This design comes from an exercise in tuning for small area, a short achievable clock period and few clock cycles per item on the open sky130 flow, not from production work. RTL that was checked went through simulation tests only; none was proved equivalent to the original. Some runs may be left out. An edit can pass the tests and still lose a function that they never use. For runs 12 to 15, only the layout was checked, not whether the RTL still works. No activity file was given, so power comes from the tool's default toggle rates.

Fig. 1: run 1, the whole layout, all layers
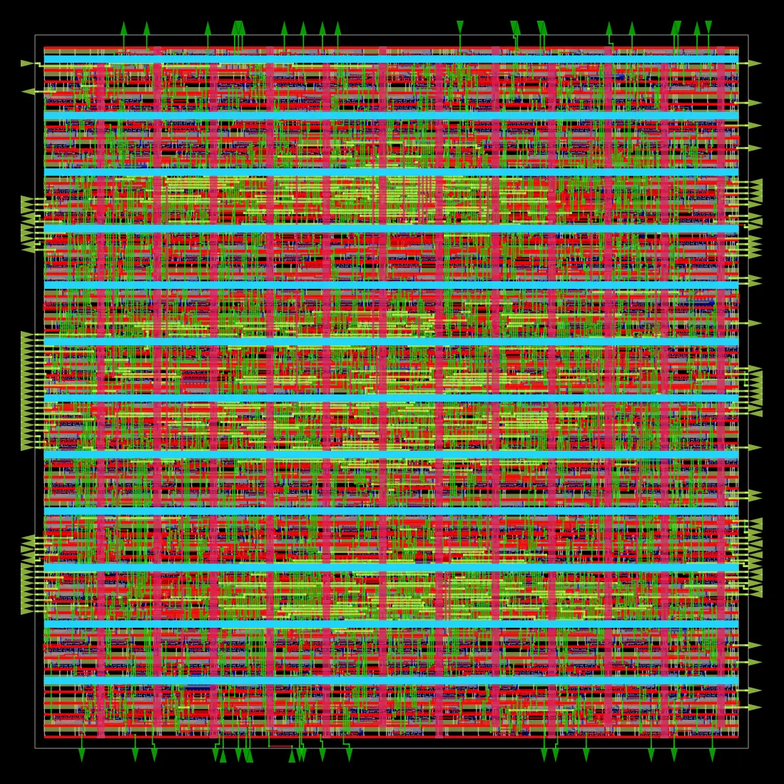
Fig. 2: run 1, cells by drive strength
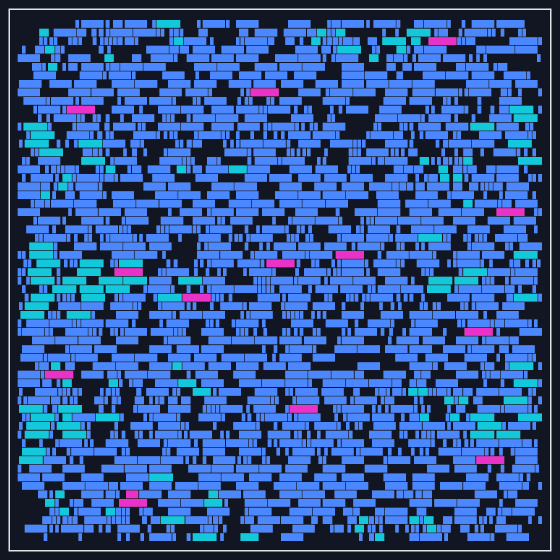
Fig. 3: run 1, I/O nets highlighted
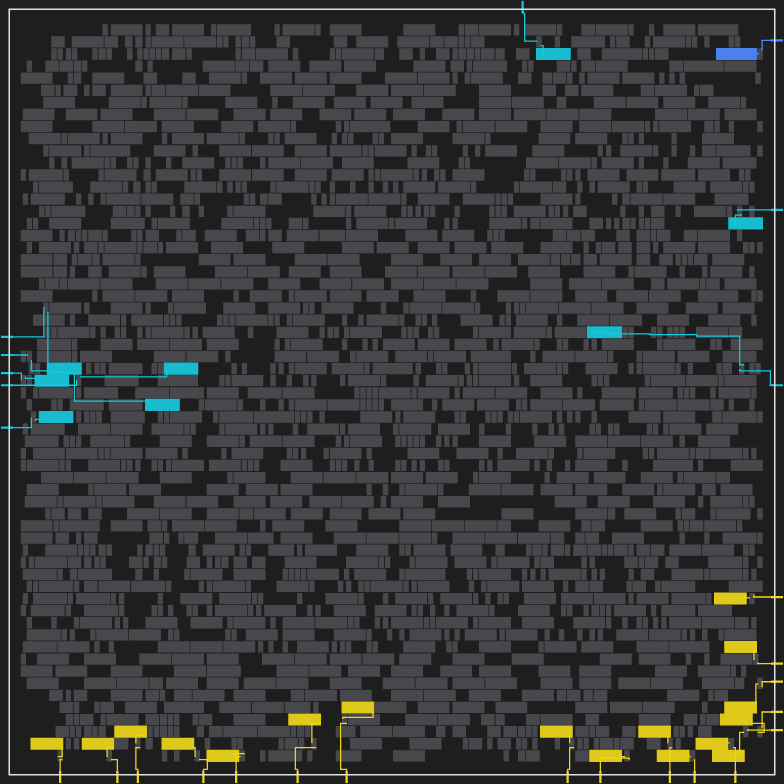
Fig. 4: run 1, cell density map
17 x 17 tiles, from white (low) to dark blue (high), 0 to 100% covered.
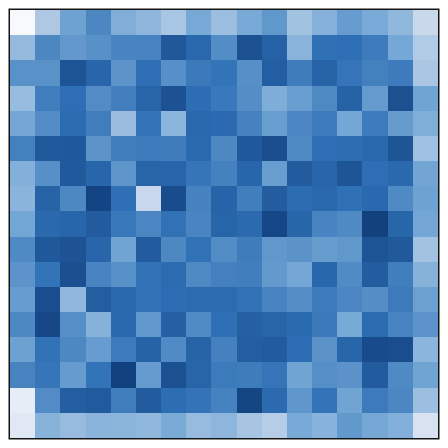
File: design/flow/flow/run.sh
#!/bin/bash
# The standard layout, with plain buffers (buf_1) on the ports instead of the
# delay buffer buffer_ports picks by default.
set -euo pipefail
bash standard.sh "BUFFER_PORTS_ARGS=-buffer_cell sky130_fd_sc_hd__buf_1" finish > standard_flow.log 2>&1
File: design/flow/standard.sh
#!/bin/bash
# synth_recipe.tcl (not shown) runs the flow's synth.tcl, then flattens the netlist and writes it again
# the make line also repeats each setting of config.mk as NAME=value (left out here)
make -C /OpenROAD-flow-scripts/flow DESIGN_CONFIG=/design/flow/config.mk WORK_HOME=/design/flow/orfs CLKGATE_MAP_FILE= SYNTH_SCRIPT=/design/flow/synth_recipe.tcl "${@:-finish}"
File: design/flow/config.mk
export PLATFORM = sky130hd
export DESIGN_NAME = matrix2x2_mult
export DESIGN_NICKNAME = matrix2x2_mult
export VERILOG_FILES = /design/flow/design.v
export SDC_FILE = /design/flow/constraint.sdc
export NUM_CORES = 4
export LEC_CHECK = 0
export CAP_MARGIN = 20
export CORE_MARGIN = 2
export CORE_UTILIZATION = 65
export CTS_BUF_LIST = sky130_fd_sc_hd__clkbuf_16
export CTS_CLUSTER_DIAMETER = 150
export CTS_CLUSTER_SIZE = 30
export SETUP_SLACK_MARGIN = 4.0
export SLEW_MARGIN = 20
export SYNTH_HIERARCHICAL = 1
export SYNTH_MINIMUM_KEEP_SIZE = 0
File: design/flow/constraint.sdc
create_clock -name core_clock -period 7.0 [get_ports {clk}]
set_input_delay 1.4000 -clock core_clock [delete_from_list [all_inputs] [get_ports {clk}]]
set_output_delay 1.4000 -clock core_clock [all_outputs]
set_load 0.01 [all_outputs]
File: design/flow/design.v
`timescale 1ns / 1ps
module matrix2x2_mult (
    input       clk,
    input       rst,
    input       start,
    input [7:0]  a00, a01,
    input [7:0]  a10, a11,
    input [7:0]  b00, b01,
    input [7:0]  b10, b11,
    output [16:0] c00, c01,
    output [16:0] c10, c11,
    output done
);
reg [7:0] ra00, ra01, ra10, ra11, rb00, rb01, rb10, rb11;
always @(posedge clk) begin
    ra00 <= a00; ra01 <= a01; ra10 <= a10; ra11 <= a11;
    rb00 <= b00; rb01 <= b01; rb10 <= b10; rb11 <= b11;
end
reg [2:0] v;
always @(posedge clk, posedge rst) begin
    if (rst)
        v <= 3'd0;
    else
        v <= {v[1:0], start};
end
assign done = v[2];
wire [38:0] t1_00;
mm_t1 s1_00 (.x0(ra00), .y0(rb00), .x1(ra01), .y1(rb10), .o(t1_00));
wire [38:0] t1_01;
mm_t1 s1_01 (.x0(ra00), .y0(rb01), .x1(ra01), .y1(rb11), .o(t1_01));
wire [38:0] t1_10;
mm_t1 s1_10 (.x0(ra10), .y0(rb00), .x1(ra11), .y1(rb10), .o(t1_10));
wire [38:0] t1_11;
mm_t1 s1_11 (.x0(ra10), .y0(rb01), .x1(ra11), .y1(rb11), .o(t1_11));
reg [38:0] q1_00, q1_01, q1_10, q1_11;
always @(posedge clk) begin
    q1_00 <= t1_00;
    q1_01 <= t1_01;
    q1_10 <= t1_10;
    q1_11 <= t1_11;
end
wire [16:0] s_00;
mm_cpa a_00 (.i(q1_00), .c(s_00));
wire [16:0] s_01;
mm_cpa a_01 (.i(q1_01), .c(s_01));
wire [16:0] s_10;
mm_cpa a_10 (.i(q1_10), .c(s_10));
wire [16:0] s_11;
mm_cpa a_11 (.i(q1_11), .c(s_11));
reg [16:0] r00, r01, r10, r11;
always @(posedge clk) begin
    r00 <= s_00;
    r01 <= s_01;
    r10 <= s_10;
    r11 <= s_11;
end
assign c00 = r00;
assign c01 = r01;
assign c10 = r10;
assign c11 = r11;
endmodule
module mm_t1 (
  input  [7:0] x0, y0, x1, y1,
  output [38:0] o
);
  mm_nand u1 (.a(x0[0]), .b(y0[0]), .y(o[0]));
  wire w2_0;
  mm_nand u2 (.a(x0[0]), .b(y0[1]), .y(w2_0));
  wire w3_0;
  mm_nand u3 (.a(x0[0]), .b(y0[2]), .y(w3_0));
  wire w4_0;
  mm_nand u4 (.a(x0[0]), .b(y0[3]), .y(w4_0));
  wire w5_0;
  mm_nand u5 (.a(x0[0]), .b(y0[4]), .y(w5_0));
  wire w6_0;
  mm_nand u6 (.a(x0[0]), .b(y0[5]), .y(w6_0));
  wire w7_0;
  mm_nand u7 (.a(x0[0]), .b(y0[6]), .y(w7_0));
  wire w8_0;
  mm_nand u8 (.a(x0[0]), .b(y0[7]), .y(w8_0));
  mm_nand u9 (.a(x0[1]), .b(y0[0]), .y(o[2]));
  wire w10_0;
  mm_nand u10 (.a(x0[1]), .b(y0[1]), .y(w10_0));
  wire w11_0;
  mm_nand u11 (.a(x0[1]), .b(y0[2]), .y(w11_0));
  wire w12_0;
  mm_nand u12 (.a(x0[1]), .b(y0[3]), .y(w12_0));
  wire w13_0;
  mm_nand u13 (.a(x0[1]), .b(y0[4]), .y(w13_0));
  wire w14_0;
  mm_nand u14 (.a(x0[1]), .b(y0[5]), .y(w14_0));
  wire w15_0;
  mm_nand u15 (.a(x0[1]), .b(y0[6]), .y(w15_0));
  wire w16_0;
  mm_nand u16 (.a(x0[1]), .b(y0[7]), .y(w16_0));
  wire w17_0;
  mm_nand u17 (.a(x0[2]), .b(y0[0]), .y(w17_0));
  wire w18_0;
  mm_nand u18 (.a(x0[2]), .b(y0[1]), .y(w18_0));
  wire w19_0;
  mm_nand u19 (.a(x0[2]), .b(y0[2]), .y(w19_0));
  wire w20_0;
  mm_nand u20 (.a(x0[2]), .b(y0[3]), .y(w20_0));
  wire w21_0;
  mm_nand u21 (.a(x0[2]), .b(y0[4]), .y(w21_0));
  wire w22_0;
  mm_nand u22 (.a(x0[2]), .b(y0[5]), .y(w22_0));
  wire w23_0;
  mm_nand u23 (.a(x0[2]), .b(y0[6]), .y(w23_0));
  wire w24_0;
  mm_nand u24 (.a(x0[2]), .b(y0[7]), .y(w24_0));
  wire w25_0;
  mm_nand u25 (.a(x0[3]), .b(y0[0]), .y(w25_0));
  wire w26_0;
  mm_nand u26 (.a(x0[3]), .b(y0[1]), .y(w26_0));
  wire w27_0;
  mm_nand u27 (.a(x0[3]), .b(y0[2]), .y(w27_0));
  wire w28_0;
  mm_nand u28 (.a(x0[3]), .b(y0[3]), .y(w28_0));
  wire w29_0;
  mm_nand u29 (.a(x0[3]), .b(y0[4]), .y(w29_0));
  wire w30_0;
  mm_nand u30 (.a(x0[3]), .b(y0[5]), .y(w30_0));
  wire w31_0;
  mm_nand u31 (.a(x0[3]), .b(y0[6]), .y(w31_0));
  wire w32_0;
  mm_nand u32 (.a(x0[3]), .b(y0[7]), .y(w32_0));
  wire w33_0;
  mm_nand u33 (.a(x0[4]), .b(y0[0]), .y(w33_0));
  wire w34_0;
  mm_nand u34 (.a(x0[4]), .b(y0[1]), .y(w34_0));
  wire w35_0;
  mm_nand u35 (.a(x0[4]), .b(y0[2]), .y(w35_0));
  wire w36_0;
  mm_nand u36 (.a(x0[4]), .b(y0[3]), .y(w36_0));
  wire w37_0;
  mm_nand u37 (.a(x0[4]), .b(y0[4]), .y(w37_0));
  wire w38_0;
  mm_nand u38 (.a(x0[4]), .b(y0[5]), .y(w38_0));
  wire w39_0;
  mm_nand u39 (.a(x0[4]), .b(y0[6]), .y(w39_0));
  wire w40_0;
  mm_nand u40 (.a(x0[4]), .b(y0[7]), .y(w40_0));
  wire w41_0;
  mm_nand u41 (.a(x0[5]), .b(y0[0]), .y(w41_0));
  wire w42_0;
  mm_nand u42 (.a(x0[5]), .b(y0[1]), .y(w42_0));
  wire w43_0;
  mm_nand u43 (.a(x0[5]), .b(y0[2]), .y(w43_0));
  wire w44_0;
  mm_nand u44 (.a(x0[5]), .b(y0[3]), .y(w44_0));
  wire w45_0;
  mm_nand u45 (.a(x0[5]), .b(y0[4]), .y(w45_0));
  wire w46_0;
  mm_nand u46 (.a(x0[5]), .b(y0[5]), .y(w46_0));
  wire w47_0;
  mm_nand u47 (.a(x0[5]), .b(y0[6]), .y(w47_0));
  wire w48_0;
  mm_nand u48 (.a(x0[5]), .b(y0[7]), .y(w48_0));
  wire w49_0;
  mm_nand u49 (.a(x0[6]), .b(y0[0]), .y(w49_0));
  wire w50_0;
  mm_nand u50 (.a(x0[6]), .b(y0[1]), .y(w50_0));
  wire w51_0;
  mm_nand u51 (.a(x0[6]), .b(y0[2]), .y(w51_0));
  wire w52_0;
  mm_nand u52 (.a(x0[6]), .b(y0[3]), .y(w52_0));
  wire w53_0;
  mm_nand u53 (.a(x0[6]), .b(y0[4]), .y(w53_0));
  wire w54_0;
  mm_nand u54 (.a(x0[6]), .b(y0[5]), .y(w54_0));
  wire w55_0;
  mm_nand u55 (.a(x0[6]), .b(y0[6]), .y(w55_0));
  wire w56_0;
  mm_nand u56 (.a(x0[6]), .b(y0[7]), .y(w56_0));
  wire w57_0;
  mm_nand u57 (.a(x0[7]), .b(y0[0]), .y(w57_0));
  wire w58_0;
  mm_nand u58 (.a(x0[7]), .b(y0[1]), .y(w58_0));
  wire w59_0;
  mm_nand u59 (.a(x0[7]), .b(y0[2]), .y(w59_0));
  wire w60_0;
  mm_nand u60 (.a(x0[7]), .b(y0[3]), .y(w60_0));
  wire w61_0;
  mm_nand u61 (.a(x0[7]), .b(y0[4]), .y(w61_0));
  wire w62_0;
  mm_nand u62 (.a(x0[7]), .b(y0[5]), .y(w62_0));
  wire w63_0;
  mm_nand u63 (.a(x0[7]), .b(y0[6]), .y(w63_0));
  wire w64_0;
  mm_nand u64 (.a(x0[7]), .b(y0[7]), .y(w64_0));
  mm_nand u65 (.a(x1[0]), .b(y1[0]), .y(o[1]));
  wire w66_0;
  mm_nand u66 (.a(x1[0]), .b(y1[1]), .y(w66_0));
  wire w67_0;
  mm_nand u67 (.a(x1[0]), .b(y1[2]), .y(w67_0));
  wire w68_0;
  mm_nand u68 (.a(x1[0]), .b(y1[3]), .y(w68_0));
  wire w69_0;
  mm_nand u69 (.a(x1[0]), .b(y1[4]), .y(w69_0));
  wire w70_0;
  mm_nand u70 (.a(x1[0]), .b(y1[5]), .y(w70_0));
  wire w71_0;
  mm_nand u71 (.a(x1[0]), .b(y1[6]), .y(w71_0));
  wire w72_0;
  mm_nand u72 (.a(x1[0]), .b(y1[7]), .y(w72_0));
  wire w73_0;
  mm_nand u73 (.a(x1[1]), .b(y1[0]), .y(w73_0));
  wire w74_0;
  mm_nand u74 (.a(x1[1]), .b(y1[1]), .y(w74_0));
  wire w75_0;
  mm_nand u75 (.a(x1[1]), .b(y1[2]), .y(w75_0));
  wire w76_0;
  mm_nand u76 (.a(x1[1]), .b(y1[3]), .y(w76_0));
  wire w77_0;
  mm_nand u77 (.a(x1[1]), .b(y1[4]), .y(w77_0));
  wire w78_0;
  mm_nand u78 (.a(x1[1]), .b(y1[5]), .y(w78_0));
  wire w79_0;
  mm_nand u79 (.a(x1[1]), .b(y1[6]), .y(w79_0));
  wire w80_0;
  mm_nand u80 (.a(x1[1]), .b(y1[7]), .y(w80_0));
  wire w81_0;
  mm_nand u81 (.a(x1[2]), .b(y1[0]), .y(w81_0));
  wire w82_0;
  mm_nand u82 (.a(x1[2]), .b(y1[1]), .y(w82_0));
  wire w83_0;
  mm_nand u83 (.a(x1[2]), .b(y1[2]), .y(w83_0));
  wire w84_0;
  mm_nand u84 (.a(x1[2]), .b(y1[3]), .y(w84_0));
  wire w85_0;
  mm_nand u85 (.a(x1[2]), .b(y1[4]), .y(w85_0));
  wire w86_0;
  mm_nand u86 (.a(x1[2]), .b(y1[5]), .y(w86_0));
  wire w87_0;
  mm_nand u87 (.a(x1[2]), .b(y1[6]), .y(w87_0));
  wire w88_0;
  mm_nand u88 (.a(x1[2]), .b(y1[7]), .y(w88_0));
  wire w89_0;
  mm_nand u89 (.a(x1[3]), .b(y1[0]), .y(w89_0));
  wire w90_0;
  mm_nand u90 (.a(x1[3]), .b(y1[1]), .y(w90_0));
  wire w91_0;
  mm_nand u91 (.a(x1[3]), .b(y1[2]), .y(w91_0));
  wire w92_0;
  mm_nand u92 (.a(x1[3]), .b(y1[3]), .y(w92_0));
  wire w93_0;
  mm_nand u93 (.a(x1[3]), .b(y1[4]), .y(w93_0));
  wire w94_0;
  mm_nand u94 (.a(x1[3]), .b(y1[5]), .y(w94_0));
  wire w95_0;
  mm_nand u95 (.a(x1[3]), .b(y1[6]), .y(w95_0));
  wire w96_0;
  mm_nand u96 (.a(x1[3]), .b(y1[7]), .y(w96_0));
  wire w97_0;
  mm_nand u97 (.a(x1[4]), .b(y1[0]), .y(w97_0));
  wire w98_0;
  mm_nand u98 (.a(x1[4]), .b(y1[1]), .y(w98_0));
  wire w99_0;
  mm_nand u99 (.a(x1[4]), .b(y1[2]), .y(w99_0));
  wire w100_0;
  mm_nand u100 (.a(x1[4]), .b(y1[3]), .y(w100_0));
  wire w101_0;
  mm_nand u101 (.a(x1[4]), .b(y1[4]), .y(w101_0));
  wire w102_0;
  mm_nand u102 (.a(x1[4]), .b(y1[5]), .y(w102_0));
  wire w103_0;
  mm_nand u103 (.a(x1[4]), .b(y1[6]), .y(w103_0));
  wire w104_0;
  mm_nand u104 (.a(x1[4]), .b(y1[7]), .y(w104_0));
  wire w105_0;
  mm_nand u105 (.a(x1[5]), .b(y1[0]), .y(w105_0));
  wire w106_0;
  mm_nand u106 (.a(x1[5]), .b(y1[1]), .y(w106_0));
  wire w107_0;
  mm_nand u107 (.a(x1[5]), .b(y1[2]), .y(w107_0));
  wire w108_0;
  mm_nand u108 (.a(x1[5]), .b(y1[3]), .y(w108_0));
  wire w109_0;
  mm_nand u109 (.a(x1[5]), .b(y1[4]), .y(w109_0));
  wire w110_0;
  mm_nand u110 (.a(x1[5]), .b(y1[5]), .y(w110_0));
  wire w111_0;
  mm_nand u111 (.a(x1[5]), .b(y1[6]), .y(w111_0));
  wire w112_0;
  mm_nand u112 (.a(x1[5]), .b(y1[7]), .y(w112_0));
  wire w113_0;
  mm_nand u113 (.a(x1[6]), .b(y1[0]), .y(w113_0));
  wire w114_0;
  mm_nand u114 (.a(x1[6]), .b(y1[1]), .y(w114_0));
  wire w115_0;
  mm_nand u115 (.a(x1[6]), .b(y1[2]), .y(w115_0));
  wire w116_0;
  mm_nand u116 (.a(x1[6]), .b(y1[3]), .y(w116_0));
  wire w117_0;
  mm_nand u117 (.a(x1[6]), .b(y1[4]), .y(w117_0));
  wire w118_0;
  mm_nand u118 (.a(x1[6]), .b(y1[5]), .y(w118_0));
  wire w119_0;
  mm_nand u119 (.a(x1[6]), .b(y1[6]), .y(w119_0));
  wire w120_0;
  mm_nand u120 (.a(x1[6]), .b(y1[7]), .y(w120_0));
  wire w121_0;
  mm_nand u121 (.a(x1[7]), .b(y1[0]), .y(w121_0));
  wire w122_0;
  mm_nand u122 (.a(x1[7]), .b(y1[1]), .y(w122_0));
  wire w123_0;
  mm_nand u123 (.a(x1[7]), .b(y1[2]), .y(w123_0));
  wire w124_0;
  mm_nand u124 (.a(x1[7]), .b(y1[3]), .y(w124_0));
  wire w125_0;
  mm_nand u125 (.a(x1[7]), .b(y1[4]), .y(w125_0));
  wire w126_0;
  mm_nand u126 (.a(x1[7]), .b(y1[5]), .y(w126_0));
  wire w127_0;
  mm_nand u127 (.a(x1[7]), .b(y1[6]), .y(w127_0));
  wire w128_0;
  mm_nand u128 (.a(x1[7]), .b(y1[7]), .y(w128_0));
  wire w129_1;
  mm_fa u129 (.a(w2_0), .b(w66_0), .c(w73_0), .s(o[3]), .co(w129_1));
  wire w130_0, w130_1;
  mm_fa u130 (.a(w10_0), .b(w17_0), .c(w3_0), .s(w130_0), .co(w130_1));
  wire w131_0, w131_1;
  mm_fa u131 (.a(w67_0), .b(w74_0), .c(w81_0), .s(w131_0), .co(w131_1));
  wire w132_1;
  mm_fa u132 (.a(w129_1), .b(w130_0), .c(w131_0), .s(o[4]), .co(w132_1));
  wire w133_0, w133_1;
  mm_fa u133 (.a(w11_0), .b(w18_0), .c(w25_0), .s(w133_0), .co(w133_1));
  wire w134_0, w134_1;
  mm_fa u134 (.a(w4_0), .b(w68_0), .c(w75_0), .s(w134_0), .co(w134_1));
  wire w135_0, w135_1;
  mm_fa u135 (.a(w82_0), .b(w89_0), .c(w130_1), .s(w135_0), .co(w135_1));
  wire w136_0, w136_1;
  mm_fa u136 (.a(w131_1), .b(w133_0), .c(w134_0), .s(w136_0), .co(w136_1));
  wire w137_1;
  mm_fa u137 (.a(w132_1), .b(w135_0), .c(w136_0), .s(o[5]), .co(w137_1));
  wire w138_0, w138_1;
  mm_fa u138 (.a(w12_0), .b(w19_0), .c(w26_0), .s(w138_0), .co(w138_1));
  wire w139_0, w139_1;
  mm_fa u139 (.a(w33_0), .b(w5_0), .c(w69_0), .s(w139_0), .co(w139_1));
  wire w140_0, w140_1;
  mm_fa u140 (.a(w76_0), .b(w83_0), .c(w90_0), .s(w140_0), .co(w140_1));
  wire w141_0, w141_1;
  mm_fa u141 (.a(w97_0), .b(w133_1), .c(w134_1), .s(w141_0), .co(w141_1));
  wire w142_0, w142_1;
  mm_fa u142 (.a(w138_0), .b(w139_0), .c(w140_0), .s(w142_0), .co(w142_1));
  wire w143_0, w143_1;
  mm_fa u143 (.a(w135_1), .b(w136_1), .c(w141_0), .s(w143_0), .co(w143_1));
  mm_fa u144 (.a(w142_0), .b(w137_1), .c(w143_0), .s(o[6]), .co(o[8]));
  wire w145_0, w145_1;
  mm_fa u145 (.a(w105_0), .b(w13_0), .c(w20_0), .s(w145_0), .co(w145_1));
  wire w146_0, w146_1;
  mm_fa u146 (.a(w27_0), .b(w34_0), .c(w41_0), .s(w146_0), .co(w146_1));
  wire w147_0, w147_1;
  mm_fa u147 (.a(w6_0), .b(w70_0), .c(w77_0), .s(w147_0), .co(w147_1));
  wire w148_0, w148_1;
  mm_fa u148 (.a(w84_0), .b(w91_0), .c(w98_0), .s(w148_0), .co(w148_1));
  wire w149_0, w149_1;
  mm_fa u149 (.a(w138_1), .b(w139_1), .c(w140_1), .s(w149_0), .co(w149_1));
  wire w150_0, w150_1;
  mm_fa u150 (.a(w145_0), .b(w146_0), .c(w147_0), .s(w150_0), .co(w150_1));
  wire w151_1;
  mm_fa u151 (.a(w148_0), .b(w141_1), .c(w142_1), .s(o[7]), .co(w151_1));
  mm_fa u152 (.a(w149_0), .b(w150_0), .c(w143_1), .s(o[9]), .co(o[10]));
  wire w153_0, w153_1;
  mm_fa u153 (.a(w106_0), .b(w113_0), .c(w14_0), .s(w153_0), .co(w153_1));
  wire w154_0, w154_1;
  mm_fa u154 (.a(w21_0), .b(w28_0), .c(w35_0), .s(w154_0), .co(w154_1));
  wire w155_0, w155_1;
  mm_fa u155 (.a(w42_0), .b(w49_0), .c(w71_0), .s(w155_0), .co(w155_1));
  wire w156_0, w156_1;
  mm_fa u156 (.a(w78_0), .b(w7_0), .c(w85_0), .s(w156_0), .co(w156_1));
  wire w157_0, w157_1;
  mm_fa u157 (.a(w92_0), .b(w99_0), .c(w145_1), .s(w157_0), .co(w157_1));
  wire w158_0, w158_1;
  mm_fa u158 (.a(w146_1), .b(w147_1), .c(w148_1), .s(w158_0), .co(w158_1));
  wire w159_0, w159_1;
  mm_fa u159 (.a(w153_0), .b(w154_0), .c(w155_0), .s(w159_0), .co(w159_1));
  wire w160_0, w160_1;
  mm_fa u160 (.a(w156_0), .b(w149_1), .c(w150_1), .s(w160_0), .co(w160_1));
  wire w161_0;
  mm_fa u161 (.a(w157_0), .b(w158_0), .c(w159_0), .s(w161_0), .co(o[12]));
  mm_fa u162 (.a(w151_1), .b(w160_0), .c(w161_0), .s(o[11]), .co(o[15]));
  wire w163_0, w163_1;
  mm_fa u163 (.a(w100_0), .b(w107_0), .c(w114_0), .s(w163_0), .co(w163_1));
  wire w164_0, w164_1;
  mm_fa u164 (.a(w121_0), .b(w15_0), .c(w22_0), .s(w164_0), .co(w164_1));
  wire w165_0, w165_1;
  mm_fa u165 (.a(w29_0), .b(w36_0), .c(w43_0), .s(w165_0), .co(w165_1));
  wire w166_0, w166_1;
  mm_fa u166 (.a(w50_0), .b(w57_0), .c(w72_0), .s(w166_0), .co(w166_1));
  wire w167_0, w167_1;
  mm_fa u167 (.a(w79_0), .b(w86_0), .c(w8_0), .s(w167_0), .co(w167_1));
  wire w168_0, w168_1;
  mm_fa u168 (.a(w93_0), .b(w153_1), .c(w154_1), .s(w168_0), .co(w168_1));
  wire w169_0, w169_1;
  mm_fa u169 (.a(w155_1), .b(w156_1), .c(w163_0), .s(w169_0), .co(w169_1));
  wire w170_0, w170_1;
  mm_fa u170 (.a(w164_0), .b(w165_0), .c(w166_0), .s(w170_0), .co(w170_1));
  wire w171_0, w171_1;
  mm_fa u171 (.a(w167_0), .b(w157_1), .c(w158_1), .s(w171_0), .co(w171_1));
  wire w172_1;
  mm_fa u172 (.a(w159_1), .b(w168_0), .c(w169_0), .s(o[13]), .co(w172_1));
  mm_fa u173 (.a(w170_0), .b(w160_1), .c(w171_0), .s(o[14]), .co(o[16]));
  wire w174_0, w174_1;
  mm_fa u174 (.a(w101_0), .b(w108_0), .c(w115_0), .s(w174_0), .co(w174_1));
  wire w175_0, w175_1;
  mm_fa u175 (.a(w122_0), .b(w16_0), .c(w23_0), .s(w175_0), .co(w175_1));
  wire w176_0, w176_1;
  mm_fa u176 (.a(w30_0), .b(w37_0), .c(w44_0), .s(w176_0), .co(w176_1));
  wire w177_0, w177_1;
  mm_fa u177 (.a(w51_0), .b(w58_0), .c(w80_0), .s(w177_0), .co(w177_1));
  wire w178_0, w178_1;
  mm_fa u178 (.a(w87_0), .b(w94_0), .c(w163_1), .s(w178_0), .co(w178_1));
  wire w179_0, w179_1;
  mm_fa u179 (.a(w164_1), .b(w165_1), .c(w166_1), .s(w179_0), .co(w179_1));
  wire w180_0, w180_1;
  mm_fa u180 (.a(w167_1), .b(w174_0), .c(w175_0), .s(w180_0), .co(w180_1));
  wire w181_0, w181_1;
  mm_fa u181 (.a(w176_0), .b(w177_0), .c(w168_1), .s(w181_0), .co(w181_1));
  wire w182_0, w182_1;
  mm_fa u182 (.a(w169_1), .b(w170_1), .c(w178_0), .s(w182_0), .co(w182_1));
  mm_fa u183 (.a(w179_0), .b(w180_0), .c(w171_1), .s(o[17]), .co(o[21]));
  mm_fa u184 (.a(w181_0), .b(w172_1), .c(w182_0), .s(o[18]), .co(o[22]));
  wire w185_0, w185_1;
  mm_fa u185 (.a(w102_0), .b(w109_0), .c(w116_0), .s(w185_0), .co(w185_1));
  wire w186_0, w186_1;
  mm_fa u186 (.a(w123_0), .b(w24_0), .c(w31_0), .s(w186_0), .co(w186_1));
  wire w187_0, w187_1;
  mm_fa u187 (.a(w38_0), .b(w45_0), .c(w52_0), .s(w187_0), .co(w187_1));
  wire w188_0, w188_1;
  mm_fa u188 (.a(w59_0), .b(w88_0), .c(w95_0), .s(w188_0), .co(w188_1));
  wire w189_0, w189_1;
  mm_fa u189 (.a(w174_1), .b(w175_1), .c(w176_1), .s(w189_0), .co(w189_1));
  wire w190_0, w190_1;
  mm_fa u190 (.a(w177_1), .b(w185_0), .c(w186_0), .s(w190_0), .co(w190_1));
  wire w191_1;
  mm_fa u191 (.a(w187_0), .b(w188_0), .c(w178_1), .s(o[19]), .co(w191_1));
  wire w192_1;
  mm_fa u192 (.a(w179_1), .b(w180_1), .c(w189_0), .s(o[20]), .co(w192_1));
  mm_fa u193 (.a(w190_0), .b(w181_1), .c(w182_1), .s(o[23]), .co(o[25]));
  wire w194_0, w194_1;
  mm_fa u194 (.a(w103_0), .b(w110_0), .c(w117_0), .s(w194_0), .co(w194_1));
  wire w195_0, w195_1;
  mm_fa u195 (.a(w124_0), .b(w32_0), .c(w39_0), .s(w195_0), .co(w195_1));
  wire w196_0, w196_1;
  mm_fa u196 (.a(w46_0), .b(w53_0), .c(w60_0), .s(w196_0), .co(w196_1));
  wire w197_0, w197_1;
  mm_fa u197 (.a(w96_0), .b(w185_1), .c(w186_1), .s(w197_0), .co(w197_1));
  wire w198_0, w198_1;
  mm_fa u198 (.a(w187_1), .b(w188_1), .c(w194_0), .s(w198_0), .co(w198_1));
  wire w199_0, w199_1;
  mm_fa u199 (.a(w195_0), .b(w196_0), .c(w189_1), .s(w199_0), .co(w199_1));
  mm_fa u200 (.a(w190_1), .b(w197_0), .c(w198_0), .s(o[24]), .co(o[27]));
  mm_fa u201 (.a(w191_1), .b(w192_1), .c(w199_0), .s(o[26]), .co(o[29]));
  wire w202_0, w202_1;
  mm_fa u202 (.a(w104_0), .b(w111_0), .c(w118_0), .s(w202_0), .co(w202_1));
  wire w203_0, w203_1;
  mm_fa u203 (.a(w125_0), .b(w40_0), .c(w47_0), .s(w203_0), .co(w203_1));
  wire w204_0, w204_1;
  mm_fa u204 (.a(w54_0), .b(w61_0), .c(w194_1), .s(w204_0), .co(w204_1));
  wire w205_0, w205_1;
  mm_fa u205 (.a(w195_1), .b(w196_1), .c(w202_0), .s(w205_0), .co(w205_1));
  wire w206_1;
  mm_fa u206 (.a(w203_0), .b(w197_1), .c(w198_1), .s(o[28]), .co(w206_1));
  mm_fa u207 (.a(w204_0), .b(w205_0), .c(w199_1), .s(o[30]), .co(o[31]));
  wire w208_0, w208_1;
  mm_fa u208 (.a(w112_0), .b(w119_0), .c(w126_0), .s(w208_0), .co(w208_1));
  wire w209_0, w209_1;
  mm_fa u209 (.a(w48_0), .b(w55_0), .c(w62_0), .s(w209_0), .co(w209_1));
  wire w210_0, w210_1;
  mm_fa u210 (.a(w202_1), .b(w203_1), .c(w208_0), .s(w210_0), .co(w210_1));
  wire w211_0;
  mm_fa u211 (.a(w209_0), .b(w204_1), .c(w205_1), .s(w211_0), .co(o[33]));
  mm_fa u212 (.a(w210_0), .b(w206_1), .c(w211_0), .s(o[32]), .co(o[35]));
  wire w213_0, w213_1;
  mm_fa u213 (.a(w120_0), .b(w127_0), .c(w56_0), .s(w213_0), .co(w213_1));
  wire w214_0, w214_1;
  mm_fa u214 (.a(w63_0), .b(w208_1), .c(w209_1), .s(w214_0), .co(w214_1));
  wire w215_1;
  mm_fa u215 (.a(w213_0), .b(w210_1), .c(w214_0), .s(o[34]), .co(w215_1));
  wire w216_0;
  mm_fa u216 (.a(w128_0), .b(w64_0), .c(w213_1), .s(w216_0), .co(o[37]));
  mm_fa u217 (.a(w214_1), .b(w216_0), .c(w215_1), .s(o[36]), .co(o[38]));
endmodule
module mm_cpa (
  input  [38:0] i,
  output [16:0] c
);
  wire w1_0;
  mm_xnor u1 (.a(i[0]), .b(i[1]), .y(w1_0));
  wire w2_0;
  mm_or u2 (.a(i[0]), .b(i[1]), .y(w2_0));
  wire w3_0, w3_1;
  mm_fa u3 (.a(i[2]), .b(i[3]), .c(w2_0), .s(w3_0), .co(w3_1));
  wire w4_0, w4_1;
  mm_fa u4 (.a(i[7]), .b(i[8]), .c(i[9]), .s(w4_0), .co(w4_1));
  wire w5_0;
  mm_xnor u5 (.a(i[10]), .b(i[11]), .y(w5_0));
  wire w6_0;
  mm_or u6 (.a(i[10]), .b(i[11]), .y(w6_0));
  wire w7_0, w7_1;
  mm_fa u7 (.a(i[12]), .b(i[13]), .c(i[14]), .s(w7_0), .co(w7_1));
  wire w8_0;
  mm_xnor u8 (.a(i[15]), .b(w6_0), .y(w8_0));
  wire w9_0;
  mm_or u9 (.a(i[15]), .b(w6_0), .y(w9_0));
  wire w10_0, w10_1;
  mm_fa u10 (.a(i[16]), .b(i[17]), .c(i[18]), .s(w10_0), .co(w10_1));
  wire w11_0;
  mm_xnor u11 (.a(w7_1), .b(w9_0), .y(w11_0));
  wire w12_0;
  mm_or u12 (.a(w7_1), .b(w9_0), .y(w12_0));
  wire w13_0, w13_1;
  mm_fa u13 (.a(i[19]), .b(i[20]), .c(i[21]), .s(w13_0), .co(w13_1));
  wire w14_0, w14_1;
  mm_fa u14 (.a(i[22]), .b(i[23]), .c(w10_1), .s(w14_0), .co(w14_1));
  wire w15_0;
  mm_xnor u15 (.a(w13_0), .b(w12_0), .y(w15_0));
  wire w16_0;
  mm_or u16 (.a(w13_0), .b(w12_0), .y(w16_0));
  wire w17_0, w17_1;
  mm_fa u17 (.a(i[24]), .b(i[25]), .c(i[26]), .s(w17_0), .co(w17_1));
  wire w18_0, w18_1;
  mm_fa u18 (.a(w13_1), .b(w17_0), .c(w14_1), .s(w18_0), .co(w18_1));
  wire w19_0, w19_1;
  mm_fa u19 (.a(i[27]), .b(i[28]), .c(i[29]), .s(w19_0), .co(w19_1));
  wire w20_0, w20_1;
  mm_fa u20 (.a(i[30]), .b(w17_1), .c(w19_0), .s(w20_0), .co(w20_1));
  wire w21_0, w21_1;
  mm_fa u21 (.a(i[31]), .b(i[32]), .c(w19_1), .s(w21_0), .co(w21_1));
  wire w22_0, w22_1;
  mm_fa u22 (.a(i[33]), .b(i[34]), .c(i[35]), .s(w22_0), .co(w22_1));
  mm_inv u23 (.a(w1_0), .y(c[0]));
  mm_inv u24 (.a(w3_0), .y(c[1]));
  wire w25_0;
  mm_nor u25 (.a(i[4]), .b(w3_1), .y(w25_0));
  mm_xor u26 (.a(i[4]), .b(w3_1), .y(c[2]));
  wire w27_0;
  mm_nor u27 (.a(w5_0), .b(w4_1), .y(w27_0));
  wire w28_0;
  mm_xor u28 (.a(w5_0), .b(w4_1), .y(w28_0));
  wire w29_0;
  mm_nor u29 (.a(w8_0), .b(w7_0), .y(w29_0));
  wire w30_0;
  mm_xor u30 (.a(w8_0), .b(w7_0), .y(w30_0));
  wire w31_0;
  mm_nor u31 (.a(w10_0), .b(w11_0), .y(w31_0));
  wire w32_0;
  mm_xor u32 (.a(w10_0), .b(w11_0), .y(w32_0));
  wire w33_0;
  mm_nor u33 (.a(w15_0), .b(w14_0), .y(w33_0));
  wire w34_0;
  mm_xor u34 (.a(w15_0), .b(w14_0), .y(w34_0));
  wire w35_0;
  mm_nor u35 (.a(w16_0), .b(w18_0), .y(w35_0));
  wire w36_0;
  mm_xor u36 (.a(w16_0), .b(w18_0), .y(w36_0));
  wire w37_0;
  mm_nor u37 (.a(w20_0), .b(w18_1), .y(w37_0));
  wire w38_0;
  mm_xor u38 (.a(w20_0), .b(w18_1), .y(w38_0));
  wire w39_0;
  mm_nor u39 (.a(w20_1), .b(w21_0), .y(w39_0));
  wire w40_0;
  mm_xor u40 (.a(w20_1), .b(w21_0), .y(w40_0));
  wire w41_0;
  mm_nor u41 (.a(w22_0), .b(w21_1), .y(w41_0));
  wire w42_0;
  mm_xor u42 (.a(w22_0), .b(w21_1), .y(w42_0));
  wire w43_0;
  mm_nor u43 (.a(i[36]), .b(w22_1), .y(w43_0));
  wire w44_0;
  mm_xor u44 (.a(i[36]), .b(w22_1), .y(w44_0));
  wire w45_0;
  mm_nor u45 (.a(i[37]), .b(i[38]), .y(w45_0));
  wire w46_0;
  mm_xor u46 (.a(i[37]), .b(i[38]), .y(w46_0));
  wire w47_0;
  mm_inv u47 (.a(i[5]), .y(w47_0));
  wire w48_0;
  mm_nand u48 (.a(w47_0), .b(w25_0), .y(w48_0));
  wire w49_0;
  mm_nor u49 (.a(w4_0), .b(i[6]), .y(w49_0));
  wire w50_0;
  mm_a21oi u50 (.a(w30_0), .b(w27_0), .c(w29_0), .y(w50_0));
  wire w51_0;
  mm_nand u51 (.a(w30_0), .b(w28_0), .y(w51_0));
  wire w52_0;
  mm_a21oi u52 (.a(w34_0), .b(w31_0), .c(w33_0), .y(w52_0));
  wire w53_0;
  mm_nand u53 (.a(w34_0), .b(w32_0), .y(w53_0));
  wire w54_0;
  mm_a21oi u54 (.a(w38_0), .b(w35_0), .c(w37_0), .y(w54_0));
  wire w55_0;
  mm_nand u55 (.a(w38_0), .b(w36_0), .y(w55_0));
  wire w56_0;
  mm_a21oi u56 (.a(w42_0), .b(w39_0), .c(w41_0), .y(w56_0));
  wire w57_0;
  mm_nand u57 (.a(w42_0), .b(w40_0), .y(w57_0));
  wire w58_0;
  mm_a21oi u58 (.a(w46_0), .b(w43_0), .c(w45_0), .y(w58_0));
  wire w59_0;
  mm_nand u59 (.a(w46_0), .b(w44_0), .y(w59_0));
  wire w60_0;
  mm_nor u60 (.a(i[6]), .b(w48_0), .y(w60_0));
  wire w61_0;
  mm_inv u61 (.a(w49_0), .y(w61_0));
  wire w62_0;
  mm_nor u62 (.a(w61_0), .b(w48_0), .y(w62_0));
  wire w63_0;
  mm_inv u63 (.a(w31_0), .y(w63_0));
  wire w64_0;
  mm_inv u64 (.a(w32_0), .y(w64_0));
  wire w65_0;
  mm_o21ai u65 (.a(w64_0), .b(w50_0), .c(w63_0), .y(w65_0));
  wire w66_0;
  mm_inv u66 (.a(w32_0), .y(w66_0));
  wire w67_0;
  mm_nor u67 (.a(w66_0), .b(w51_0), .y(w67_0));
  wire w68_0;
  mm_o21ai u68 (.a(w53_0), .b(w50_0), .c(w52_0), .y(w68_0));
  wire w69_0;
  mm_nor u69 (.a(w53_0), .b(w51_0), .y(w69_0));
  wire w70_0;
  mm_inv u70 (.a(w39_0), .y(w70_0));
  wire w71_0;
  mm_inv u71 (.a(w40_0), .y(w71_0));
  wire w72_0;
  mm_o21ai u72 (.a(w71_0), .b(w54_0), .c(w70_0), .y(w72_0));
  wire w73_0;
  mm_inv u73 (.a(w40_0), .y(w73_0));
  wire w74_0;
  mm_nor u74 (.a(w73_0), .b(w55_0), .y(w74_0));
  wire w75_0;
  mm_o21ai u75 (.a(w57_0), .b(w54_0), .c(w56_0), .y(w75_0));
  wire w76_0;
  mm_nor u76 (.a(w57_0), .b(w55_0), .y(w76_0));
  wire w77_0;
  mm_a21oi u77 (.a(w28_0), .b(w62_0), .c(w27_0), .y(w77_0));
  wire w78_0;
  mm_inv u78 (.a(w50_0), .y(w78_0));
  wire w79_0;
  mm_inv u79 (.a(w51_0), .y(w79_0));
  wire w80_0;
  mm_a21oi u80 (.a(w79_0), .b(w62_0), .c(w78_0), .y(w80_0));
  wire w81_0;
  mm_a21oi u81 (.a(w67_0), .b(w62_0), .c(w65_0), .y(w81_0));
  wire w82_0;
  mm_a21oi u82 (.a(w69_0), .b(w62_0), .c(w68_0), .y(w82_0));
  wire w83_0;
  mm_a21oi u83 (.a(w44_0), .b(w75_0), .c(w43_0), .y(w83_0));
  wire w84_0;
  mm_nand u84 (.a(w44_0), .b(w76_0), .y(w84_0));
  wire w85_0;
  mm_inv u85 (.a(w58_0), .y(w85_0));
  wire w86_0;
  mm_inv u86 (.a(w59_0), .y(w86_0));
  wire w87_0;
  mm_a21oi u87 (.a(w86_0), .b(w75_0), .c(w85_0), .y(w87_0));
  wire w88_0;
  mm_inv u88 (.a(w59_0), .y(w88_0));
  wire w89_0;
  mm_nand u89 (.a(w88_0), .b(w76_0), .y(w89_0));
  wire w90_0;
  mm_inv u90 (.a(w35_0), .y(w90_0));
  wire w91_0;
  mm_inv u91 (.a(w36_0), .y(w91_0));
  wire w92_0;
  mm_o21ai u92 (.a(w91_0), .b(w82_0), .c(w90_0), .y(w92_0));
  wire w93_0;
  mm_o21ai u93 (.a(w55_0), .b(w82_0), .c(w54_0), .y(w93_0));
  wire w94_0;
  mm_inv u94 (.a(w72_0), .y(w94_0));
  wire w95_0;
  mm_inv u95 (.a(w74_0), .y(w95_0));
  wire w96_0;
  mm_o21ai u96 (.a(w95_0), .b(w82_0), .c(w94_0), .y(w96_0));
  wire w97_0;
  mm_inv u97 (.a(w75_0), .y(w97_0));
  wire w98_0;
  mm_inv u98 (.a(w76_0), .y(w98_0));
  wire w99_0;
  mm_o21ai u99 (.a(w98_0), .b(w82_0), .c(w97_0), .y(w99_0));
  wire w100_0;
  mm_o21ai u100 (.a(w84_0), .b(w82_0), .c(w83_0), .y(w100_0));
  mm_o21ai u101 (.a(w89_0), .b(w82_0), .c(w87_0), .y(c[16]));
  mm_xnor u102 (.a(i[5]), .b(w25_0), .y(c[3]));
  mm_xor u103 (.a(i[6]), .b(w48_0), .y(c[4]));
  mm_xnor u104 (.a(w4_0), .b(w60_0), .y(c[5]));
  mm_xor u105 (.a(w28_0), .b(w62_0), .y(c[6]));
  mm_xnor u106 (.a(w30_0), .b(w77_0), .y(c[7]));
  mm_xnor u107 (.a(w32_0), .b(w80_0), .y(c[8]));
  mm_xnor u108 (.a(w34_0), .b(w81_0), .y(c[9]));
  mm_xnor u109 (.a(w36_0), .b(w82_0), .y(c[10]));
  mm_xor u110 (.a(w38_0), .b(w92_0), .y(c[11]));
  mm_xor u111 (.a(w40_0), .b(w93_0), .y(c[12]));
  mm_xor u112 (.a(w42_0), .b(w96_0), .y(c[13]));
  mm_xor u113 (.a(w44_0), .b(w99_0), .y(c[14]));
  mm_xor u114 (.a(w46_0), .b(w100_0), .y(c[15]));
endmodule
module mm_nand (input a, b, output y); assign y = ~(a & b); endmodule
module mm_nor (input a, b, output y); assign y = ~(a | b); endmodule
module mm_or (input a, b, output y); assign y = a | b; endmodule
module mm_xor (input a, b, output y); assign y = a ^ b; endmodule
module mm_xnor (input a, b, output y); assign y = ~(a ^ b); endmodule
module mm_inv (input a, output y); assign y = ~a; endmodule
module mm_a21oi (input a, b, c, output y); assign y = ~((a & b) | c); endmodule
module mm_o21ai (input a, b, c, output y); assign y = ~((a | b) & c); endmodule
module mm_fa (
  input  a, b, c,
  output s, co
);
  assign s = a ^ b ^ c;
  assign co = (a & b) | (a & c) | (b & c);
endmodule
==> impl_metrics.csv, run 1 <==
group,metric,value,unit
outcome,status,"finished clean",
logic_synthesis,ys_ff_latch,291,
hold_path,hp-start,"v[1]$_DFF_PP0_",
hold_path,hold_depth,0,
cts,path_clk_slew,110,ps
logic_synthesis,netlist_instances,1616,
power_and_ir_drop,p_sw_share,45.1,%
routing,wirelength,40600,um
timing,final.setup.tns,0,ps
hold_path,holdPathEnd,"v[2]$_DFF_PP0_",
power_and_ir_drop,clkPwrFrac,9.9,%
setup_path,r2r-start,"ra10[5]$_DFF_P_",
setup_path,crit_type,"register to register",
logic_synthesis,yosysTopAreaCell,"fa_1",
cts,cts_resized,56,
logic_synthesis,synth_area,18300,um2
final_layout,fin_cells,2144,
final_layout,fill_cells,2109,
grt,grt_pass1_wl,66900,um
power_and_ir_drop,powerDensity,434,nW/um2
cts,cts.sinks,291,
setup_path,r2r_slack,4080,ps
cts,clockBufferDepth,3,
setup_path,end_kind,"register",
routing,ant_nets,0,
timing,finalMaxSlewViolations,0,
timing,final-setup-viol-count,0,
grt,globalRouteOverflowTotal,0,
floorplan,dieWidth,172,um
final_layout,diodes,0,
cts,cts_tree,"yes",
grt,grt_max_degree,32,
power_and_ir_drop,worst_ir_drop_vdd,0.371,mV
cts,cts_max_level,1,
place,dp.cells,2129,
routing,via_per_inst,5.53,
timing,finalHoldViolCount,0,
routing,post-route-drc-count,0,
cts,cts-root-buf,"clkbuf_16",
setup_path,r2r-end,"q1_10[11]$_DFF_P_",
timing,fin_crit,2920,ps
timing,skew,19.1,ps
logic_synthesis,avgSynthCellArea,11.3,um2
logic_synthesis,yosys_warnings,7,
grt,first_global_vias,13100,
timing,fin_crit_sh,41.7,%
setup_path,crit_arrival,3310,ps
final_layout,drive_above_1_share,7.19,%
Testbench counts for the RTL of run 1, summed over its fixed seeds: cycles 16,016, items 16,000.
About Fig. 1:
Post-Route Utilization: 71.2%
final instance area: 19700 um2
Die Y-Extent: 172 um
Rows: 61

About Fig. 2:
[_0 and _1 cells] blue | cells: 1639
[_6 and larger] magenta | cells: 14
[_2 cells] cyan | cells: 113
number of non-clock buffers in the layout: 135
final worst slack: 4080 ps
Area Overhead vs Synth: 7.86%

About Fig. 3:
[`b01`] cyan | bits: 8 | direction: input | end cells: 8 | buffers: 8 | wire: 199 um
[`done`] blue | bits: 1 | direction: output | end cells: 1 | buffers: 1 | wire: 5.50 um
[`c00`] yellow | bits: 17 | direction: output | end cells: 17 | buffers: 17 | wire: 166 um
num ports: 136
port buffer count: 135

About Fig. 4:
tiles over 75% full: 32%
fullest tile: 93%
mean over tiles: 65%
Core Area: 27700 um2
Initial Util: 66.0%

-- run 1: cell families (layout without fill, tap and decap cells) --
kind of cell / after synthesis / after routing / synth area share, %
fa+ha+maj: 404 / 404 / 44.2
xor+xnor: 116 / 116 / 5.56
compound gates: 84 / 84 / 3.20
buf+inv: 85 / 235 / 1.74
simple gates: 636 / 636 / 13.3
flops: 291 / 291 / 31.9
-- run 1: final cells by class --
class	instances	area, um2	area share [%]
clock buffer	13	325	1.65
clock inverter	2	15.0	0.0761
inverter	85	319	1.62
multi-input combinational	1240	12200	61.7
sequential	291	5920	30.0
tap	378	473	2.40
timing repair buffer	135	507	2.57
-- run 1: registers in the layout, indices dropped and copies added, names as in the netlist --
name / flops
q1_00: 39
q1_01: 39
q1_10: 39
q1_11: 39
r00: 17
r01: 17
r10: 17
r11: 17
ra00: 8
ra01: 8
ra10: 8
ra11: 8
rb00: 8
rb01: 8
rb10: 8
rb11: 8
v: 3
-- run 1: Yosys stat by module, one instance, submodules excluded, a selection --
module | copies in the design | cell area, um2 | flops+latches | cells
mm_nand | 544 | 3.75 | 0 | 1
mm_inv | 84 | 3.75 | 0 | 1
mm_nor | 72 | 3.75 | 0 | 1
mm_o21ai | 40 | 5.00 | 0 | 1
mm_or | 20 | 6.26 | 0 | 1
mm_xor | 72 | 8.76 | 0 | 1
mm_fa | 404 | 20.0 | 0 | 1
mm_xnor | 44 | 8.76 | 0 | 1
matrix2x2_mult | 1 | 5840 | 291 | 292
mm_a21oi | 44 | 8.76 | 0 | 1
-- run 1: through the flow --
stage / instance area [um2] / worst slack, ps
floorplan: 18300 / 4310
global placement: 19300 / 3920
detailed placement: 19300 / 3860
CTS: 19700 / 4000
global route: 19700 / 3920
finish: 19700 / 4080
-- run 1: cells in the final DEF, fill, tap and decap left out, types with 20 or more instances in the layout --
master / synthesis / final
buf_1: 0 / 135
fa_1: 404 / 404
nand2_1: 544 / 544
dfxtp_1: 288 / 224
xnor2_1: 44 / 44
dfxtp_2: 0 / 64
or2_1: 20 / 20
o21ai_1: 40 / 40
xor2_1: 72 / 67
a21oi_2: 44 / 44
inv_1: 85 / 86
nor2_1: 72 / 72
-- run 1: power by group through the flow --
| stage | combinational [uW] | clock (uW) | sequential (uW) |
|---|---|---|---|
| final | 5040 | 850 | 2680 |
| after global routing | 5720 | 937 | 2750 |
| after CTS | 5000 | 883 | 2680 |
| after detailed placement | 4970 | 0 | 2710 |
| after global placement | 4810 | 0 | 2700 |
| after floorplan | 3770 | 0 | 2710 |
-- run 1: layer usage --
layer / vias to the layer above / GRT usage (%) / routed length, um
li1: 5159 / - / -
met1: 5969 / 43.7 / 17100
met2: 673 / 45.2 / 18300
met3: 57 / 7.46 / 4420
met4: 0 / 6.32 / 822
met5: - / 0 / 0
-- run 1: critical path: stages, from the launching register on --
cell and delay (ps):
dfxtp_2 670, nand2_1 170, fa_1 590, fa_1 440, fa_1 520, fa_1 410
-- run 1: worst max-delay path by stage --
stage / start / to / slack [ps] / cells after the start
6_report: ra10[5]$_DFF_P_ / q1_10[11]$_DFF_P_ / 4080 / 5
3_5_place_dp: ra10[3]$_DFF_P_ / q1_11[11]$_DFF_P_ / 3860 / 5
4_1_cts: ra11[0]$_DFF_P_ / q1_11[18]$_DFF_P_ / 4000 / 5
3_3_place_gp: ra10[3]$_DFF_P_ / q1_11[11]$_DFF_P_ / 3920 / 5
5_1_grt: q1_01[16]$_DFF_P_ / r01[14]$_DFF_P_ / 3920 / 9
2_1_floorplan: ra01[5]$_DFF_P_ / q1_00[11]$_DFF_P_ / 4310 / 5
Fig. 5: run 1, met1 routing
The bar under the picture is 50 um long.
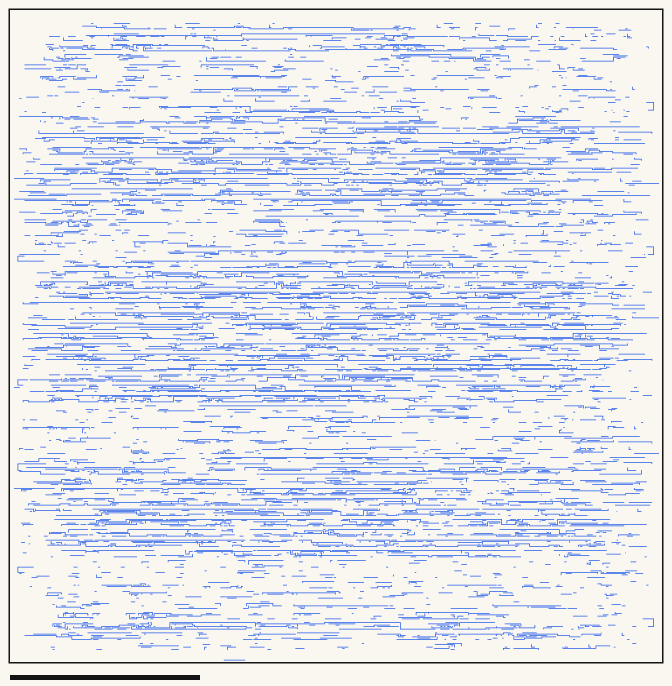

## Run 2: what changed since run 1
--- a/design/flow/design.v
+++ b/design/flow/design.v
@@ -610,93 +610,73 @@
   mm_nor u62 (.a(w61_0), .b(w48_0), .y(w62_0));
   wire w63_0;
-  mm_inv u63 (.a(w31_0), .y(w63_0));
+  mm_inv u63 (.a(w32_0), .y(w63_0));
   wire w64_0;
-  mm_inv u64 (.a(w32_0), .y(w64_0));
+  mm_o21bai u64 (.a(w63_0), .b(w50_0), .c(w31_0), .y(w64_0));
   wire w65_0;
-  mm_o21ai u65 (.a(w64_0), .b(w50_0), .c(w63_0), .y(w65_0));
+  mm_nor u65 (.a(w63_0), .b(w51_0), .y(w65_0));
   wire w66_0;
-  mm_inv u66 (.a(w32_0), .y(w66_0));
+  mm_o21ai u66 (.a(w53_0), .b(w50_0), .c(w52_0), .y(w66_0));
   wire w67_0;
-  mm_nor u67 (.a(w66_0), .b(w51_0), .y(w67_0));
+  mm_nor u67 (.a(w53_0), .b(w51_0), .y(w67_0));
   wire w68_0;
-  mm_o21ai u68 (.a(w53_0), .b(w50_0), .c(w52_0), .y(w68_0));
+  mm_inv u68 (.a(w40_0), .y(w68_0));
   wire w69_0;
-  mm_nor u69 (.a(w53_0), .b(w51_0), .y(w69_0));
+  mm_o21bai u69 (.a(w68_0), .b(w54_0), .c(w39_0), .y(w69_0));
   wire w70_0;
-  mm_inv u70 (.a(w39_0), .y(w70_0));
+  mm_nor u70 (.a(w68_0), .b(w55_0), .y(w70_0));
   wire w71_0;
-  mm_inv u71 (.a(w40_0), .y(w71_0));
+  mm_o21ai u71 (.a(w57_0), .b(w54_0), .c(w56_0), .y(w71_0));
   wire w72_0;
-  mm_o21ai u72 (.a(w71_0), .b(w54_0), .c(w70_0), .y(w72_0));
+  mm_nor u72 (.a(w57_0), .b(w55_0), .y(w72_0));
   wire w73_0;
-  mm_inv u73 (.a(w40_0), .y(w73_0));
+  mm_a21oi u73 (.a(w28_0), .b(w62_0), .c(w27_0), .y(w73_0));
   wire w74_0;
-  mm_nor u74 (.a(w73_0), .b(w55_0), .y(w74_0));
+  mm_inv u74 (.a(w51_0), .y(w74_0));
   wire w75_0;
-  mm_o21ai u75 (.a(w57_0), .b(w54_0), .c(w56_0), .y(w75_0));
+  mm_a21boi u75 (.a(w74_0), .b(w62_0), .c(w50_0), .y(w75_0));
   wire w76_0;
-  mm_nor u76 (.a(w57_0), .b(w55_0), .y(w76_0));
+  mm_a21oi u76 (.a(w65_0), .b(w62_0), .c(w64_0), .y(w76_0));
   wire w77_0;
-  mm_a21oi u77 (.a(w28_0), .b(w62_0), .c(w27_0), .y(w77_0));
+  mm_a21oi u77 (.a(w67_0), .b(w62_0), .c(w66_0), .y(w77_0));
   wire w78_0;
-  mm_inv u78 (.a(w50_0), .y(w78_0));
+  mm_a21oi u78 (.a(w44_0), .b(w71_0), .c(w43_0), .y(w78_0));
   wire w79_0;
-  mm_inv u79 (.a(w51_0), .y(w79_0));
+  mm_nand u79 (.a(w44_0), .b(w72_0), .y(w79_0));
   wire w80_0;
-  mm_a21oi u80 (.a(w79_0), .b(w62_0), .c(w78_0), .y(w80_0));
+  mm_inv u80 (.a(w59_0), .y(w80_0));
   wire w81_0;
-  mm_a21oi u81 (.a(w67_0), .b(w62_0), .c(w65_0), .y(w81_0));
+  mm_a21boi u81 (.a(w80_0), .b(w71_0), .c(w58_0), .y(w81_0));
   wire w82_0;
-  mm_a21oi u82 (.a(w69_0), .b(w62_0), .c(w68_0), .y(w82_0));
+  mm_nand u82 (.a(w80_0), .b(w72_0), .y(w82_0));
   wire w83_0;
-  mm_a21oi u83 (.a(w44_0), .b(w75_0), .c(w43_0), .y(w83_0));
+  mm_inv u83 (.a(w36_0), .y(w83_0));
   wire w84_0;
-  mm_nand u84 (.a(w44_0), .b(w76_0), .y(w84_0));
+  mm_o21bai u84 (.a(w83_0), .b(w77_0), .c(w35_0), .y(w84_0));
   wire w85_0;
-  mm_inv u85 (.a(w58_0), .y(w85_0));
+  mm_o21ai u85 (.a(w55_0), .b(w77_0), .c(w54_0), .y(w85_0));
   wire w86_0;
-  mm_inv u86 (.a(w59_0), .y(w86_0));
+  mm_inv u86 (.a(w70_0), .y(w86_0));
   wire w87_0;
-  mm_a21oi u87 (.a(w86_0), .b(w75_0), .c(w85_0), .y(w87_0));
+  mm_o21bai u87 (.a(w86_0), .b(w77_0), .c(w69_0), .y(w87_0));
   wire w88_0;
-  mm_inv u88 (.a(w59_0), .y(w88_0));
+  mm_inv u88 (.a(w72_0), .y(w88_0));
   wire w89_0;
-  mm_nand u89 (.a(w88_0), .b(w76_0), .y(w89_0));
+  mm_o21bai u89 (.a(w88_0), .b(w77_0), .c(w71_0), .y(w89_0));
   wire w90_0;
-  mm_inv u90 (.a(w35_0), .y(w90_0));
-  wire w91_0;
-  mm_inv u91 (.a(w36_0), .y(w91_0));
-  wire w92_0;
-  mm_o21ai u92 (.a(w91_0), .b(w82_0), .c(w90_0), .y(w92_0));
-  wire w93_0;
-  mm_o21ai u93 (.a(w55_0), .b(w82_0), .c(w54_0), .y(w93_0));
-  wire w94_0;
-  mm_inv u94 (.a(w72_0), .y(w94_0));
-  wire w95_0;
-  mm_inv u95 (.a(w74_0), .y(w95_0));
-  wire w96_0;
-  mm_o21ai u96 (.a(w95_0), .b(w82_0), .c(w94_0), .y(w96_0));
-  wire w97_0;
-  mm_inv u97 (.a(w75_0), .y(w97_0));
-  wire w98_0;
-  mm_inv u98 (.a(w76_0), .y(w98_0));
-  wire w99_0;
-  mm_o21ai u99 (.a(w98_0), .b(w82_0), .c(w97_0), .y(w99_0));
-  wire w100_0;
-  mm_o21ai u100 (.a(w84_0), .b(w82_0), .c(w83_0), .y(w100_0));
-  mm_o21ai u101 (.a(w89_0), .b(w82_0), .c(w87_0), .y(c[16]));
-  mm_xnor u102 (.a(i[5]), .b(w25_0), .y(c[3]));
-  mm_xor u103 (.a(i[6]), .b(w48_0), .y(c[4]));
-  mm_xnor u104 (.a(w4_0), .b(w60_0), .y(c[5]));
-  mm_xor u105 (.a(w28_0), .b(w62_0), .y(c[6]));
-  mm_xnor u106 (.a(w30_0), .b(w77_0), .y(c[7]));
-  mm_xnor u107 (.a(w32_0), .b(w80_0), .y(c[8]));
-  mm_xnor u108 (.a(w34_0), .b(w81_0), .y(c[9]));
-  mm_xnor u109 (.a(w36_0), .b(w82_0), .y(c[10]));
-  mm_xor u110 (.a(w38_0), .b(w92_0), .y(c[11]));
-  mm_xor u111 (.a(w40_0), .b(w93_0), .y(c[12]));
-  mm_xor u112 (.a(w42_0), .b(w96_0), .y(c[13]));
-  mm_xor u113 (.a(w44_0), .b(w99_0), .y(c[14]));
-  mm_xor u114 (.a(w46_0), .b(w100_0), .y(c[15]));
+  mm_o21ai u90 (.a(w79_0), .b(w77_0), .c(w78_0), .y(w90_0));
+  mm_o21ai u91 (.a(w82_0), .b(w77_0), .c(w81_0), .y(c[16]));
+  mm_xnor u92 (.a(i[5]), .b(w25_0), .y(c[3]));
+  mm_xor u93 (.a(i[6]), .b(w48_0), .y(c[4]));
+  mm_xnor u94 (.a(w4_0), .b(w60_0), .y(c[5]));
+  mm_xor u95 (.a(w28_0), .b(w62_0), .y(c[6]));
+  mm_xnor u96 (.a(w30_0), .b(w73_0), .y(c[7]));
+  mm_xnor u97 (.a(w32_0), .b(w75_0), .y(c[8]));
+  mm_xnor u98 (.a(w34_0), .b(w76_0), .y(c[9]));
+  mm_xnor u99 (.a(w36_0), .b(w77_0), .y(c[10]));
+  mm_xor u100 (.a(w38_0), .b(w84_0), .y(c[11]));
+  mm_xor u101 (.a(w40_0), .b(w85_0), .y(c[12]));
+  mm_xor u102 (.a(w42_0), .b(w87_0), .y(c[13]));
+  mm_xor u103 (.a(w44_0), .b(w89_0), .y(c[14]));
+  mm_xor u104 (.a(w46_0), .b(w90_0), .y(c[15]));
 endmodule
 module mm_nand (input a, b, output y); assign y = ~(a & b); endmodule
@@ -708,4 +688,7 @@
 module mm_a21oi (input a, b, c, output y); assign y = ~((a & b) | c); endmodule
 module mm_o21ai (input a, b, c, output y); assign y = ~((a | b) & c); endmodule
+module mm_a21boi (input a, b, c, output y); assign y = ~((a & b) | ~c); endmodule
+module mm_o21bai (input a, b, c, output y); assign y = ~((a | b) & ~c); endmodule
+module mm_nor2b (input a, b, output y); assign y = ~(a | ~b); endmodule
 module mm_fa (
   input  a, b, c,
--- a/design/flow/config.mk
+++ b/design/flow/config.mk
@@ -12,5 +12,5 @@
 export CTS_CLUSTER_DIAMETER = 150
 export CTS_CLUSTER_SIZE = 30
-export SETUP_SLACK_MARGIN = 4.0
+export SETUP_SLACK_MARGIN = 4.1
 export SLEW_MARGIN = 20
 export SYNTH_HIERARCHICAL = 1
Fig. 6: run 2, met1 routing
The bar under the picture is 50 um long.
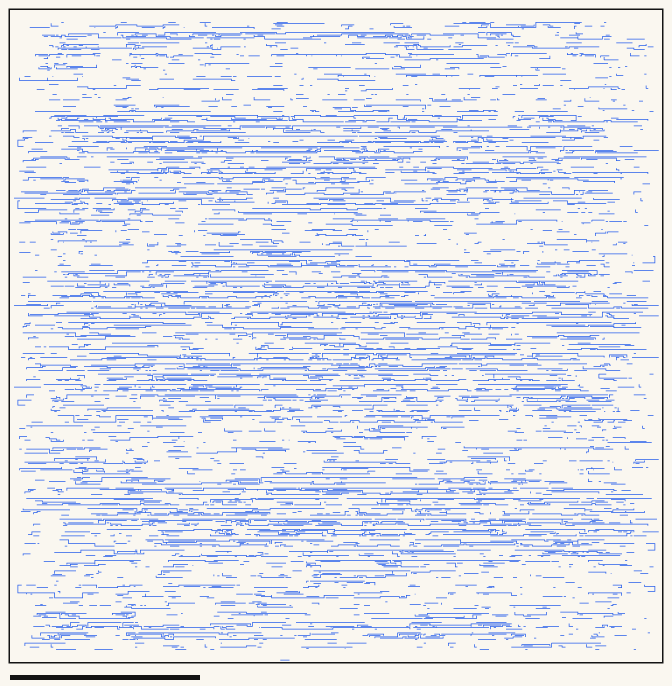
share of all routed wire: 42%
wire length on this layer: 17200 um
main direction: horizontal
longest straight run: 43.2 um
via count: 11900
grt met1 use: 44.2%
Post-Route WL: 41300 um

Fig. 7: run 2, I/O nets highlighted
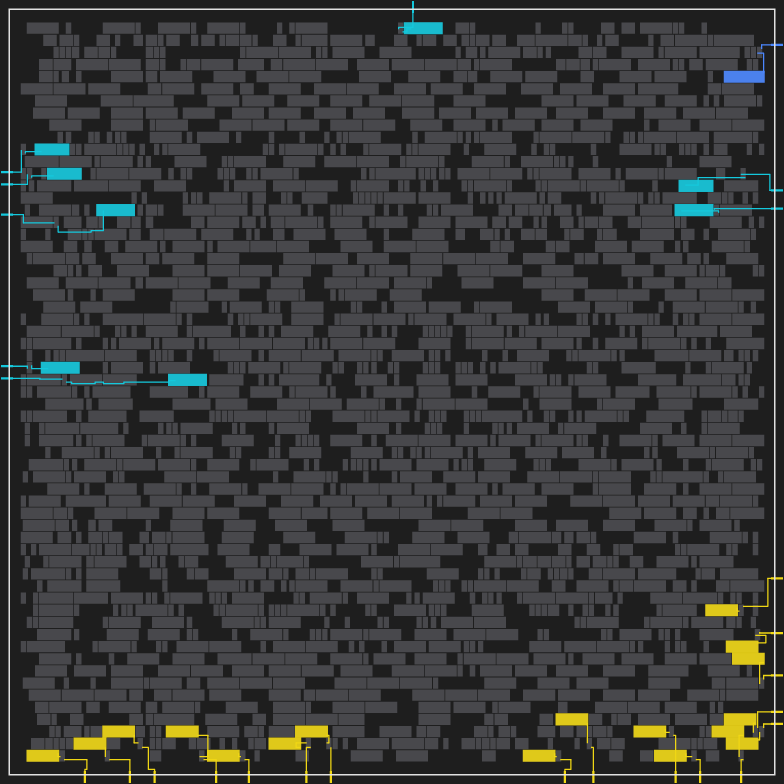
[`c00`] yellow | bits: 17 | direction: output | end cells: 17 | buffers: 17 | wire: 156 um
[`b01`] cyan | bits: 8 | direction: input | end cells: 8 | buffers: 8 | wire: 152 um
[`done`] blue | bits: 1 | direction: output | end cells: 1 | buffers: 1 | wire: 8.70 um

Fig. 8: run 2, cell density map
17 x 17 tiles, from white (low) to dark blue (high), 0 to 100% covered.
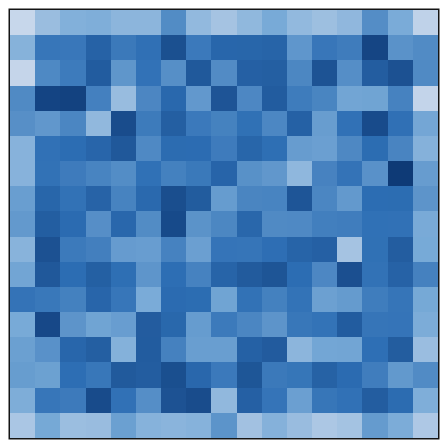
fullest tile: 96%
tiles over 75% full: 29%
mean over tiles: 66%
Post-Route Utilization: 71.3%
Initial Util: 65.7%

==> impl_metrics.csv, run 2 <==
group,metric,value,unit
outcome,status,"finished clean",
timing,finalHoldViolCount,0,
power_and_ir_drop,seqPwrFrac,31.0,%
cts,cts_buffers,13,
setup_path,r2r-start,"rb00[5]$_DFF_P_",
timing,rsz0062_at_grt,"true",
setup_path,r2r-end,"q1_10[11]$_DFF_P_",
power_and_ir_drop,cellInternalPower,4800,uW
cts,cts.sinks,291,
setup_path,start_kind,"register",
final_layout,syn_to_final_growth,8.53,%
hold_path,hp-start,"v[0]$_DFF_PP0_",
cts,cts-root-buf,"clkbuf_16",
power_and_ir_drop,clkPwrFrac,9.8,%
logic_synthesis,synth_ff_type,"dfxtp_1",
final_layout,nNetsFinal,2200,
final_layout,drive_above_1_share,7.98,%
hold_path,hold_depth,0,
hold_path,hp-class,"register to register",
setup_path,rr_worst_depth,5,
place,io_buffer_count,135,
grt,globalRouteOverflowTotal,0,
timing,final.setup.tns,0,ps
timing,skew,18.8,ps
timing,fin_crit_sh,40.8,%
logic_synthesis,yosysTopAreaCell,"fa_1",
place,dp_hpwl,28600,um
grt,grt_max_degree,32,
logic_synthesis,avgSynthCellArea,11.6,um2
final_layout,multi_input_area,12300,um2
logic_synthesis,yosys_warnings,7,
grt,first_global_vias,12900,
floorplan,rows,61,
power_and_ir_drop,powerDensity,438,nW/um2
setup_path,crit_fanout,16,
timing,finalMaxSlewViolations,0,
final_layout,seqCellArea,5980,um2
routing,ant_nets,0,
logic_synthesis,netlist_instances,1576,
floorplan,dieWidth,171,um
cts,cts_max_level,1,
final_layout,diodes,0,
timing,final-setup-viol-count,0,
hold_path,holdPathEnd,"v[1]$_DFF_PP0_",
cts,clockBufferDepth,3,
timing,max_freq,350,MHz
power_and_ir_drop,p_comb_share,59.2,%
routing,wl_per_cell,19.6,um
final_layout,final_cell_mix,"543 x nand2_1, 404 x fa_1, 224 x dfxtp_1",
power_and_ir_drop,p_sw_share,44.6,%
routing,post-route-drc-count,0,
setup_path,crit_type,"register to register",
setup_path,end_kind,"register",
logic_synthesis,synth_area,18200,um2
logic_synthesis,ys_ff_latch,291,
grt,antenna_found_initial,0,
logic_synthesis,synth_edf_count,0,
floorplan,die_area,29400,um2
setup_path,r2r_slack,4140,ps
final_layout,fill_cells,2086,
floorplan,fp.coreArea,27700,um2
timing,max_slew.worst_pin.slew,586,ps
logic_synthesis,synth_cell_type_count,13,
cts,path_clk_slew,110,ps
setup_path,crit_arrival,3250,ps
final_layout,mostFrequentLayoutCell,"nand2_1",
logic_synthesis,synthTopCellsByCount,"544 x nand2_1, 404 x fa_1, 288 x dfxtp_1",
routing,via_per_inst,5.63,
floorplan,die-height,171,um
routing,drt_iter0_markers,1170,
logic_synthesis,synth-seq-area-share,32.1,%
timing,fin_crit,2860,ps
cts,cts_tree,"yes",
power_and_ir_drop,power.switching,3860,uW
floorplan,ios,136,
grt,grt_pass1_wl,66700,um
power_and_ir_drop,p_leak,0.00709,uW
power_and_ir_drop,worst_ir_drop_vdd,0.322,mV
Testbench counts for the RTL of run 2, summed over its fixed seeds: cycles 16,016, items 16,000.
==> run 2: changes by cell type after synthesis <==
cell / change
a21oi_2: -8
inv_1: -40
o21ai_1: -20
a21boi_2: +8
o21bai_1: +20
==> run 2: how the worst max path moves through the flow <==
| stage | from | end | slack, ps | depth (start not counted) |
|---|---|---|---|---|
| 6_report | rb00[5]$_DFF_P_ | q1_10[11]$_DFF_P_ | 4140 | 5 |
| 5_1_grt | q1_00[16]$_DFF_P_ | r00[15]$_DFF_P_ | 4070 | 9 |
| 3_3_place_gp | ra10[2]$_DFF_P_ | q1_11[11]$_DFF_P_ | 3880 | 5 |
| 2_1_floorplan | ra01[5]$_DFF_P_ | q1_00[11]$_DFF_P_ | 4310 | 5 |
| 4_1_cts | q1_00[16]$_DFF_P_ | r00[15]$_DFF_P_ | 4110 | 9 |
| 3_5_place_dp | ra10[2]$_DFF_P_ | q1_10[11]$_DFF_P_ | 3830 | 5 |
==> run 2: cell families (layout without fill, tap and decap cells) <==
kind of cell | count (synthesis) | in the layout | share of synthesized area [%]
adder cells (fa/ha/maj) | 404 | 404 | 44.4
AND/OR/NAND/NOR | 636 | 636 | 13.4
AO/OA/AOI/OAI | 84 | 84 | 3.60
flip-flops | 291 | 291 | 32.1
buffers and inverters | 45 | 198 | 0.928
XOR/XNOR | 116 | 116 | 5.58
==> run 2: power by group through the flow <==
stage          combinational [uW]  sequential (uW)  clock (uW)
2_1_floorplan                3720             2710           0
3_3_place_gp                 4740             2700           0
3_5_place_dp                 4900             2720           0
4_1_cts                      4930             2680         881
5_1_grt                      5780             2750         936
6_report                     5120             2680         852
==> run 2: critical path, stage by stage, from the launching register on <==
cell     delay, ps
dfxtp_2        640
nand2_1        180
fa_1           500
fa_1           570
fa_1           440
fa_1           430
==> run 2: layer usage <==
layer / share of wire (%) / track usage, % / wire length [um]
met2: 45 / 45.2 / 18600
met3: 11 / 7.32 / 4660
met5: 0 / 0 / 0
met1: 42 / 44.2 / 17200
met4: 2.1 / 6.37 / 859
==> run 2: metrics by stage <==
step | std cells | utilization [%] | instance area (um2) | setup slack, ps | power, uW
final | 2107 | 71.3 | 19800 | 4140 | 8660
after global routing | 2107 | 71.3 | 19800 | 4070 | 9460
after CTS | 2104 | 70.8 | 19600 | 4110 | 8500
after detailed placement | 2089 | 69.2 | 19200 | 3830 | 7620
after global placement | 2089 | 69.2 | 19200 | 3880 | 7440
after floorplan | 1576 | - | 18200 | 4310 | 6440
==> run 2: layout make-up <==
cell class	instances	area share [%]
clock inverter	2	0.0760
timing repair buffer	138	2.68
sequential	291	30.3
tap	378	2.39
clock buffer	13	1.65
multi-input combinational	1240	62.1
inverter	45	0.855
==> run 2: what timing repair did <==
item                       4_1_cts  5_1_grt
pin swaps                        0        5
buffers inserted                 0        3
gates resized for setup         64       36
setup endpoints to repair       82       25
hold buffers                     0        0
==> run 2: per-module statistics from Yosys, one instance, submodules excluded, a selection <==
module,flip-flops and latches,cells inside
mm_or,0,1
matrix2x2_mult,291,292
mm_o21bai,0,1
mm_inv,0,1
mm_xnor,0,1
mm_o21ai,0,1
Fig. 9: run 2, cells by drive strength
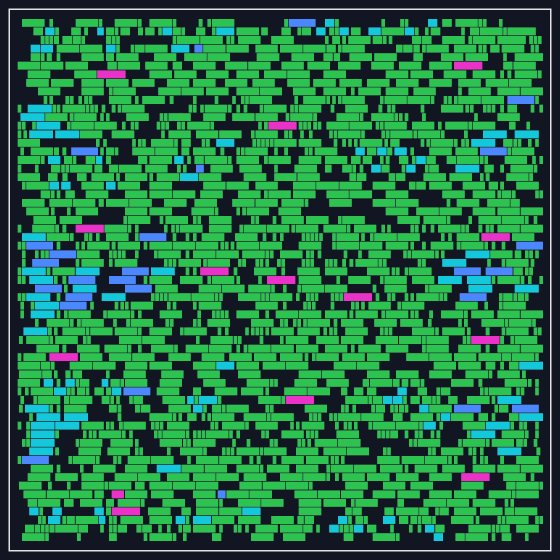

## Run 3: what changed since run 2
--- a/design/flow/config.mk
+++ b/design/flow/config.mk
@@ -12,5 +12,5 @@
 export CTS_CLUSTER_DIAMETER = 150
 export CTS_CLUSTER_SIZE = 30
-export SETUP_SLACK_MARGIN = 4.1
+export SETUP_SLACK_MARGIN = 4.25
 export SLEW_MARGIN = 20
 export SYNTH_HIERARCHICAL = 1
Fig. 10: run 3, cells by drive strength
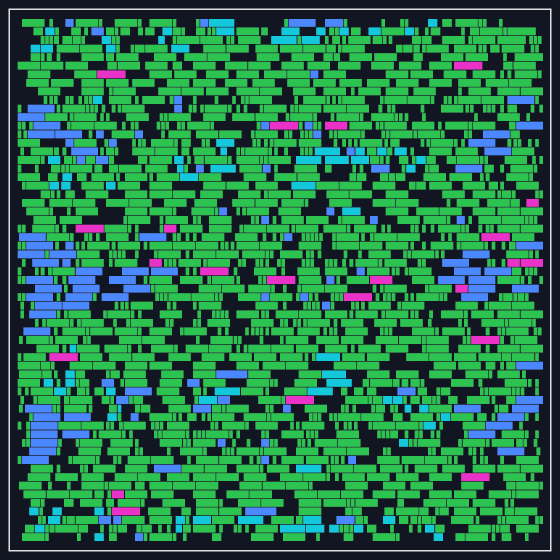
[_2 cells] cyan | cells: 81
[_0 and _1 cells] green | cells: 1553
[_6 and larger] magenta | cells: 22
[_3 and _4 cells] blue | cells: 115

Fig. 11: run 3, the whole layout, all layers
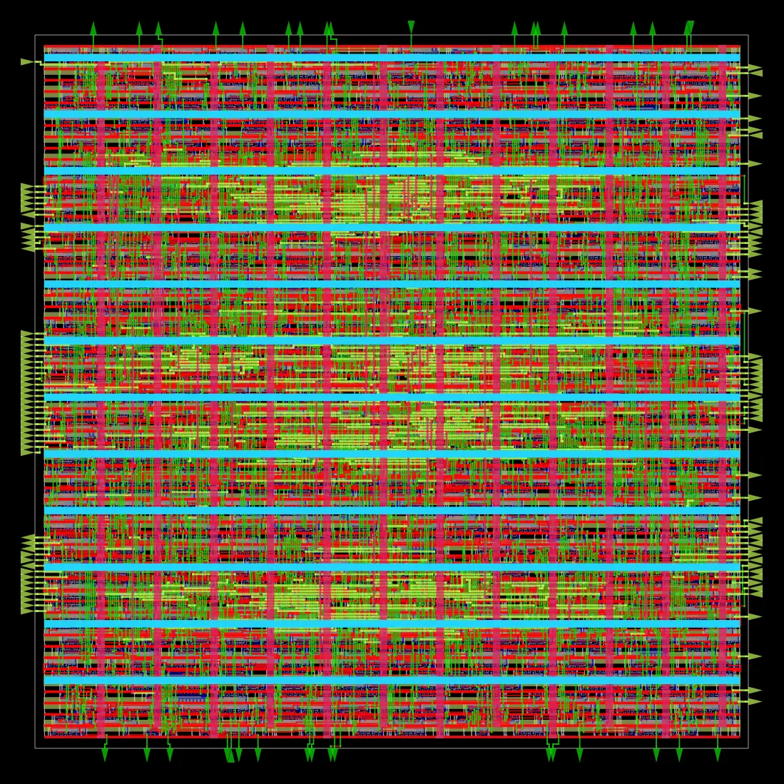
die footprint: 29400 um2
Die Width: 171 um
Die Y-Extent: 171 um
final instance area: 20500 um2
Post-Route Utilization: 73.8%

Fig. 12: run 3, met1 routing
The bar under the picture is 50 um long.
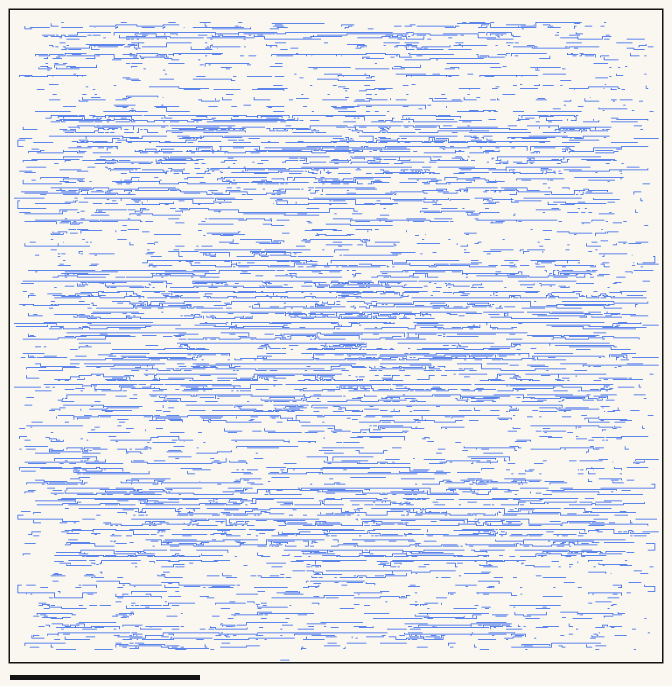
wire length on this layer: 17600 um
nets with wire on the layer: 1944
share of all routed wire: 41%
longest straight run: 65.8 um
via count: 12100
Post-Route WL: 43000 um
grt met1 use: 44.7%

==> impl_metrics.csv, run 3 <==
group,metric,value,unit
grt,grt_pass1_wl,67100,um
setup_path,critical-path-max-stage-delay,580,ps
logic_synthesis,yosysTopAreaCell,"fa_1",
logic_synthesis,ys_ff_latch,291,
cts,clockBufferDepth,3,
logic_synthesis,avgSynthCellArea,11.6,um2
cts,cts.sinks,291,
logic_synthesis,yosysMostFrequentCell,"nand2_1",
cts,holdBufCountCts,0,
place,pre_cts_ws,3830,ps
routing,ant_nets,0,
power_and_ir_drop,power.total,9170,uW
routing,via_per_inst,5.61,
power_and_ir_drop,powerDensity,448,nW/um2
setup_path,crit_fanout,15,
setup_path,critPathSlowestCell,"fa_1",
logic_synthesis,yosys_warnings,7,
grt,grt_use_total,30.0,%
cts,cts-root-buf,"clkbuf_16",
setup_path,worstPathCellList,"nand2_1, fa_1, fa_1, fa_1, fa_1",
floorplan,fp.coreArea,27700,um2
floorplan,initial_core_util,65.7,%
setup_path,end_kind,"register",
timing,max_slew.worst_pin.slew,649,ps
timing,fin_crit,2730,ps
logic_synthesis,synthTopCellsByCount,"544 x nand2_1, 404 x fa_1, 288 x dfxtp_1",
logic_synthesis,post-synth-top-area-fraction,44.4,%
setup_path,crit_type,"register to register",
power_and_ir_drop,p_leak,0.00737,uW
grt,globalRouteOverflowTotal,0,
logic_synthesis,async_flop_share,1.03,%
timing,slew_headroom,56.5,%
place,gp_congestion,0.846,
power_and_ir_drop,worst_ir_drop_vdd,0.328,mV
timing,finalHoldViolCount,0,
timing,final.setup.tns,0,ps
cts,path_clk_slew,110,ps
logic_synthesis,synthTopCellsByArea,"fa_1 44%, dfxtp_1 32%, nand2_1 11%, xor2_1 3.5%, xnor2_1 2.1%",
floorplan,rows,61,
timing,max_freq,366,MHz
outcome,status,"finished clean",
final_layout,nNetsFinal,2242,
timing,skew,19.0,ps
place,io_buffer_count,135,
logic_synthesis,synth_cell_type_count,13,
logic_synthesis,synth_edf_count,0,
logic_synthesis,synth_ff_type,"dfxtp_1",
logic_synthesis,netlist_instances,1576,
timing,fin_ws,4270,ps
logic_synthesis,synth.net_count,2047,
logic_synthesis,synth_area,18200,um2
final_layout,syn_to_final_growth,12.4,%
cts,clock_latency,510,ps
setup_path,critPathBufInv,0,
cts,cts_buffers,13,
routing,first_pass_iters,6,
grt,grt_max_degree,32,
logic_synthesis,synth-seq-area-share,32.1,%
setup_path,worstPathRequired,7400,ps
final_layout,diodes,0,
final_layout,drive_above_1_share,12.3,%
cts,cts_max_level,1,
timing,rsz0062_at_grt,"true",
setup_path,timing.critical_path.mode_cell,"fa_1",
timing,fin_crit_sh,39.0,%
place,dp_hpwl,28600,um
final_layout,mostFrequentLayoutCell,"nand2_1",
timing,final-setup-viol-count,0,
job,drv_cap,0,
routing,wl_per_cell,20.0,um
setup_path,critPathTopFamily,"adder cells",
hold_path,hp-class,"register to register",
cts,cts_tree,"yes",
grt,first_global_vias,13000,
routing,post-route-drc-count,0,
setup_path,crit_arrival,3130,ps
routing,drt_iter0_markers,1194,
setup_path,start_kind,"register",
grt,antenna_found_initial,0,
timing,finalMaxSlewViolations,0,
final_layout,final_cell_mix,"539 x nand2_1, 393 x fa_1, 220 x dfxtp_1",
floorplan,ios,136,
==> run 3: cell type report <==
type | instances | area, um2
clock buffers | 13 | 325
clock inverters | 2 | 15.0
fillers | 1983 | 7250
inverters | 45 | 169
multi-input cells | 1240 | 12500
flip-flops and latches | 291 | 6090
well taps | 378 | 473
repair buffers | 180 | 901
==> run 3: stage by stage <==
stage / instance area (um2) / util (%) / std cells / hold slack (ps)
6_report: 20500 / 73.8 / 2149 / 364
5_1_grt: 20500 / 73.8 / 2149 / 371
4_1_cts: 19900 / 71.6 / 2107 / 368
3_5_place_dp: 19200 / 69.2 / 2089 / 339
3_3_place_gp: 19200 / 69.2 / 2089 / 335
2_1_floorplan: 18200 / - / 1576 / 331
==> run 3: worst reg2reg max path, delay by kind of cell, from the launching register on <==
family | cells | cell delay, ps
adders and majority gates | 4 | 1980
DFF | 1 | 510
and+or+nand+nor | 1 | 140
==> run 3: kinds of logic after synthesis <==
kind of cell	after synthesis	share of synthesized area [%]
xor gates and xnor gates	116	5.58
adders and majority gates	404	44.4
DFF	291	32.1
and+or+nand+nor	636	13.4
AOI/OAI and AO/OA	84	3.60
buffers and inverters	45	0.928
==> run 3: timing repair <==
item	in CTS	in global routing
pin swaps	6	21
cloned	0	0
gates resized for setup	132	64
buffers inserted	3	42
endpoints found under the setup margin	98	66
==> run 3: final timing paths <==
kind                            startpoint           endpoint  slack (ps)  cells after the start
min reg2reg                 v[0]$_DFF_PP0_     v[1]$_DFF_PP0_         360                      0
min in group asynchronous              rst     v[2]$_DFF_PP0_         710                      2
max                        rb10[1]$_DFF_P_  q1_10[11]$_DFF_P_        4270                      5
min                         v[0]$_DFF_PP0_     v[1]$_DFF_PP0_         360                      0
max reg2reg                rb10[1]$_DFF_P_  q1_10[11]$_DFF_P_        4270                      5
max in group asynchronous              rst     v[1]$_DFF_PP0_        6170                      2
==> run 3: where the power goes <==
group	internal, uW	switching (uW)	leakage (uW)
clock network	343	514	0.000172
logic	2380	3260	0.00472
registers	2300	363	0.00248
==> run 3: per-layer routing <==
metal	vias up	part of all wire, %	track usage (%)
met5	-	0	0
met4	0	2.7	5.71
met3	81	12	7.11
met2	759	45	46.0
met1	6038	41	44.7
li1	5177	-	-
==> run 3: per-module statistics from Yosys, one instance, submodules excluded, a selection <==
module | flip-flops and latches | cells inside | copies in the design | cell area, um2
matrix2x2_mult | 291 | 292 | 1 | 5840
mm_a21boi | 0 | 1 | 8 | 11.3
mm_a21oi | 0 | 1 | 36 | 8.76
mm_fa | 0 | 1 | 404 | 20.0
mm_inv | 0 | 1 | 44 | 3.75
mm_nand | 0 | 1 | 544 | 3.75
mm_nor | 0 | 1 | 72 | 3.75
mm_o21ai | 0 | 1 | 20 | 5.00
mm_o21bai | 0 | 1 | 20 | 7.51
mm_or | 0 | 1 | 20 | 6.26
mm_xnor | 0 | 1 | 44 | 8.76
mm_xor | 0 | 1 | 72 | 8.76
Fig. 13: run 3, I/O nets highlighted
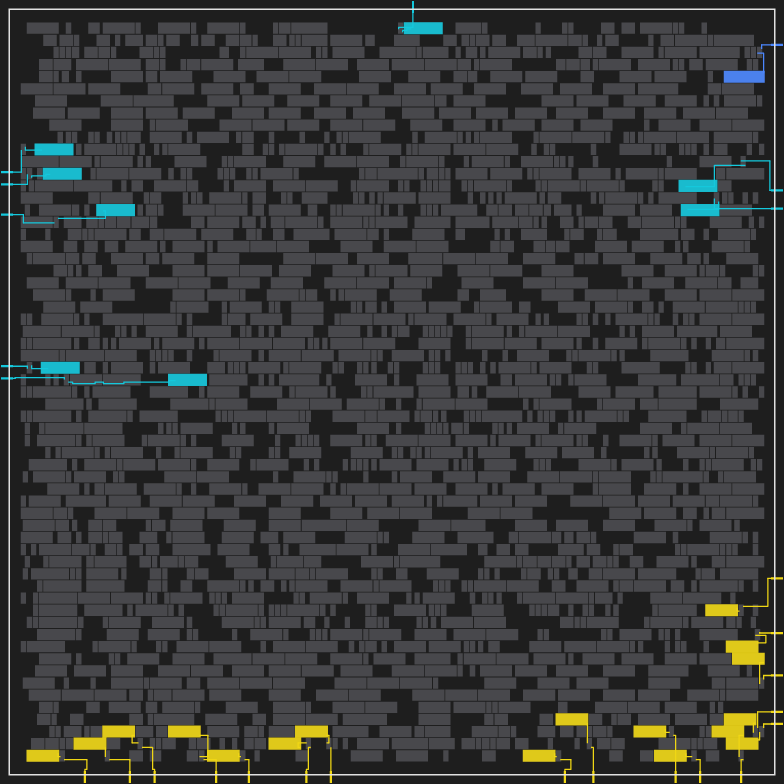

## Run 4: what changed since run 3
--- a/design/flow/config.mk
+++ b/design/flow/config.mk
@@ -12,5 +12,5 @@
 export CTS_CLUSTER_DIAMETER = 150
 export CTS_CLUSTER_SIZE = 30
-export SETUP_SLACK_MARGIN = 4.25
+export SETUP_SLACK_MARGIN = 4.3
 export SLEW_MARGIN = 20
 export SYNTH_HIERARCHICAL = 1
Fig. 14: run 4, I/O nets highlighted
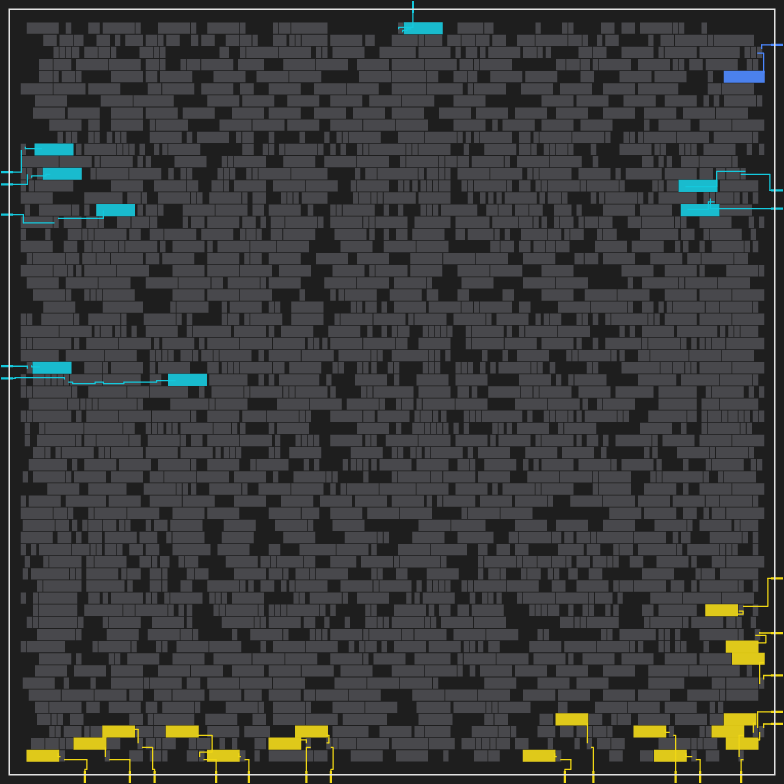
[`c00`] yellow | bits: 17 | direction: output | end cells: 17 | buffers: 17 | wire: 160 um
[`done`] blue | bits: 1 | direction: output | end cells: 1 | buffers: 1 | wire: 8.70 um
[`b01`] cyan | bits: 8 | direction: input | end cells: 8 | buffers: 8 | wire: 149 um

Fig. 15: run 4, met1 routing
The bar under the picture is 50 um long.
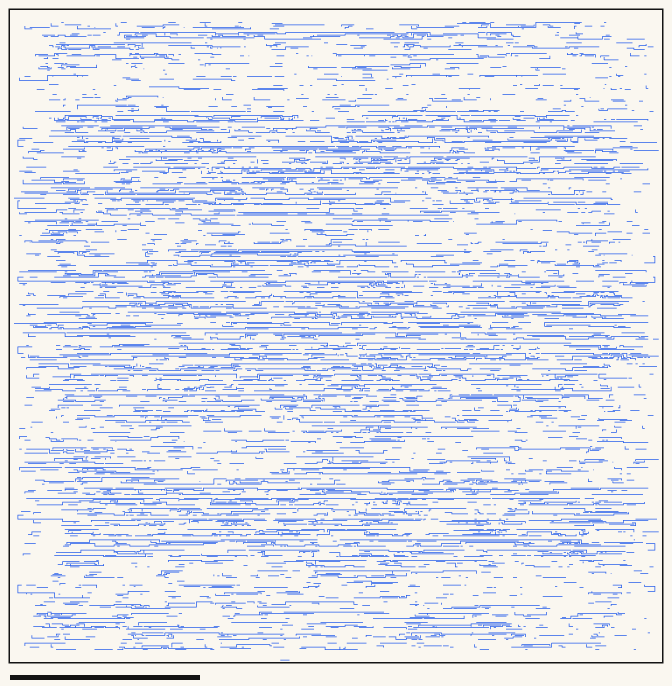
main direction: horizontal
wire length on this layer: 18000 um
nets with wire on the layer: 2042
longest straight run: 63.5 um
share of all routed wire: 38%
via count: 12700
Post-Route WL: 46900 um
grt met1 use: 44.9%

==> impl_metrics.csv, run 4 <==
group,metric,value,unit
logic_synthesis,synthTopCellsByArea,"fa_1 44%, dfxtp_1 32%, nand2_1 11%, xor2_1 3.5%, xnor2_1 2.1%",
cts,cts.sinks,291,
hold_path,hold_depth,0,
final_layout,final_cell_mix,"539 x nand2_1, 380 x fa_1, 218 x dfxtp_1",
setup_path,crit_arrival,3120,ps
grt,antenna_found_initial,1,
power_and_ir_drop,clkPwrFrac,9.1,%
final_layout,syn_to_final_growth,17.4,%
timing,rsz0062_at_grt,"true",
logic_synthesis,yosysTopAreaCell,"fa_1",
grt,grt_max_degree,32,
cts,holdBufCountCts,0,
power_and_ir_drop,cellInternalPower,5200,uW
logic_synthesis,async_flop_share,1.03,%
logic_synthesis,ys_ff_latch,291,
final_layout,mostFrequentLayoutCell,"nand2_1",
hold_path,holdPathEnd,"v[1]$_DFF_PP0_",
timing,final.setup.tns,0,ps
outcome,status,"finished clean",
logic_synthesis,synth_edf_count,0,
timing,final-setup-viol-count,0,
power_and_ir_drop,worst_ir_drop_vdd,0.347,mV
routing,wl_per_cell,21.1,um
setup_path,r2r-end,"q1_10[26]$_DFF_P_",
setup_path,end_kind,"register",
routing,via_per_inst,5.70,
cts,cts-root-buf,"clkbuf_16",
logic_synthesis,synth-seq-area-share,32.1,%
power_and_ir_drop,p_sw_share,45.0,%
power_and_ir_drop,powerDensity,443,nW/um2
timing,fin_crit,2720,ps
timing,finalMaxSlewViolations,0,
power_and_ir_drop,power.total,9460,uW
final_layout,drive_above_1_share,16.9,%
logic_synthesis,synth.net_count,2047,
grt,globalRouteOverflowTotal,0,
floorplan,ios,136,
logic_synthesis,avgSynthCellArea,11.6,um2
grt,first_global_vias,13200,
setup_path,worstPathRequired,7400,ps
place,pre_cts_ws,3830,ps
floorplan,die-height,171,um
cts,cts_max_level,1,
power_and_ir_drop,seqPwrFrac,27.9,%
cts,cts_buffers,13,
timing,max_slew.worst_pin.slew,646,ps
cts,path_clk_slew,120,ps
floorplan,initial_core_util,65.7,%
place,dp_hpwl,28600,um
setup_path,crit_fanout,7,
timing,fin_crit_sh,38.9,%
logic_synthesis,netlist_instances,1576,
job,drv_cap,0,
logic_synthesis,yosysMostFrequentCell,"nand2_1",
timing,skew,18.9,ps
setup_path,rr_worst_depth,7,
floorplan,fp.coreArea,27700,um2
place,gp_congestion,0.846,
setup_path,start_kind,"register",
timing,fin_ws,4280,ps
logic_synthesis,synth_area,18200,um2
routing,post-route-drc-count,0,
logic_synthesis,post-synth-top-area-fraction,44.4,%
place,io_buffer_count,135,
setup_path,r2r_slack,4280,ps
routing,ant_nets,0,
cts,cts_tree,"yes",
grt,grt_pass1_wl,67900,um
floorplan,rows,61,
cts,clockBufferDepth,3,
setup_path,crit_type,"register to register",
final_layout,fill_cells,1822,
hold_path,hp-class,"register to register",
logic_synthesis,synth_cell_type_count,13,
timing,slew_headroom,56.8,%
final_layout,diodes,0,
power_and_ir_drop,p_leak,0.00784,uW
final_layout,nNetsFinal,2318,
floorplan,dieWidth,171,um
timing,finalHoldViolCount,0,
logic_synthesis,yosys_warnings,7,
floorplan,die_area,29400,um2
logic_synthesis,synth_ff_type,"dfxtp_1",
power_and_ir_drop,power.switching,4260,uW
power_and_ir_drop,p_comb_share,63.0,%
grt,grt_use_total,30.3,%
routing,first_pass_iters,5,
Fig. 16: run 4, cell density map
17 x 17 tiles, from white (low) to dark blue (high), 0 to 100% covered.
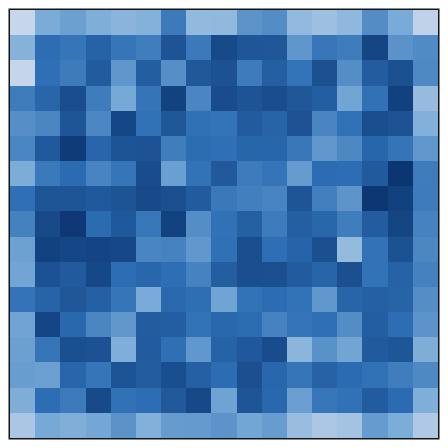
tiles over 75% full: 45%
fullest tile: 98%
mean over tiles: 71%
Post-Route Utilization: 77.2%

[run 4: modules after synthesis (local to each module, per instance), excerpt]
module / cells / area [um2]
matrix2x2_mult: 292 / 5840
mm_a21boi: 1 / 11.3
mm_a21oi: 1 / 8.76
mm_fa: 1 / 20.0
mm_inv: 1 / 3.75
mm_nand: 1 / 3.75
mm_nor: 1 / 3.75
mm_o21ai: 1 / 5.00
mm_o21bai: 1 / 7.51
mm_or: 1 / 6.26
mm_xnor: 1 / 8.76
mm_xor: 1 / 8.76
[run 4: how the worst max path moves through the flow]
stage	slack (ps)	cells after the start	to	from
3_5_place_dp	3830	5	q1_10[11]$_DFF_P_	ra10[2]$_DFF_P_
5_1_grt	4230	8	r01[13]$_DFF_P_	q1_01[1]$_DFF_P_
3_3_place_gp	3880	5	q1_11[11]$_DFF_P_	ra10[2]$_DFF_P_
2_1_floorplan	4310	5	q1_00[11]$_DFF_P_	ra01[5]$_DFF_P_
4_1_cts	4290	5	q1_10[11]$_DFF_P_	ra10[3]$_DFF_P_
6_report	4280	7	q1_10[26]$_DFF_P_	ra10[2]$_DFF_P_
[run 4: power groups by stage]
| stage | Clock (uW) | Combinational [uW] | Sequential, uW |
|---|---|---|---|
| 6_report | 857 | 5960 | 2640 |
| 5_1_grt | 932 | 6600 | 2710 |
| 4_1_cts | 880 | 5290 | 2670 |
| 3_5_place_dp | 0 | 4900 | 2720 |
| 3_3_place_gp | 0 | 4740 | 2700 |
| 2_1_floorplan | 0 | 3720 | 2710 |
[run 4: what timing repair did]
item,4_1_cts,5_1_grt
resized for setup,158,63
endpoints found under the setup margin,103,59
buffers inserted,16,105
pin swaps,15,30
[run 4: per-stage QoR]
| step | hold slack, ps | area (um2) | std cells |
|---|---|---|---|
| finish | 364 | 21400 | 2225 |
| global placement | 335 | 19200 | 2089 |
| CTS | 368 | 20000 | 2120 |
| global route | 371 | 21400 | 2225 |
| detailed placement | 339 | 19200 | 2089 |
| floorplan | 331 | 18200 | 1576 |
[run 4: layer usage]
layer | track usage [%] | wire length, um | vias to the layer above
li1 | - | - | 5328
met1 | 44.9 | 18000 | 6367
met2 | 46.4 | 21300 | 856
met3 | 7.46 | 5950 | 124
met4 | 6.41 | 1620 | 2
met5 | 0 | 13 | -
[run 4: cells by family (layout without fill, tap and decap cells)]
group	count (synthesis)	in the layout	share of synthesized area, %
adders and majority gates	404	404	44.4
and+or+nand+nor	636	636	13.4
buffers and inverters	45	316	0.928
DFF	291	291	32.1
xor gates and xnor gates	116	116	5.58
AOI/OAI and AO/OA	84	84	3.60
[run 4: worst max-delay path, stage by stage (launching register included)]
cell	delay (ps)
dfxtp_4	390
buf_4	210
buf_4	150
nand2_1	70
fa_1	410
fa_1	440
fa_1	530
fa_1	420
[run 4: final cells by class]
| cell class | count | area [um2] | share of cell area [%] |
|---|---|---|---|
| multi-input combinational | 1240 | 12500 | 58.6 |
| sequential | 291 | 6090 | 28.5 |
| timing repair buffer | 256 | 1780 | 8.32 |
| tap | 378 | 473 | 2.21 |
| clock buffer | 13 | 325 | 1.52 |
| inverter | 45 | 169 | 0.790 |
| clock inverter | 2 | 15.0 | 0.0702 |
Fig. 17: run 4, the whole layout, all layers
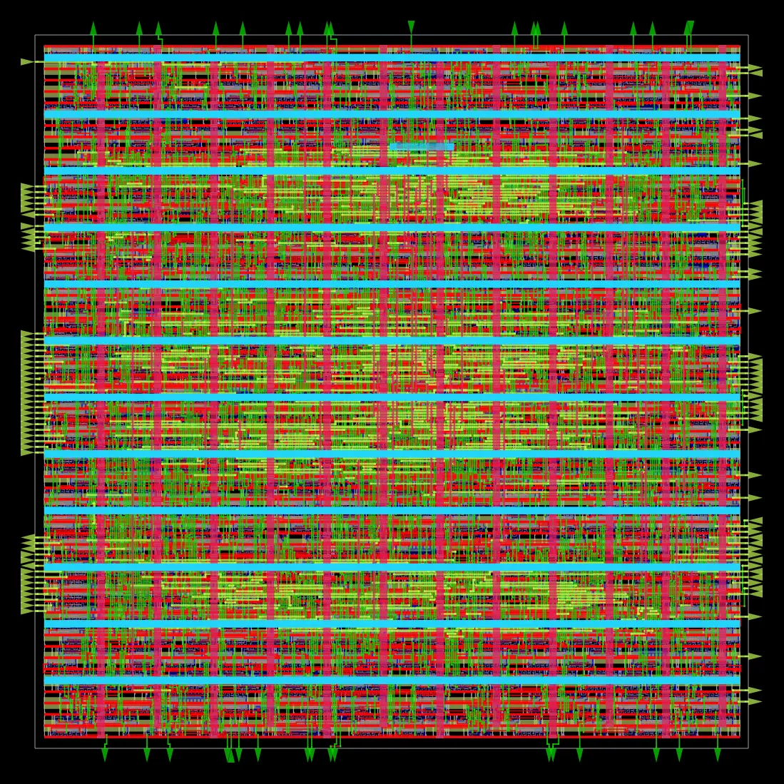

## Run 5: what changed since run 4
--- a/design/flow/config.mk
+++ b/design/flow/config.mk
@@ -12,5 +12,5 @@
 export CTS_CLUSTER_DIAMETER = 150
 export CTS_CLUSTER_SIZE = 30
-export SETUP_SLACK_MARGIN = 4.3
+export SETUP_SLACK_MARGIN = 4.15
 export SLEW_MARGIN = 20
 export SYNTH_HIERARCHICAL = 1
Fig. 18: run 5, the whole layout, all layers
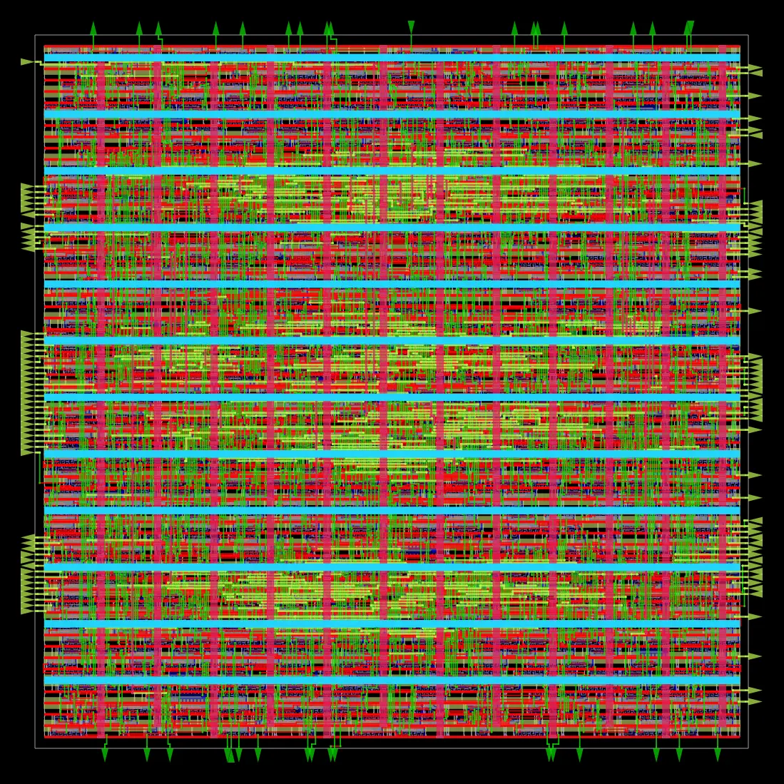
Post-Route Utilization: 71.9%
final instance area: 19900 um2
Post-Route WL: 41400 um
final cell count without fillers: 2110

Fig. 19: run 5, I/O nets highlighted
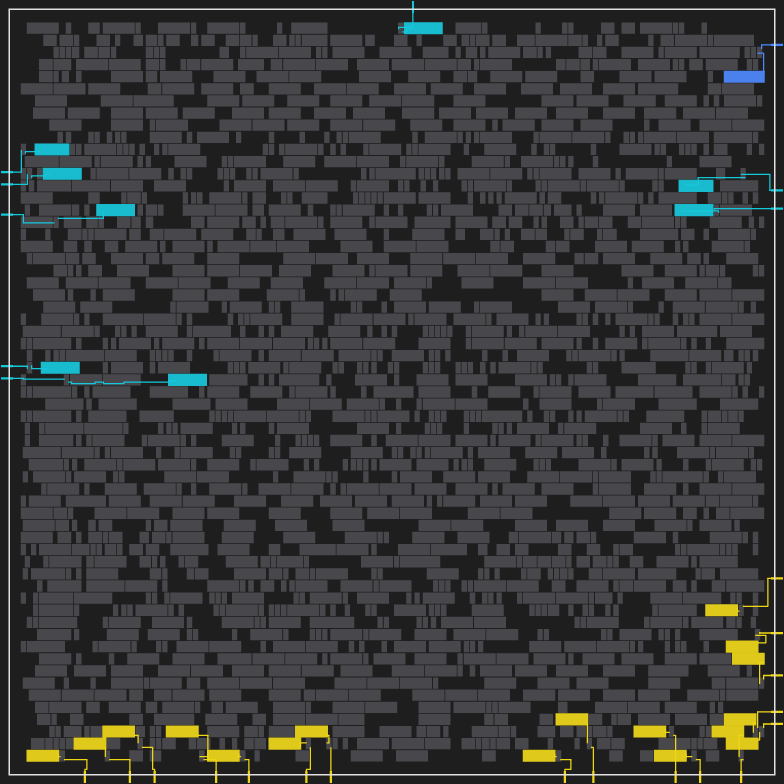
[`done`] blue | bits: 1 | direction: output | end cells: 1 | buffers: 1 | wire: 8.70 um
[`c00`] yellow | bits: 17 | direction: output | end cells: 17 | buffers: 17 | wire: 155 um
[`b01`] cyan | bits: 8 | direction: input | end cells: 8 | buffers: 8 | wire: 147 um

Fig. 20: run 5, cells by drive strength
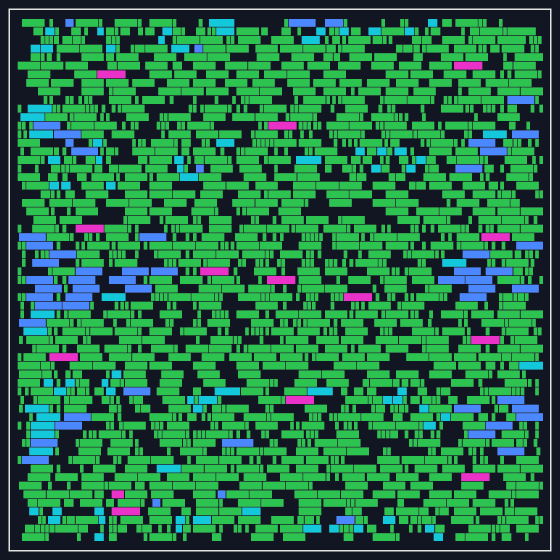
[_3 and _4 cells] blue | cells: 58
[_2 cells] cyan | cells: 81
[_0 and _1 cells] green | cells: 1579
[_6 and larger] magenta | cells: 14
Area Overhead vs Synth: 9.39%
final worst slack: 4190 ps
number of non-clock buffers in the layout: 141

==> impl_metrics.csv, run 5 <==
group,metric,value,unit
outcome,status,"finished clean",
setup_path,r2r_slack,4190,ps
job,drv_cap,0,
final_layout,mostFrequentLayoutCell,"nand2_1",
final_layout,diodes,0,
hold_path,hold_depth,0,
cts,cts_buffers,13,
grt,grt_use_total,29.8,%
timing,final-setup-viol-count,0,
timing,skew,23.8,ps
logic_synthesis,synth-seq-area-share,32.1,%
timing,fin_crit_sh,40.1,%
cts,cts_max_level,1,
final_layout,final_cell_mix,"540 x nand2_1, 400 x fa_1, 224 x dfxtp_1",
logic_synthesis,yosysMostFrequentCell,"nand2_1",
grt,first_global_vias,12900,
power_and_ir_drop,p_leak,0.00712,uW
timing,fin_crit,2810,ps
floorplan,initial_core_util,65.7,%
routing,post-route-drc-count,0,
cts,clock_latency,510,ps
logic_synthesis,yosys_warnings,7,
place,dp_hpwl,28600,um
floorplan,rows,61,
logic_synthesis,synthTopCellsByCount,"544 x nand2_1, 404 x fa_1, 288 x dfxtp_1",
final_layout,fill_cells,2059,
cts,cts.sinks,291,
logic_synthesis,synth_edf_count,0,
final_layout,nNetsFinal,2203,
timing,finalHoldViolCount,0,
floorplan,ios,136,
hold_path,holdPathEnd,"v[1]$_DFF_PP0_",
floorplan,fp.coreArea,27700,um2
place,gp_congestion,0.846,
setup_path,end_kind,"register",
routing,num_vias,11900,
logic_synthesis,synth_area,18200,um2
grt,grt_max_degree,32,
power_and_ir_drop,powerDensity,443,nW/um2
cts,cts-root-buf,"clkbuf_16",
logic_synthesis,yosysTopAreaCell,"fa_1",
hold_path,hp-class,"register to register",
power_and_ir_drop,worst_ir_drop_vdd,0.320,mV
final_layout,drive_above_1_share,8.83,%
setup_path,start_kind,"register",
floorplan,die_area,29400,um2
grt,globalRouteOverflowTotal,0,
cts,path_clk_slew,120,ps
routing,via_per_inst,5.65,
logic_synthesis,ys_ff_latch,291,
grt,grt_pass1_wl,66700,um
setup_path,crit_type,"register to register",
logic_synthesis,synth.net_count,2047,
timing,final.setup.tns,0,ps
timing,finalMaxSlewViolations,0,
cts,clockBufferDepth,3,
floorplan,dieWidth,171,um
timing,max_freq,356,MHz
final_layout,seqCellArea,6040,um2
logic_synthesis,post-synth-top-area-fraction,44.4,%
floorplan,die-height,171,um
setup_path,r2r-start,"ra11[4]$_DFF_P_",
setup_path,r2r-end,"q1_10[18]$_DFF_P_",
timing,slew_headroom,56.5,%
setup_path,worstPathRequired,7390,ps
timing,max_slew.worst_pin.slew,649,ps
logic_synthesis,synthTopCellsByArea,"fa_1 44%, dfxtp_1 32%, nand2_1 11%, xor2_1 3.5%, xnor2_1 2.1%",
logic_synthesis,synth_cell_type_count,13,
timing,rsz0062_at_grt,"true",
final_layout,multi_input_area,12300,um2
routing,drt_iter0_markers,1295,
routing,wl_per_cell,19.6,um
logic_synthesis,avgSynthCellArea,11.6,um2
setup_path,rr_worst_depth,5,
logic_synthesis,netlist_instances,1576,
logic_synthesis,async_flop_share,1.03,%
routing,ant_nets,0,
cts,cts_tree,"yes",
routing,first_pass_iters,5,
setup_path,crit_arrival,3200,ps
place,io_buffer_count,135,
hold_path,hp-start,"v[0]$_DFF_PP0_",
setup_path,crit_fanout,16,
grt,antenna_found_initial,0,
logic_synthesis,synth_ff_type,"dfxtp_1",
power_and_ir_drop,power.total,8830,uW
[run 5: how the worst max path moves through the flow]
stage | to | slack (ps) | cells after the start | startpoint
global route | r00[15]$_DFF_P_ | 4090 | 9 | q1_00[16]$_DFF_P_
global placement | q1_11[11]$_DFF_P_ | 3880 | 5 | ra10[2]$_DFF_P_
floorplan | q1_00[11]$_DFF_P_ | 4310 | 5 | ra01[5]$_DFF_P_
detailed placement | q1_10[11]$_DFF_P_ | 3830 | 5 | ra10[2]$_DFF_P_
finish | q1_10[18]$_DFF_P_ | 4190 | 5 | ra11[4]$_DFF_P_
CTS | q1_10[11]$_DFF_P_ | 4150 | 5 | ra11[5]$_DFF_P_
[run 5: metal layers]
layer  global-route usage (%)  vias to the layer above  wire, um
met2                     45.3                      735     18800
met3                     7.23                       62      4770
met1                     44.3                     6034     17000
li1                         -                     5092         -
met5                        0                        -         0
met4                     6.37                        0       840
[run 5: cell families (layout without fill, tap and decap cells)]
| logic type | Yosys count | in the layout | synth area share [%] |
|---|---|---|---|
| buffers and inverters | 45 | 201 | 0.928 |
| adder cells (fa/ha/maj) | 404 | 404 | 44.4 |
| flip-flops | 291 | 291 | 32.1 |
| AND/OR/NAND/NOR | 636 | 636 | 13.4 |
| XOR/XNOR | 116 | 116 | 5.58 |
| AO/OA/AOI/OAI | 84 | 84 | 3.60 |
[run 5: layout make-up]
class / instances / share of cell area, %
multi-input combinational: 1240 / 62.0
inverter: 45 / 0.848
timing repair buffer: 141 / 2.77
clock buffer: 13 / 1.63
sequential: 291 / 30.3
clock inverter: 2 / 0.0754
tap: 378 / 2.37
[run 5: worst max-delay path: stages (launching register included)]
cell and delay (ps):
dfxtp_2 630, nand2_1 150, fa_1 520, fa_1 410
fa_1 570, fa_1 410
[run 5: metrics by stage]
stage / instance area, um2 / std cells / hold WS [ps] / utilization (%) / setup WS, ps
6_report: 19900 / 2110 / 364 / 71.9 / 4190
5_1_grt: 19900 / 2110 / 371 / 71.9 / 4090
4_1_cts: 19600 / 2104 / 368 / 70.9 / 4150
3_5_place_dp: 19200 / 2089 / 339 / 69.2 / 3830
3_3_place_gp: 19200 / 2089 / 335 / 69.2 / 3880
2_1_floorplan: 18200 / 1576 / 331 / - / 4310
[run 5: modules after synthesis (local to each module, per instance), a selection]
| module | copies in the design | flops+latches | cell area (um2) |
|---|---|---|---|
| mm_a21boi | 8 | 0 | 11.3 |
| mm_fa | 404 | 0 | 20.0 |
| mm_inv | 44 | 0 | 3.75 |
| mm_nor | 72 | 0 | 3.75 |
| matrix2x2_mult | 1 | 291 | 5840 |
| mm_a21oi | 36 | 0 | 8.76 |
| mm_o21bai | 20 | 0 | 7.51 |
[run 5: repair_timing]
| action | in CTS | in global routing |
|---|---|---|
| hold buffers | 0 | 0 |
| setup endpoints to repair | 92 | 39 |
| buffers inserted | 0 | 6 |
| pin swaps | 0 | 12 |
| resized for setup | 68 | 73 |
[run 5: where the power goes]
group	internal, uW	switching (uW)	total, uW
Clock	343	515	858
Sequential	2300	371	2680
Combinational	2240	3050	5290
Fig. 21: run 5, cell density map
17 x 17 tiles, from white (low) to dark blue (high), 0 to 100% covered.
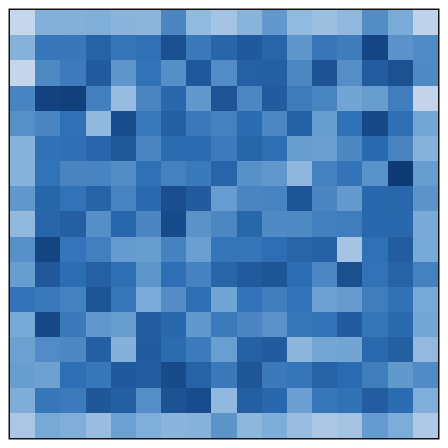

## Run 6: what changed since run 5
--- a/design/flow/config.mk
+++ b/design/flow/config.mk
@@ -12,5 +12,5 @@
 export CTS_CLUSTER_DIAMETER = 150
 export CTS_CLUSTER_SIZE = 30
-export SETUP_SLACK_MARGIN = 4.15
+export SETUP_SLACK_MARGIN = 4.0
 export SLEW_MARGIN = 20
 export SYNTH_HIERARCHICAL = 1
Fig. 22: run 6, cell density map
17 x 17 tiles, from white (low) to dark blue (high), 0 to 100% covered.
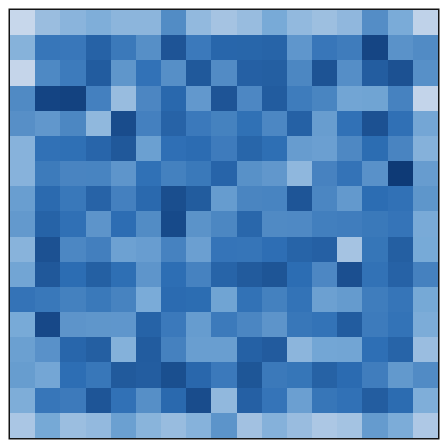
tiles over 75% full: 27%
mean over tiles: 65%
fullest tile: 96%

Fig. 23: run 6, cells by drive strength
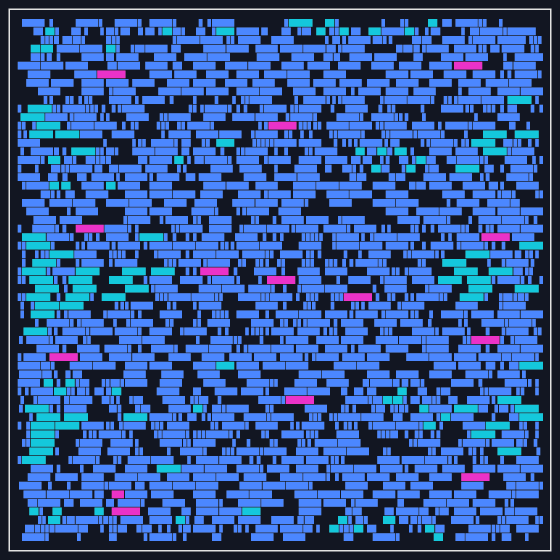
[_0 and _1 cells] blue | cells: 1600
[_6 and larger] magenta | cells: 14
[_2 cells] cyan | cells: 112

==> impl_metrics.csv, run 6 <==
group,metric,value,unit
setup_path,timing.critical_path.mode_cell,"fa_1",
floorplan,initial_core_util,65.7,%
logic_synthesis,yosysTopAreaCell,"fa_1",
final_layout,fill_cells,2098,
cts,path_clk_slew,110,ps
floorplan,die_area,29400,um2
routing,post-route-drc-count,0,
timing,fin_crit_sh,41.6,%
final_layout,final_cell_mix,"544 x nand2_1, 404 x fa_1, 224 x dfxtp_1",
grt,grt_max_degree,32,
timing,max_freq,343,MHz
timing,finalMaxSlewViolations,0,
final_layout,finish.utilization,70.9,%
setup_path,worstPathCellList,"nand2_1, fa_1, fa_1, fa_1, fa_1",
grt,globalRouteOverflowTotal,0,
final_layout,seqCellArea,5920,um2
power_and_ir_drop,p_leak,0.00706,uW
final_layout,drive_above_1_share,7.30,%
logic_synthesis,synth_area,18200,um2
cts,post_cts_buffers,0,
final_layout,nNetsFinal,2197,
place,dp_hpwl,28600,um
cts,cts.sinks,291,
timing,rsz0062_at_grt,"true",
routing,num_vias,11800,
hold_path,hp-start,"v[0]$_DFF_PP0_",
routing,via_per_inst,5.63,
setup_path,r2r-end,"q1_10[11]$_DFF_P_",
final_layout,finish.instance_area,19600,um2
final_layout,diodes,0,
hold_path,hp-class,"register to register",
timing,skew,17.5,ps
setup_path,end_kind,"register",
floorplan,dieWidth,171,um
hold_path,hold_depth,0,
floorplan,rows,61,
cts,cts_max_level,1,
logic_synthesis,synthTopCellsByCount,"544 x nand2_1, 404 x fa_1, 288 x dfxtp_1",
routing,wl_per_cell,19.6,um
place,io_buffer_count,135,
floorplan,ios,136,
cts,clockBufferDepth,3,
setup_path,crit_arrival,3310,ps
setup_path,start_kind,"register",
setup_path,crit_fanout,16,
timing,final.setup.tns,0,ps
grt,first_global_vias,12900,
logic_synthesis,synth_ff_type,"dfxtp_1",
grt,grt_use_total,29.7,%
place,placed_area,19200,um2
power_and_ir_drop,powerDensity,433,nW/um2
timing,fin_crit,2910,ps
setup_path,critical-path-max-stage-delay,680,ps
timing,finalHoldViolCount,0,
logic_synthesis,yosys_warnings,7,
setup_path,rr_worst_depth,5,
routing,first_pass_iters,7,
cts,clock_latency,510,ps
setup_path,worstPathRequired,7390,ps
logic_synthesis,async_flop_share,1.03,%
power_and_ir_drop,worst_ir_drop_vdd,0.321,mV
grt,grt_pass1_wl,66700,um
timing,max_slew.worst_pin.slew,593,ps
timing,whs,364,ps
outcome,status,"finished clean",
grt,antenna_found_initial,0,
setup_path,crit_type,"register to register",
final_layout,syn_to_final_growth,7.85,%
final_layout,multi_input_area,12200,um2
floorplan,die-height,171,um
logic_synthesis,post-synth-top-area-fraction,44.4,%
Fig. 24: run 6, I/O nets highlighted
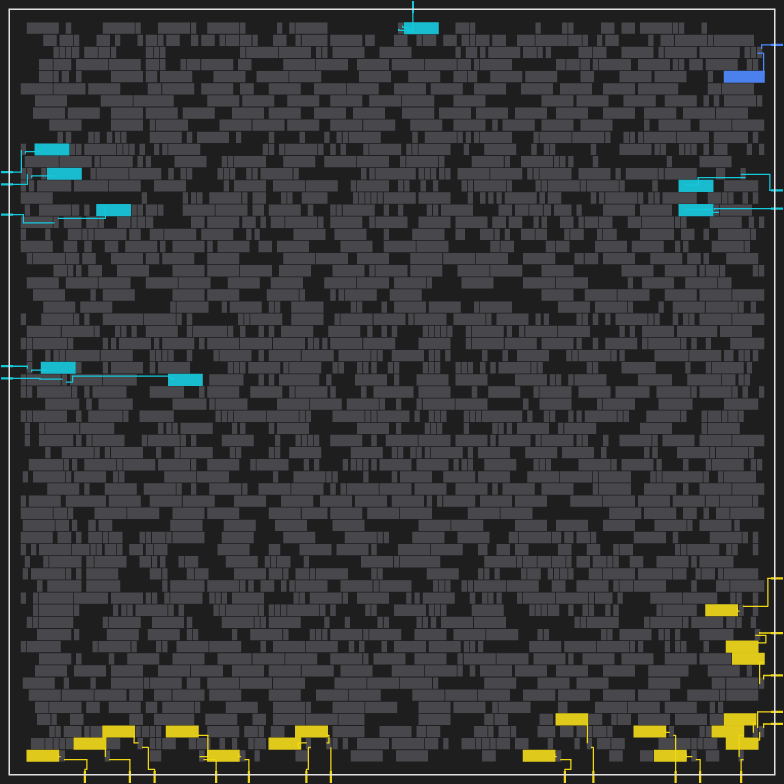
[`c00`] yellow | bits: 17 | direction: output | end cells: 17 | buffers: 17 | wire: 155 um
[`b01`] cyan | bits: 8 | direction: input | end cells: 8 | buffers: 8 | wire: 149 um
[`done`] blue | bits: 1 | direction: output | end cells: 1 | buffers: 1 | wire: 8.70 um

-- run 6: cell count changes in the layout (fill, tap and decap cells not counted), moves of 5 or more --
cell | before | now
xor2_1 | 62 | 68
buf_4 | 6 | 0
dfxtp_4 | 49 | 0
xor2_2 | 9 | 4
dfxtp_2 | 15 | 64
-- run 6: logic make-up (layout without fill, tap and decap cells) --
| group | count (synthesis) | count (layout) | synth area share [%] |
|---|---|---|---|
| AO/OA/AOI/OAI | 84 | 84 | 3.60 |
| XOR/XNOR | 116 | 116 | 5.58 |
| adder cells (fa/ha/maj) | 404 | 404 | 44.4 |
| buffers and inverters | 45 | 195 | 0.928 |
| flip-flops | 291 | 291 | 32.1 |
| AND/OR/NAND/NOR | 636 | 636 | 13.4 |
-- run 6: area by class of cell --
cell class	instances	share of cell area, %
multi-input combinational	1240	62.3
sequential	291	30.2
timing repair buffer	135	2.58
tap	378	2.41
clock buffer	13	1.66
inverter	45	0.860
clock inverter	2	0.0765
-- run 6: per-stage QoR --
step / setup WS (ps) / power [uW]
floorplan: 4310 / 6440
global placement: 3880 / 7440
detailed placement: 3830 / 7620
CTS: 4000 / 8500
global route: 3960 / 9300
finish: 4090 / 8500
-- run 6: power breakdown --
group / switching (uW) / internal (uW) / leakage, uW
sequential: 370 / 2310 / 0.00246
combinational: 2910 / 2060 / 0.00443
clock: 511 / 343 / 0.000172
-- run 6: worst max path at each step --
stage | startpoint | to | slack, ps | cells after the start
after global placement | ra10[2]$_DFF_P_ | q1_11[11]$_DFF_P_ | 3880 | 5
after floorplan | ra01[5]$_DFF_P_ | q1_00[11]$_DFF_P_ | 4310 | 5
final | ra10[2]$_DFF_P_ | q1_10[11]$_DFF_P_ | 4090 | 5
after global routing | q1_00[16]$_DFF_P_ | r00[15]$_DFF_P_ | 3960 | 9
after CTS | ra00[7]$_DFF_P_ | q1_01[18]$_DFF_P_ | 4000 | 5
after detailed placement | ra10[2]$_DFF_P_ | q1_10[11]$_DFF_P_ | 3830 | 5
-- run 6: per-module statistics from Yosys (local to each module, per instance), a selection --
module          times used  flip-flops and latches  cells  area, um2
matrix2x2_mult           1                     291    292       5840
mm_fa                  404                       0      1       20.0
mm_a21boi                8                       0      1       11.3
mm_xnor                 44                       0      1       8.76
mm_a21oi                36                       0      1       8.76
mm_xor                  72                       0      1       8.76
mm_or                   20                       0      1       6.26
mm_o21ai                20                       0      1       5.00
-- run 6: timing repair --
item	in CTS	in global routing
setup endpoints to repair	50	43
hold buffers	0	0
resized for setup	57	11
-- run 6: per-layer routing --
layer  wire length [um]  GRT usage [%]  part of all wire (%)  vias to the layer above
met5                  0              0                     0                        -
met4                940           6.37                   2.3                        0
met3               4900           7.32                    12                       61
met2              18400           45.2                    45                      730
met1              17000           44.2                    41                     5967
li1                   -              -                     -                     5091
-- run 6: critical path, delay by kind of cell (launching register included) --
| family | cells | cell delay, ps |
|---|---|---|
| flops | 1 | 680 |
| simple gates | 1 | 160 |
| fa+ha+maj | 4 | 1970 |
Fig. 25: run 6, met1 routing
The bar under the picture is 50 um long.
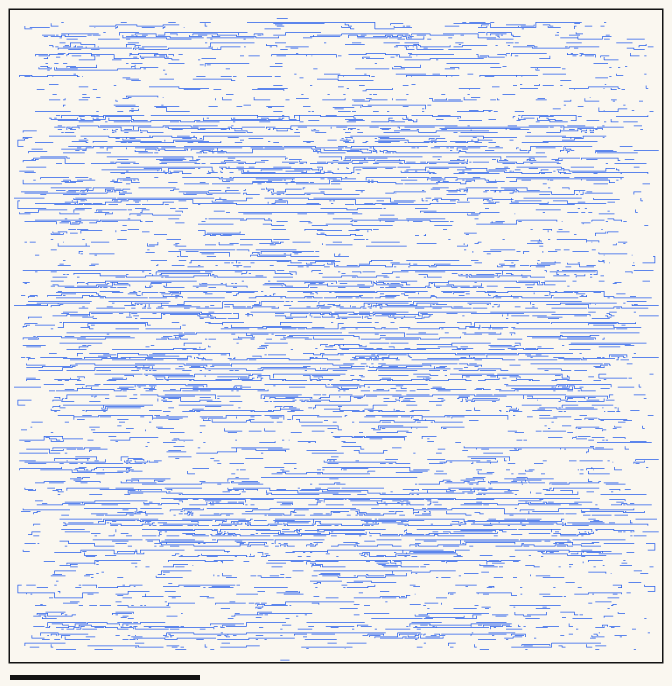

## Run 7: what changed since run 6
--- a/design/flow/config.mk
+++ b/design/flow/config.mk
@@ -12,5 +12,5 @@
 export CTS_CLUSTER_DIAMETER = 150
 export CTS_CLUSTER_SIZE = 30
-export SETUP_SLACK_MARGIN = 4.0
+export SETUP_SLACK_MARGIN = 4.2
 export SLEW_MARGIN = 20
 export SYNTH_HIERARCHICAL = 1
Fig. 26: run 7, met1 routing
The bar under the picture is 50 um long.
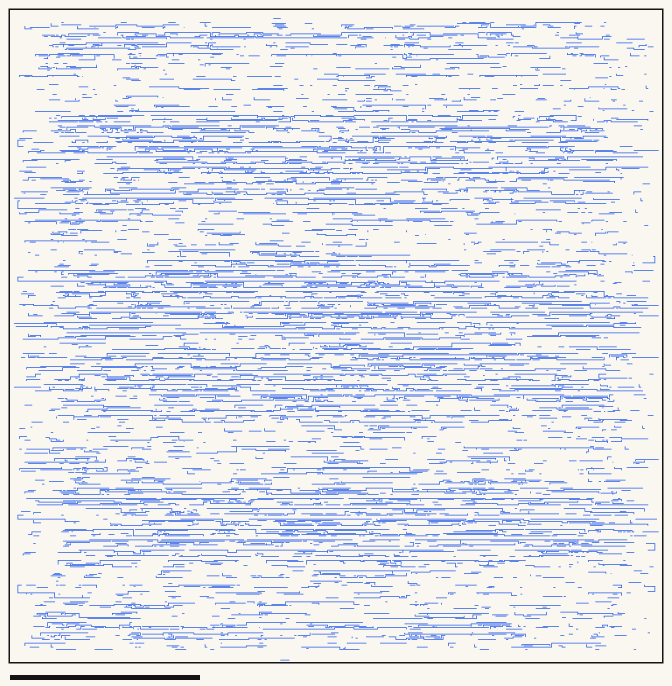
longest straight run: 47.8 um
wire length on this layer: 17400 um
share of all routed wire: 42%
nets with wire on the layer: 1916
main direction: horizontal

Fig. 27: run 7, cell density map
17 x 17 tiles, from white (low) to dark blue (high), 0 to 100% covered.
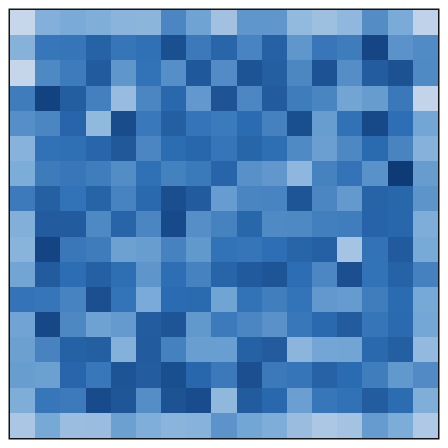
fullest tile: 96%
tiles over 75% full: 32%
mean over tiles: 67%

Fig. 28: run 7, I/O nets highlighted
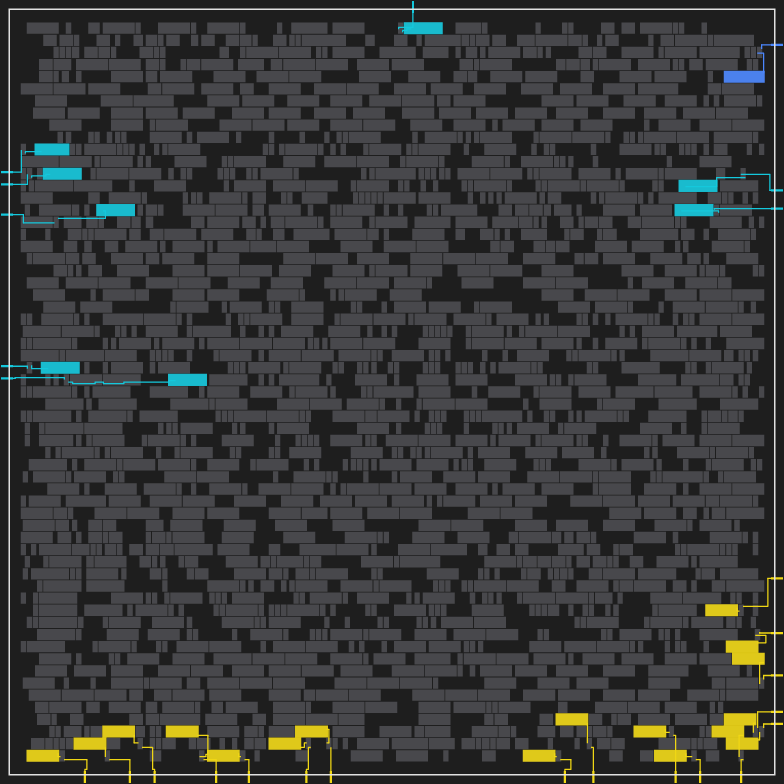
[`done`] blue | bits: 1 | direction: output | end cells: 1 | buffers: 1 | wire: 8.70 um
[`c00`] yellow | bits: 17 | direction: output | end cells: 17 | buffers: 17 | wire: 156 um
[`b01`] cyan | bits: 8 | direction: input | end cells: 8 | buffers: 8 | wire: 148 um

==> impl_metrics.csv, run 7 <==
group,metric,value,unit
outcome,status,"finished clean",
routing,wl_per_cell,19.7,um
power_and_ir_drop,cellInternalPower,4960,uW
power_and_ir_drop,power.switching,3990,uW
cts,cts.sinks,291,
final_layout,syn_to_final_growth,10.0,%
timing,whs,364,ps
cts,cts_buffers,13,
timing,fin_crit,2740,ps
routing,post-route-drc-count,0,
final_layout,drive_above_1_share,9.57,%
final_layout,final_cell_mix,"540 x nand2_1, 394 x fa_1, 224 x dfxtp_1",
power_and_ir_drop,clkPwrFrac,9.5,%
cts,cts_max_level,1,
final_layout,mostFrequentLayoutCell,"nand2_1",
grt,first_global_vias,13000,
routing,num_vias,11900,
power_and_ir_drop,p_leak,0.00715,uW
grt,grt.busiest_layer,"met2",
job,drv_cap,0,
timing,rsz0062_at_grt,"false",
grt,grt_pass1_wl,66800,um
final_layout,multi_input_area,12400,um2
timing,finalMaxSlewViolations,0,
logic_synthesis,yosysMostFrequentCell,"nand2_1",
logic_synthesis,yosysTopAreaCell,"fa_1",
setup_path,crit_fanout,16,
floorplan,die_area,29400,um2
timing,final.setup.tns,0,ps
routing,drt_iter0_markers,1174,
place,gp_congestion,0.846,
logic_synthesis,synth_area,18200,um2
logic_synthesis,synth_cell_type_count,13,
cts,holdBufCountCts,0,
timing,slew_headroom,56.5,%
final_layout,fill_cells,2025,
power_and_ir_drop,powerDensity,447,nW/um2
grt,globalRouteOverflowTotal,0,
setup_path,critPathTopFamily,"adder cells",
power_and_ir_drop,worst_ir_drop_vdd,0.322,mV
logic_synthesis,synthTopCellsByArea,"fa_1 44%, dfxtp_1 32%, nand2_1 11%, xor2_1 3.5%, xnor2_1 2.1%",
final_layout,diodes,0,
logic_synthesis,ys_ff_latch,291,
setup_path,critPathBufInv,0,
logic_synthesis,synth_ff_type,"dfxtp_1",
timing,max_freq,365,MHz
setup_path,r2r-start,"ra10[7]$_DFF_P_",
cts,cts-root-buf,"clkbuf_16",
setup_path,worstPathCellList,"nand2_1, fa_1, fa_1, fa_1, fa_1",
logic_synthesis,synth-seq-area-share,32.1,%
routing,first_pass_iters,6,
grt,grtUsageMet2,45.5,%
timing,finalHoldViolCount,0,
setup_path,critPathSlowestCell,"dfxtp_2",
routing,via_per_inst,5.62,
setup_path,end_kind,"register",
==> run 7: cell type report <==
type                    instances  area share (%)
flip-flops and latches        291            30.3
inverters                      45           0.843
clock inverters                 2          0.0750
repair buffers                144            2.87
well taps                     378            2.36
clock buffers                  13            1.62
multi-input cells            1240            61.9
==> run 7: worst paths after layout <==
path / depth (start not counted) / to
min: 0 / v[1]$_DFF_PP0_
max in group asynchronous: 2 / v[1]$_DFF_PP0_
max: 5 / q1_10[18]$_DFF_P_
min in group asynchronous: 2 / v[2]$_DFF_PP0_
max reg2reg: 5 / q1_10[18]$_DFF_P_
min reg2reg: 0 / v[1]$_DFF_PP0_
==> run 7: power groups by stage <==
| stage | clock (uW) | sequential [uW] | combinational (uW) |
|---|---|---|---|
| CTS | 881 | 2680 | 5040 |
| global route | 934 | 2740 | 6090 |
| global placement | 0 | 2700 | 4740 |
| detailed placement | 0 | 2720 | 4900 |
| finish | 853 | 2670 | 5420 |
| floorplan | 0 | 2710 | 3720 |
==> run 7: worst reg2reg max path: stages, from the launching register on <==
cell and delay [ps]:
dfxtp_2 620, nand2_1 160, fa_1 510, fa_1 400
fa_1 540, fa_1 410
==> run 7: logic make-up (layout without fill, tap and decap cells) <==
logic type               after synthesis  count (layout)  share of synthesized area, %
AND/OR/NAND/NOR                      636             636                          13.4
adder cells (fa/ha/maj)              404             404                          44.4
flip-flops                           291             291                          32.1
XOR/XNOR                             116             116                          5.58
AO/OA/AOI/OAI                         84              84                          3.60
buffers and inverters                 45             204                         0.928
==> run 7: repair_timing <==
| action | CTS | global route |
|---|---|---|
| setup endpoints to repair | 95 | 61 |
| pin swaps | 0 | 18 |
| gates resized for setup | 92 | 75 |
| buffers inserted | 0 | 9 |
==> run 7: Yosys stat by module, one instance, submodules excluded, a selection <==
module	copies in the design	cells inside
mm_xnor	44	1
matrix2x2_mult	1	292
mm_xor	72	1
mm_inv	44	1
mm_o21ai	20	1
mm_a21boi	8	1
mm_nand	544	1
mm_nor	72	1
mm_or	20	1
mm_a21oi	36	1
mm_o21bai	20	1
mm_fa	404	1
==> run 7: routing by layer <==
layer	part of all wire, %	vias to the layer above
met5	0	-
met4	2.2	0
met3	11	59
met2	45	714
met1	42	5992
li1	-	5109
==> run 7: through the flow <==
stage,area [um2],utilization [%],std cells
5_1_grt,20000,72.3,2113
3_3_place_gp,19200,69.2,2089
3_5_place_dp,19200,69.2,2089
4_1_cts,19700,71.1,2104
6_report,20000,72.3,2113
2_1_floorplan,18200,-,1576
Fig. 29: run 7, the whole layout, all layers
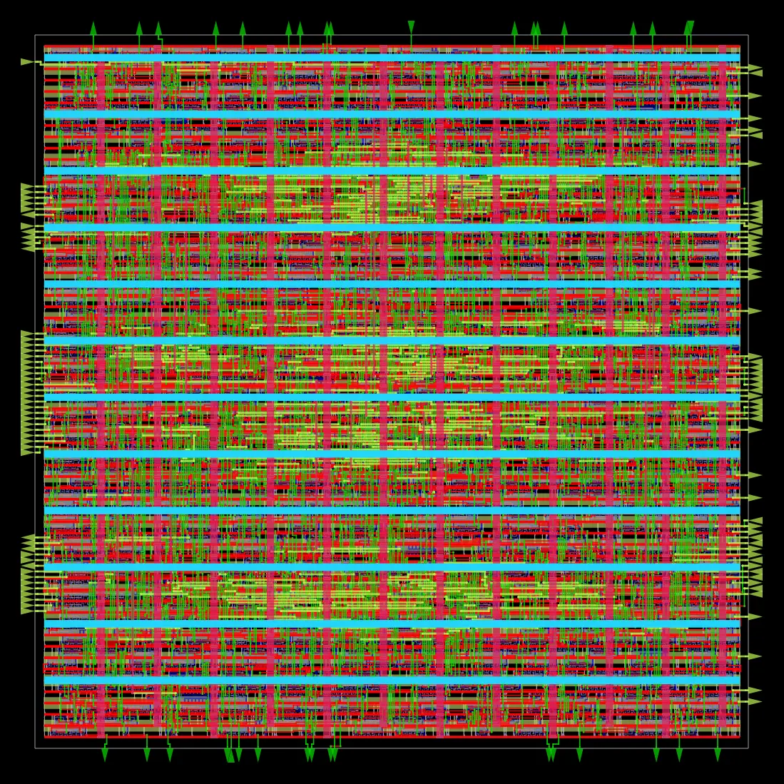

## Run 8: what changed since run 7
--- a/design/flow/config.mk
+++ b/design/flow/config.mk
@@ -8,5 +8,5 @@
 export CAP_MARGIN = 20
 export CORE_MARGIN = 2
-export CORE_UTILIZATION = 65
+export CORE_UTILIZATION = 70
 export CTS_BUF_LIST = sky130_fd_sc_hd__clkbuf_16
 export CTS_CLUSTER_DIAMETER = 150
Fig. 30: run 8, the whole layout, all layers
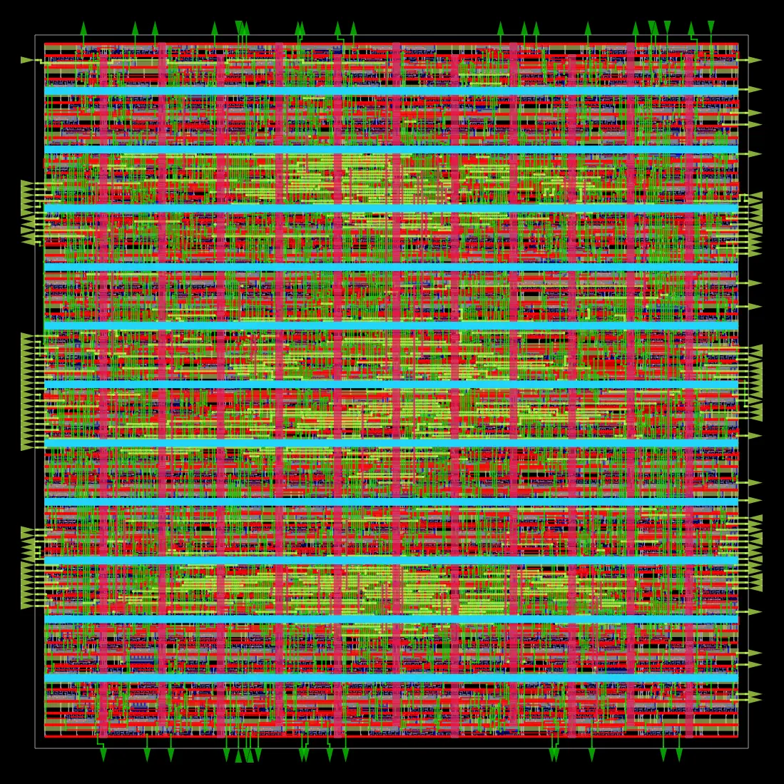
final cell count without fillers: 2073
Die Width: 165 um
Rows: 59
Post-Route WL: 41400 um
Die Y-Extent: 165 um

Fig. 31: run 8, cell density map
17 x 17 tiles, from white (low) to dark blue (high), 0 to 100% covered.
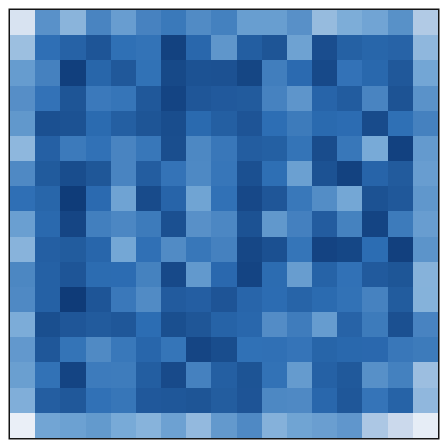
mean over tiles: 72%
tiles over 75% full: 48%
fullest tile: 96%
Initial Util: 70.7%
Core Area: 25800 um2
Post-Route Utilization: 77.6%

Fig. 32: run 8, cells by drive strength
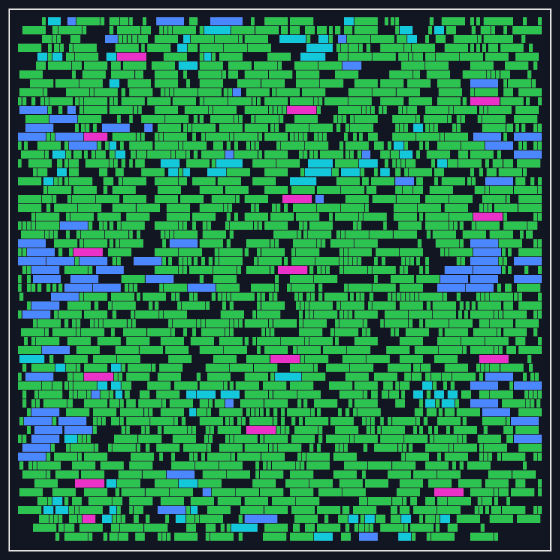
[_3 and _4 cells] blue | cells: 80
[_2 cells] cyan | cells: 72
[_0 and _1 cells] green | cells: 1571
[_6 and larger] magenta | cells: 15

==> impl_metrics.csv, run 8 <==
group,metric,value,unit
setup_path,r2r-end,"q1_11[11]$_DFF_P_",
logic_synthesis,synth-seq-area-share,32.1,%
setup_path,worstPathCellList,"nand2_1, fa_1, fa_1, fa_1, fa_1",
setup_path,crit_fanout,16,
hold_path,holdPathEnd,"v[2]$_DFF_PP0_",
place,dp_hpwl,28200,um
timing,finalHoldViolCount,0,
logic_synthesis,yosysTopAreaCell,"fa_1",
cts,cts.sinks,291,
routing,via_per_inst,5.82,
setup_path,start_kind,"register",
final_layout,diodes,0,
logic_synthesis,synthTopCellsByArea,"fa_1 44%, dfxtp_1 32%, nand2_1 11%, xor2_1 3.5%, xnor2_1 2.1%",
routing,first_pass_iters,7,
setup_path,crit_arrival,3140,ps
setup_path,r2r-start,"rb01[4]$_DFF_P_",
routing,ant_nets,0,
logic_synthesis,synthTopCellsByCount,"544 x nand2_1, 404 x fa_1, 288 x dfxtp_1",
timing,max_freq,365,MHz
timing,final-setup-viol-count,0,
grt,globalRouteOverflowTotal,0,
place,gp_congestion,0.831,
timing,skew,33.7,ps
setup_path,critPathSlowestCell,"fa_1",
logic_synthesis,async_flop_share,1.03,%
logic_synthesis,synth_cell_type_count,13,
logic_synthesis,netlist_instances,1576,
routing,wl_per_cell,20.0,um
outcome,status,"finished clean",
logic_synthesis,yosys_warnings,7,
cts,clock_latency,510,ps
logic_synthesis,synth.net_count,2047,
timing,max_slew.worst_pin.slew,651,ps
final_layout,drive_above_1_share,9.61,%
grt,grt_max_degree,32,
logic_synthesis,post-synth-top-area-fraction,44.4,%
hold_path,hp-start,"v[1]$_DFF_PP0_",
place,dp.cells,2046,
hold_path,hp-class,"register to register",
logic_synthesis,synth_area,18200,um2
timing,finalMaxSlewViolations,0,
cts,path_clk_slew,110,ps
power_and_ir_drop,powerDensity,449,nW/um2
grt,grt_use_total,31.8,%
setup_path,worstPathRequired,7400,ps
floorplan,ios,136,
place,io_buffer_count,135,
setup_path,critical-path-max-stage-delay,580,ps
timing,fin_crit,2740,ps
grt,grt_pass1_wl,65900,um
cts,cts_buffers,13,
final_layout,syn_to_final_growth,9.86,%
routing,num_vias,12100,
logic_synthesis,yosysMostFrequentCell,"nand2_1",
logic_synthesis,synth_edf_count,0,
final_layout,nNetsFinal,2209,
logic_synthesis,ys_ff_latch,291,
logic_synthesis,synth_ff_type,"dfxtp_1",
job,drv_cap,0,
setup_path,end_kind,"register",
cts,clockBufferDepth,3,
setup_path,critPathBufInv,0,
## run 8: cell types whose count changed in the layout (fill, tap and decap cells not counted), moves of 2 or more
cell	change
buf_4	+2
dfxtp_1	-2
fa_1	+2
fa_2	-2
o21ai_1	+2
o21ai_2	-2
xor2_2	-2
## run 8: power breakdown
group | switching (uW) | leakage [uW] | total [uW] | internal, uW
clock | 510 | 0.000172 | 853 | 343
combinational | 3130 | 0.00452 | 5460 | 2330
sequential | 371 | 0.00248 | 2670 | 2300
## run 8: how the worst max path moves through the flow
stage	from	endpoint	slack [ps]	cells after the start
final	rb01[4]$_DFF_P_	q1_11[11]$_DFF_P_	4260	5
after global routing	q1_01[16]$_DFF_P_	r01[14]$_DFF_P_	4180	9
after CTS	rb00[2]$_DFF_P_	q1_00[11]$_DFF_P_	4180	5
after detailed placement	ra00[2]$_DFF_P_	q1_00[11]$_DFF_P_	3870	5
after global placement	rb10[1]$_DFF_P_	q1_10[11]$_DFF_P_	3910	5
after floorplan	ra01[5]$_DFF_P_	q1_00[11]$_DFF_P_	4310	5
## run 8: final cells by class
class,instances,area (um2)
multi-input cells,1240,12400
flip-flops and latches,291,6080
fillers,1686,5760
repair buffers,147,609
well taps,335,419
clock buffers,13,325
inverters,45,169
clock inverters,2,15.0
## run 8: Yosys stat by module (local to each module, per instance), a selection
module,copies in the design,cells inside
mm_xor,72,1
mm_nand,544,1
mm_a21boi,8,1
mm_fa,404,1
mm_o21ai,20,1
mm_o21bai,20,1
mm_or,20,1
matrix2x2_mult,1,292
mm_xnor,44,1
## run 8: worst register-to-register path, cell delays in order, from the launching register on
cell     delay [ps]
dfxtp_4         520
nand2_1         140
fa_1            580
fa_1            460
fa_1            520
fa_1            400
## run 8: timing repair
action / 4_1_cts / 5_1_grt
endpoints found under the setup margin: 97 / 55
buffers inserted: 1 / 11
gates resized for setup: 93 / 73
pin swaps: 1 / 18
gates cloned: 0 / 0
## run 8: cell families after synthesis
| kind of cell | after synthesis | synth area share [%] |
|---|---|---|
| XOR/XNOR | 116 | 5.58 |
| buffers and inverters | 45 | 0.928 |
| AO/OA/AOI/OAI | 84 | 3.60 |
| AND/OR/NAND/NOR | 636 | 13.4 |
| adder cells (fa/ha/maj) | 404 | 44.4 |
| flip-flops | 291 | 32.1 |
## run 8: routing by layer
layer	up-vias	GRT usage [%]	wire (um)
met5	-	0	0
met4	0	7.63	953
met3	99	7.87	4840
met2	826	50.3	19400
met1	6038	45.5	16200
li1	5108	-	-
## run 8: metrics by stage
stage | hold slack (ps) | util [%] | cell area [um2] | total power, uW | worst slack [ps]
5_1_grt | 377 | 77.6 | 20000 | 9760 | 4180
2_1_floorplan | 331 | - | 18200 | 6440 | 4310
6_report | 361 | 77.6 | 20000 | 8980 | 4260
3_5_place_dp | 338 | 74.3 | 19100 | 7660 | 3870
3_3_place_gp | 335 | 74.3 | 19100 | 7430 | 3910
4_1_cts | 363 | 76.3 | 19700 | 8640 | 4180
Fig. 33: run 8, I/O nets highlighted
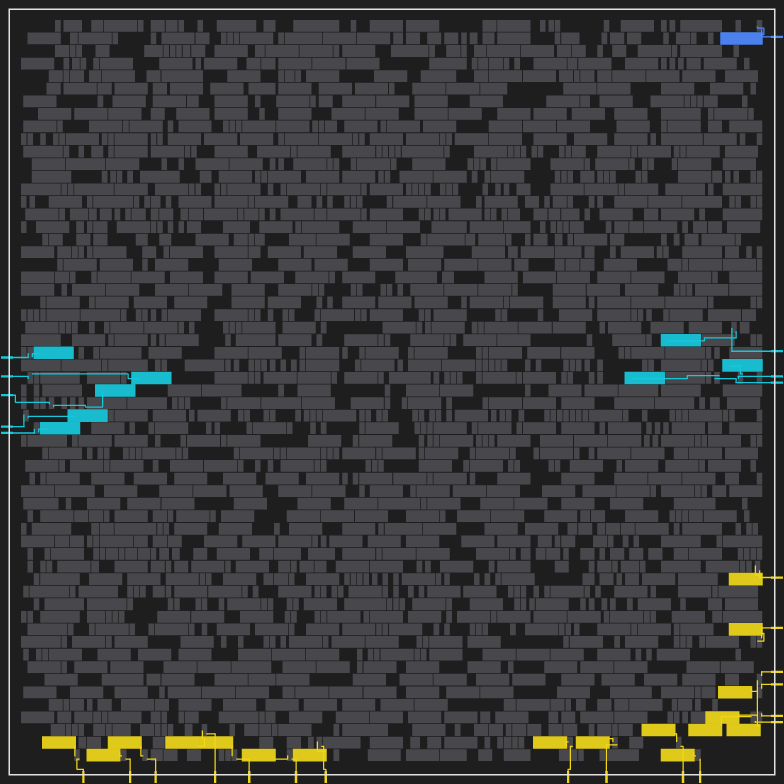

## Run 9: what changed since run 8
--- a/design/flow/config.mk
+++ b/design/flow/config.mk
@@ -8,5 +8,5 @@
 export CAP_MARGIN = 20
 export CORE_MARGIN = 2
-export CORE_UTILIZATION = 70
+export CORE_UTILIZATION = 60
 export CTS_BUF_LIST = sky130_fd_sc_hd__clkbuf_16
 export CTS_CLUSTER_DIAMETER = 150
Fig. 34: run 9, I/O nets highlighted
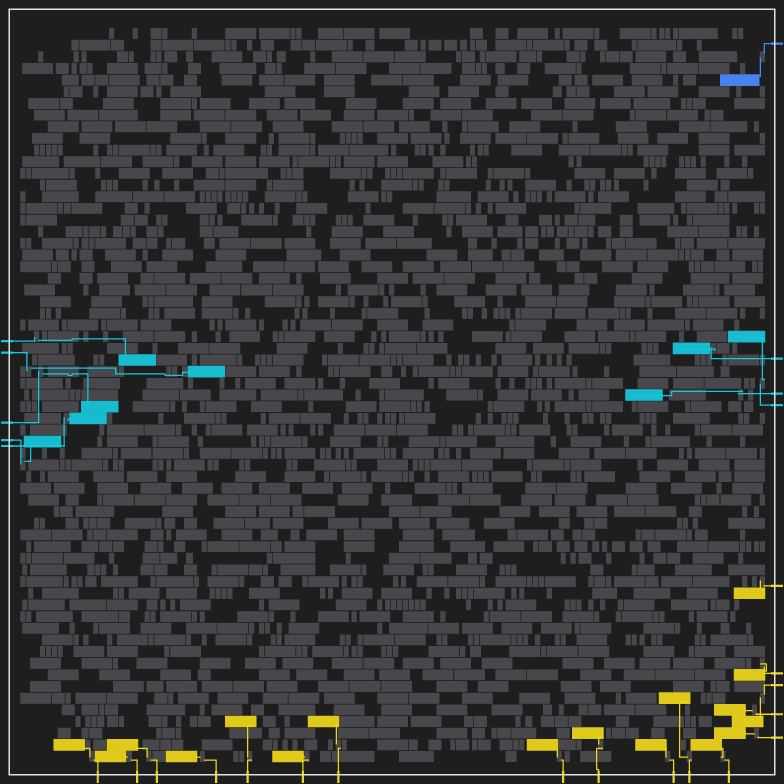
[`c00`] yellow | bits: 17 | direction: output | end cells: 17 | buffers: 17 | wire: 142 um
[`done`] blue | bits: 1 | direction: output | end cells: 1 | buffers: 1 | wire: 9.20 um
[`b01`] cyan | bits: 8 | direction: input | end cells: 8 | buffers: 8 | wire: 237 um

Fig. 35: run 9, cell density map
18 x 18 tiles, from white (low) to dark blue (high), 0 to 100% covered.
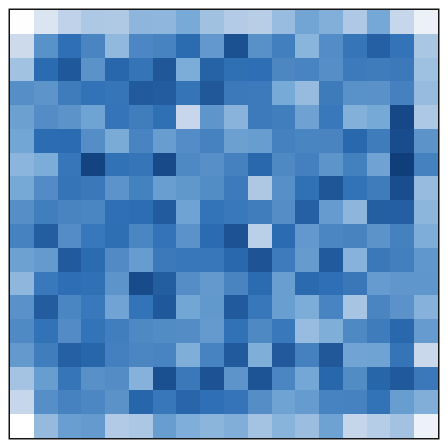
tiles over 75% full: 18%
nearly empty tiles: 0.60%
fullest tile: 94%
mean over tiles: 62%

==> impl_metrics.csv, run 9 <==
group,metric,value,unit
routing,via_per_inst,5.54,
power_and_ir_drop,p_leak,0.00717,uW
cts,cts_max_level,1,
final_layout,drive_above_1_share,9.67,%
timing,max_slew.worst_pin.slew,614,ps
setup_path,rr_worst_depth,6,
final_layout,finish.utilization,67.4,%
power_and_ir_drop,worst_ir_drop_vdd,0.324,mV
logic_synthesis,synth-seq-area-share,32.1,%
logic_synthesis,synth_cell_type_count,13,
job,drv_cap,0,
outcome,status,"finished clean",
logic_synthesis,synthMuxAreaShare,0,%
routing,first_pass_iters,5,
logic_synthesis,synthXorXnorAreaFrac,5.58,%
setup_path,start_kind,"register",
routing,wirelength,41500,um
routing,post-route-drc-count,0,
routing,num_vias,11800,
place,gp_congestion,0.843,
logic_synthesis,synthTopCellsByArea,"fa_1 44%, dfxtp_1 32%, nand2_1 11%, xor2_1 3.5%, xnor2_1 2.1%",
timing,fin_crit_sh,39.3,%
timing,slew_headroom,58.9,%
final_layout,diodes,0,
timing,rsz0062_at_grt,"true",
logic_synthesis,synth_ff_type,"dfxtp_1",
grt,first_global_vias,12700,
logic_synthesis,synth.net_count,2047,
grt,antenna_found_initial,0,
setup_path,worstPathRequired,7390,ps
routing,ant_nets,0,
timing,final-setup-viol-count,0,
final_layout,mostFrequentLayoutCell,"nand2_1",
cts,cts_buffers,13,
final_layout,finish.instance_area,20100,um2
cts,clockBufferDepth,3,
logic_synthesis,avgSynthCellArea,11.6,um2
timing,fin_crit,2750,ps
place,io_buffer_count,135,
logic_synthesis,synth_edf_count,0,
power_and_ir_drop,powerDensity,449,nW/um2
setup_path,crit_fanout,9,
logic_synthesis,yosys.area_share.adder,44.4,%
grt,grt_pass1_wl,66500,um
final_layout,syn_to_final_growth,10.3,%
setup_path,crit_arrival,3140,ps
timing,skew,13.8,ps
logic_synthesis,synth_compound_area_share,3.60,%
grt,grt_use_total,27.5,%
setup_path,r2r_slack,4250,ps
logic_synthesis,yosysMostFrequentCell,"nand2_1",
timing,finalHoldViolCount,0,
hold_path,hp-start,"v[0]$_DFF_PP0_",
logic_synthesis,synthTopCellsByCount,"544 x nand2_1, 404 x fa_1, 288 x dfxtp_1",
logic_synthesis,yosysTopAreaCell,"fa_1",
cts,cts-root-buf,"clkbuf_16",
setup_path,r2r-end,"q1_00[26]$_DFF_P_",
routing,drt_iter0_markers,853,
cts,cts.sinks,291,
logic_synthesis,synth_top_family_by_area,"adder cells",
timing,final.setup.tns,0,ps
floorplan,rows,63,
setup_path,r2r-start,"ra01[5]$_DFF_P_",
final_layout,final_cell_mix,"540 x nand2_1, 396 x fa_1, 222 x dfxtp_1",
grt,grt_max_degree,32,
setup_path,end_kind,"register",
cts,clock_latency,510,ps
timing,max_freq,363,MHz
logic_synthesis,synth-simple-area-share,13.4,%
setup_path,crit_type,"register to register",
floorplan,fp.coreArea,29800,um2
final_layout,nNetsFinal,2209,
logic_synthesis,netlist_instances,1576,
hold_path,hp-class,"register to register",
timing,finalMaxSlewViolations,0,
logic_synthesis,ys_ff_latch,291,
logic_synthesis,async_flop_share,1.03,%
hold_path,holdPathEnd,"v[1]$_DFF_PP0_",
grt,globalRouteOverflowTotal,0,
hold_path,hold_depth,0,
place,placed_area,19200,um2
cts,cts_tree,"yes",
cts,path_clk_slew,110,ps
routing,wl_per_cell,19.5,um
place,dp_hpwl,28400,um
logic_synthesis,synth_area,18200,um2
floorplan,ios,136,
Fig. 36: run 9, the whole layout, all layers
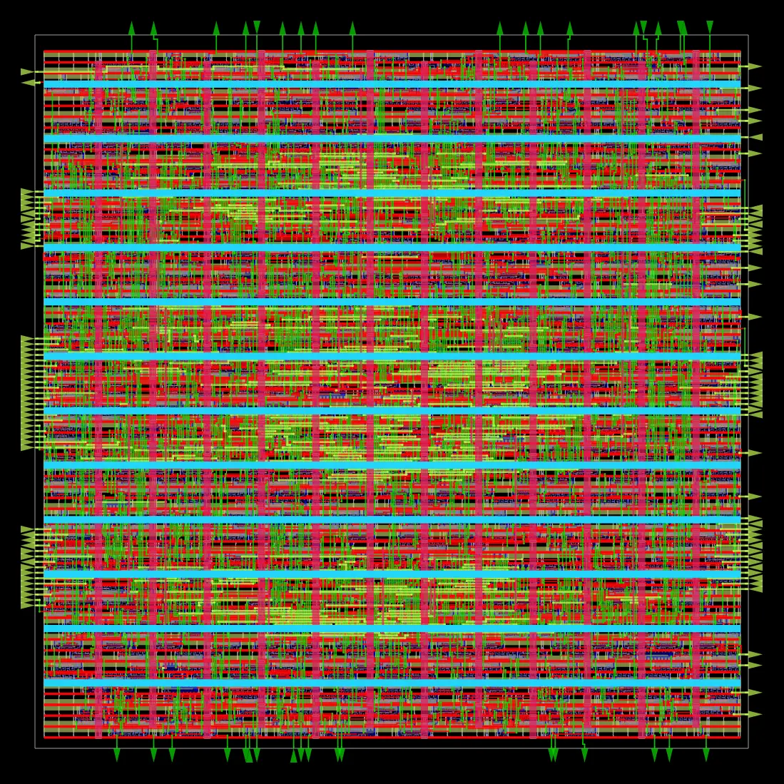
final cell count without fillers: 2128
die footprint: 31800 um2
Die Width: 178 um
Die Y-Extent: 178 um

## run 9: final cells by class
type,count,area (um2)
Multi-Input combinational cell,1240,12400
Sequential cell,291,6080
Tap cell,390,488
Inverter,45,169
Clock inverter,2,15.0
Fill cell,2293,9710
Clock buffer,13,325
Timing Repair Buffer,147,597
## run 9: kinds of logic (layout without fill, tap and decap cells)
| family | count (synthesis) | after routing |
|---|---|---|
| adders and majority gates | 404 | 404 |
| AOI/OAI and AO/OA | 84 | 84 |
| DFF | 291 | 291 |
| buffers and inverters | 45 | 207 |
| xor gates and xnor gates | 116 | 116 |
| and+or+nand+nor | 636 | 636 |
## run 9: worst max-delay path, cell delays in order (launching register included)
cell     delay, ps
dfxtp_4        470
buf_4          230
nand2_1        100
fa_1           440
fa_1           530
fa_1           410
fa_1           460
## run 9: how the worst max path moves through the flow
| stage | from | to | slack [ps] | cells after the start |
|---|---|---|---|---|
| after floorplan | ra01[5]$_DFF_P_ | q1_00[11]$_DFF_P_ | 4310 | 5 |
| after global placement | rb00[1]$_DFF_P_ | q1_10[11]$_DFF_P_ | 3850 | 5 |
| after detailed placement | ra11[5]$_DFF_P_ | q1_11[11]$_DFF_P_ | 3830 | 5 |
| after CTS | ra00[2]$_DFF_P_ | q1_00[11]$_DFF_P_ | 4160 | 5 |
| after global routing | ra11[5]$_DFF_P_ | q1_11[11]$_DFF_P_ | 4160 | 5 |
| final | ra01[5]$_DFF_P_ | q1_00[26]$_DFF_P_ | 4250 | 6 |
## run 9: repair_timing
action | CTS | global route
cloned | 0 | 0
endpoints found under the setup margin | 95 | 63
gates resized for setup | 91 | 81
setup buffers | 0 | 12
pin swaps | 0 | 20
## run 9: metal layers
layer / track usage, % / share of wire, % / up-vias
met1: 41.9 / 43 / 5935
met2: 40.5 / 44 / 684
met5: 0 / 0 / -
li1: - / - / 5116
met3: 7.27 / 11 / 46
met4: 5.59 / 1.8 / 0
## run 9: power breakdown
part | total [uW] | leakage (uW) | switching, uW | internal, uW
Clock | 860 | 0.000172 | 517 | 343
Combinational | 5490 | 0.00452 | 3160 | 2330
Sequential | 2670 | 0.00248 | 368 | 2300
## run 9: per-stage QoR
step                      setup WS, ps  total power, uW  std cells  hold slack (ps)
after global routing              4160             9860       2128              374
after global placement            3850             7490       2101              335
after CTS                         4160             8620       2116              369
after detailed placement          3830             7650       2101              344
after floorplan                   4310             6440       1576              331
final                             4250             9020       2128              364
## run 9: per-module statistics from Yosys, one instance, submodules excluded, excerpt
| module | flip-flops and latches | cells | copies in the design |
|---|---|---|---|
| mm_o21bai | 0 | 1 | 20 |
| mm_a21oi | 0 | 1 | 36 |
| matrix2x2_mult | 291 | 292 | 1 |
| mm_fa | 0 | 1 | 404 |
| mm_inv | 0 | 1 | 44 |
| mm_nand | 0 | 1 | 544 |
| mm_o21ai | 0 | 1 | 20 |
| mm_xnor | 0 | 1 | 44 |
| mm_a21boi | 0 | 1 | 8 |
| mm_nor | 0 | 1 | 72 |
| mm_xor | 0 | 1 | 72 |
| mm_or | 0 | 1 | 20 |
Fig. 37: run 9, met1 routing
The bar under the picture is 50 um long.
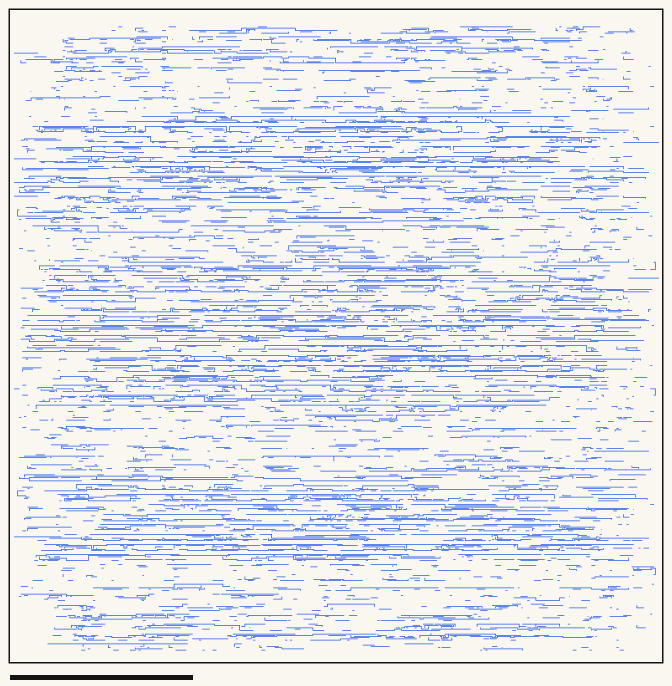

## Run 10: what changed since run 9
==> design/flow/flow/run.sh (replaced) <==
#!/bin/bash
# The standard layout with two changes: plain buf_1 port buffers instead of
# the delay buffer buffer_ports picks by default, and the AOI cells that
# ABC upsized to drive strength 2 during synthesis put back at drive
# strength 1 before placement (timing repair upsizes any that need it).
set -euo pipefail
PB="BUFFER_PORTS_ARGS=-buffer_cell sky130_fd_sc_hd__buf_1"
NET="$PWD/orfs/results/sky130hd/matrix2x2_mult/base/1_2_yosys.v"
bash standard.sh "$PB" "$NET" > synth_flow.log 2>&1
python3 flow/downsize.py "$NET" > downsize.log 2>&1
bash standard.sh "$PB" finish > layout_flow.log 2>&1
==> design/flow/flow/downsize.py (new file) <==
#!/usr/bin/env python3
"""Put the AOI cells that ABC's upsizing left at drive strength 2 back at
drive strength 1 in the synthesized netlist (same function and pins; timing
repair later upsizes any that need it)."""
import re
import sys

path = sys.argv[1]
text = open(path).read()
swaps = {'sky130_fd_sc_hd__a21oi_2': 'sky130_fd_sc_hd__a21oi_1',
         'sky130_fd_sc_hd__a21boi_2': 'sky130_fd_sc_hd__a21boi_1'}
for old, new in swaps.items():
    n = len(re.findall(r'\b%s\b' % old, text))
    text = re.sub(r'\b%s\b' % old, new, text)
    print('%s -> %s: %d' % (old, new, n))
open(path, 'w').write(text)
--- a/design/flow/config.mk
+++ b/design/flow/config.mk
@@ -8,9 +8,9 @@
 export CAP_MARGIN = 20
 export CORE_MARGIN = 2
-export CORE_UTILIZATION = 60
+export CORE_UTILIZATION = 65
 export CTS_BUF_LIST = sky130_fd_sc_hd__clkbuf_16
 export CTS_CLUSTER_DIAMETER = 150
 export CTS_CLUSTER_SIZE = 30
-export SETUP_SLACK_MARGIN = 4.2
+export SETUP_SLACK_MARGIN = 4.0
 export SLEW_MARGIN = 20
 export SYNTH_HIERARCHICAL = 1
Fig. 38: run 10, met1 routing
The bar under the picture is 50 um long.
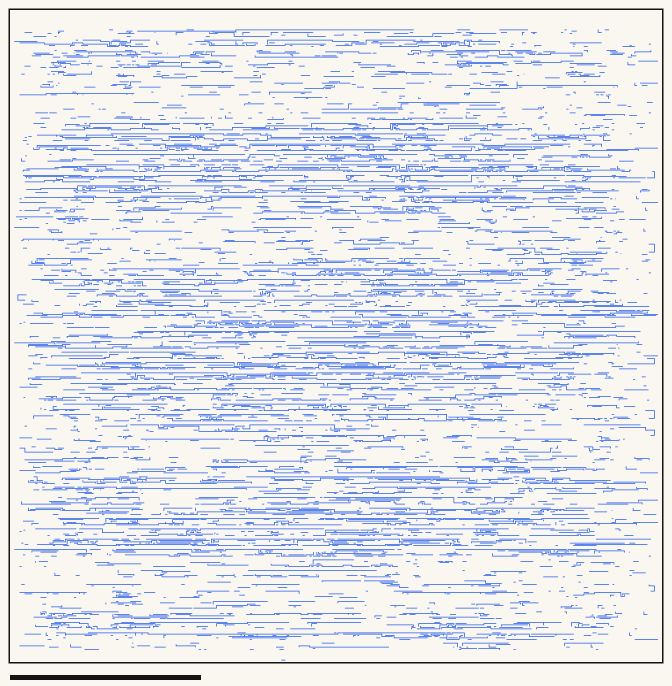
longest straight run: 50.6 um
nets with wire on the layer: 1893
main direction: horizontal
grt met1 use: 43.9%
Post-Route WL: 40500 um
via count: 11800

Fig. 39: run 10, I/O nets highlighted
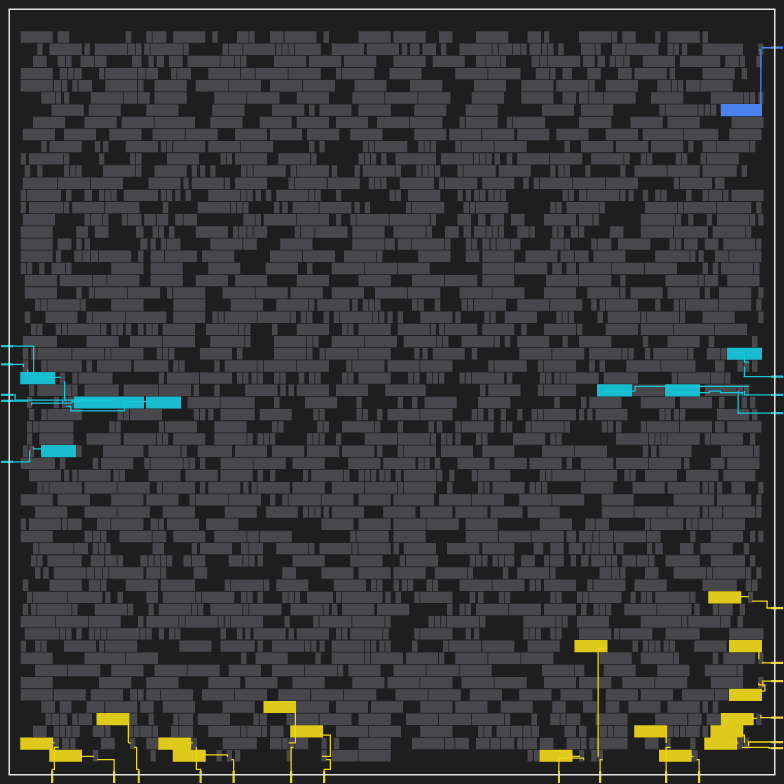
[`b01`] cyan | bits: 8 | direction: input | end cells: 8 | buffers: 8 | wire: 181 um
[`c00`] yellow | bits: 17 | direction: output | end cells: 17 | buffers: 17 | wire: 170 um
[`done`] blue | bits: 1 | direction: output | end cells: 1 | buffers: 1 | wire: 15.3 um

==> impl_metrics.csv, run 10 <==
group,metric,value,unit
outcome,status,"finished clean",
timing,max_slew.worst_pin.slew,569,ps
routing,first_pass_iters,7,
final_layout,drive_above_1_share,5.10,%
setup_path,start_kind,"register",
cts,post_cts_buffers,0,
logic_synthesis,synthTopCellsByCount,"544 x nand2_1, 404 x fa_1, 288 x dfxtp_1",
routing,via_per_inst,5.63,
logic_synthesis,netlist_instances,1576,
cts,holdBufCountCts,0,
power_and_ir_drop,p_leak,0.00704,uW
routing,ant_nets,0,
logic_synthesis,synthTopCellsByArea,"fa_1 44%, dfxtp_1 32%, nand2_1 11%, xor2_1 3.5%, xnor2_1 2.1%",
setup_path,r2r_slack,4060,ps
floorplan,initial_core_util,66.6,%
power_and_ir_drop,worst_ir_drop_vdd,0.306,mV
final_layout,final_cell_mix,"544 x nand2_1, 404 x fa_1, 224 x dfxtp_1",
logic_synthesis,synth.net_count,2047,
grt,grt_pass1_wl,65800,um
logic_synthesis,avgSynthCellArea,11.4,um2
grt,first_global_vias,12900,
floorplan,rows,60,
setup_path,r2r-end,"q1_10[11]$_DFF_P_",
logic_synthesis,synth_area,18000,um2
cts,cts_buffers,13,
setup_path,rr_worst_depth,5,
setup_path,crit_fanout,16,
routing,drt_iter0_markers,931,
hold_path,hold_depth,0,
logic_synthesis,synth_cell_type_count,13,
place,dp.cells,2083,
logic_synthesis,synth_edf_count,0,
cts,path_clk_slew,110,ps
timing,finalMaxSlewViolations,0,
hold_path,holdPathEnd,"v[1]$_DFF_PP0_",
place,gp_congestion,0.833,
timing,rsz0062_at_grt,"false",
logic_synthesis,yosys_warnings,7,
timing,final.setup.tns,0,ps
timing,skew,17.5,ps
place,dp_hpwl,28300,um
Fig. 40: run 10, the whole layout, all layers
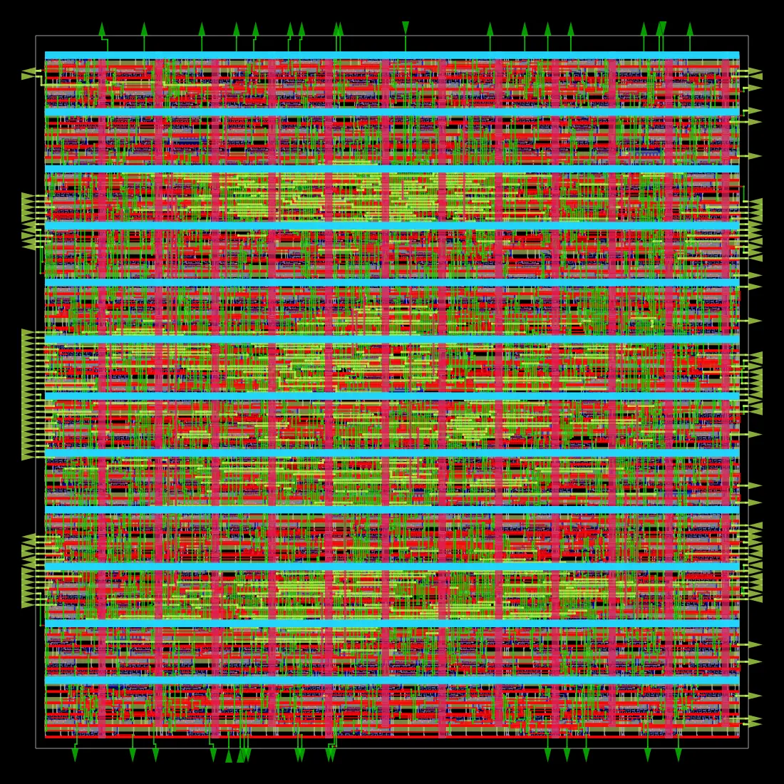
final cell count without fillers: 2098
Die Width: 171 um
final instance area: 19500 um2
Die Y-Extent: 171 um
Post-Route Utilization: 71.9%

run 10: timing repair:
action | 4_1_cts | 5_1_grt
endpoints found under the hold margin | 0 | 0
pin swaps | 0 | 0
gates resized for setup | 60 | 14
setup endpoints to repair | 49 | 45
run 10: stage by stage:
stage	worst slack (ps)	total power (uW)	util, %
after floorplan	4310	6210	-
after global placement	3880	7220	70.2
after detailed placement	3850	7410	70.2
after CTS	3980	8260	71.7
after global routing	4000	9120	71.9
final	4060	8320	71.9
run 10: power breakdown:
part           internal (uW)  switching, uW  leakage [uW]
combinational           2000           2790       0.00441
clock                    343            507      0.000172
sequential              2310            365       0.00246
total                   4650           3660       0.00704
run 10: worst max-delay path by stage:
stage                        end  cells past startpoint  slack [ps]
3_3_place_gp   q1_00[11]$_DFF_P_                      5        3880
3_5_place_dp   q1_00[11]$_DFF_P_                      5        3850
5_1_grt          r11[15]$_DFF_P_                      9        4000
4_1_cts        q1_00[11]$_DFF_P_                      5        3980
6_report       q1_10[11]$_DFF_P_                      5        4060
2_1_floorplan  q1_00[11]$_DFF_P_                      5        4310
run 10: per-module statistics from Yosys, one instance, submodules excluded, a selection:
module / cells inside / copies in the design / flops+latches
mm_a21boi: 1 / 8 / 0
mm_fa: 1 / 404 / 0
mm_nand: 1 / 544 / 0
mm_nor: 1 / 72 / 0
mm_or: 1 / 20 / 0
mm_a21oi: 1 / 36 / 0
mm_xor: 1 / 72 / 0
matrix2x2_mult: 292 / 1 / 291
mm_o21bai: 1 / 20 / 0
mm_xnor: 1 / 44 / 0
mm_inv: 1 / 44 / 0
mm_o21ai: 1 / 20 / 0
run 10: logic make-up (layout without fill, tap and decap cells):
| logic type | after synthesis | count (layout) | synth area share, % |
|---|---|---|---|
| AOI/OAI and AO/OA | 84 | 84 | 3.60 |
| xor gates and xnor gates | 116 | 116 | 5.58 |
| adders and majority gates | 404 | 404 | 44.4 |
| buffers and inverters | 45 | 195 | 0.928 |
| DFF | 291 | 291 | 32.1 |
| and+or+nand+nor | 636 | 636 | 13.4 |
run 10: layer usage:
layer  vias up  track usage, %  share of wire [%]
met5         -               0                  0
met4         0            6.80                2.0
met3        60            7.59                 12
met2       732            44.5                 45
met1      5941            43.9                 41
li1       5080               -                  -
run 10: area by class of cell:
type | instances | area, um2 | area share (%)
Clock inverter | 2 | 15.0 | 0.0771
Clock buffer | 13 | 325 | 1.67
Multi-Input combinational cell | 1240 | 12100 | 62.0
Sequential cell | 291 | 5920 | 30.4
Inverter | 45 | 169 | 0.867
Timing Repair Buffer | 135 | 507 | 2.60
Tap cell | 372 | 465 | 2.39
run 10: worst max-delay path: stages, from the launching register on:
cell     delay (ps)
dfxtp_2         660
nand2_1         180
fa_1            540
fa_1            570
fa_1            430
fa_1            430
Fig. 41: run 10, cell density map
17 x 17 tiles, from white (low) to dark blue (high), 0 to 100% covered.
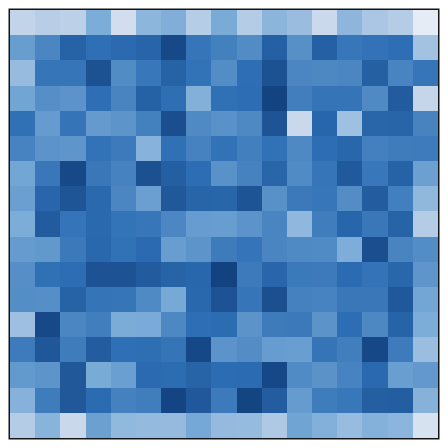

## Run 11: what changed since run 10
--- a/design/flow/config.mk
+++ b/design/flow/config.mk
@@ -12,5 +12,5 @@
 export CTS_CLUSTER_DIAMETER = 150
 export CTS_CLUSTER_SIZE = 30
-export SETUP_SLACK_MARGIN = 4.0
+export SETUP_SLACK_MARGIN = 4.2
 export SLEW_MARGIN = 20
 export SYNTH_HIERARCHICAL = 1
Fig. 42: run 11, cell density map
17 x 17 tiles, from white (low) to dark blue (high), 0 to 100% covered.
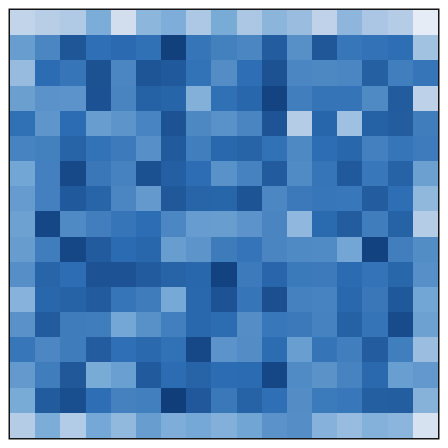
mean over tiles: 67%
tiles over 75% full: 34%
fullest tile: 95%
Initial Util: 66.6%
Core Area: 27100 um2
Post-Route Utilization: 73.6%

Fig. 43: run 11, I/O nets highlighted
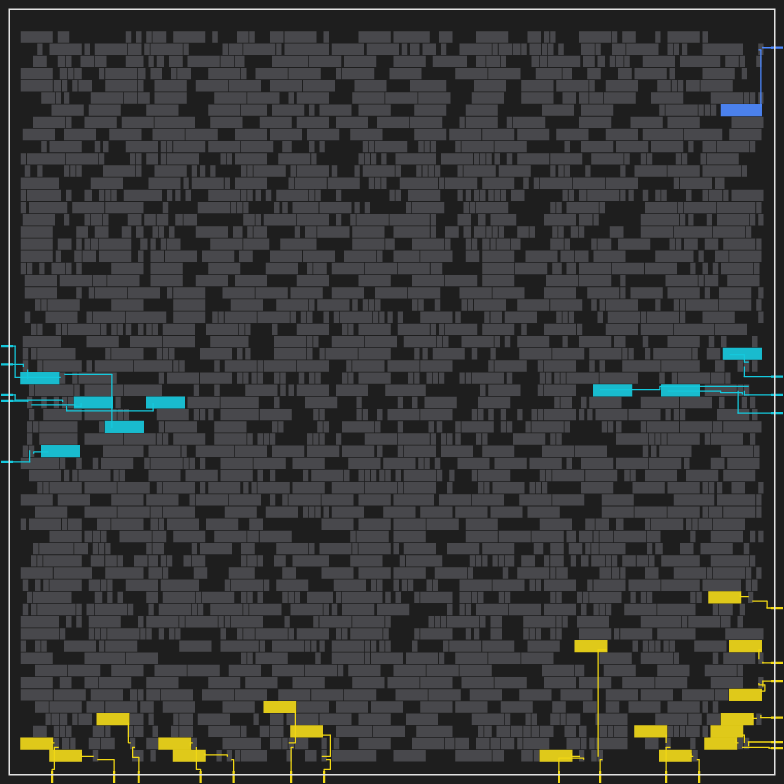
[`c00`] yellow | bits: 17 | direction: output | end cells: 17 | buffers: 17 | wire: 170 um
[`done`] blue | bits: 1 | direction: output | end cells: 1 | buffers: 1 | wire: 15.3 um
[`b01`] cyan | bits: 8 | direction: input | end cells: 8 | buffers: 8 | wire: 191 um

==> impl_metrics.csv, run 11 <==
group,metric,value,unit
outcome,status,"finished clean",
logic_synthesis,synth_area,18000,um2
power_and_ir_drop,seqPwrFrac,30.3,%
logic_synthesis,netlist_instances,1576,
routing,post-route-drc-count,0,
timing,final.setup.tns,0,ps
timing,final-setup-viol-count,0,
cts,clock_latency,510,ps
place,dp_hpwl,28300,um
setup_path,rr_worst_depth,9,
logic_synthesis,synthTopCellsByArea,"fa_1 44%, dfxtp_1 32%, nand2_1 11%, xor2_1 3.5%, xnor2_1 2.1%",
timing,skew,21.4,ps
floorplan,dieWidth,171,um
grt,globalRouteOverflowTotal,0,
cts,cts_tree,"yes",
setup_path,start_kind,"register",
final_layout,diodes,0,
final_layout,drive_above_1_share,7.86,%
timing,fin_crit_sh,39.4,%
cts,cts_max_level,1,
logic_synthesis,synth.net_count,2047,
routing,num_vias,11900,
cts,holdBufCountCts,0,
power_and_ir_drop,powerDensity,443,nW/um2
floorplan,die-height,171,um
place,dp.cells,2083,
routing,wl_per_cell,19.6,um
logic_synthesis,synth_cell_type_count,13,
setup_path,end_kind,"register",
power_and_ir_drop,cellInternalPower,4920,uW
power_and_ir_drop,p_comb_share,60.1,%
power_and_ir_drop,power.switching,3910,uW
power_and_ir_drop,p_sw_share,44.3,%
power_and_ir_drop,p_leak,0.00716,uW
setup_path,crit_fanout,3,
logic_synthesis,async_flop_share,1.03,%
timing,max_freq,362,MHz
timing,slew_headroom,60.7,%
logic_synthesis,synth_edf_count,0,
routing,first_pass_iters,5,
routing,ant_nets,0,
timing,max_slew.worst_pin.slew,587,ps
place,io_buffer_count,135,
timing,finalHoldViolCount,0,
power_and_ir_drop,clkPwrFrac,9.7,%
logic_synthesis,avgSynthCellArea,11.4,um2
floorplan,ios,136,
cts,clockBufferDepth,3,
setup_path,crit_type,"register to register",
grt,first_global_vias,12900,
setup_path,crit_arrival,3150,ps
job,drv_cap,0,
grt,grt_pass1_wl,66000,um
logic_synthesis,yosys_warnings,7,
final_layout,final_cell_mix,"540 x nand2_1, 394 x fa_1, 223 x dfxtp_1",
timing,fin_crit,2760,ps
timing,rsz0062_at_grt,"true",
hold_path,hold_depth,0,
final_layout,nNetsFinal,2214,
logic_synthesis,yosysMostFrequentCell,"nand2_1",
routing,via_per_inst,5.64,
timing,finalMaxSlewViolations,0,
grt,grt_use_total,29.7,%
logic_synthesis,yosysTopAreaCell,"fa_1",
power_and_ir_drop,worst_ir_drop_vdd,0.317,mV
logic_synthesis,synth-seq-area-share,32.1,%
final_layout,syn_to_final_growth,10.5,%
hold_path,hp-class,"register to register",
logic_synthesis,ys_ff_latch,291,
logic_synthesis,synthTopCellsByCount,"544 x nand2_1, 404 x fa_1, 288 x dfxtp_1",
cts,cts-root-buf,"clkbuf_16",
cts,path_clk_slew,120,ps
logic_synthesis,post-synth-top-area-fraction,44.4,%
grt,antenna_found_initial,0,
place,gp_congestion,0.833,
Fig. 44: run 11, the whole layout, all layers
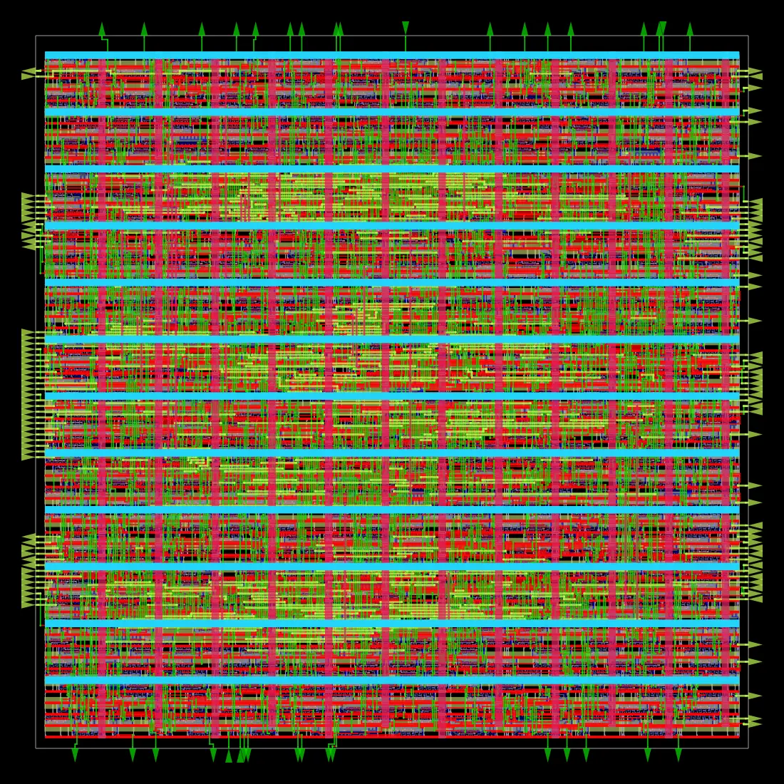
Rows: 60
final instance area: 19900 um2
Post-Route WL: 41500 um
final cell count without fillers: 2115
die footprint: 29100 um2

==> run 11: cell counts after synthesis <==
No cell type changed its count.
==> run 11: routing by layer <==
| metal | GRT usage (%) | wire length [um] |
|---|---|---|
| met5 | 0 | 0 |
| met4 | 6.84 | 771 |
| met3 | 7.70 | 4920 |
| met2 | 44.9 | 18900 |
| met1 | 43.9 | 16900 |
==> run 11: cell families after synthesis <==
logic type / count (synthesis) / synth area share, %
adder cells (fa/ha/maj): 404 / 44.4
AO/OA/AOI/OAI: 84 / 3.60
XOR/XNOR: 116 / 5.58
AND/OR/NAND/NOR: 636 / 13.4
buffers and inverters: 45 / 0.928
flip-flops: 291 / 32.1
==> run 11: worst max-delay path, stage by stage (launching register included) <==
cell and delay (ps):
dfxtp_2 350, fa_2 390, fa_2 390, fa_2 630, nor2_2 80, a21oi_2 230, buf_4 140, o21bai_1 70
o21bai_1 190, xor2_1 180
==> run 11: power groups by stage <==
stage	clock network [uW]	logic (uW)	registers, uW
6_report	853	5300	2670
5_1_grt	932	5960	2740
4_1_cts	872	4830	2680
3_5_place_dp	0	4690	2710
3_3_place_gp	0	4520	2700
2_1_floorplan	0	3500	2720
==> run 11: cell type report <==
| cell class | count | area (um2) |
|---|---|---|
| Multi-Input combinational cell | 1240 | 12300 |
| Inverter | 45 | 169 |
| Tap cell | 372 | 465 |
| Clock inverter | 2 | 15.0 |
| Timing Repair Buffer | 152 | 634 |
| Sequential cell | 291 | 6080 |
| Fill cell | 1880 | 7160 |
| Clock buffer | 13 | 325 |
==> run 11: timing repair <==
item                       CTS  global route
setup endpoints to repair  108            68
pin swaps                    0            17
setup buffers                0            17
resized for setup           83            92
==> run 11: path summary, 6_finish.rpt <==
check                                       start         endpoint  slack (ps)
worst max-delay path            q1_11[16]$_DFF_P_  r11[13]$_DFF_P_        4240
worst min-delay path               v[0]$_DFF_PP0_   v[1]$_DFF_PP0_         360
worst max register to register  q1_11[16]$_DFF_P_  r11[13]$_DFF_P_        4240
worst min register to register     v[0]$_DFF_PP0_   v[1]$_DFF_PP0_         360
max in group asynchronous                     rst   v[0]$_DFF_PP0_        6160
min in group asynchronous                     rst   v[1]$_DFF_PP0_         710
==> run 11: through the flow <==
stage,instance area (um2),worst slack (ps),hold WS [ps],power [uW],util (%)
6_report,19900,4240,362,8830,73.6
5_1_grt,19900,4110,381,9630,73.6
4_1_cts,19500,4180,365,8390,72.0
3_5_place_dp,19000,3850,340,7410,70.2
3_3_place_gp,19000,3880,335,7220,70.2
2_1_floorplan,18000,4310,331,6210,-
==> run 11: per-module statistics from Yosys, one instance, submodules excluded, a selection <==
| module | copies in the design | area, um2 |
|---|---|---|
| matrix2x2_mult | 1 | 5840 |
| mm_a21oi | 36 | 8.76 |
| mm_nand | 544 | 3.75 |
| mm_o21ai | 20 | 5.00 |
| mm_o21bai | 20 | 7.51 |
| mm_or | 20 | 6.26 |
Fig. 45: run 11, met1 routing
The bar under the picture is 50 um long.
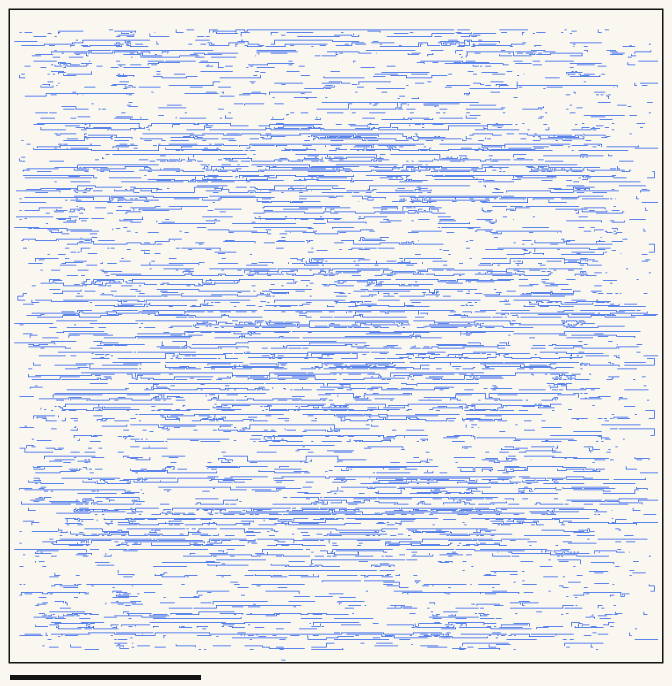

## Run 12: what changed since run 11
--- a/design/flow/design.v
+++ b/design/flow/design.v
@@ -17,12 +17,12 @@
     rb00 <= b00; rb01 <= b01; rb10 <= b10; rb11 <= b11;
 end
-reg [2:0] v;
+reg [3:0] v;
 always @(posedge clk, posedge rst) begin
     if (rst)
-        v <= 3'd0;
+        v <= 4'd0;
     else
-        v <= {v[1:0], start};
+        v <= {v[2:0], start};
 end
-assign done = v[2];
+assign done = v[3];
 wire [38:0] t1_00;
 mm_t1 s1_00 (.x0(ra00), .y0(rb00), .x1(ra01), .y1(rb10), .o(t1_00));
@@ -40,12 +40,27 @@
     q1_11 <= t1_11;
 end
+wire [22:0] t2_00;
+mm_t2 s2_00 (.i(q1_00), .o(t2_00));
+wire [22:0] t2_01;
+mm_t2 s2_01 (.i(q1_01), .o(t2_01));
+wire [22:0] t2_10;
+mm_t2 s2_10 (.i(q1_10), .o(t2_10));
+wire [22:0] t2_11;
+mm_t2 s2_11 (.i(q1_11), .o(t2_11));
+reg [22:0] q2_00, q2_01, q2_10, q2_11;
+always @(posedge clk) begin
+    q2_00 <= t2_00;
+    q2_01 <= t2_01;
+    q2_10 <= t2_10;
+    q2_11 <= t2_11;
+end
 wire [16:0] s_00;
-mm_cpa a_00 (.i(q1_00), .c(s_00));
+mm_cpa a_00 (.i(q2_00), .c(s_00));
 wire [16:0] s_01;
-mm_cpa a_01 (.i(q1_01), .c(s_01));
+mm_cpa a_01 (.i(q2_01), .c(s_01));
 wire [16:0] s_10;
-mm_cpa a_10 (.i(q1_10), .c(s_10));
+mm_cpa a_10 (.i(q2_10), .c(s_10));
 wire [16:0] s_11;
-mm_cpa a_11 (.i(q1_11), .c(s_11));
+mm_cpa a_11 (.i(q2_11), .c(s_11));
 reg [16:0] r00, r01, r10, r11;
 always @(posedge clk) begin
@@ -484,199 +499,147 @@
   mm_fa u217 (.a(w214_1), .b(w216_0), .c(w215_1), .s(o[36]), .co(o[38]));
 endmodule
-module mm_cpa (
+module mm_t2 (
   input  [38:0] i,
-  output [16:0] c
+  output [22:0] o
 );
-  wire w1_0;
-  mm_xnor u1 (.a(i[0]), .b(i[1]), .y(w1_0));
+  mm_xnor u1 (.a(i[0]), .b(i[1]), .y(o[0]));
   wire w2_0;
   mm_or u2 (.a(i[0]), .b(i[1]), .y(w2_0));
-  wire w3_0, w3_1;
-  mm_fa u3 (.a(i[2]), .b(i[3]), .c(w2_0), .s(w3_0), .co(w3_1));
-  wire w4_0, w4_1;
-  mm_fa u4 (.a(i[7]), .b(i[8]), .c(i[9]), .s(w4_0), .co(w4_1));
+  wire w3_1;
+  mm_fa u3 (.a(i[2]), .b(i[3]), .c(w2_0), .s(o[1]), .co(w3_1));
+  mm_xnor u4 (.a(i[4]), .b(w3_1), .y(o[2]));
   wire w5_0;
-  mm_xnor u5 (.a(i[10]), .b(i[11]), .y(w5_0));
-  wire w6_0;
-  mm_or u6 (.a(i[10]), .b(i[11]), .y(w6_0));
-  wire w7_0, w7_1;
-  mm_fa u7 (.a(i[12]), .b(i[13]), .c(i[14]), .s(w7_0), .co(w7_1));
-  wire w8_0;
-  mm_xnor u8 (.a(i[15]), .b(w6_0), .y(w8_0));
+  mm_or u5 (.a(i[4]), .b(w3_1), .y(w5_0));
+  mm_xnor u6 (.a(i[5]), .b(w5_0), .y(o[3]));
+  wire w7_0;
+  mm_or u7 (.a(i[5]), .b(w5_0), .y(w7_0));
+  mm_xnor u8 (.a(i[6]), .b(w7_0), .y(o[4]));
   wire w9_0;
-  mm_or u9 (.a(i[15]), .b(w6_0), .y(w9_0));
+  mm_or u9 (.a(i[6]), .b(w7_0), .y(w9_0));
   wire w10_0, w10_1;
-  mm_fa u10 (.a(i[16]), .b(i[17]), .c(i[18]), .s(w10_0), .co(w10_1));
-  wire w11_0;
-  mm_xnor u11 (.a(w7_1), .b(w9_0), .y(w11_0));
+  mm_fa u10 (.a(i[7]), .b(i[8]), .c(i[9]), .s(w10_0), .co(w10_1));
+  mm_xnor u11 (.a(w10_0), .b(w9_0), .y(o[5]));
   wire w12_0;
-  mm_or u12 (.a(w7_1), .b(w9_0), .y(w12_0));
+  mm_or u12 (.a(w10_0), .b(w9_0), .y(w12_0));
   wire w13_0, w13_1;
-  mm_fa u13 (.a(i[19]), .b(i[20]), .c(i[21]), .s(w13_0), .co(w13_1));
-  wire w14_0, w14_1;
-  mm_fa u14 (.a(i[22]), .b(i[23]), .c(w10_1), .s(w14_0), .co(w14_1));
+  mm_fa u13 (.a(i[10]), .b(i[11]), .c(w10_1), .s(w13_0), .co(w13_1));
+  mm_xnor u14 (.a(w13_0), .b(w12_0), .y(o[6]));
   wire w15_0;
-  mm_xnor u15 (.a(w13_0), .b(w12_0), .y(w15_0));
-  wire w16_0;
-  mm_or u16 (.a(w13_0), .b(w12_0), .y(w16_0));
+  mm_or u15 (.a(w13_0), .b(w12_0), .y(w15_0));
+  wire w16_0, w16_1;
+  mm_fa u16 (.a(i[12]), .b(i[13]), .c(i[14]), .s(w16_0), .co(w16_1));
   wire w17_0, w17_1;
-  mm_fa u17 (.a(i[24]), .b(i[25]), .c(i[26]), .s(w17_0), .co(w17_1));
-  wire w18_0, w18_1;
-  mm_fa u18 (.a(w13_1), .b(w17_0), .c(w14_1), .s(w18_0), .co(w18_1));
-  wire w19_0, w19_1;
-  mm_fa u19 (.a(i[27]), .b(i[28]), .c(i[29]), .s(w19_0), .co(w19_1));
+  mm_fa u17 (.a(i[15]), .b(w16_0), .c(w13_1), .s(w17_0), .co(w17_1));
+  mm_xnor u18 (.a(w17_0), .b(w15_0), .y(o[7]));
+  wire w19_0;
+  mm_or u19 (.a(w17_0), .b(w15_0), .y(w19_0));
   wire w20_0, w20_1;
-  mm_fa u20 (.a(i[30]), .b(w17_1), .c(w19_0), .s(w20_0), .co(w20_1));
+  mm_fa u20 (.a(i[16]), .b(i[17]), .c(i[18]), .s(w20_0), .co(w20_1));
   wire w21_0, w21_1;
-  mm_fa u21 (.a(i[31]), .b(i[32]), .c(w19_1), .s(w21_0), .co(w21_1));
-  wire w22_0, w22_1;
-  mm_fa u22 (.a(i[33]), .b(i[34]), .c(i[35]), .s(w22_0), .co(w22_1));
-  mm_inv u23 (.a(w1_0), .y(c[0]));
-  mm_inv u24 (.a(w3_0), .y(c[1]));
+  mm_fa u21 (.a(w16_1), .b(w20_0), .c(w17_1), .s(w21_0), .co(w21_1));
+  mm_xnor u22 (.a(w21_0), .b(w19_0), .y(o[8]));
+  mm_or u23 (.a(w21_0), .b(w19_0), .y(o[10]));
+  wire w24_0, w24_1;
+  mm_fa u24 (.a(i[19]), .b(i[20]), .c(i[21]), .s(w24_0), .co(w24_1));
+  wire w25_0, w25_1;
+  mm_fa u25 (.a(i[22]), .b(i[23]), .c(w20_1), .s(w25_0), .co(w25_1));
+  mm_fa u26 (.a(w24_0), .b(w25_0), .c(w21_1), .s(o[9]), .co(o[12]));
+  wire w27_0, w27_1;
+  mm_fa u27 (.a(i[24]), .b(i[25]), .c(i[26]), .s(w27_0), .co(w27_1));
+  mm_fa u28 (.a(w24_1), .b(w27_0), .c(w25_1), .s(o[11]), .co(o[14]));
+  wire w29_0, w29_1;
+  mm_fa u29 (.a(i[27]), .b(i[28]), .c(i[29]), .s(w29_0), .co(w29_1));
+  mm_fa u30 (.a(i[30]), .b(w27_1), .c(w29_0), .s(o[13]), .co(o[15]));
+  mm_fa u31 (.a(i[31]), .b(i[32]), .c(w29_1), .s(o[16]), .co(o[18]));
+  mm_fa u32 (.a(i[33]), .b(i[34]), .c(i[35]), .s(o[17]), .co(o[20]));
+  assign o[19] = i[36];
+  assign o[21] = i[37];
+  assign o[22] = i[38];
+endmodule
+module mm_cpa (
+  input  [22:0] i,
+  output [16:0] c
+);
+  mm_inv u1 (.a(i[0]), .y(c[0]));
+  mm_inv u2 (.a(i[1]), .y(c[1]));
+  mm_inv u3 (.a(i[2]), .y(c[2]));
+  mm_inv u4 (.a(i[3]), .y(c[3]));
+  mm_inv u5 (.a(i[4]), .y(c[4]));
+  mm_inv u6 (.a(i[5]), .y(c[5]));
+  mm_inv u7 (.a(i[6]), .y(c[6]));
+  mm_inv u8 (.a(i[7]), .y(c[7]));
+  mm_inv u9 (.a(i[8]), .y(c[8]));
+  wire w10_0;
+  mm_nor u10 (.a(i[9]), .b(i[10]), .y(w10_0));
+  mm_xor u11 (.a(i[9]), .b(i[10]), .y(c[9]));
+  wire w12_0;
+  mm_nor u12 (.a(i[11]), .b(i[12]), .y(w12_0));
+  wire w13_0;
+  mm_xor u13 (.a(i[11]), .b(i[12]), .y(w13_0));
+  wire w14_0;
+  mm_nor u14 (.a(i[13]), .b(i[14]), .y(w14_0));
+  wire w15_0;
+  mm_xor u15 (.a(i[13]), .b(i[14]), .y(w15_0));
+  wire w16_0;
+  mm_nor u16 (.a(i[15]), .b(i[16]), .y(w16_0));
+  wire w17_0;
+  mm_xor u17 (.a(i[15]), .b(i[16]), .y(w17_0));
+  wire w18_0;
+  mm_nor u18 (.a(i[17]), .b(i[18]), .y(w18_0));
+  wire w19_0;
+  mm_xor u19 (.a(i[17]), .b(i[18]), .y(w19_0));
+  wire w20_0;
+  mm_nor u20 (.a(i[19]), .b(i[20]), .y(w20_0));
+  wire w21_0;
+  mm_xor u21 (.a(i[19]), .b(i[20]), .y(w21_0));
+  wire w22_0;
+  mm_nor u22 (.a(i[21]), .b(i[22]), .y(w22_0));
+  wire w23_0;
+  mm_xor u23 (.a(i[21]), .b(i[22]), .y(w23_0));
+  wire w24_0;
+  mm_a21oi u24 (.a(w13_0), .b(w10_0), .c(w12_0), .y(w24_0));
   wire w25_0;
-  mm_nor u25 (.a(i[4]), .b(w3_1), .y(w25_0));
-  mm_xor u26 (.a(i[4]), .b(w3_1), .y(c[2]));
+  mm_a21oi u25 (.a(w17_0), .b(w14_0), .c(w16_0), .y(w25_0));
+  wire w26_0;
+  mm_nand u26 (.a(w17_0), .b(w15_0), .y(w26_0));
   wire w27_0;
-  mm_nor u27 (.a(w5_0), .b(w4_1), .y(w27_0));
+  mm_a21oi u27 (.a(w21_0), .b(w18_0), .c(w20_0), .y(w27_0));
   wire w28_0;
-  mm_xor u28 (.a(w5_0), .b(w4_1), .y(w28_0));
+  mm_nand u28 (.a(w21_0), .b(w19_0), .y(w28_0));
   wire w29_0;
-  mm_nor u29 (.a(w8_0), .b(w7_0), .y(w29_0));
+  mm_inv u29 (.a(w14_0), .y(w29_0));
   wire w30_0;
-  mm_xor u30 (.a(w8_0), .b(w7_0), .y(w30_0));
+  mm_inv u30 (.a(w15_0), .y(w30_0));
   wire w31_0;
-  mm_nor u31 (.a(w10_0), .b(w11_0), .y(w31_0));
+  mm_o21ai u31 (.a(w30_0), .b(w24_0), .c(w29_0), .y(w31_0));
   wire w32_0;
-  mm_xor u32 (.a(w10_0), .b(w11_0), .y(w32_0));
+  mm_o21ai u32 (.a(w26_0), .b(w24_0), .c(w25_0), .y(w32_0));
   wire w33_0;
-  mm_nor u33 (.a(w15_0), .b(w14_0), .y(w33_0));
+  mm_inv u33 (.a(w22_0), .y(w33_0));
   wire w34_0;
-  mm_xor u34 (.a(w15_0), .b(w14_0), .y(w34_0));
+  mm_inv u34 (.a(w23_0), .y(w34_0));
   wire w35_0;
-  mm_nor u35 (.a(w16_0), .b(w18_0), .y(w35_0));
+  mm_o21ai u35 (.a(w34_0), .b(w27_0), .c(w33_0), .y(w35_0));
   wire w36_0;
-  mm_xor u36 (.a(w16_0), .b(w18_0), .y(w36_0));
+  mm_inv u36 (.a(w23_0), .y(w36_0));
   wire w37_0;
-  mm_nor u37 (.a(w20_0), .b(w18_1), .y(w37_0));
+  mm_nor u37 (.a(w36_0), .b(w28_0), .y(w37_0));
   wire w38_0;
-  mm_xor u38 (.a(w20_0), .b(w18_1), .y(w38_0));
+  mm_a21oi u38 (.a(w19_0), .b(w32_0), .c(w18_0), .y(w38_0));
   wire w39_0;
-  mm_nor u39 (.a(w20_1), .b(w21_0), .y(w39_0));
+  mm_inv u39 (.a(w27_0), .y(w39_0));
   wire w40_0;
-  mm_xor u40 (.a(w20_1), .b(w21_0), .y(w40_0));
+  mm_inv u40 (.a(w28_0), .y(w40_0));
   wire w41_0;
-  mm_nor u41 (.a(w22_0), .b(w21_1), .y(w41_0));
+  mm_a21oi u41 (.a(w40_0), .b(w32_0), .c(w39_0), .y(w41_0));
   wire w42_0;
-  mm_xor u42 (.a(w22_0), .b(w21_1), .y(w42_0));
-  wire w43_0;
-  mm_nor u43 (.a(i[36]), .b(w22_1), .y(w43_0));
-  wire w44_0;
-  mm_xor u44 (.a(i[36]), .b(w22_1), .y(w44_0));
-  wire w45_0;
-  mm_nor u45 (.a(i[37]), .b(i[38]), .y(w45_0));
-  wire w46_0;
-  mm_xor u46 (.a(i[37]), .b(i[38]), .y(w46_0));
-  wire w47_0;
-  mm_inv u47 (.a(i[5]), .y(w47_0));
-  wire w48_0;
-  mm_nand u48 (.a(w47_0), .b(w25_0), .y(w48_0));
-  wire w49_0;
-  mm_nor u49 (.a(w4_0), .b(i[6]), .y(w49_0));
-  wire w50_0;
-  mm_a21oi u50 (.a(w30_0), .b(w27_0), .c(w29_0), .y(w50_0));
-  wire w51_0;
-  mm_nand u51 (.a(w30_0), .b(w28_0), .y(w51_0));
-  wire w52_0;
-  mm_a21oi u52 (.a(w34_0), .b(w31_0), .c(w33_0), .y(w52_0));
-  wire w53_0;
-  mm_nand u53 (.a(w34_0), .b(w32_0), .y(w53_0));
-  wire w54_0;
-  mm_a21oi u54 (.a(w38_0), .b(w35_0), .c(w37_0), .y(w54_0));
-  wire w55_0;
-  mm_nand u55 (.a(w38_0), .b(w36_0), .y(w55_0));
-  wire w56_0;
-  mm_a21oi u56 (.a(w42_0), .b(w39_0), .c(w41_0), .y(w56_0));
-  wire w57_0;
-  mm_nand u57 (.a(w42_0), .b(w40_0), .y(w57_0));
-  wire w58_0;
-  mm_a21oi u58 (.a(w46_0), .b(w43_0), .c(w45_0), .y(w58_0));
-  wire w59_0;
-  mm_nand u59 (.a(w46_0), .b(w44_0), .y(w59_0));
-  wire w60_0;
-  mm_nor u60 (.a(i[6]), .b(w48_0), .y(w60_0));
-  wire w61_0;
-  mm_inv u61 (.a(w49_0), .y(w61_0));
-  wire w62_0;
-  mm_nor u62 (.a(w61_0), .b(w48_0), .y(w62_0));
-  wire w63_0;
-  mm_inv u63 (.a(w32_0), .y(w63_0));
-  wire w64_0;
-  mm_o21bai u64 (.a(w63_0), .b(w50_0), .c(w31_0), .y(w64_0));
-  wire w65_0;
-  mm_nor u65 (.a(w63_0), .b(w51_0), .y(w65_0));
-  wire w66_0;
-  mm_o21ai u66 (.a(w53_0), .b(w50_0), .c(w52_0), .y(w66_0));
-  wire w67_0;
-  mm_nor u67 (.a(w53_0), .b(w51_0), .y(w67_0));
-  wire w68_0;
-  mm_inv u68 (.a(w40_0), .y(w68_0));
-  wire w69_0;
-  mm_o21bai u69 (.a(w68_0), .b(w54_0), .c(w39_0), .y(w69_0));
-  wire w70_0;
-  mm_nor u70 (.a(w68_0), .b(w55_0), .y(w70_0));
-  wire w71_0;
-  mm_o21ai u71 (.a(w57_0), .b(w54_0), .c(w56_0), .y(w71_0));
-  wire w72_0;
-  mm_nor u72 (.a(w57_0), .b(w55_0), .y(w72_0));
-  wire w73_0;
-  mm_a21oi u73 (.a(w28_0), .b(w62_0), .c(w27_0), .y(w73_0));
-  wire w74_0;
-  mm_inv u74 (.a(w51_0), .y(w74_0));
-  wire w75_0;
-  mm_a21boi u75 (.a(w74_0), .b(w62_0), .c(w50_0), .y(w75_0));
-  wire w76_0;
-  mm_a21oi u76 (.a(w65_0), .b(w62_0), .c(w64_0), .y(w76_0));
-  wire w77_0;
-  mm_a21oi u77 (.a(w67_0), .b(w62_0), .c(w66_0), .y(w77_0));
-  wire w78_0;
-  mm_a21oi u78 (.a(w44_0), .b(w71_0), .c(w43_0), .y(w78_0));
-  wire w79_0;
-  mm_nand u79 (.a(w44_0), .b(w72_0), .y(w79_0));
-  wire w80_0;
-  mm_inv u80 (.a(w59_0), .y(w80_0));
-  wire w81_0;
-  mm_a21boi u81 (.a(w80_0), .b(w71_0), .c(w58_0), .y(w81_0));
-  wire w82_0;
-  mm_nand u82 (.a(w80_0), .b(w72_0), .y(w82_0));
-  wire w83_0;
-  mm_inv u83 (.a(w36_0), .y(w83_0));
-  wire w84_0;
-  mm_o21bai u84 (.a(w83_0), .b(w77_0), .c(w35_0), .y(w84_0));
-  wire w85_0;
-  mm_o21ai u85 (.a(w55_0), .b(w77_0), .c(w54_0), .y(w85_0));
-  wire w86_0;
-  mm_inv u86 (.a(w70_0), .y(w86_0));
-  wire w87_0;
-  mm_o21bai u87 (.a(w86_0), .b(w77_0), .c(w69_0), .y(w87_0));
-  wire w88_0;
-  mm_inv u88 (.a(w72_0), .y(w88_0));
-  wire w89_0;
-  mm_o21bai u89 (.a(w88_0), .b(w77_0), .c(w71_0), .y(w89_0));
-  wire w90_0;
-  mm_o21ai u90 (.a(w79_0), .b(w77_0), .c(w78_0), .y(w90_0));
-  mm_o21ai u91 (.a(w82_0), .b(w77_0), .c(w81_0), .y(c[16]));
-  mm_xnor u92 (.a(i[5]), .b(w25_0), .y(c[3]));
-  mm_xor u93 (.a(i[6]), .b(w48_0), .y(c[4]));
-  mm_xnor u94 (.a(w4_0), .b(w60_0), .y(c[5]));
-  mm_xor u95 (.a(w28_0), .b(w62_0), .y(c[6]));
-  mm_xnor u96 (.a(w30_0), .b(w73_0), .y(c[7]));
-  mm_xnor u97 (.a(w32_0), .b(w75_0), .y(c[8]));
-  mm_xnor u98 (.a(w34_0), .b(w76_0), .y(c[9]));
-  mm_xnor u99 (.a(w36_0), .b(w77_0), .y(c[10]));
-  mm_xor u100 (.a(w38_0), .b(w84_0), .y(c[11]));
-  mm_xor u101 (.a(w40_0), .b(w85_0), .y(c[12]));
-  mm_xor u102 (.a(w42_0), .b(w87_0), .y(c[13]));
-  mm_xor u103 (.a(w44_0), .b(w89_0), .y(c[14]));
-  mm_xor u104 (.a(w46_0), .b(w90_0), .y(c[15]));
+  mm_a21oi u42 (.a(w37_0), .b(w32_0), .c(w35_0), .y(w42_0));
+  mm_xor u43 (.a(w13_0), .b(w10_0), .y(c[10]));
+  mm_xnor u44 (.a(w15_0), .b(w24_0), .y(c[11]));
+  mm_xor u45 (.a(w17_0), .b(w31_0), .y(c[12]));
+  mm_xor u46 (.a(w19_0), .b(w32_0), .y(c[13]));
+  mm_xnor u47 (.a(w21_0), .b(w38_0), .y(c[14]));
+  mm_xnor u48 (.a(w23_0), .b(w41_0), .y(c[15]));
+  mm_inv u49 (.a(w42_0), .y(c[16]));
 endmodule
 module mm_nand (input a, b, output y); assign y = ~(a & b); endmodule
@@ -688,7 +651,4 @@
 module mm_a21oi (input a, b, c, output y); assign y = ~((a & b) | c); endmodule
 module mm_o21ai (input a, b, c, output y); assign y = ~((a | b) & c); endmodule
-module mm_a21boi (input a, b, c, output y); assign y = ~((a & b) | ~c); endmodule
-module mm_o21bai (input a, b, c, output y); assign y = ~((a | b) & ~c); endmodule
-module mm_nor2b (input a, b, output y); assign y = ~(a | ~b); endmodule
 module mm_fa (
   input  a, b, c,
==> design/flow/run.sh (new file) <==
#!/bin/bash
# synth_recipe.tcl (not shown) runs the flow's synth.tcl, then flattens the netlist and writes it again
# the make line also repeats each setting of config.mk as NAME=value (left out here)
make -C /OpenROAD-flow-scripts/flow DESIGN_CONFIG=/design/flow/config.mk WORK_HOME=/design/flow/orfs CLKGATE_MAP_FILE= SYNTH_SCRIPT=/design/flow/synth_recipe.tcl finish
--- a/design/flow/config.mk
+++ b/design/flow/config.mk
@@ -8,9 +8,6 @@
 export CAP_MARGIN = 20
 export CORE_MARGIN = 2
-export CORE_UTILIZATION = 65
-export CTS_BUF_LIST = sky130_fd_sc_hd__clkbuf_16
-export CTS_CLUSTER_DIAMETER = 150
-export CTS_CLUSTER_SIZE = 30
-export SETUP_SLACK_MARGIN = 4.2
+export CORE_UTILIZATION = 40
+export SETUP_SLACK_MARGIN = 4.1
 export SLEW_MARGIN = 20
 export SYNTH_HIERARCHICAL = 1
removed: design/flow/flow/run.sh
removed: design/flow/flow/downsize.py
removed: design/flow/standard.sh
Fig. 46: run 12, met1 routing
The bar under the picture is 50 um long.
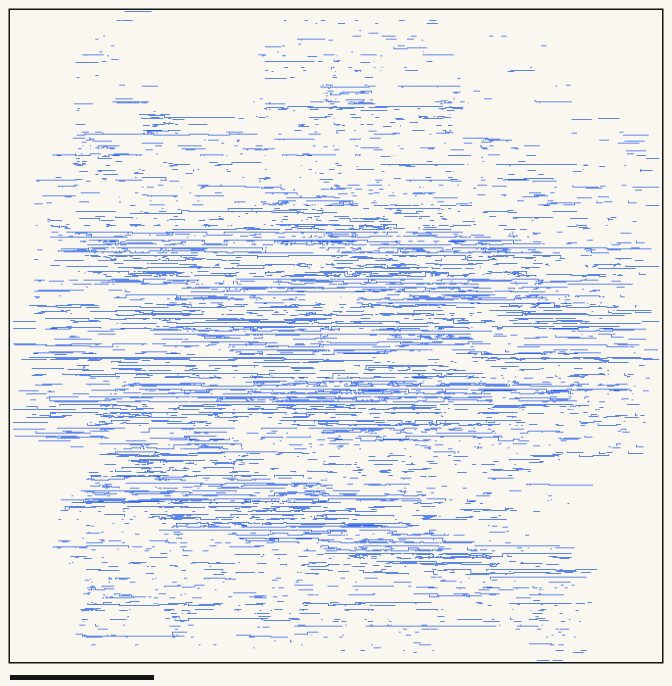
wire length on this layer: 18100 um
longest straight run: 88.3 um
nets with wire on the layer: 1947
share of all routed wire: 40%

Fig. 47: run 12, cell density map
23 x 23 tiles, from white (low) to dark blue (high), 0 to 100% covered.
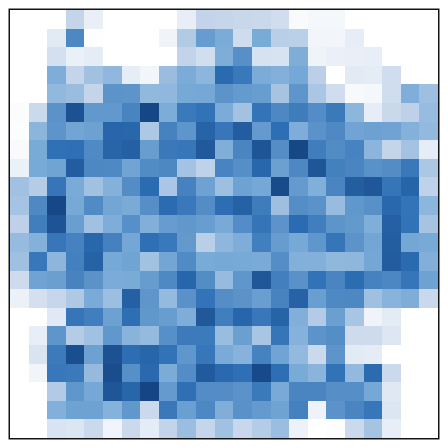
mean over tiles: 45%
fullest tile: 91%
nearly empty tiles: 13%
Initial Util: 40.4%
Core Area: 48800 um2

==> impl_metrics.csv, run 12 <==
group,metric,value,unit
outcome,status,"finished clean",
timing,rsz0062_at_grt,"true",
setup_path,critPathBufInv,0,
floorplan,ios,136,
setup_path,crit_arrival,3290,ps
setup_path,critPathTopFamily,"adder cells",
cts,clockBufferDepth,3,
place,gp_congestion,0.822,
setup_path,worstPathRequired,7450,ps
logic_synthesis,ys_ff_latch,384,
place,placed_area,21800,um2
routing,wirelength,45300,um
routing,via_per_inst,4.83,
routing,first_pass_iters,5,
cts,cts_max_level,2,
routing,num_vias,11900,
routing,wl_per_cell,18.4,um
logic_synthesis,post-synth-top-area-fraction,42.6,%
setup_path,start_kind,"register",
timing,final-setup-viol-count,0,
grt,first_global_vias,13800,
cts,clock_latency,570,ps
place,io_buffer_count,135,
logic_synthesis,synth.net_count,2076,
cts,cts.sinks,384,
cts,path_clk_slew,70,ps
floorplan,die_area,51200,um2
hold_path,hp-class,"register to register",
floorplan,dieWidth,226,um
logic_synthesis,yosysMostFrequentCell,"nand2_1",
setup_path,worstPathCellList,"nand2_1, fa_1, fa_1, fa_1, fa_1",
floorplan,rows,81,
power_and_ir_drop,power.switching,2910,uW
logic_synthesis,yosys_warnings,7,
routing,post-route-drc-count,0,
grt,grt_use_total,18.9,%
logic_synthesis,netlist_instances,1589,
power_and_ir_drop,cellInternalPower,6140,uW
setup_path,crit_fanout,16,
timing,fin_crit_sh,40.6,%
setup_path,crit_type,"register to register",
final_layout,fill_cells,4426,
job,drv_cap,0,
timing,fin_crit,2840,ps
power_and_ir_drop,powerDensity,383,nW/um2
logic_synthesis,synthTopCellsByCount,"520 x nand2_1, 420 x fa_1, 380 x dfxtp_1",
setup_path,timing.critical_path.mode_cell,"fa_1",
logic_synthesis,synth_cell_type_count,12,
timing,max_slew.worst_pin.slew,733,ps
place,dp_hpwl,31700,um
final_layout,diodes,0,
final_layout,finish.instance_area,23600,um2
final_layout,drive_above_1_share,9.69,%
power_and_ir_drop,p_leak,0.00874,uW
final_layout,syn_to_final_growth,19.5,%
floorplan,die-height,226,um
setup_path,critPathSlowestCell,"fa_1",
logic_synthesis,synth_edf_count,0,
final_layout,mostFrequentLayoutCell,"nand2_1",
logic_synthesis,avgSynthCellArea,12.4,um2
cts,cts-root-buf,"clkbuf_16",
cts,cts_tree,"yes",
logic_synthesis,async_flop_share,1.04,%
grt,globalRouteOverflowTotal,0,
power_and_ir_drop,p_sw_share,32.2,%
setup_path,critical-path-max-stage-delay,600,ps
logic_synthesis,synth_ff_type,"dfxtp_1",
grt,grt_max_degree,17,
timing,slew_headroom,50.8,%
final_layout,nNetsFinal,2247,
setup_path,end_kind,"register",
timing,finalMaxSlewViolations,0,
grt,grt_pass1_wl,73100,um
cts,cts_buffers,44,
logic_synthesis,synth_area,19700,um2
grt,antenna_found_initial,1,
timing,final.setup.tns,0,ps
routing,drt_iter0_markers,927,
power_and_ir_drop,p_comb_share,34.2,%
power_and_ir_drop,worst_ir_drop_vdd,0.199,mV
logic_synthesis,synthTopCellsByArea,"fa_1 43%, dfxtp_1 39%, nand2_1 9.9%, xnor2_1 2.0%, xor2_1 1.8%",
timing,max_freq,352,MHz
logic_synthesis,synth-seq-area-share,39.0,%
power_and_ir_drop,clkPwrFrac,27.0,%
timing,skew,22.2,ps
logic_synthesis,yosysTopAreaCell,"fa_1",
routing,ant_nets,0,
final_layout,final_cell_mix,"520 x nand2_1, 417 x fa_1, 317 x dfxtp_1",
power_and_ir_drop,seqPwrFrac,38.8,%
timing,finalHoldViolCount,0,
Fig. 48: run 12, I/O nets highlighted
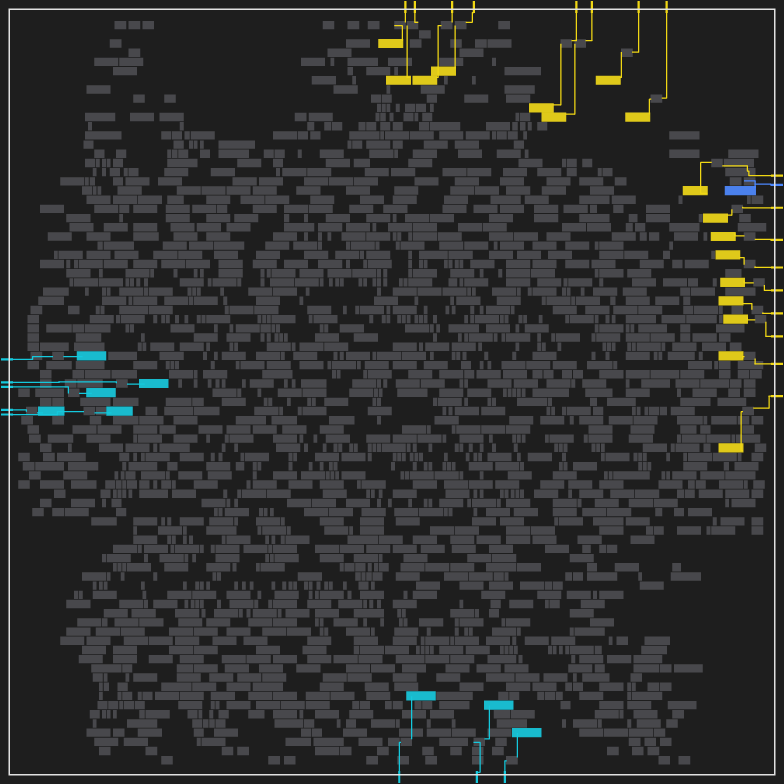
[`done`] blue | bits: 1 | direction: output | end cells: 1 | buffers: 1 | wire: 10.7 um
[`b01`] cyan | bits: 8 | direction: input | end cells: 8 | buffers: 8 | wire: 168 um
[`c00`] yellow | bits: 17 | direction: output | end cells: 17 | buffers: 17 | wire: 304 um

run 12: cell count changes in the layout (fill, tap and decap cells not counted), sizes merged, moves of 9 or more:
cell	previous run	this run
fa	404	420
nor2	72	32
dfxtp	288	380
or2	20	32
nand2	544	520
xor2	72	40
clkinv	0	9
o21bai	20	0
buf	152	2
inv	47	72
clkbuf	13	60
a21oi	36	24
clkdlybuf4s50	0	135
run 12: logic make-up after synthesis:
| family | after synthesis | synth area share (%) |
|---|---|---|
| AO/OA/AOI/OAI | 36 | 1.37 |
| XOR/XNOR | 84 | 3.73 |
| adder cells (fa/ha/maj) | 420 | 42.6 |
| buffers and inverters | 81 | 1.77 |
| flip-flops | 384 | 39.0 |
| AND/OR/NAND/NOR | 584 | 11.5 |
run 12: metrics by stage:
step	hold slack [ps]	util (%)	cells	worst slack, ps	total power [uW]
after floorplan	331	-	1589	4280	5610
after global placement	315	44.7	2377	3800	6710
after detailed placement	312	44.7	2377	3770	6770
after CTS	323	48.1	2458	4100	9270
after global routing	334	48.3	2459	4080	9830
final	322	48.3	2459	4160	9050
run 12: metal layers:
layer  track usage [%]  vias to the layer above  share of wire, %
met5                 0                        -             0.024
met4              7.70                        2               3.6
met3              4.87                      107               8.9
met2              30.6                      536                48
met1              24.1                     6112                40
li1                  -                     5116                 -
run 12: final timing paths:
check                                  startpoint                 to  slack [ps]  depth (start not counted)
worst max-delay path              rb00[4]$_DFF_P_  q1_00[11]$_DFF_P_        4160                          5
worst min-delay path            q1_10[38]$_DFF_P_  q2_10[22]$_DFF_P_         320                          0
worst max register to register    rb00[4]$_DFF_P_  q1_00[11]$_DFF_P_        4160                          5
worst min register to register  q1_10[38]$_DFF_P_  q2_10[22]$_DFF_P_         320                          0
max in group asynchronous                     rst     v[0]$_DFF_PP0_        5850                          2
min in group asynchronous                     rst     v[3]$_DFF_PP0_        1010                          2
run 12: modules after synthesis (local to each module, per instance), excerpt:
module          times used  flops+latches  cells
matrix2x2_mult           1            384    385
mm_a21oi                24              0      1
mm_inv                  68              0      1
mm_nand                520              0      1
mm_nor                  32              0      1
mm_o21ai                12              0      1
mm_or                   32              0      1
mm_t2                    4              0      3
mm_xnor                 44              0      1
mm_xor                  40              0      1
run 12: final cells by class:
type,count,area [um2],area share [%]
multi-input cells,1124,11700,49.6
flip-flops and latches,384,7870,33.3
clock buffers,60,1280,5.44
inverters,69,259,1.10
repair buffers,137,1370,5.79
clock inverters,21,278,1.18
well taps,664,831,3.52
run 12: power by group through the flow:
stage,Clock [uW],Sequential [uW],Combinational [uW]
floorplan,0,3530,2080
finish,2440,3510,3100
detailed placement,0,3570,3200
CTS,2520,3530,3220
global route,2600,3610,3610
global placement,0,3550,3160
run 12: repair_timing:
item,in CTS,in global routing
setup buffers,0,1
gates resized for setup,64,42
pin swaps,1,5
setup endpoints to repair,89,26
cloned,0,0
hold buffers,0,0
hold endpoints to repair,0,0
Fig. 49: run 12, cells by drive strength
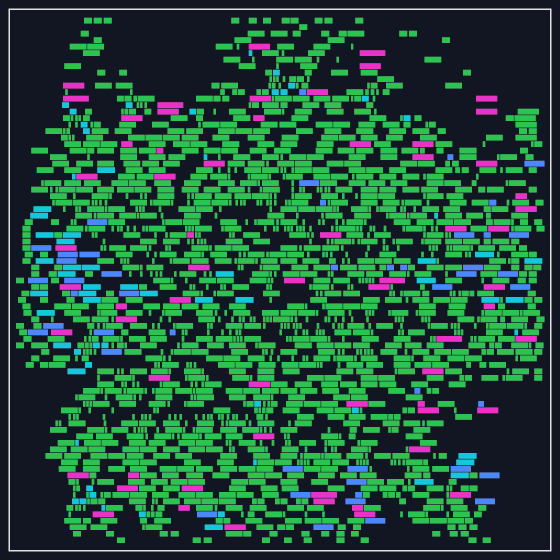

==> run 13: too many edits to list; what changed since run 12 <==
design/flow/design.v: 659 -> 716 lines; modules unchanged: 9
  matrix2x2_mult: edited, 75 -> 60 lines
  mm_t1: edited, 424 -> 426 lines
  mm_cpa: edited, 86 -> 214 lines
  removed: mm_t2
==> module matrix2x2_mult as of run 13 <==
module matrix2x2_mult (
    input       clk,
    input       rst,
    input       start,
    input [7:0]  a00, a01,
    input [7:0]  a10, a11,
    input [7:0]  b00, b01,
    input [7:0]  b10, b11,
    output [16:0] c00, c01,
    output [16:0] c10, c11,
    output done
);
reg [7:0] ra00, ra01, ra10, ra11, rb00, rb01, rb10, rb11;
always @(posedge clk) begin
    ra00 <= a00; ra01 <= a01; ra10 <= a10; ra11 <= a11;
    rb00 <= b00; rb01 <= b01; rb10 <= b10; rb11 <= b11;
end
reg [2:0] v;
always @(posedge clk, posedge rst) begin
    if (rst)
        v <= 3'd0;
    else
        v <= {v[1:0], start};
end
assign done = v[2];
wire [37:0] t1_00;
mm_t1 s1_00 (.x0(ra00), .y0(rb00), .x1(ra01), .y1(rb10), .o(t1_00));
wire [37:0] t1_01;
mm_t1 s1_01 (.x0(ra00), .y0(rb01), .x1(ra01), .y1(rb11), .o(t1_01));
wire [37:0] t1_10;
mm_t1 s1_10 (.x0(ra10), .y0(rb00), .x1(ra11), .y1(rb10), .o(t1_10));
wire [37:0] t1_11;
mm_t1 s1_11 (.x0(ra10), .y0(rb01), .x1(ra11), .y1(rb11), .o(t1_11));
reg [37:0] q1_00, q1_01, q1_10, q1_11;
always @(posedge clk) begin
    q1_00 <= t1_00;
    q1_01 <= t1_01;
    q1_10 <= t1_10;
    q1_11 <= t1_11;
end
wire [16:0] s_00;
mm_cpa a_00 (.i(q1_00), .c(s_00));
wire [16:0] s_01;
mm_cpa a_01 (.i(q1_01), .c(s_01));
wire [16:0] s_10;
mm_cpa a_10 (.i(q1_10), .c(s_10));
wire [16:0] s_11;
mm_cpa a_11 (.i(q1_11), .c(s_11));
reg [16:0] r00, r01, r10, r11;
always @(posedge clk) begin
    r00 <= s_00;
    r01 <= s_01;
    r10 <= s_10;
    r11 <= s_11;
end
assign c00 = r00;
assign c01 = r01;
assign c10 = r10;
assign c11 = r11;
endmodule
==> module mm_cpa as of run 13 <==
module mm_cpa (
  input  [37:0] i,
  output [16:0] c
);
  wire w1_0;
  mm_xnor u1 (.a(i[0]), .b(i[1]), .y(w1_0));
  wire w2_0;
  mm_or u2 (.a(i[0]), .b(i[1]), .y(w2_0));
  wire w3_0, w3_1;
  mm_fa u3 (.a(i[2]), .b(i[3]), .c(w2_0), .s(w3_0), .co(w3_1));
  wire w4_0, w4_1;
  mm_fa u4 (.a(i[7]), .b(i[8]), .c(i[9]), .s(w4_0), .co(w4_1));
  wire w5_0;
  mm_xnor u5 (.a(i[10]), .b(i[11]), .y(w5_0));
  wire w6_0;
  mm_or u6 (.a(i[10]), .b(i[11]), .y(w6_0));
  wire w7_0, w7_1;
  mm_fa u7 (.a(i[12]), .b(i[13]), .c(i[14]), .s(w7_0), .co(w7_1));
  wire w8_0;
  mm_xnor u8 (.a(i[15]), .b(w6_0), .y(w8_0));
  wire w9_0;
  mm_or u9 (.a(i[15]), .b(w6_0), .y(w9_0));
  wire w10_0, w10_1;
  mm_fa u10 (.a(i[16]), .b(i[17]), .c(i[18]), .s(w10_0), .co(w10_1));
  wire w11_0;
  mm_xnor u11 (.a(w7_1), .b(w9_0), .y(w11_0));
  wire w12_0;
  mm_or u12 (.a(w7_1), .b(w9_0), .y(w12_0));
  wire w13_0, w13_1;
  mm_fa u13 (.a(i[19]), .b(i[20]), .c(i[21]), .s(w13_0), .co(w13_1));
  wire w14_0;
  mm_xnor u14 (.a(w10_1), .b(w13_0), .y(w14_0));
  wire w15_0;
  mm_or u15 (.a(w10_1), .b(w13_0), .y(w15_0));
  wire w16_0, w16_1;
  mm_fa u16 (.a(i[22]), .b(i[23]), .c(i[24]), .s(w16_0), .co(w16_1));
  wire w17_0, w17_1;
  mm_fa u17 (.a(i[25]), .b(w13_1), .c(w16_0), .s(w17_0), .co(w17_1));
  wire w18_0, w18_1;
  mm_fa u18 (.a(i[26]), .b(i[27]), .c(i[28]), .s(w18_0), .co(w18_1));
  wire w19_0, w19_1;
  mm_fa u19 (.a(i[29]), .b(w16_1), .c(w18_0), .s(w19_0), .co(w19_1));
  wire w20_0, w20_1;
  mm_fa u20 (.a(i[30]), .b(i[31]), .c(w18_1), .s(w20_0), .co(w20_1));
  wire w21_0, w21_1;
  mm_fa u21 (.a(i[32]), .b(i[33]), .c(i[34]), .s(w21_0), .co(w21_1));
  mm_inv u22 (.a(w1_0), .y(c[0]));
  mm_inv u23 (.a(w3_0), .y(c[1]));
  wire w24_0;
  mm_nor u24 (.a(i[4]), .b(w3_1), .y(w24_0));
  mm_xor u25 (.a(i[4]), .b(w3_1), .y(c[2]));
  wire w26_0;
  mm_nor u26 (.a(w5_0), .b(w4_1), .y(w26_0));
  wire w27_0;
  mm_xor u27 (.a(w5_0), .b(w4_1), .y(w27_0));
  wire w28_0;
  mm_nor u28 (.a(w8_0), .b(w7_0), .y(w28_0));
  wire w29_0;
  mm_xor u29 (.a(w8_0), .b(w7_0), .y(w29_0));
  wire w30_0;
  mm_nor u30 (.a(w10_0), .b(w11_0), .y(w30_0));
  wire w31_0;
  mm_xor u31 (.a(w10_0), .b(w11_0), .y(w31_0));
  wire w32_0;
  mm_nor u32 (.a(w12_0), .b(w14_0), .y(w32_0));
  wire w33_0;
  mm_xor u33 (.a(w12_0), .b(w14_0), .y(w33_0));
  wire w34_0;
  mm_nor u34 (.a(w15_0), .b(w17_0), .y(w34_0));
  wire w35_0;
  mm_xor u35 (.a(w15_0), .b(w17_0), .y(w35_0));
  wire w36_0;
  mm_nor u36 (.a(w17_1), .b(w19_0), .y(w36_0));
  wire w37_0;
  mm_xor u37 (.a(w17_1), .b(w19_0), .y(w37_0));
  wire w38_0;
  mm_nor u38 (.a(w19_1), .b(w20_0), .y(w38_0));
  wire w39_0;
  mm_xor u39 (.a(w19_1), .b(w20_0), .y(w39_0));
  wire w40_0;
  mm_nor u40 (.a(w21_0), .b(w20_1), .y(w40_0));
  wire w41_0;
  mm_xor u41 (.a(w21_0), .b(w20_1), .y(w41_0));
  wire w42_0;
  mm_nor u42 (.a(i[35]), .b(w21_1), .y(w42_0));
  wire w43_0;
  mm_xor u43 (.a(i[35]), .b(w21_1), .y(w43_0));
  wire w44_0;
  mm_nor u44 (.a(i[36]), .b(i[37]), .y(w44_0));
  wire w45_0;
  mm_xor u45 (.a(i[36]), .b(i[37]), .y(w45_0));
  wire w46_0;
  mm_inv u46 (.a(i[5]), .y(w46_0));
  wire w47_0;
  mm_nand u47 (.a(w46_0), .b(w24_0), .y(w47_0));
  wire w48_0;
  mm_nor u48 (.a(w4_0), .b(i[6]), .y(w48_0));
  wire w49_0;
  mm_a21oi u49 (.a(w29_0), .b(w26_0), .c(w28_0), .y(w49_0));
  wire w50_0;
  mm_nand u50 (.a(w29_0), .b(w27_0), .y(w50_0));
  wire w51_0;
  mm_a21oi u51 (.a(w33_0), .b(w30_0), .c(w32_0), .y(w51_0));
  wire w52_0;
  mm_nand u52 (.a(w33_0), .b(w31_0), .y(w52_0));
  wire w53_0;
  mm_a21oi u53 (.a(w37_0), .b(w34_0), .c(w36_0), .y(w53_0));
  wire w54_0;
  mm_nand u54 (.a(w37_0), .b(w35_0), .y(w54_0));
  wire w55_0;
  mm_a21oi u55 (.a(w41_0), .b(w38_0), .c(w40_0), .y(w55_0));
  wire w56_0;
  mm_nand u56 (.a(w41_0), .b(w39_0), .y(w56_0));
  wire w57_0;
  mm_a21oi u57 (.a(w45_0), .b(w42_0), .c(w44_0), .y(w57_0));
  wire w58_0;
  mm_nand u58 (.a(w45_0), .b(w43_0), .y(w58_0));
  wire w59_0;
  mm_nor u59 (.a(i[6]), .b(w47_0), .y(w59_0));
  wire w60_0;
  mm_inv u60 (.a(w48_0), .y(w60_0));
  wire w61_0;
  mm_nor u61 (.a(w60_0), .b(w47_0), .y(w61_0));
  wire w62_0;
  mm_inv u62 (.a(w30_0), .y(w62_0));
  wire w63_0;
  mm_inv u63 (.a(w31_0), .y(w63_0));
  wire w64_0;
  mm_o21ai u64 (.a(w63_0), .b(w49_0), .c(w62_0), .y(w64_0));
  wire w65_0;
  mm_inv u65 (.a(w31_0), .y(w65_0));
  wire w66_0;
  mm_nor u66 (.a(w65_0), .b(w50_0), .y(w66_0));
  wire w67_0;
  mm_o21ai u67 (.a(w52_0), .b(w49_0), .c(w51_0), .y(w67_0));
  wire w68_0;
  mm_nor u68 (.a(w52_0), .b(w50_0), .y(w68_0));
  wire w69_0;
  mm_inv u69 (.a(w38_0), .y(w69_0));
  wire w70_0;
  mm_inv u70 (.a(w39_0), .y(w70_0));
  wire w71_0;
  mm_o21ai u71 (.a(w70_0), .b(w53_0), .c(w69_0), .y(w71_0));
  wire w72_0;
  mm_inv u72 (.a(w39_0), .y(w72_0));
  wire w73_0;
  mm_nor u73 (.a(w72_0), .b(w54_0), .y(w73_0));
  wire w74_0;
  mm_o21ai u74 (.a(w56_0), .b(w53_0), .c(w55_0), .y(w74_0));
  wire w75_0;
  mm_nor u75 (.a(w56_0), .b(w54_0), .y(w75_0));
  wire w76_0;
  mm_a21oi u76 (.a(w27_0), .b(w61_0), .c(w26_0), .y(w76_0));
  wire w77_0;
  mm_inv u77 (.a(w49_0), .y(w77_0));
  wire w78_0;
  mm_inv u78 (.a(w50_0), .y(w78_0));
  wire w79_0;
  mm_a21oi u79 (.a(w78_0), .b(w61_0), .c(w77_0), .y(w79_0));
  wire w80_0;
  mm_a21oi u80 (.a(w66_0), .b(w61_0), .c(w64_0), .y(w80_0));
  wire w81_0;
  mm_a21oi u81 (.a(w68_0), .b(w61_0), .c(w67_0), .y(w81_0));
  wire w82_0;
  mm_a21oi u82 (.a(w43_0), .b(w74_0), .c(w42_0), .y(w82_0));
  wire w83_0;
  mm_nand u83 (.a(w43_0), .b(w75_0), .y(w83_0));
  wire w84_0;
  mm_inv u84 (.a(w57_0), .y(w84_0));
  wire w85_0;
  mm_inv u85 (.a(w58_0), .y(w85_0));
  wire w86_0;
  mm_a21oi u86 (.a(w85_0), .b(w74_0), .c(w84_0), .y(w86_0));
  wire w87_0;
  mm_inv u87 (.a(w58_0), .y(w87_0));
  wire w88_0;
  mm_nand u88 (.a(w87_0), .b(w75_0), .y(w88_0));
  wire w89_0;
  mm_inv u89 (.a(w34_0), .y(w89_0));
  wire w90_0;
  mm_inv u90 (.a(w35_0), .y(w90_0));
  wire w91_0;
  mm_o21ai u91 (.a(w90_0), .b(w81_0), .c(w89_0), .y(w91_0));
  wire w92_0;
  mm_o21ai u92 (.a(w54_0), .b(w81_0), .c(w53_0), .y(w92_0));
  wire w93_0;
  mm_inv u93 (.a(w71_0), .y(w93_0));
  wire w94_0;
  mm_inv u94 (.a(w73_0), .y(w94_0));
  wire w95_0;
  mm_o21ai u95 (.a(w94_0), .b(w81_0), .c(w93_0), .y(w95_0));
  wire w96_0;
  mm_inv u96 (.a(w74_0), .y(w96_0));
  wire w97_0;
  mm_inv u97 (.a(w75_0), .y(w97_0));
  wire w98_0;
  mm_o21ai u98 (.a(w97_0), .b(w81_0), .c(w96_0), .y(w98_0));
  wire w99_0;
  mm_o21ai u99 (.a(w83_0), .b(w81_0), .c(w82_0), .y(w99_0));
  mm_o21ai u100 (.a(w88_0), .b(w81_0), .c(w86_0), .y(c[16]));
  mm_xnor u101 (.a(i[5]), .b(w24_0), .y(c[3]));
  mm_xor u102 (.a(i[6]), .b(w47_0), .y(c[4]));
  mm_xnor u103 (.a(w4_0), .b(w59_0), .y(c[5]));
  mm_xor u104 (.a(w27_0), .b(w61_0), .y(c[6]));
  mm_xnor u105 (.a(w29_0), .b(w76_0), .y(c[7]));
  mm_xnor u106 (.a(w31_0), .b(w79_0), .y(c[8]));
  mm_xnor u107 (.a(w33_0), .b(w80_0), .y(c[9]));
  mm_xnor u108 (.a(w35_0), .b(w81_0), .y(c[10]));
  mm_xor u109 (.a(w37_0), .b(w91_0), .y(c[11]));
  mm_xor u110 (.a(w39_0), .b(w92_0), .y(c[12]));
  mm_xor u111 (.a(w41_0), .b(w95_0), .y(c[13]));
  mm_xor u112 (.a(w43_0), .b(w98_0), .y(c[14]));
  mm_xor u113 (.a(w45_0), .b(w99_0), .y(c[15]));
endmodule
--- a/design/flow/config.mk
+++ b/design/flow/config.mk
@@ -8,5 +8,6 @@
 export CAP_MARGIN = 20
 export CORE_MARGIN = 2
-export CORE_UTILIZATION = 40
+export CORE_UTILIZATION = 60
+export CTS_BUF_LIST = sky130_fd_sc_hd__clkbuf_4 sky130_fd_sc_hd__clkbuf_8
 export SETUP_SLACK_MARGIN = 4.1
 export SLEW_MARGIN = 20
Fig. 50: run 13, cells by drive strength
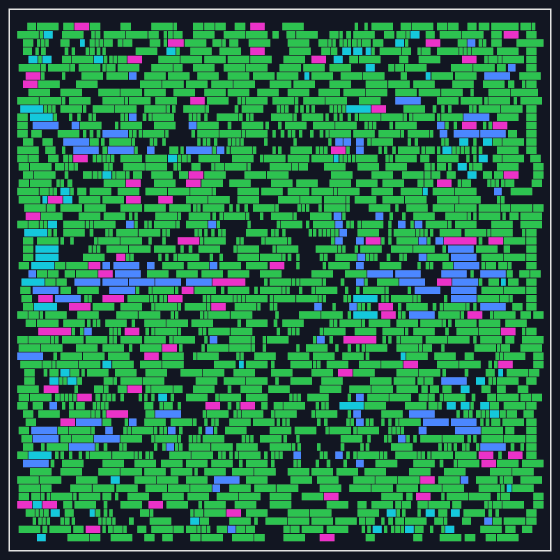
[_6 and larger] magenta | cells: 73
[_3 and _4 cells] blue | cells: 108
[_2 cells] cyan | cells: 70
[_0 and _1 cells] green | cells: 1640

Fig. 51: run 13, met1 routing
The bar under the picture is 50 um long.
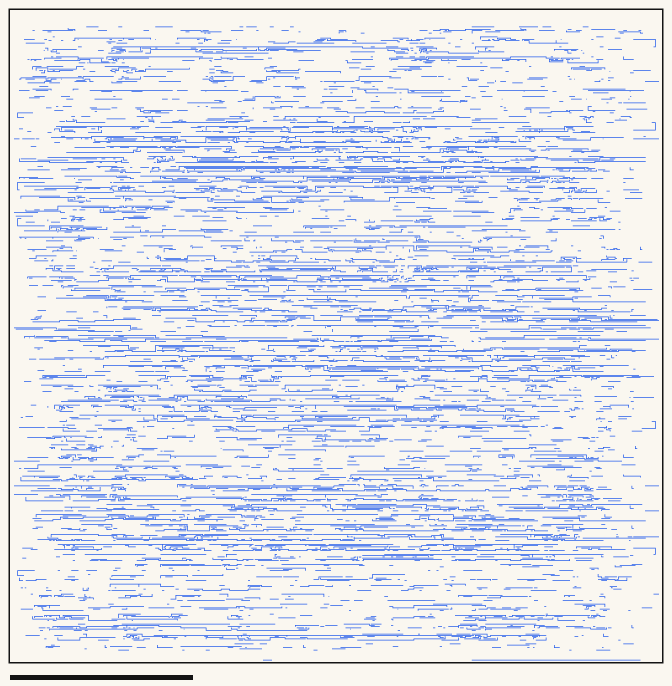
longest straight run: 87.4 um
wire length on this layer: 18300 um
share of all routed wire: 42%
nets with wire on the layer: 2054

Fig. 52: run 13, I/O nets highlighted
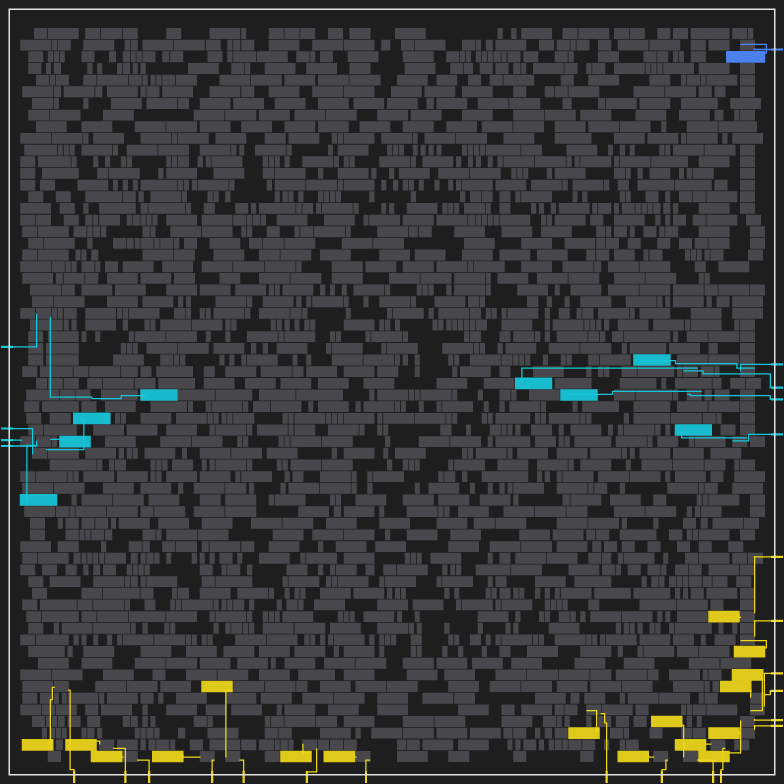
[`c00`] yellow | bits: 17 | direction: output | end cells: 17 | buffers: 17 | wire: 231 um
[`done`] blue | bits: 1 | direction: output | end cells: 1 | buffers: 1 | wire: 13.0 um
[`b01`] cyan | bits: 8 | direction: input | end cells: 8 | buffers: 8 | wire: 299 um

==> impl_metrics.csv, run 13 <==
group,metric,value,unit
setup_path,start_kind,"register",
logic_synthesis,synth_compound_area_share,3.22,%
grt,grt_use_total,29.0,%
timing,max_slew.worst_pin.slew,638,ps
logic_synthesis,avgSynthCellArea,11.3,um2
routing,num_vias,12400,
grt,grt_pass1_wl,69700,um
cts,cts_buffers,49,
setup_path,crit_fanout,16,
grt,first_global_vias,13400,
setup_path,end_kind,"register",
routing,wirelength,43400,um
routing,met1_length,18300,um
logic_synthesis,yosys.area_share.adder,44.4,%
final_layout,seqCellArea,5960,um2
logic_synthesis,synth_top_family_by_area,"adder cells",
cts,clockBufferDepth,3,
timing,finalHoldViolCount,0,
logic_synthesis,netlist_instances,1612,
logic_synthesis,synth_edf_count,0,
routing,wl_per_cell,19.0,um
grt,antenna_found_initial,0,
cts,holdBufCountCts,0,
logic_synthesis,yosys_warnings,7,
logic_synthesis,synth_cell_type_count,11,
timing,fin_crit_sh,41.2,%
logic_synthesis,ys_ff_latch,287,
routing,via_per_inst,5.43,
timing,fin_crit,2890,ps
grt,globalRouteOverflowTotal,0,
logic_synthesis,synth.net_count,2083,
routing,highest_layer,"met4",
setup_path,critical-path-max-stage-delay,500,ps
setup_path,critPathTopFamily,"adder cells",
routing,drt_iter0_markers,929,
logic_synthesis,synthXorXnorAreaFrac,5.58,%
timing,rsz0062_at_grt,"true",
timing,finalMaxSlewViolations,0,
cts,path_clk_slew,60,ps
outcome,status,"finished clean",
timing,whs,367,ps
final_layout,mostFrequentLayoutCell,"nand2_1",
logic_synthesis,synthTopCellsByCount,"544 x nand2_1, 404 x fa_1, 284 x dfxtp_1",
final_layout,drive_above_1_share,13.3,%
grt,grt_max_degree,17,
logic_synthesis,synth_ff_type,"dfxtp_1",
cts,clock_latency,580,ps
setup_path,crit_arrival,3340,ps
routing,ant_nets,0,
timing,max_freq,346,MHz
final_layout,diodes,0,
final_layout,syn_to_final_growth,20.0,%
place,pre_cts_ws,3710,ps
setup_path,worstPathRequired,7450,ps
setup_path,timing.critical_path.mode_cell,"fa_1",
floorplan,ios,136,
routing,first_pass_iters,7,
timing,skew,23.1,ps
setup_path,critPathBufInv,0,
hold_path,hp-class,"register to register",
logic_synthesis,post-synth-top-area-fraction,44.4,%
cts,cts-root-buf,"clkbuf_8",
final_layout,final_cell_mix,"544 x nand2_1, 400 x fa_1, 225 x dfxtp_1",
job,drv_cap,0,
logic_synthesis,yosysTopAreaCell,"fa_1",
floorplan,dieWidth,178,um
place,dp_hpwl,29300,um
logic_synthesis,synth-simple-area-share,13.4,%
cts,cts.sinks,287,
-- run 13: routing by layer --
metal  global-route usage [%]  up-vias
met5                        0        -
met4                     7.96        0
met3                     7.97      103
met2                     43.6      726
met1                     42.1     6167
li1                         -     5383
-- run 13: path summary, 6_finish.rpt --
check | slack (ps) | from | cells past startpoint | end
worst max-delay path | 4110 | rb11[3]$_DFF_P_ | 6 | q1_01[21]$_DFF_P_
worst max register to register | 4110 | rb11[3]$_DFF_P_ | 6 | q1_01[21]$_DFF_P_
worst min register to register | 370 | v[1]$_DFF_PP0_ | 0 | v[2]$_DFF_PP0_
worst min-delay path | 370 | v[1]$_DFF_PP0_ | 0 | v[2]$_DFF_PP0_
max in group asynchronous | 5870 | rst | 2 | v[0]$_DFF_PP0_
min in group asynchronous | 1000 | rst | 2 | v[1]$_DFF_PP0_
-- run 13: power by group --
group          internal [uW]  total, uW  switching [uW]
logic                   2300       5340            3040
registers               2290       2640             356
clock network            993       1690             699
total                   5580       9680            4100
-- run 13: cell families (layout without fill, tap and decap cells) --
family | Yosys count | count (layout)
xor gates and xnor gates | 116 | 116
and+or+nand+nor | 636 | 636
buffers and inverters | 85 | 364
adders and majority gates | 404 | 404
DFF | 287 | 287
AOI/OAI and AO/OA | 84 | 84
-- run 13: final cells by class --
cell class              instances  area share (%)
clock buffers                  71            4.19
well taps                     390            2.23
multi-input cells            1240            55.6
inverters                      85            1.46
clock inverters                20           0.957
flip-flops and latches        287            27.3
repair buffers                188            8.31
-- run 13: timing repair --
item,in CTS,in global routing
setup endpoints to repair,85,22
resized for setup,92,34
setup buffers,0,47
-- run 13: per-stage QoR --
| stage | utilization [%] | instance area, um2 | power [uW] | cells |
|---|---|---|---|---|
| CTS | 71.7 | 21400 | 9720 | 2234 |
| finish | 73.3 | 21800 | 9680 | 2281 |
| detailed placement | 67.4 | 20100 | 7970 | 2143 |
| global placement | 67.4 | 20100 | 7780 | 2143 |
| global route | 73.3 | 21800 | 10500 | 2281 |
| floorplan | - | 18200 | 6480 | 1612 |
-- run 13: worst register-to-register path, stage by stage, from the launching register on --
cell,delay [ps]
dfxtp_4,500
nand2_1,140
fa_1,450
fa_1,400
fa_1,400
fa_1,420
fa_1,450
-- run 13: Yosys stat by module, one instance, submodules excluded, excerpt --
module          area (um2)  flip-flops and latches  copies in the design  cells
mm_inv                3.75                       0                    84      1
mm_xnor               8.76                       0                    44      1
mm_o21ai              5.00                       0                    40      1
mm_nand               3.75                       0                   544      1
mm_fa                 20.0                       0                   404      1
mm_xor                8.76                       0                    72      1
matrix2x2_mult        5760                     287                     1    288
mm_a21oi              8.76                       0                    44      1
mm_or                 6.26                       0                    20      1
mm_nor                3.75                       0                    72      1
Fig. 53: run 13, the whole layout, all layers
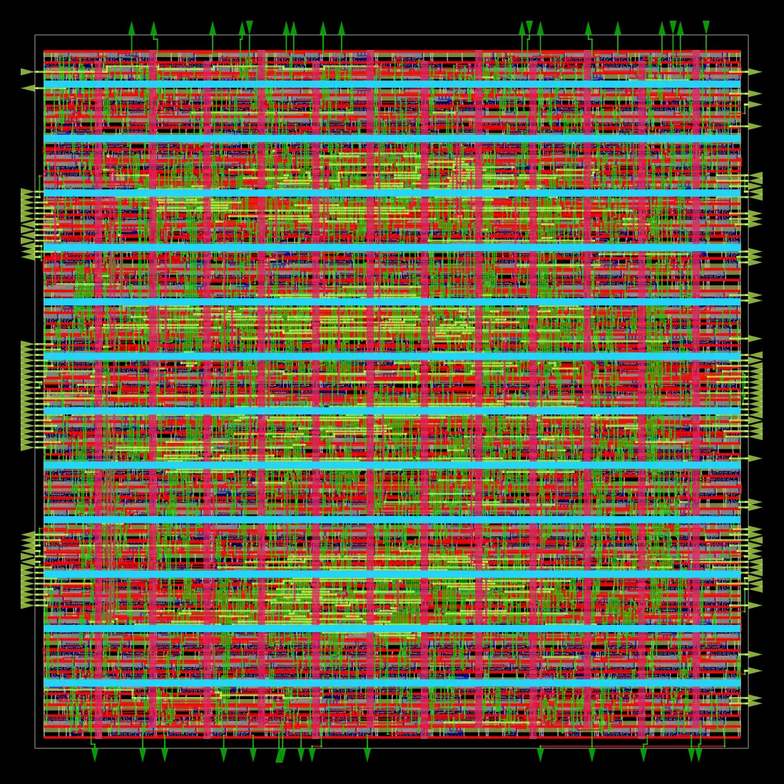

==> run 14: too many edits to list; what changed since run 13 <==
design/flow/design.v: 716 -> 1353 lines; modules unchanged: 9
  matrix2x2_mult: edited, 60 -> 67 lines
  mm_t1i: new, 424 lines
  mm_addi: new, 210 lines
  mm_t1t: new, 424 lines
  mm_addt: new, 211 lines
  mm_and: new, 1 lines
  removed: mm_t1, mm_cpa
==> module matrix2x2_mult as of run 14 <==
module matrix2x2_mult (
    input       clk,
    input       rst,
    input       start,
    input [7:0]  a00, a01,
    input [7:0]  a10, a11,
    input [7:0]  b00, b01,
    input [7:0]  b10, b11,
    output [16:0] c00, c01,
    output [16:0] c10, c11,
    output done
);
reg [7:0] ta00, ta01, ta10, ta11, tb00, tb01, tb10, tb11;
reg [7:0] na00, na01, na10, na11, nb00, nb01, nb10, nb11;
always @(posedge clk) begin
    ta00 <= a00; ta01 <= a01; ta10 <= a10; ta11 <= a11;
    tb00 <= b00; tb01 <= b01; tb10 <= b10; tb11 <= b11;
    na00 <= ~a00; na01 <= ~a01; na10 <= ~a10; na11 <= ~a11;
    nb00 <= ~b00; nb01 <= ~b01; nb10 <= ~b10; nb11 <= ~b11;
end
reg [2:0] v;
always @(posedge clk, posedge rst) begin
    if (rst)
        v <= 3'd0;
    else
        v <= {v[1:0], start};
end
assign done = v[2];
wire [38:0] t_00;
mm_t1i m1_00 (.x0(ta00), .y0(tb00), .x1(ta01), .y1(tb10), .o(t_00));
wire [38:0] t_01;
mm_t1t m1_01 (.x0(na00), .y0(nb01), .x1(na01), .y1(nb11), .o(t_01));
wire [38:0] t_10;
mm_t1t m1_10 (.x0(na10), .y0(nb00), .x1(na11), .y1(nb10), .o(t_10));
wire [38:0] t_11;
mm_t1i m1_11 (.x0(ta10), .y0(tb01), .x1(ta11), .y1(tb11), .o(t_11));
reg [38:0] q_00, q_01, q_10, q_11;
always @(posedge clk) begin
    q_00 <= t_00;
    q_01 <= t_01;
    q_10 <= t_10;
    q_11 <= t_11;
end
wire [16:0] p_00;
mm_addi m2_00 (.i(q_00), .c(p_00));
wire [16:0] s_00 = {p_00[16], p_00[15], p_00[14], p_00[13], p_00[12], p_00[11], p_00[10], p_00[9], p_00[8], p_00[7], p_00[6], p_00[5], p_00[4], p_00[3], p_00[2], p_00[1], p_00[0]};
wire [16:0] p_01;
mm_addt m2_01 (.i(q_01), .c(p_01));
wire [16:0] s_01 = {p_01[16], p_01[15], p_01[14], p_01[13], p_01[12], p_01[11], p_01[10], p_01[9], p_01[8], p_01[7], p_01[6], p_01[5], p_01[4], p_01[3], p_01[2], p_01[1], p_01[0]};
wire [16:0] p_10;
mm_addt m2_10 (.i(q_10), .c(p_10));
wire [16:0] s_10 = {p_10[16], p_10[15], p_10[14], p_10[13], p_10[12], p_10[11], p_10[10], p_10[9], p_10[8], p_10[7], p_10[6], p_10[5], p_10[4], p_10[3], p_10[2], p_10[1], p_10[0]};
wire [16:0] p_11;
mm_addi m2_11 (.i(q_11), .c(p_11));
wire [16:0] s_11 = {p_11[16], p_11[15], p_11[14], p_11[13], p_11[12], p_11[11], p_11[10], p_11[9], p_11[8], p_11[7], p_11[6], p_11[5], p_11[4], p_11[3], p_11[2], p_11[1], p_11[0]};
reg [16:0] r00, r01, r10, r11;
always @(posedge clk) begin
    r00 <= s_00;
    r01 <= s_01;
    r10 <= s_10;
    r11 <= s_11;
end
assign c00 = r00;
assign c01 = r01;
assign c10 = r10;
assign c11 = r11;
endmodule
==> module mm_and as of run 14 <==
module mm_and (input a, b, output y); assign y = a & b; endmodule
==> design/flow/flow/run.sh (new file) <==
#!/bin/bash
# The standard layout, with plain buffers (buf_2) on the ports instead of the
# delay buffer buffer_ports picks by default.
set -euo pipefail
bash standard.sh "BUFFER_PORTS_ARGS=-buffer_cell sky130_fd_sc_hd__buf_2" finish > standard_flow.log 2>&1
==> design/flow/standard.sh (new file) <==
#!/bin/bash
# synth_recipe.tcl (not shown) runs the flow's synth.tcl, then flattens the netlist and writes it again
# the make line also repeats each setting of config.mk as NAME=value (left out here)
make -C /OpenROAD-flow-scripts/flow DESIGN_CONFIG=/design/flow/config.mk WORK_HOME=/design/flow/orfs CLKGATE_MAP_FILE= SYNTH_SCRIPT=/design/flow/synth_recipe.tcl "${@:-finish}"
--- a/design/flow/config.mk
+++ b/design/flow/config.mk
@@ -8,7 +8,9 @@
 export CAP_MARGIN = 20
 export CORE_MARGIN = 2
-export CORE_UTILIZATION = 60
-export CTS_BUF_LIST = sky130_fd_sc_hd__clkbuf_4 sky130_fd_sc_hd__clkbuf_8
-export SETUP_SLACK_MARGIN = 4.1
+export CORE_UTILIZATION = 65
+export CTS_BUF_LIST = sky130_fd_sc_hd__clkbuf_16
+export CTS_CLUSTER_DIAMETER = 150
+export CTS_CLUSTER_SIZE = 30
+export SETUP_SLACK_MARGIN = 4.0
 export SLEW_MARGIN = 20
 export SYNTH_HIERARCHICAL = 1
removed: design/flow/run.sh
Fig. 54: run 14, the whole layout, all layers
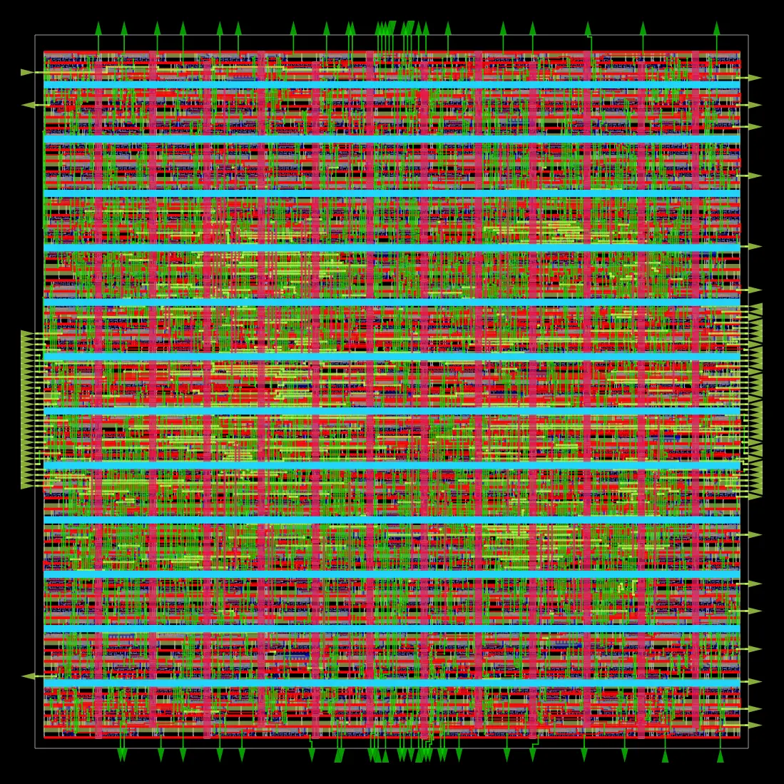
Die Y-Extent: 178 um
final instance area: 21300 um2
Post-Route WL: 43000 um
Die Width: 178 um

Fig. 55: run 14, met1 routing
The bar under the picture is 50 um long.
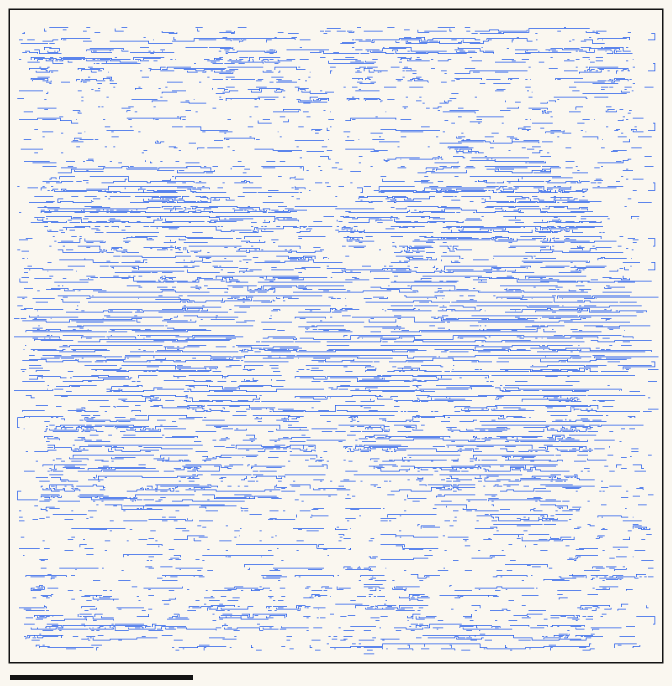
wire length on this layer: 15800 um
main direction: horizontal
nets with wire on the layer: 2053
grt met1 use: 35.9%
via count: 12400

==> impl_metrics.csv, run 14 <==
group,metric,value,unit
outcome,status,"finished clean",
power_and_ir_drop,p_leak,0.00914,uW
floorplan,ios,136,
timing,final.setup.tns,0,ps
logic_synthesis,synthTopCellsByCount,"404 x fa_1, 352 x dfxtp_1, 308 x nand2_1, 308 x nor2_1, 137 x inv_1",
cts,holdBufCountCts,0,
cts,cts-root-buf,"clkbuf_16",
cts,post_cts_buffers,0,
timing,finalHoldViolCount,0,
floorplan,die_area,31800,um2
timing,max_freq,354,MHz
routing,wl_per_cell,18.9,um
routing,via_per_inst,5.47,
grt,antenna_found_initial,0,
logic_synthesis,synth_edf_count,0,
grt,grt_pass1_wl,68700,um
logic_synthesis,yosysMostFrequentCell,"fa_1",
logic_synthesis,avgSynthCellArea,11.4,um2
cts,clockBufferDepth,3,
routing,first_pass_iters,8,
grt,first_global_vias,13600,
place,dp_hpwl,34400,um
cts,cts_max_level,1,
cts,path_clk_slew,110,ps
logic_synthesis,netlist_instances,1732,
setup_path,start_kind,"register",
grt,grt_max_degree,32,
place,gp_congestion,0.937,
routing,drt_iter0_markers,813,
cts,cts.sinks,355,
floorplan,fp.coreArea,29800,um2
final_layout,mostFrequentLayoutCell,"fa_1",
logic_synthesis,yosysTopAreaCell,"fa_1",
logic_synthesis,async_flop_share,0.845,%
hold_path,hp-class,"register to register",
timing,fin_crit,2820,ps
power_and_ir_drop,worst_ir_drop_vdd,0.478,mV
final_layout,diodes,0,
timing,final-setup-viol-count,0,
setup_path,crit_type,"register to register",
final_layout,drive_above_1_share,10.4,%
setup_path,worstPathRequired,7410,ps
setup_path,end_kind,"register",
grt,globalRouteOverflowTotal,0,
job,drv_cap,0,
timing,rsz0062_at_grt,"false",
timing,fin_crit_sh,40.3,%
logic_synthesis,synth_ff_type,"dfxtp_1",
timing,max_slew.worst_pin.slew,806,ps
setup_path,crit_arrival,3230,ps
power_and_ir_drop,powerDensity,421,nW/um2
logic_synthesis,ys_ff_latch,355,
floorplan,rows,63,
final_layout,nNetsFinal,2355,
Fig. 56: run 14, cells by drive strength
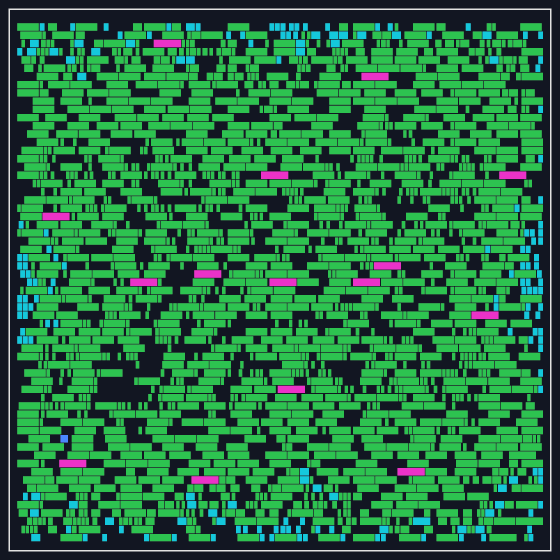
[_6 and larger] magenta | cells: 15
[_2 cells] cyan | cells: 179
[_0 and _1 cells] green | cells: 1689
[_3 and _4 cells] blue | cells: 1
final worst slack: 4180 ps
Area Overhead vs Synth: 7.90%
number of non-clock buffers in the layout: 135

-- run 14: cell types whose count changed in the layout (fill, tap and decap cells not counted), moves of 12 or more --
cell,previous run,this run
xnor2_1,44,56
clkinv_2,13,0
nand2_1,544,308
clkbuf_16,0,15
inv_1,85,138
xor2_1,72,59
dfxtp_1,225,352
dfxtp_4,50,0
buf_2,0,135
nor2_1,72,308
clkbuf_8,61,0
clkdlybuf4s50_1,135,0
buf_4,46,0
-- run 14: through the flow --
step | instances | hold slack, ps | area, um2 | power (uW) | util, %
detailed placement | 2257 | 365 | 20900 | 8060 | 70.2
global route | 2274 | 397 | 21300 | 9840 | 71.5
CTS | 2274 | 399 | 21300 | 9060 | 71.5
floorplan | 1732 | 331 | 19800 | 6950 | -
global placement | 2257 | 335 | 20900 | 7880 | 70.2
finish | 2274 | 388 | 21300 | 8970 | 71.5
-- run 14: power by group --
group	total [uW]	switching [uW]	internal, uW
registers	3040	346	2690
logic	4940	2800	2140
clock network	993	600	392
-- run 14: kinds of logic (layout without fill, tap and decap cells) --
| group | Yosys count | after routing | synth area share [%] |
|---|---|---|---|
| flip-flops | 355 | 355 | 36.1 |
| AND/OR/NAND/NOR | 636 | 636 | 12.3 |
| AO/OA/AOI/OAI | 84 | 84 | 2.93 |
| adder cells (fa/ha/maj) | 404 | 404 | 40.9 |
| buffers and inverters | 137 | 289 | 2.60 |
| XOR/XNOR | 116 | 116 | 5.14 |
-- run 14: Yosys stat by module, one instance, submodules excluded, excerpt --
module,flops+latches,copies in the design,cells inside
mm_nand,0,308,1
matrix2x2_mult,355,1,420
mm_or,0,10,1
mm_xor,0,60,1
mm_nor,0,308,1
mm_fa,0,404,1
mm_o21ai,0,42,1
mm_and,0,10,1
mm_inv,0,72,1
mm_xnor,0,56,1
mm_a21oi,0,42,1
-- run 14: area by class of cell --
cell class                      count  area, um2
Sequential cell                   355       7120
Clock buffer                       15        375
Multi-Input combinational cell   1240      12100
Inverter                          137        514
Clock inverter                      2       11.3
Tap cell                          390        488
Timing Repair Buffer              135        676
Fill cell                        2204       8480
-- run 14: layer usage --
| metal | wire length [um] | track usage [%] | share of wire (%) |
|---|---|---|---|
| met4 | 1690 | 10.3 | 3.9 |
| met3 | 3790 | 6.46 | 8.8 |
| met1 | 15800 | 35.9 | 37 |
| met2 | 21700 | 49.8 | 51 |
| met5 | 0 | 0 | 0 |
-- run 14: critical path, stage by stage (launching register included) --
cell	delay [ps]
dfxtp_1	630
nor2_1	140
fa_1	590
fa_1	440
fa_1	510
fa_1	400
-- run 14: timing repair --
| action | 4_1_cts | 5_1_grt |
|---|---|---|
| resized for setup | 0 | 2 |
| hold endpoints to repair | 0 | 0 |
| setup endpoints to repair | 0 | 5 |
-- run 14: worst paths after layout --
| path | startpoint | to | slack [ps] | cells past startpoint |
|---|---|---|---|---|
| hold reg to reg | v[0]$_DFF_PP0_ | v[1]$_DFF_PP0_ | 390 | 0 |
| min in group asynchronous | rst | v[1]$_DFF_PP0_ | 740 | 2 |
| setup / recovery | nb01[4]$_DFF_P_ | q_01[11]$_DFF_P_ | 4180 | 5 |
| setup reg to reg | nb01[4]$_DFF_P_ | q_01[11]$_DFF_P_ | 4180 | 5 |
| max in group asynchronous | rst | v[0]$_DFF_PP0_ | 6130 | 2 |
| hold / removal | v[0]$_DFF_PP0_ | v[1]$_DFF_PP0_ | 390 | 0 |
Fig. 57: run 14, cell density map
18 x 18 tiles, from white (low) to dark blue (high), 0 to 100% covered.
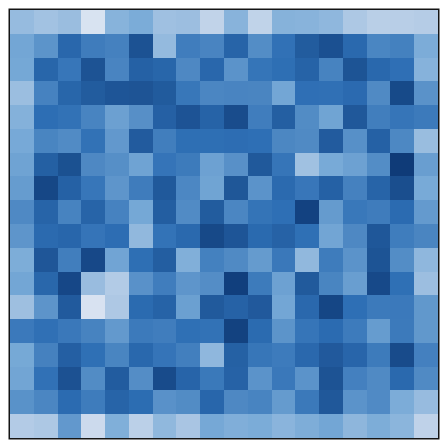

## Run 15: what changed since run 14
--- a/design/flow/config.mk
+++ b/design/flow/config.mk
@@ -12,5 +12,5 @@
 export CTS_CLUSTER_DIAMETER = 150
 export CTS_CLUSTER_SIZE = 30
-export SETUP_SLACK_MARGIN = 4.0
+export SETUP_SLACK_MARGIN = 4.3
 export SLEW_MARGIN = 20
 export SYNTH_HIERARCHICAL = 1
Fig. 58: run 15, cell density map
18 x 18 tiles, from white (low) to dark blue (high), 0 to 100% covered.
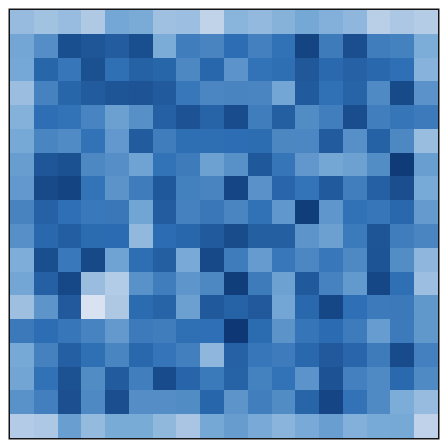
tiles over 75% full: 32%
mean over tiles: 67%
fullest tile: 97%
Initial Util: 66.3%
Core Area: 29800 um2

Fig. 59: run 15, met1 routing
The bar under the picture is 50 um long.
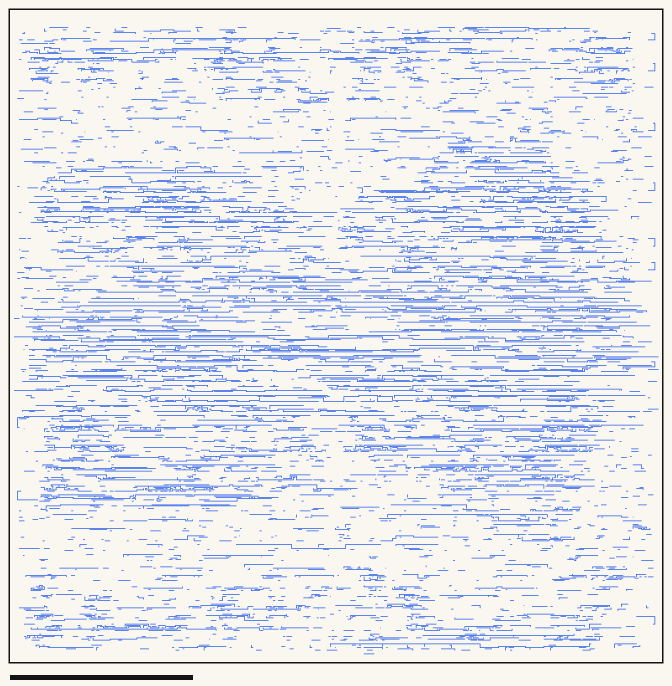
nets with wire on the layer: 2063
main direction: horizontal
share of all routed wire: 37%
wire length on this layer: 16000 um
Post-Route WL: 43500 um
grt met1 use: 36.4%
via count: 12500

Fig. 60: run 15, cells by drive strength
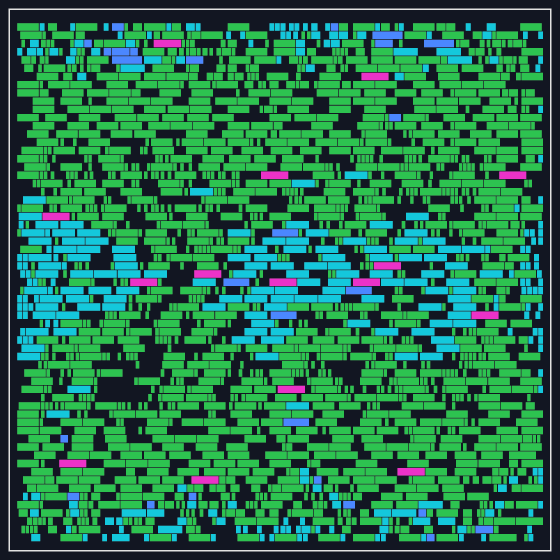
[_6 and larger] magenta | cells: 15
[_2 cells] cyan | cells: 320
[_3 and _4 cells] blue | cells: 26
[_0 and _1 cells] green | cells: 1532

==> impl_metrics.csv, run 15 <==
group,metric,value,unit
logic_synthesis,synth_cell_type_count,12,
power_and_ir_drop,worst_ir_drop_vdd,0.480,mV
timing,fin_crit_sh,37.9,%
final_layout,fill_cells,2120,
timing,final.setup.tns,0,ps
logic_synthesis,synthTopCellsByCount,"404 x fa_1, 352 x dfxtp_1, 308 x nand2_1, 308 x nor2_1, 137 x inv_1",
grt,grt_use_total,29.0,%
timing,max_freq,377,MHz
setup_path,worstPathRequired,7400,ps
logic_synthesis,synth.net_count,2203,
place,dp_hpwl,34400,um
logic_synthesis,avgSynthCellArea,11.4,um2
cts,clock_latency,520,ps
timing,fin_ws,4350,ps
logic_synthesis,async_flop_share,0.845,%
setup_path,critical-path-max-stage-delay,580,ps
setup_path,crit_fanout,8,
routing,first_pass_iters,5,
place,pre_cts_ws,4210,ps
routing,wl_per_cell,19.1,um
logic_synthesis,synth-seq-area-share,36.1,%
floorplan,die_area,31800,um2
timing,max_slew.worst_pin.slew,587,ps
grt,antenna_found_initial,0,
logic_synthesis,netlist_instances,1732,
setup_path,worstPathCellList,"nand2_1, fa_1, fa_1, fa_1, fa_1",
job,drv_cap,0,
setup_path,timing.critical_path.mode_cell,"fa_1",
final_layout,mostFrequentLayoutCell,"fa_1",
setup_path,crit_type,"register to register",
setup_path,end_kind,"register",
logic_synthesis,yosysTopAreaCell,"fa_1",
final_layout,drive_above_1_share,19.1,%
final_layout,syn_to_final_growth,10.2,%
logic_synthesis,synthTopCellsByArea,"fa_1 41%, dfxtp_1 36%, nand2_1 5.9%, nor2_1 5.9%, xor2_1 2.7%",
setup_path,crit_arrival,3050,ps
timing,finalHoldViolCount,0,
setup_path,start_kind,"register",
cts,cts_tree,"yes",
outcome,status,"finished clean",
logic_synthesis,synth_area,19800,um2
setup_path,rr_worst_depth,5,
floorplan,rows,63,
cts,path_clk_slew,110,ps
hold_path,hp-class,"register to register",
power_and_ir_drop,p_leak,0.00923,uW
final_layout,multi_input_area,12300,um2
logic_synthesis,synth_edf_count,0,
place,gp_congestion,0.937,
logic_synthesis,ys_ff_latch,355,
logic_synthesis,synth_ff_type,"dfxtp_1",
floorplan,die-height,178,um
logic_synthesis,post-synth-top-area-fraction,40.9,%
cts,cts-root-buf,"clkbuf_16",
routing,met1_length,16000,um
hold_path,holdPathEnd,"v[1]$_DFF_PP0_",
routing,drt_iter0_markers,804,
floorplan,dieWidth,178,um
hold_path,hold_depth,0,
cts,cts_buffers,15,
final_layout,seqCellArea,7290,um2
routing,wl_met3,3630,um
logic_synthesis,yosysMostFrequentCell,"fa_1",
grt,globalRouteOverflowTotal,0,
setup_path,critPathSlowestCell,"fa_1",
routing,highest_layer,"met4",
final_layout,nNetsFinal,2364,
cts,clockBufferDepth,3,
run 15: cell types whose count changed in the layout (fill, tap and decap cells not counted), moves of 6 or more:
cell	delta
o21ai_1	-7
dfxtp_2	+118
nor2_1	-6
buf_4	+9
fa_1	-8
dfxtp_1	-123
fa_2	+8
run 15: how the worst max path moves through the flow:
| stage | cells past startpoint | start | to |
|---|---|---|---|
| finish | 5 | tb10[1]$_DFF_P_ | q_00[11]$_DFF_P_ |
| global route | 9 | q_00[16]$_DFF_P_ | r00[15]$_DFF_P_ |
| CTS | 9 | q_11[16]$_DFF_P_ | r11[15]$_DFF_P_ |
| detailed placement | 5 | nb01[4]$_DFF_P_ | q_01[11]$_DFF_P_ |
| global placement | 5 | tb10[0]$_DFF_P_ | q_00[11]$_DFF_P_ |
| floorplan | 9 | q_01[16]$_DFF_P_ | r01[15]$_DFF_P_ |
run 15: through the flow:
stage	std cells	cell area [um2]	utilization, %	power [uW]	hold WS [ps]
after floorplan	1732	19800	-	6950	331
after global placement	2257	20900	70.2	7880	335
after detailed placement	2257	20900	70.2	8060	365
after CTS	2275	21500	72.0	9250	399
after global routing	2283	21800	73.1	10600	397
final	2283	21800	73.1	9730	388
run 15: cells by family (layout without fill, tap and decap cells):
group / Yosys count / after routing / share of synthesized area [%]
AOI/OAI and AO/OA: 84 / 84 / 2.93
xor gates and xnor gates: 116 / 116 / 5.14
adders and majority gates: 404 / 404 / 40.9
buffers and inverters: 137 / 298 / 2.60
DFF: 355 / 355 / 36.1
and+or+nand+nor: 636 / 636 / 12.3
run 15: cell type report:
cell class / count / area share, %
repair buffers: 144 / 3.41
multi-input cells: 1240 / 56.7
well taps: 390 / 2.24
clock buffers: 15 / 1.72
flip-flops and latches: 355 / 33.5
inverters: 137 / 2.36
clock inverters: 2 / 0.0517
run 15: what timing repair did:
item / in CTS / in global routing
gates resized for setup: 75 / 100
gates cloned: 0 / 0
pin swaps: 2 / 16
setup endpoints to repair: 34 / 58
setup buffers: 1 / 8
run 15: metal layers:
layer  GRT usage (%)  up-vias
li1                -     5484
met1            36.4     6331
met2            50.5      546
met3            5.78      122
met4            9.76        0
met5               0        -
run 15: worst max-delay path: cells and delay by family (launching register included):
kind / cells / cell delay, ps
flip-flops: 1 / 460
adder cells (fa/ha/maj): 4 / 1970
AND/OR/NAND/NOR: 1 / 110
run 15: report_power, final:
group	switching [uW]	internal, uW
clock network	602	393
logic	3140	2550
registers	348	2700
run 15: modules after synthesis (local to each module, per instance), a selection:
module / cells inside / times used / flip-flops and latches
mm_xor: 1 / 60 / 0
mm_xnor: 1 / 56 / 0
mm_a21oi: 1 / 42 / 0
mm_inv: 1 / 72 / 0
mm_nand: 1 / 308 / 0
mm_nor: 1 / 308 / 0
mm_o21ai: 1 / 42 / 0

## what the ideal ports hide
The results above use ideal ports. As a check the final layouts listed here were re-extracted and re-timed, cells and wires unchanged. Step 1 (the two cells are an assumption about what drives the block):
set clk [get_ports {clk}]
set_driving_cell -lib_cell sky130_fd_sc_hd__clkbuf_16 $clk
set_driving_cell -lib_cell sky130_fd_sc_hd__buf_2 [delete_from_list [all_inputs] $clk]
Step 2, shift: input delay + t, output delay - t, t = (earliest + latest rising clock arrival at the registers) / 2. This alone moves slack from input paths to output paths. Three values: no drivers, after step 1, after step 2; two values: the first two.
| run | t, ns | setup WS [ns] | slew at the worst register clock pin (ns) | worst data-port slew with drivers (ns) |
|---|---|---|---|---|
| run 1 | 0.548 | 4.083 / 4.083 / 4.083 | 0.11 / 0.11 | 0.04 |
| run 2 | 0.550 | 4.142 / 4.142 / 4.142 | 0.12 / 0.12 | 0.04 |
| run 3 | 0.552 | 4.270 / 4.270 / 4.270 | 0.12 / 0.12 | 0.04 |
| run 4 | 0.552 | 4.277 / 4.277 / 4.277 | 0.12 / 0.12 | 0.04 |
| run 5 | 0.552 | 4.191 / 4.191 / 4.191 | 0.12 / 0.12 | 0.04 |
| run 6 | 0.548 | 4.086 / 4.086 / 4.086 | 0.12 / 0.12 | 0.04 |
| run 7 | 0.550 | 4.258 / 4.258 / 4.258 | 0.12 / 0.12 | 0.04 |
| run 8 | 0.545 | 4.260 / 4.260 / 4.260 | 0.12 / 0.12 | 0.04 |
| run 9 | 0.549 | 4.247 / 4.247 / 4.247 | 0.12 / 0.12 | 0.04 |
| run 10 | 0.548 | 4.061 / 4.061 / 4.061 | 0.12 / 0.12 | 0.04 |
| run 11 | 0.551 | 4.239 / 4.239 / 4.239 | 0.12 / 0.12 | 0.04 |
| run 12 | 0.620 | 4.155 / 4.108 / 4.155 | 0.07 / 0.07 | 0.08 |
| run 13 | 0.617 | 4.113 / 4.104 / 4.113 | 0.07 / 0.07 | 0.06 |
| run 14 | 0.557 | 4.176 / 4.176 / 4.176 | 0.11 / 0.11 | 0.04 |
| run 15 | 0.559 | 4.350 / 4.350 / 4.350 | 0.11 / 0.11 | 0.04 |
After both steps every run listed still meets setup and hold.
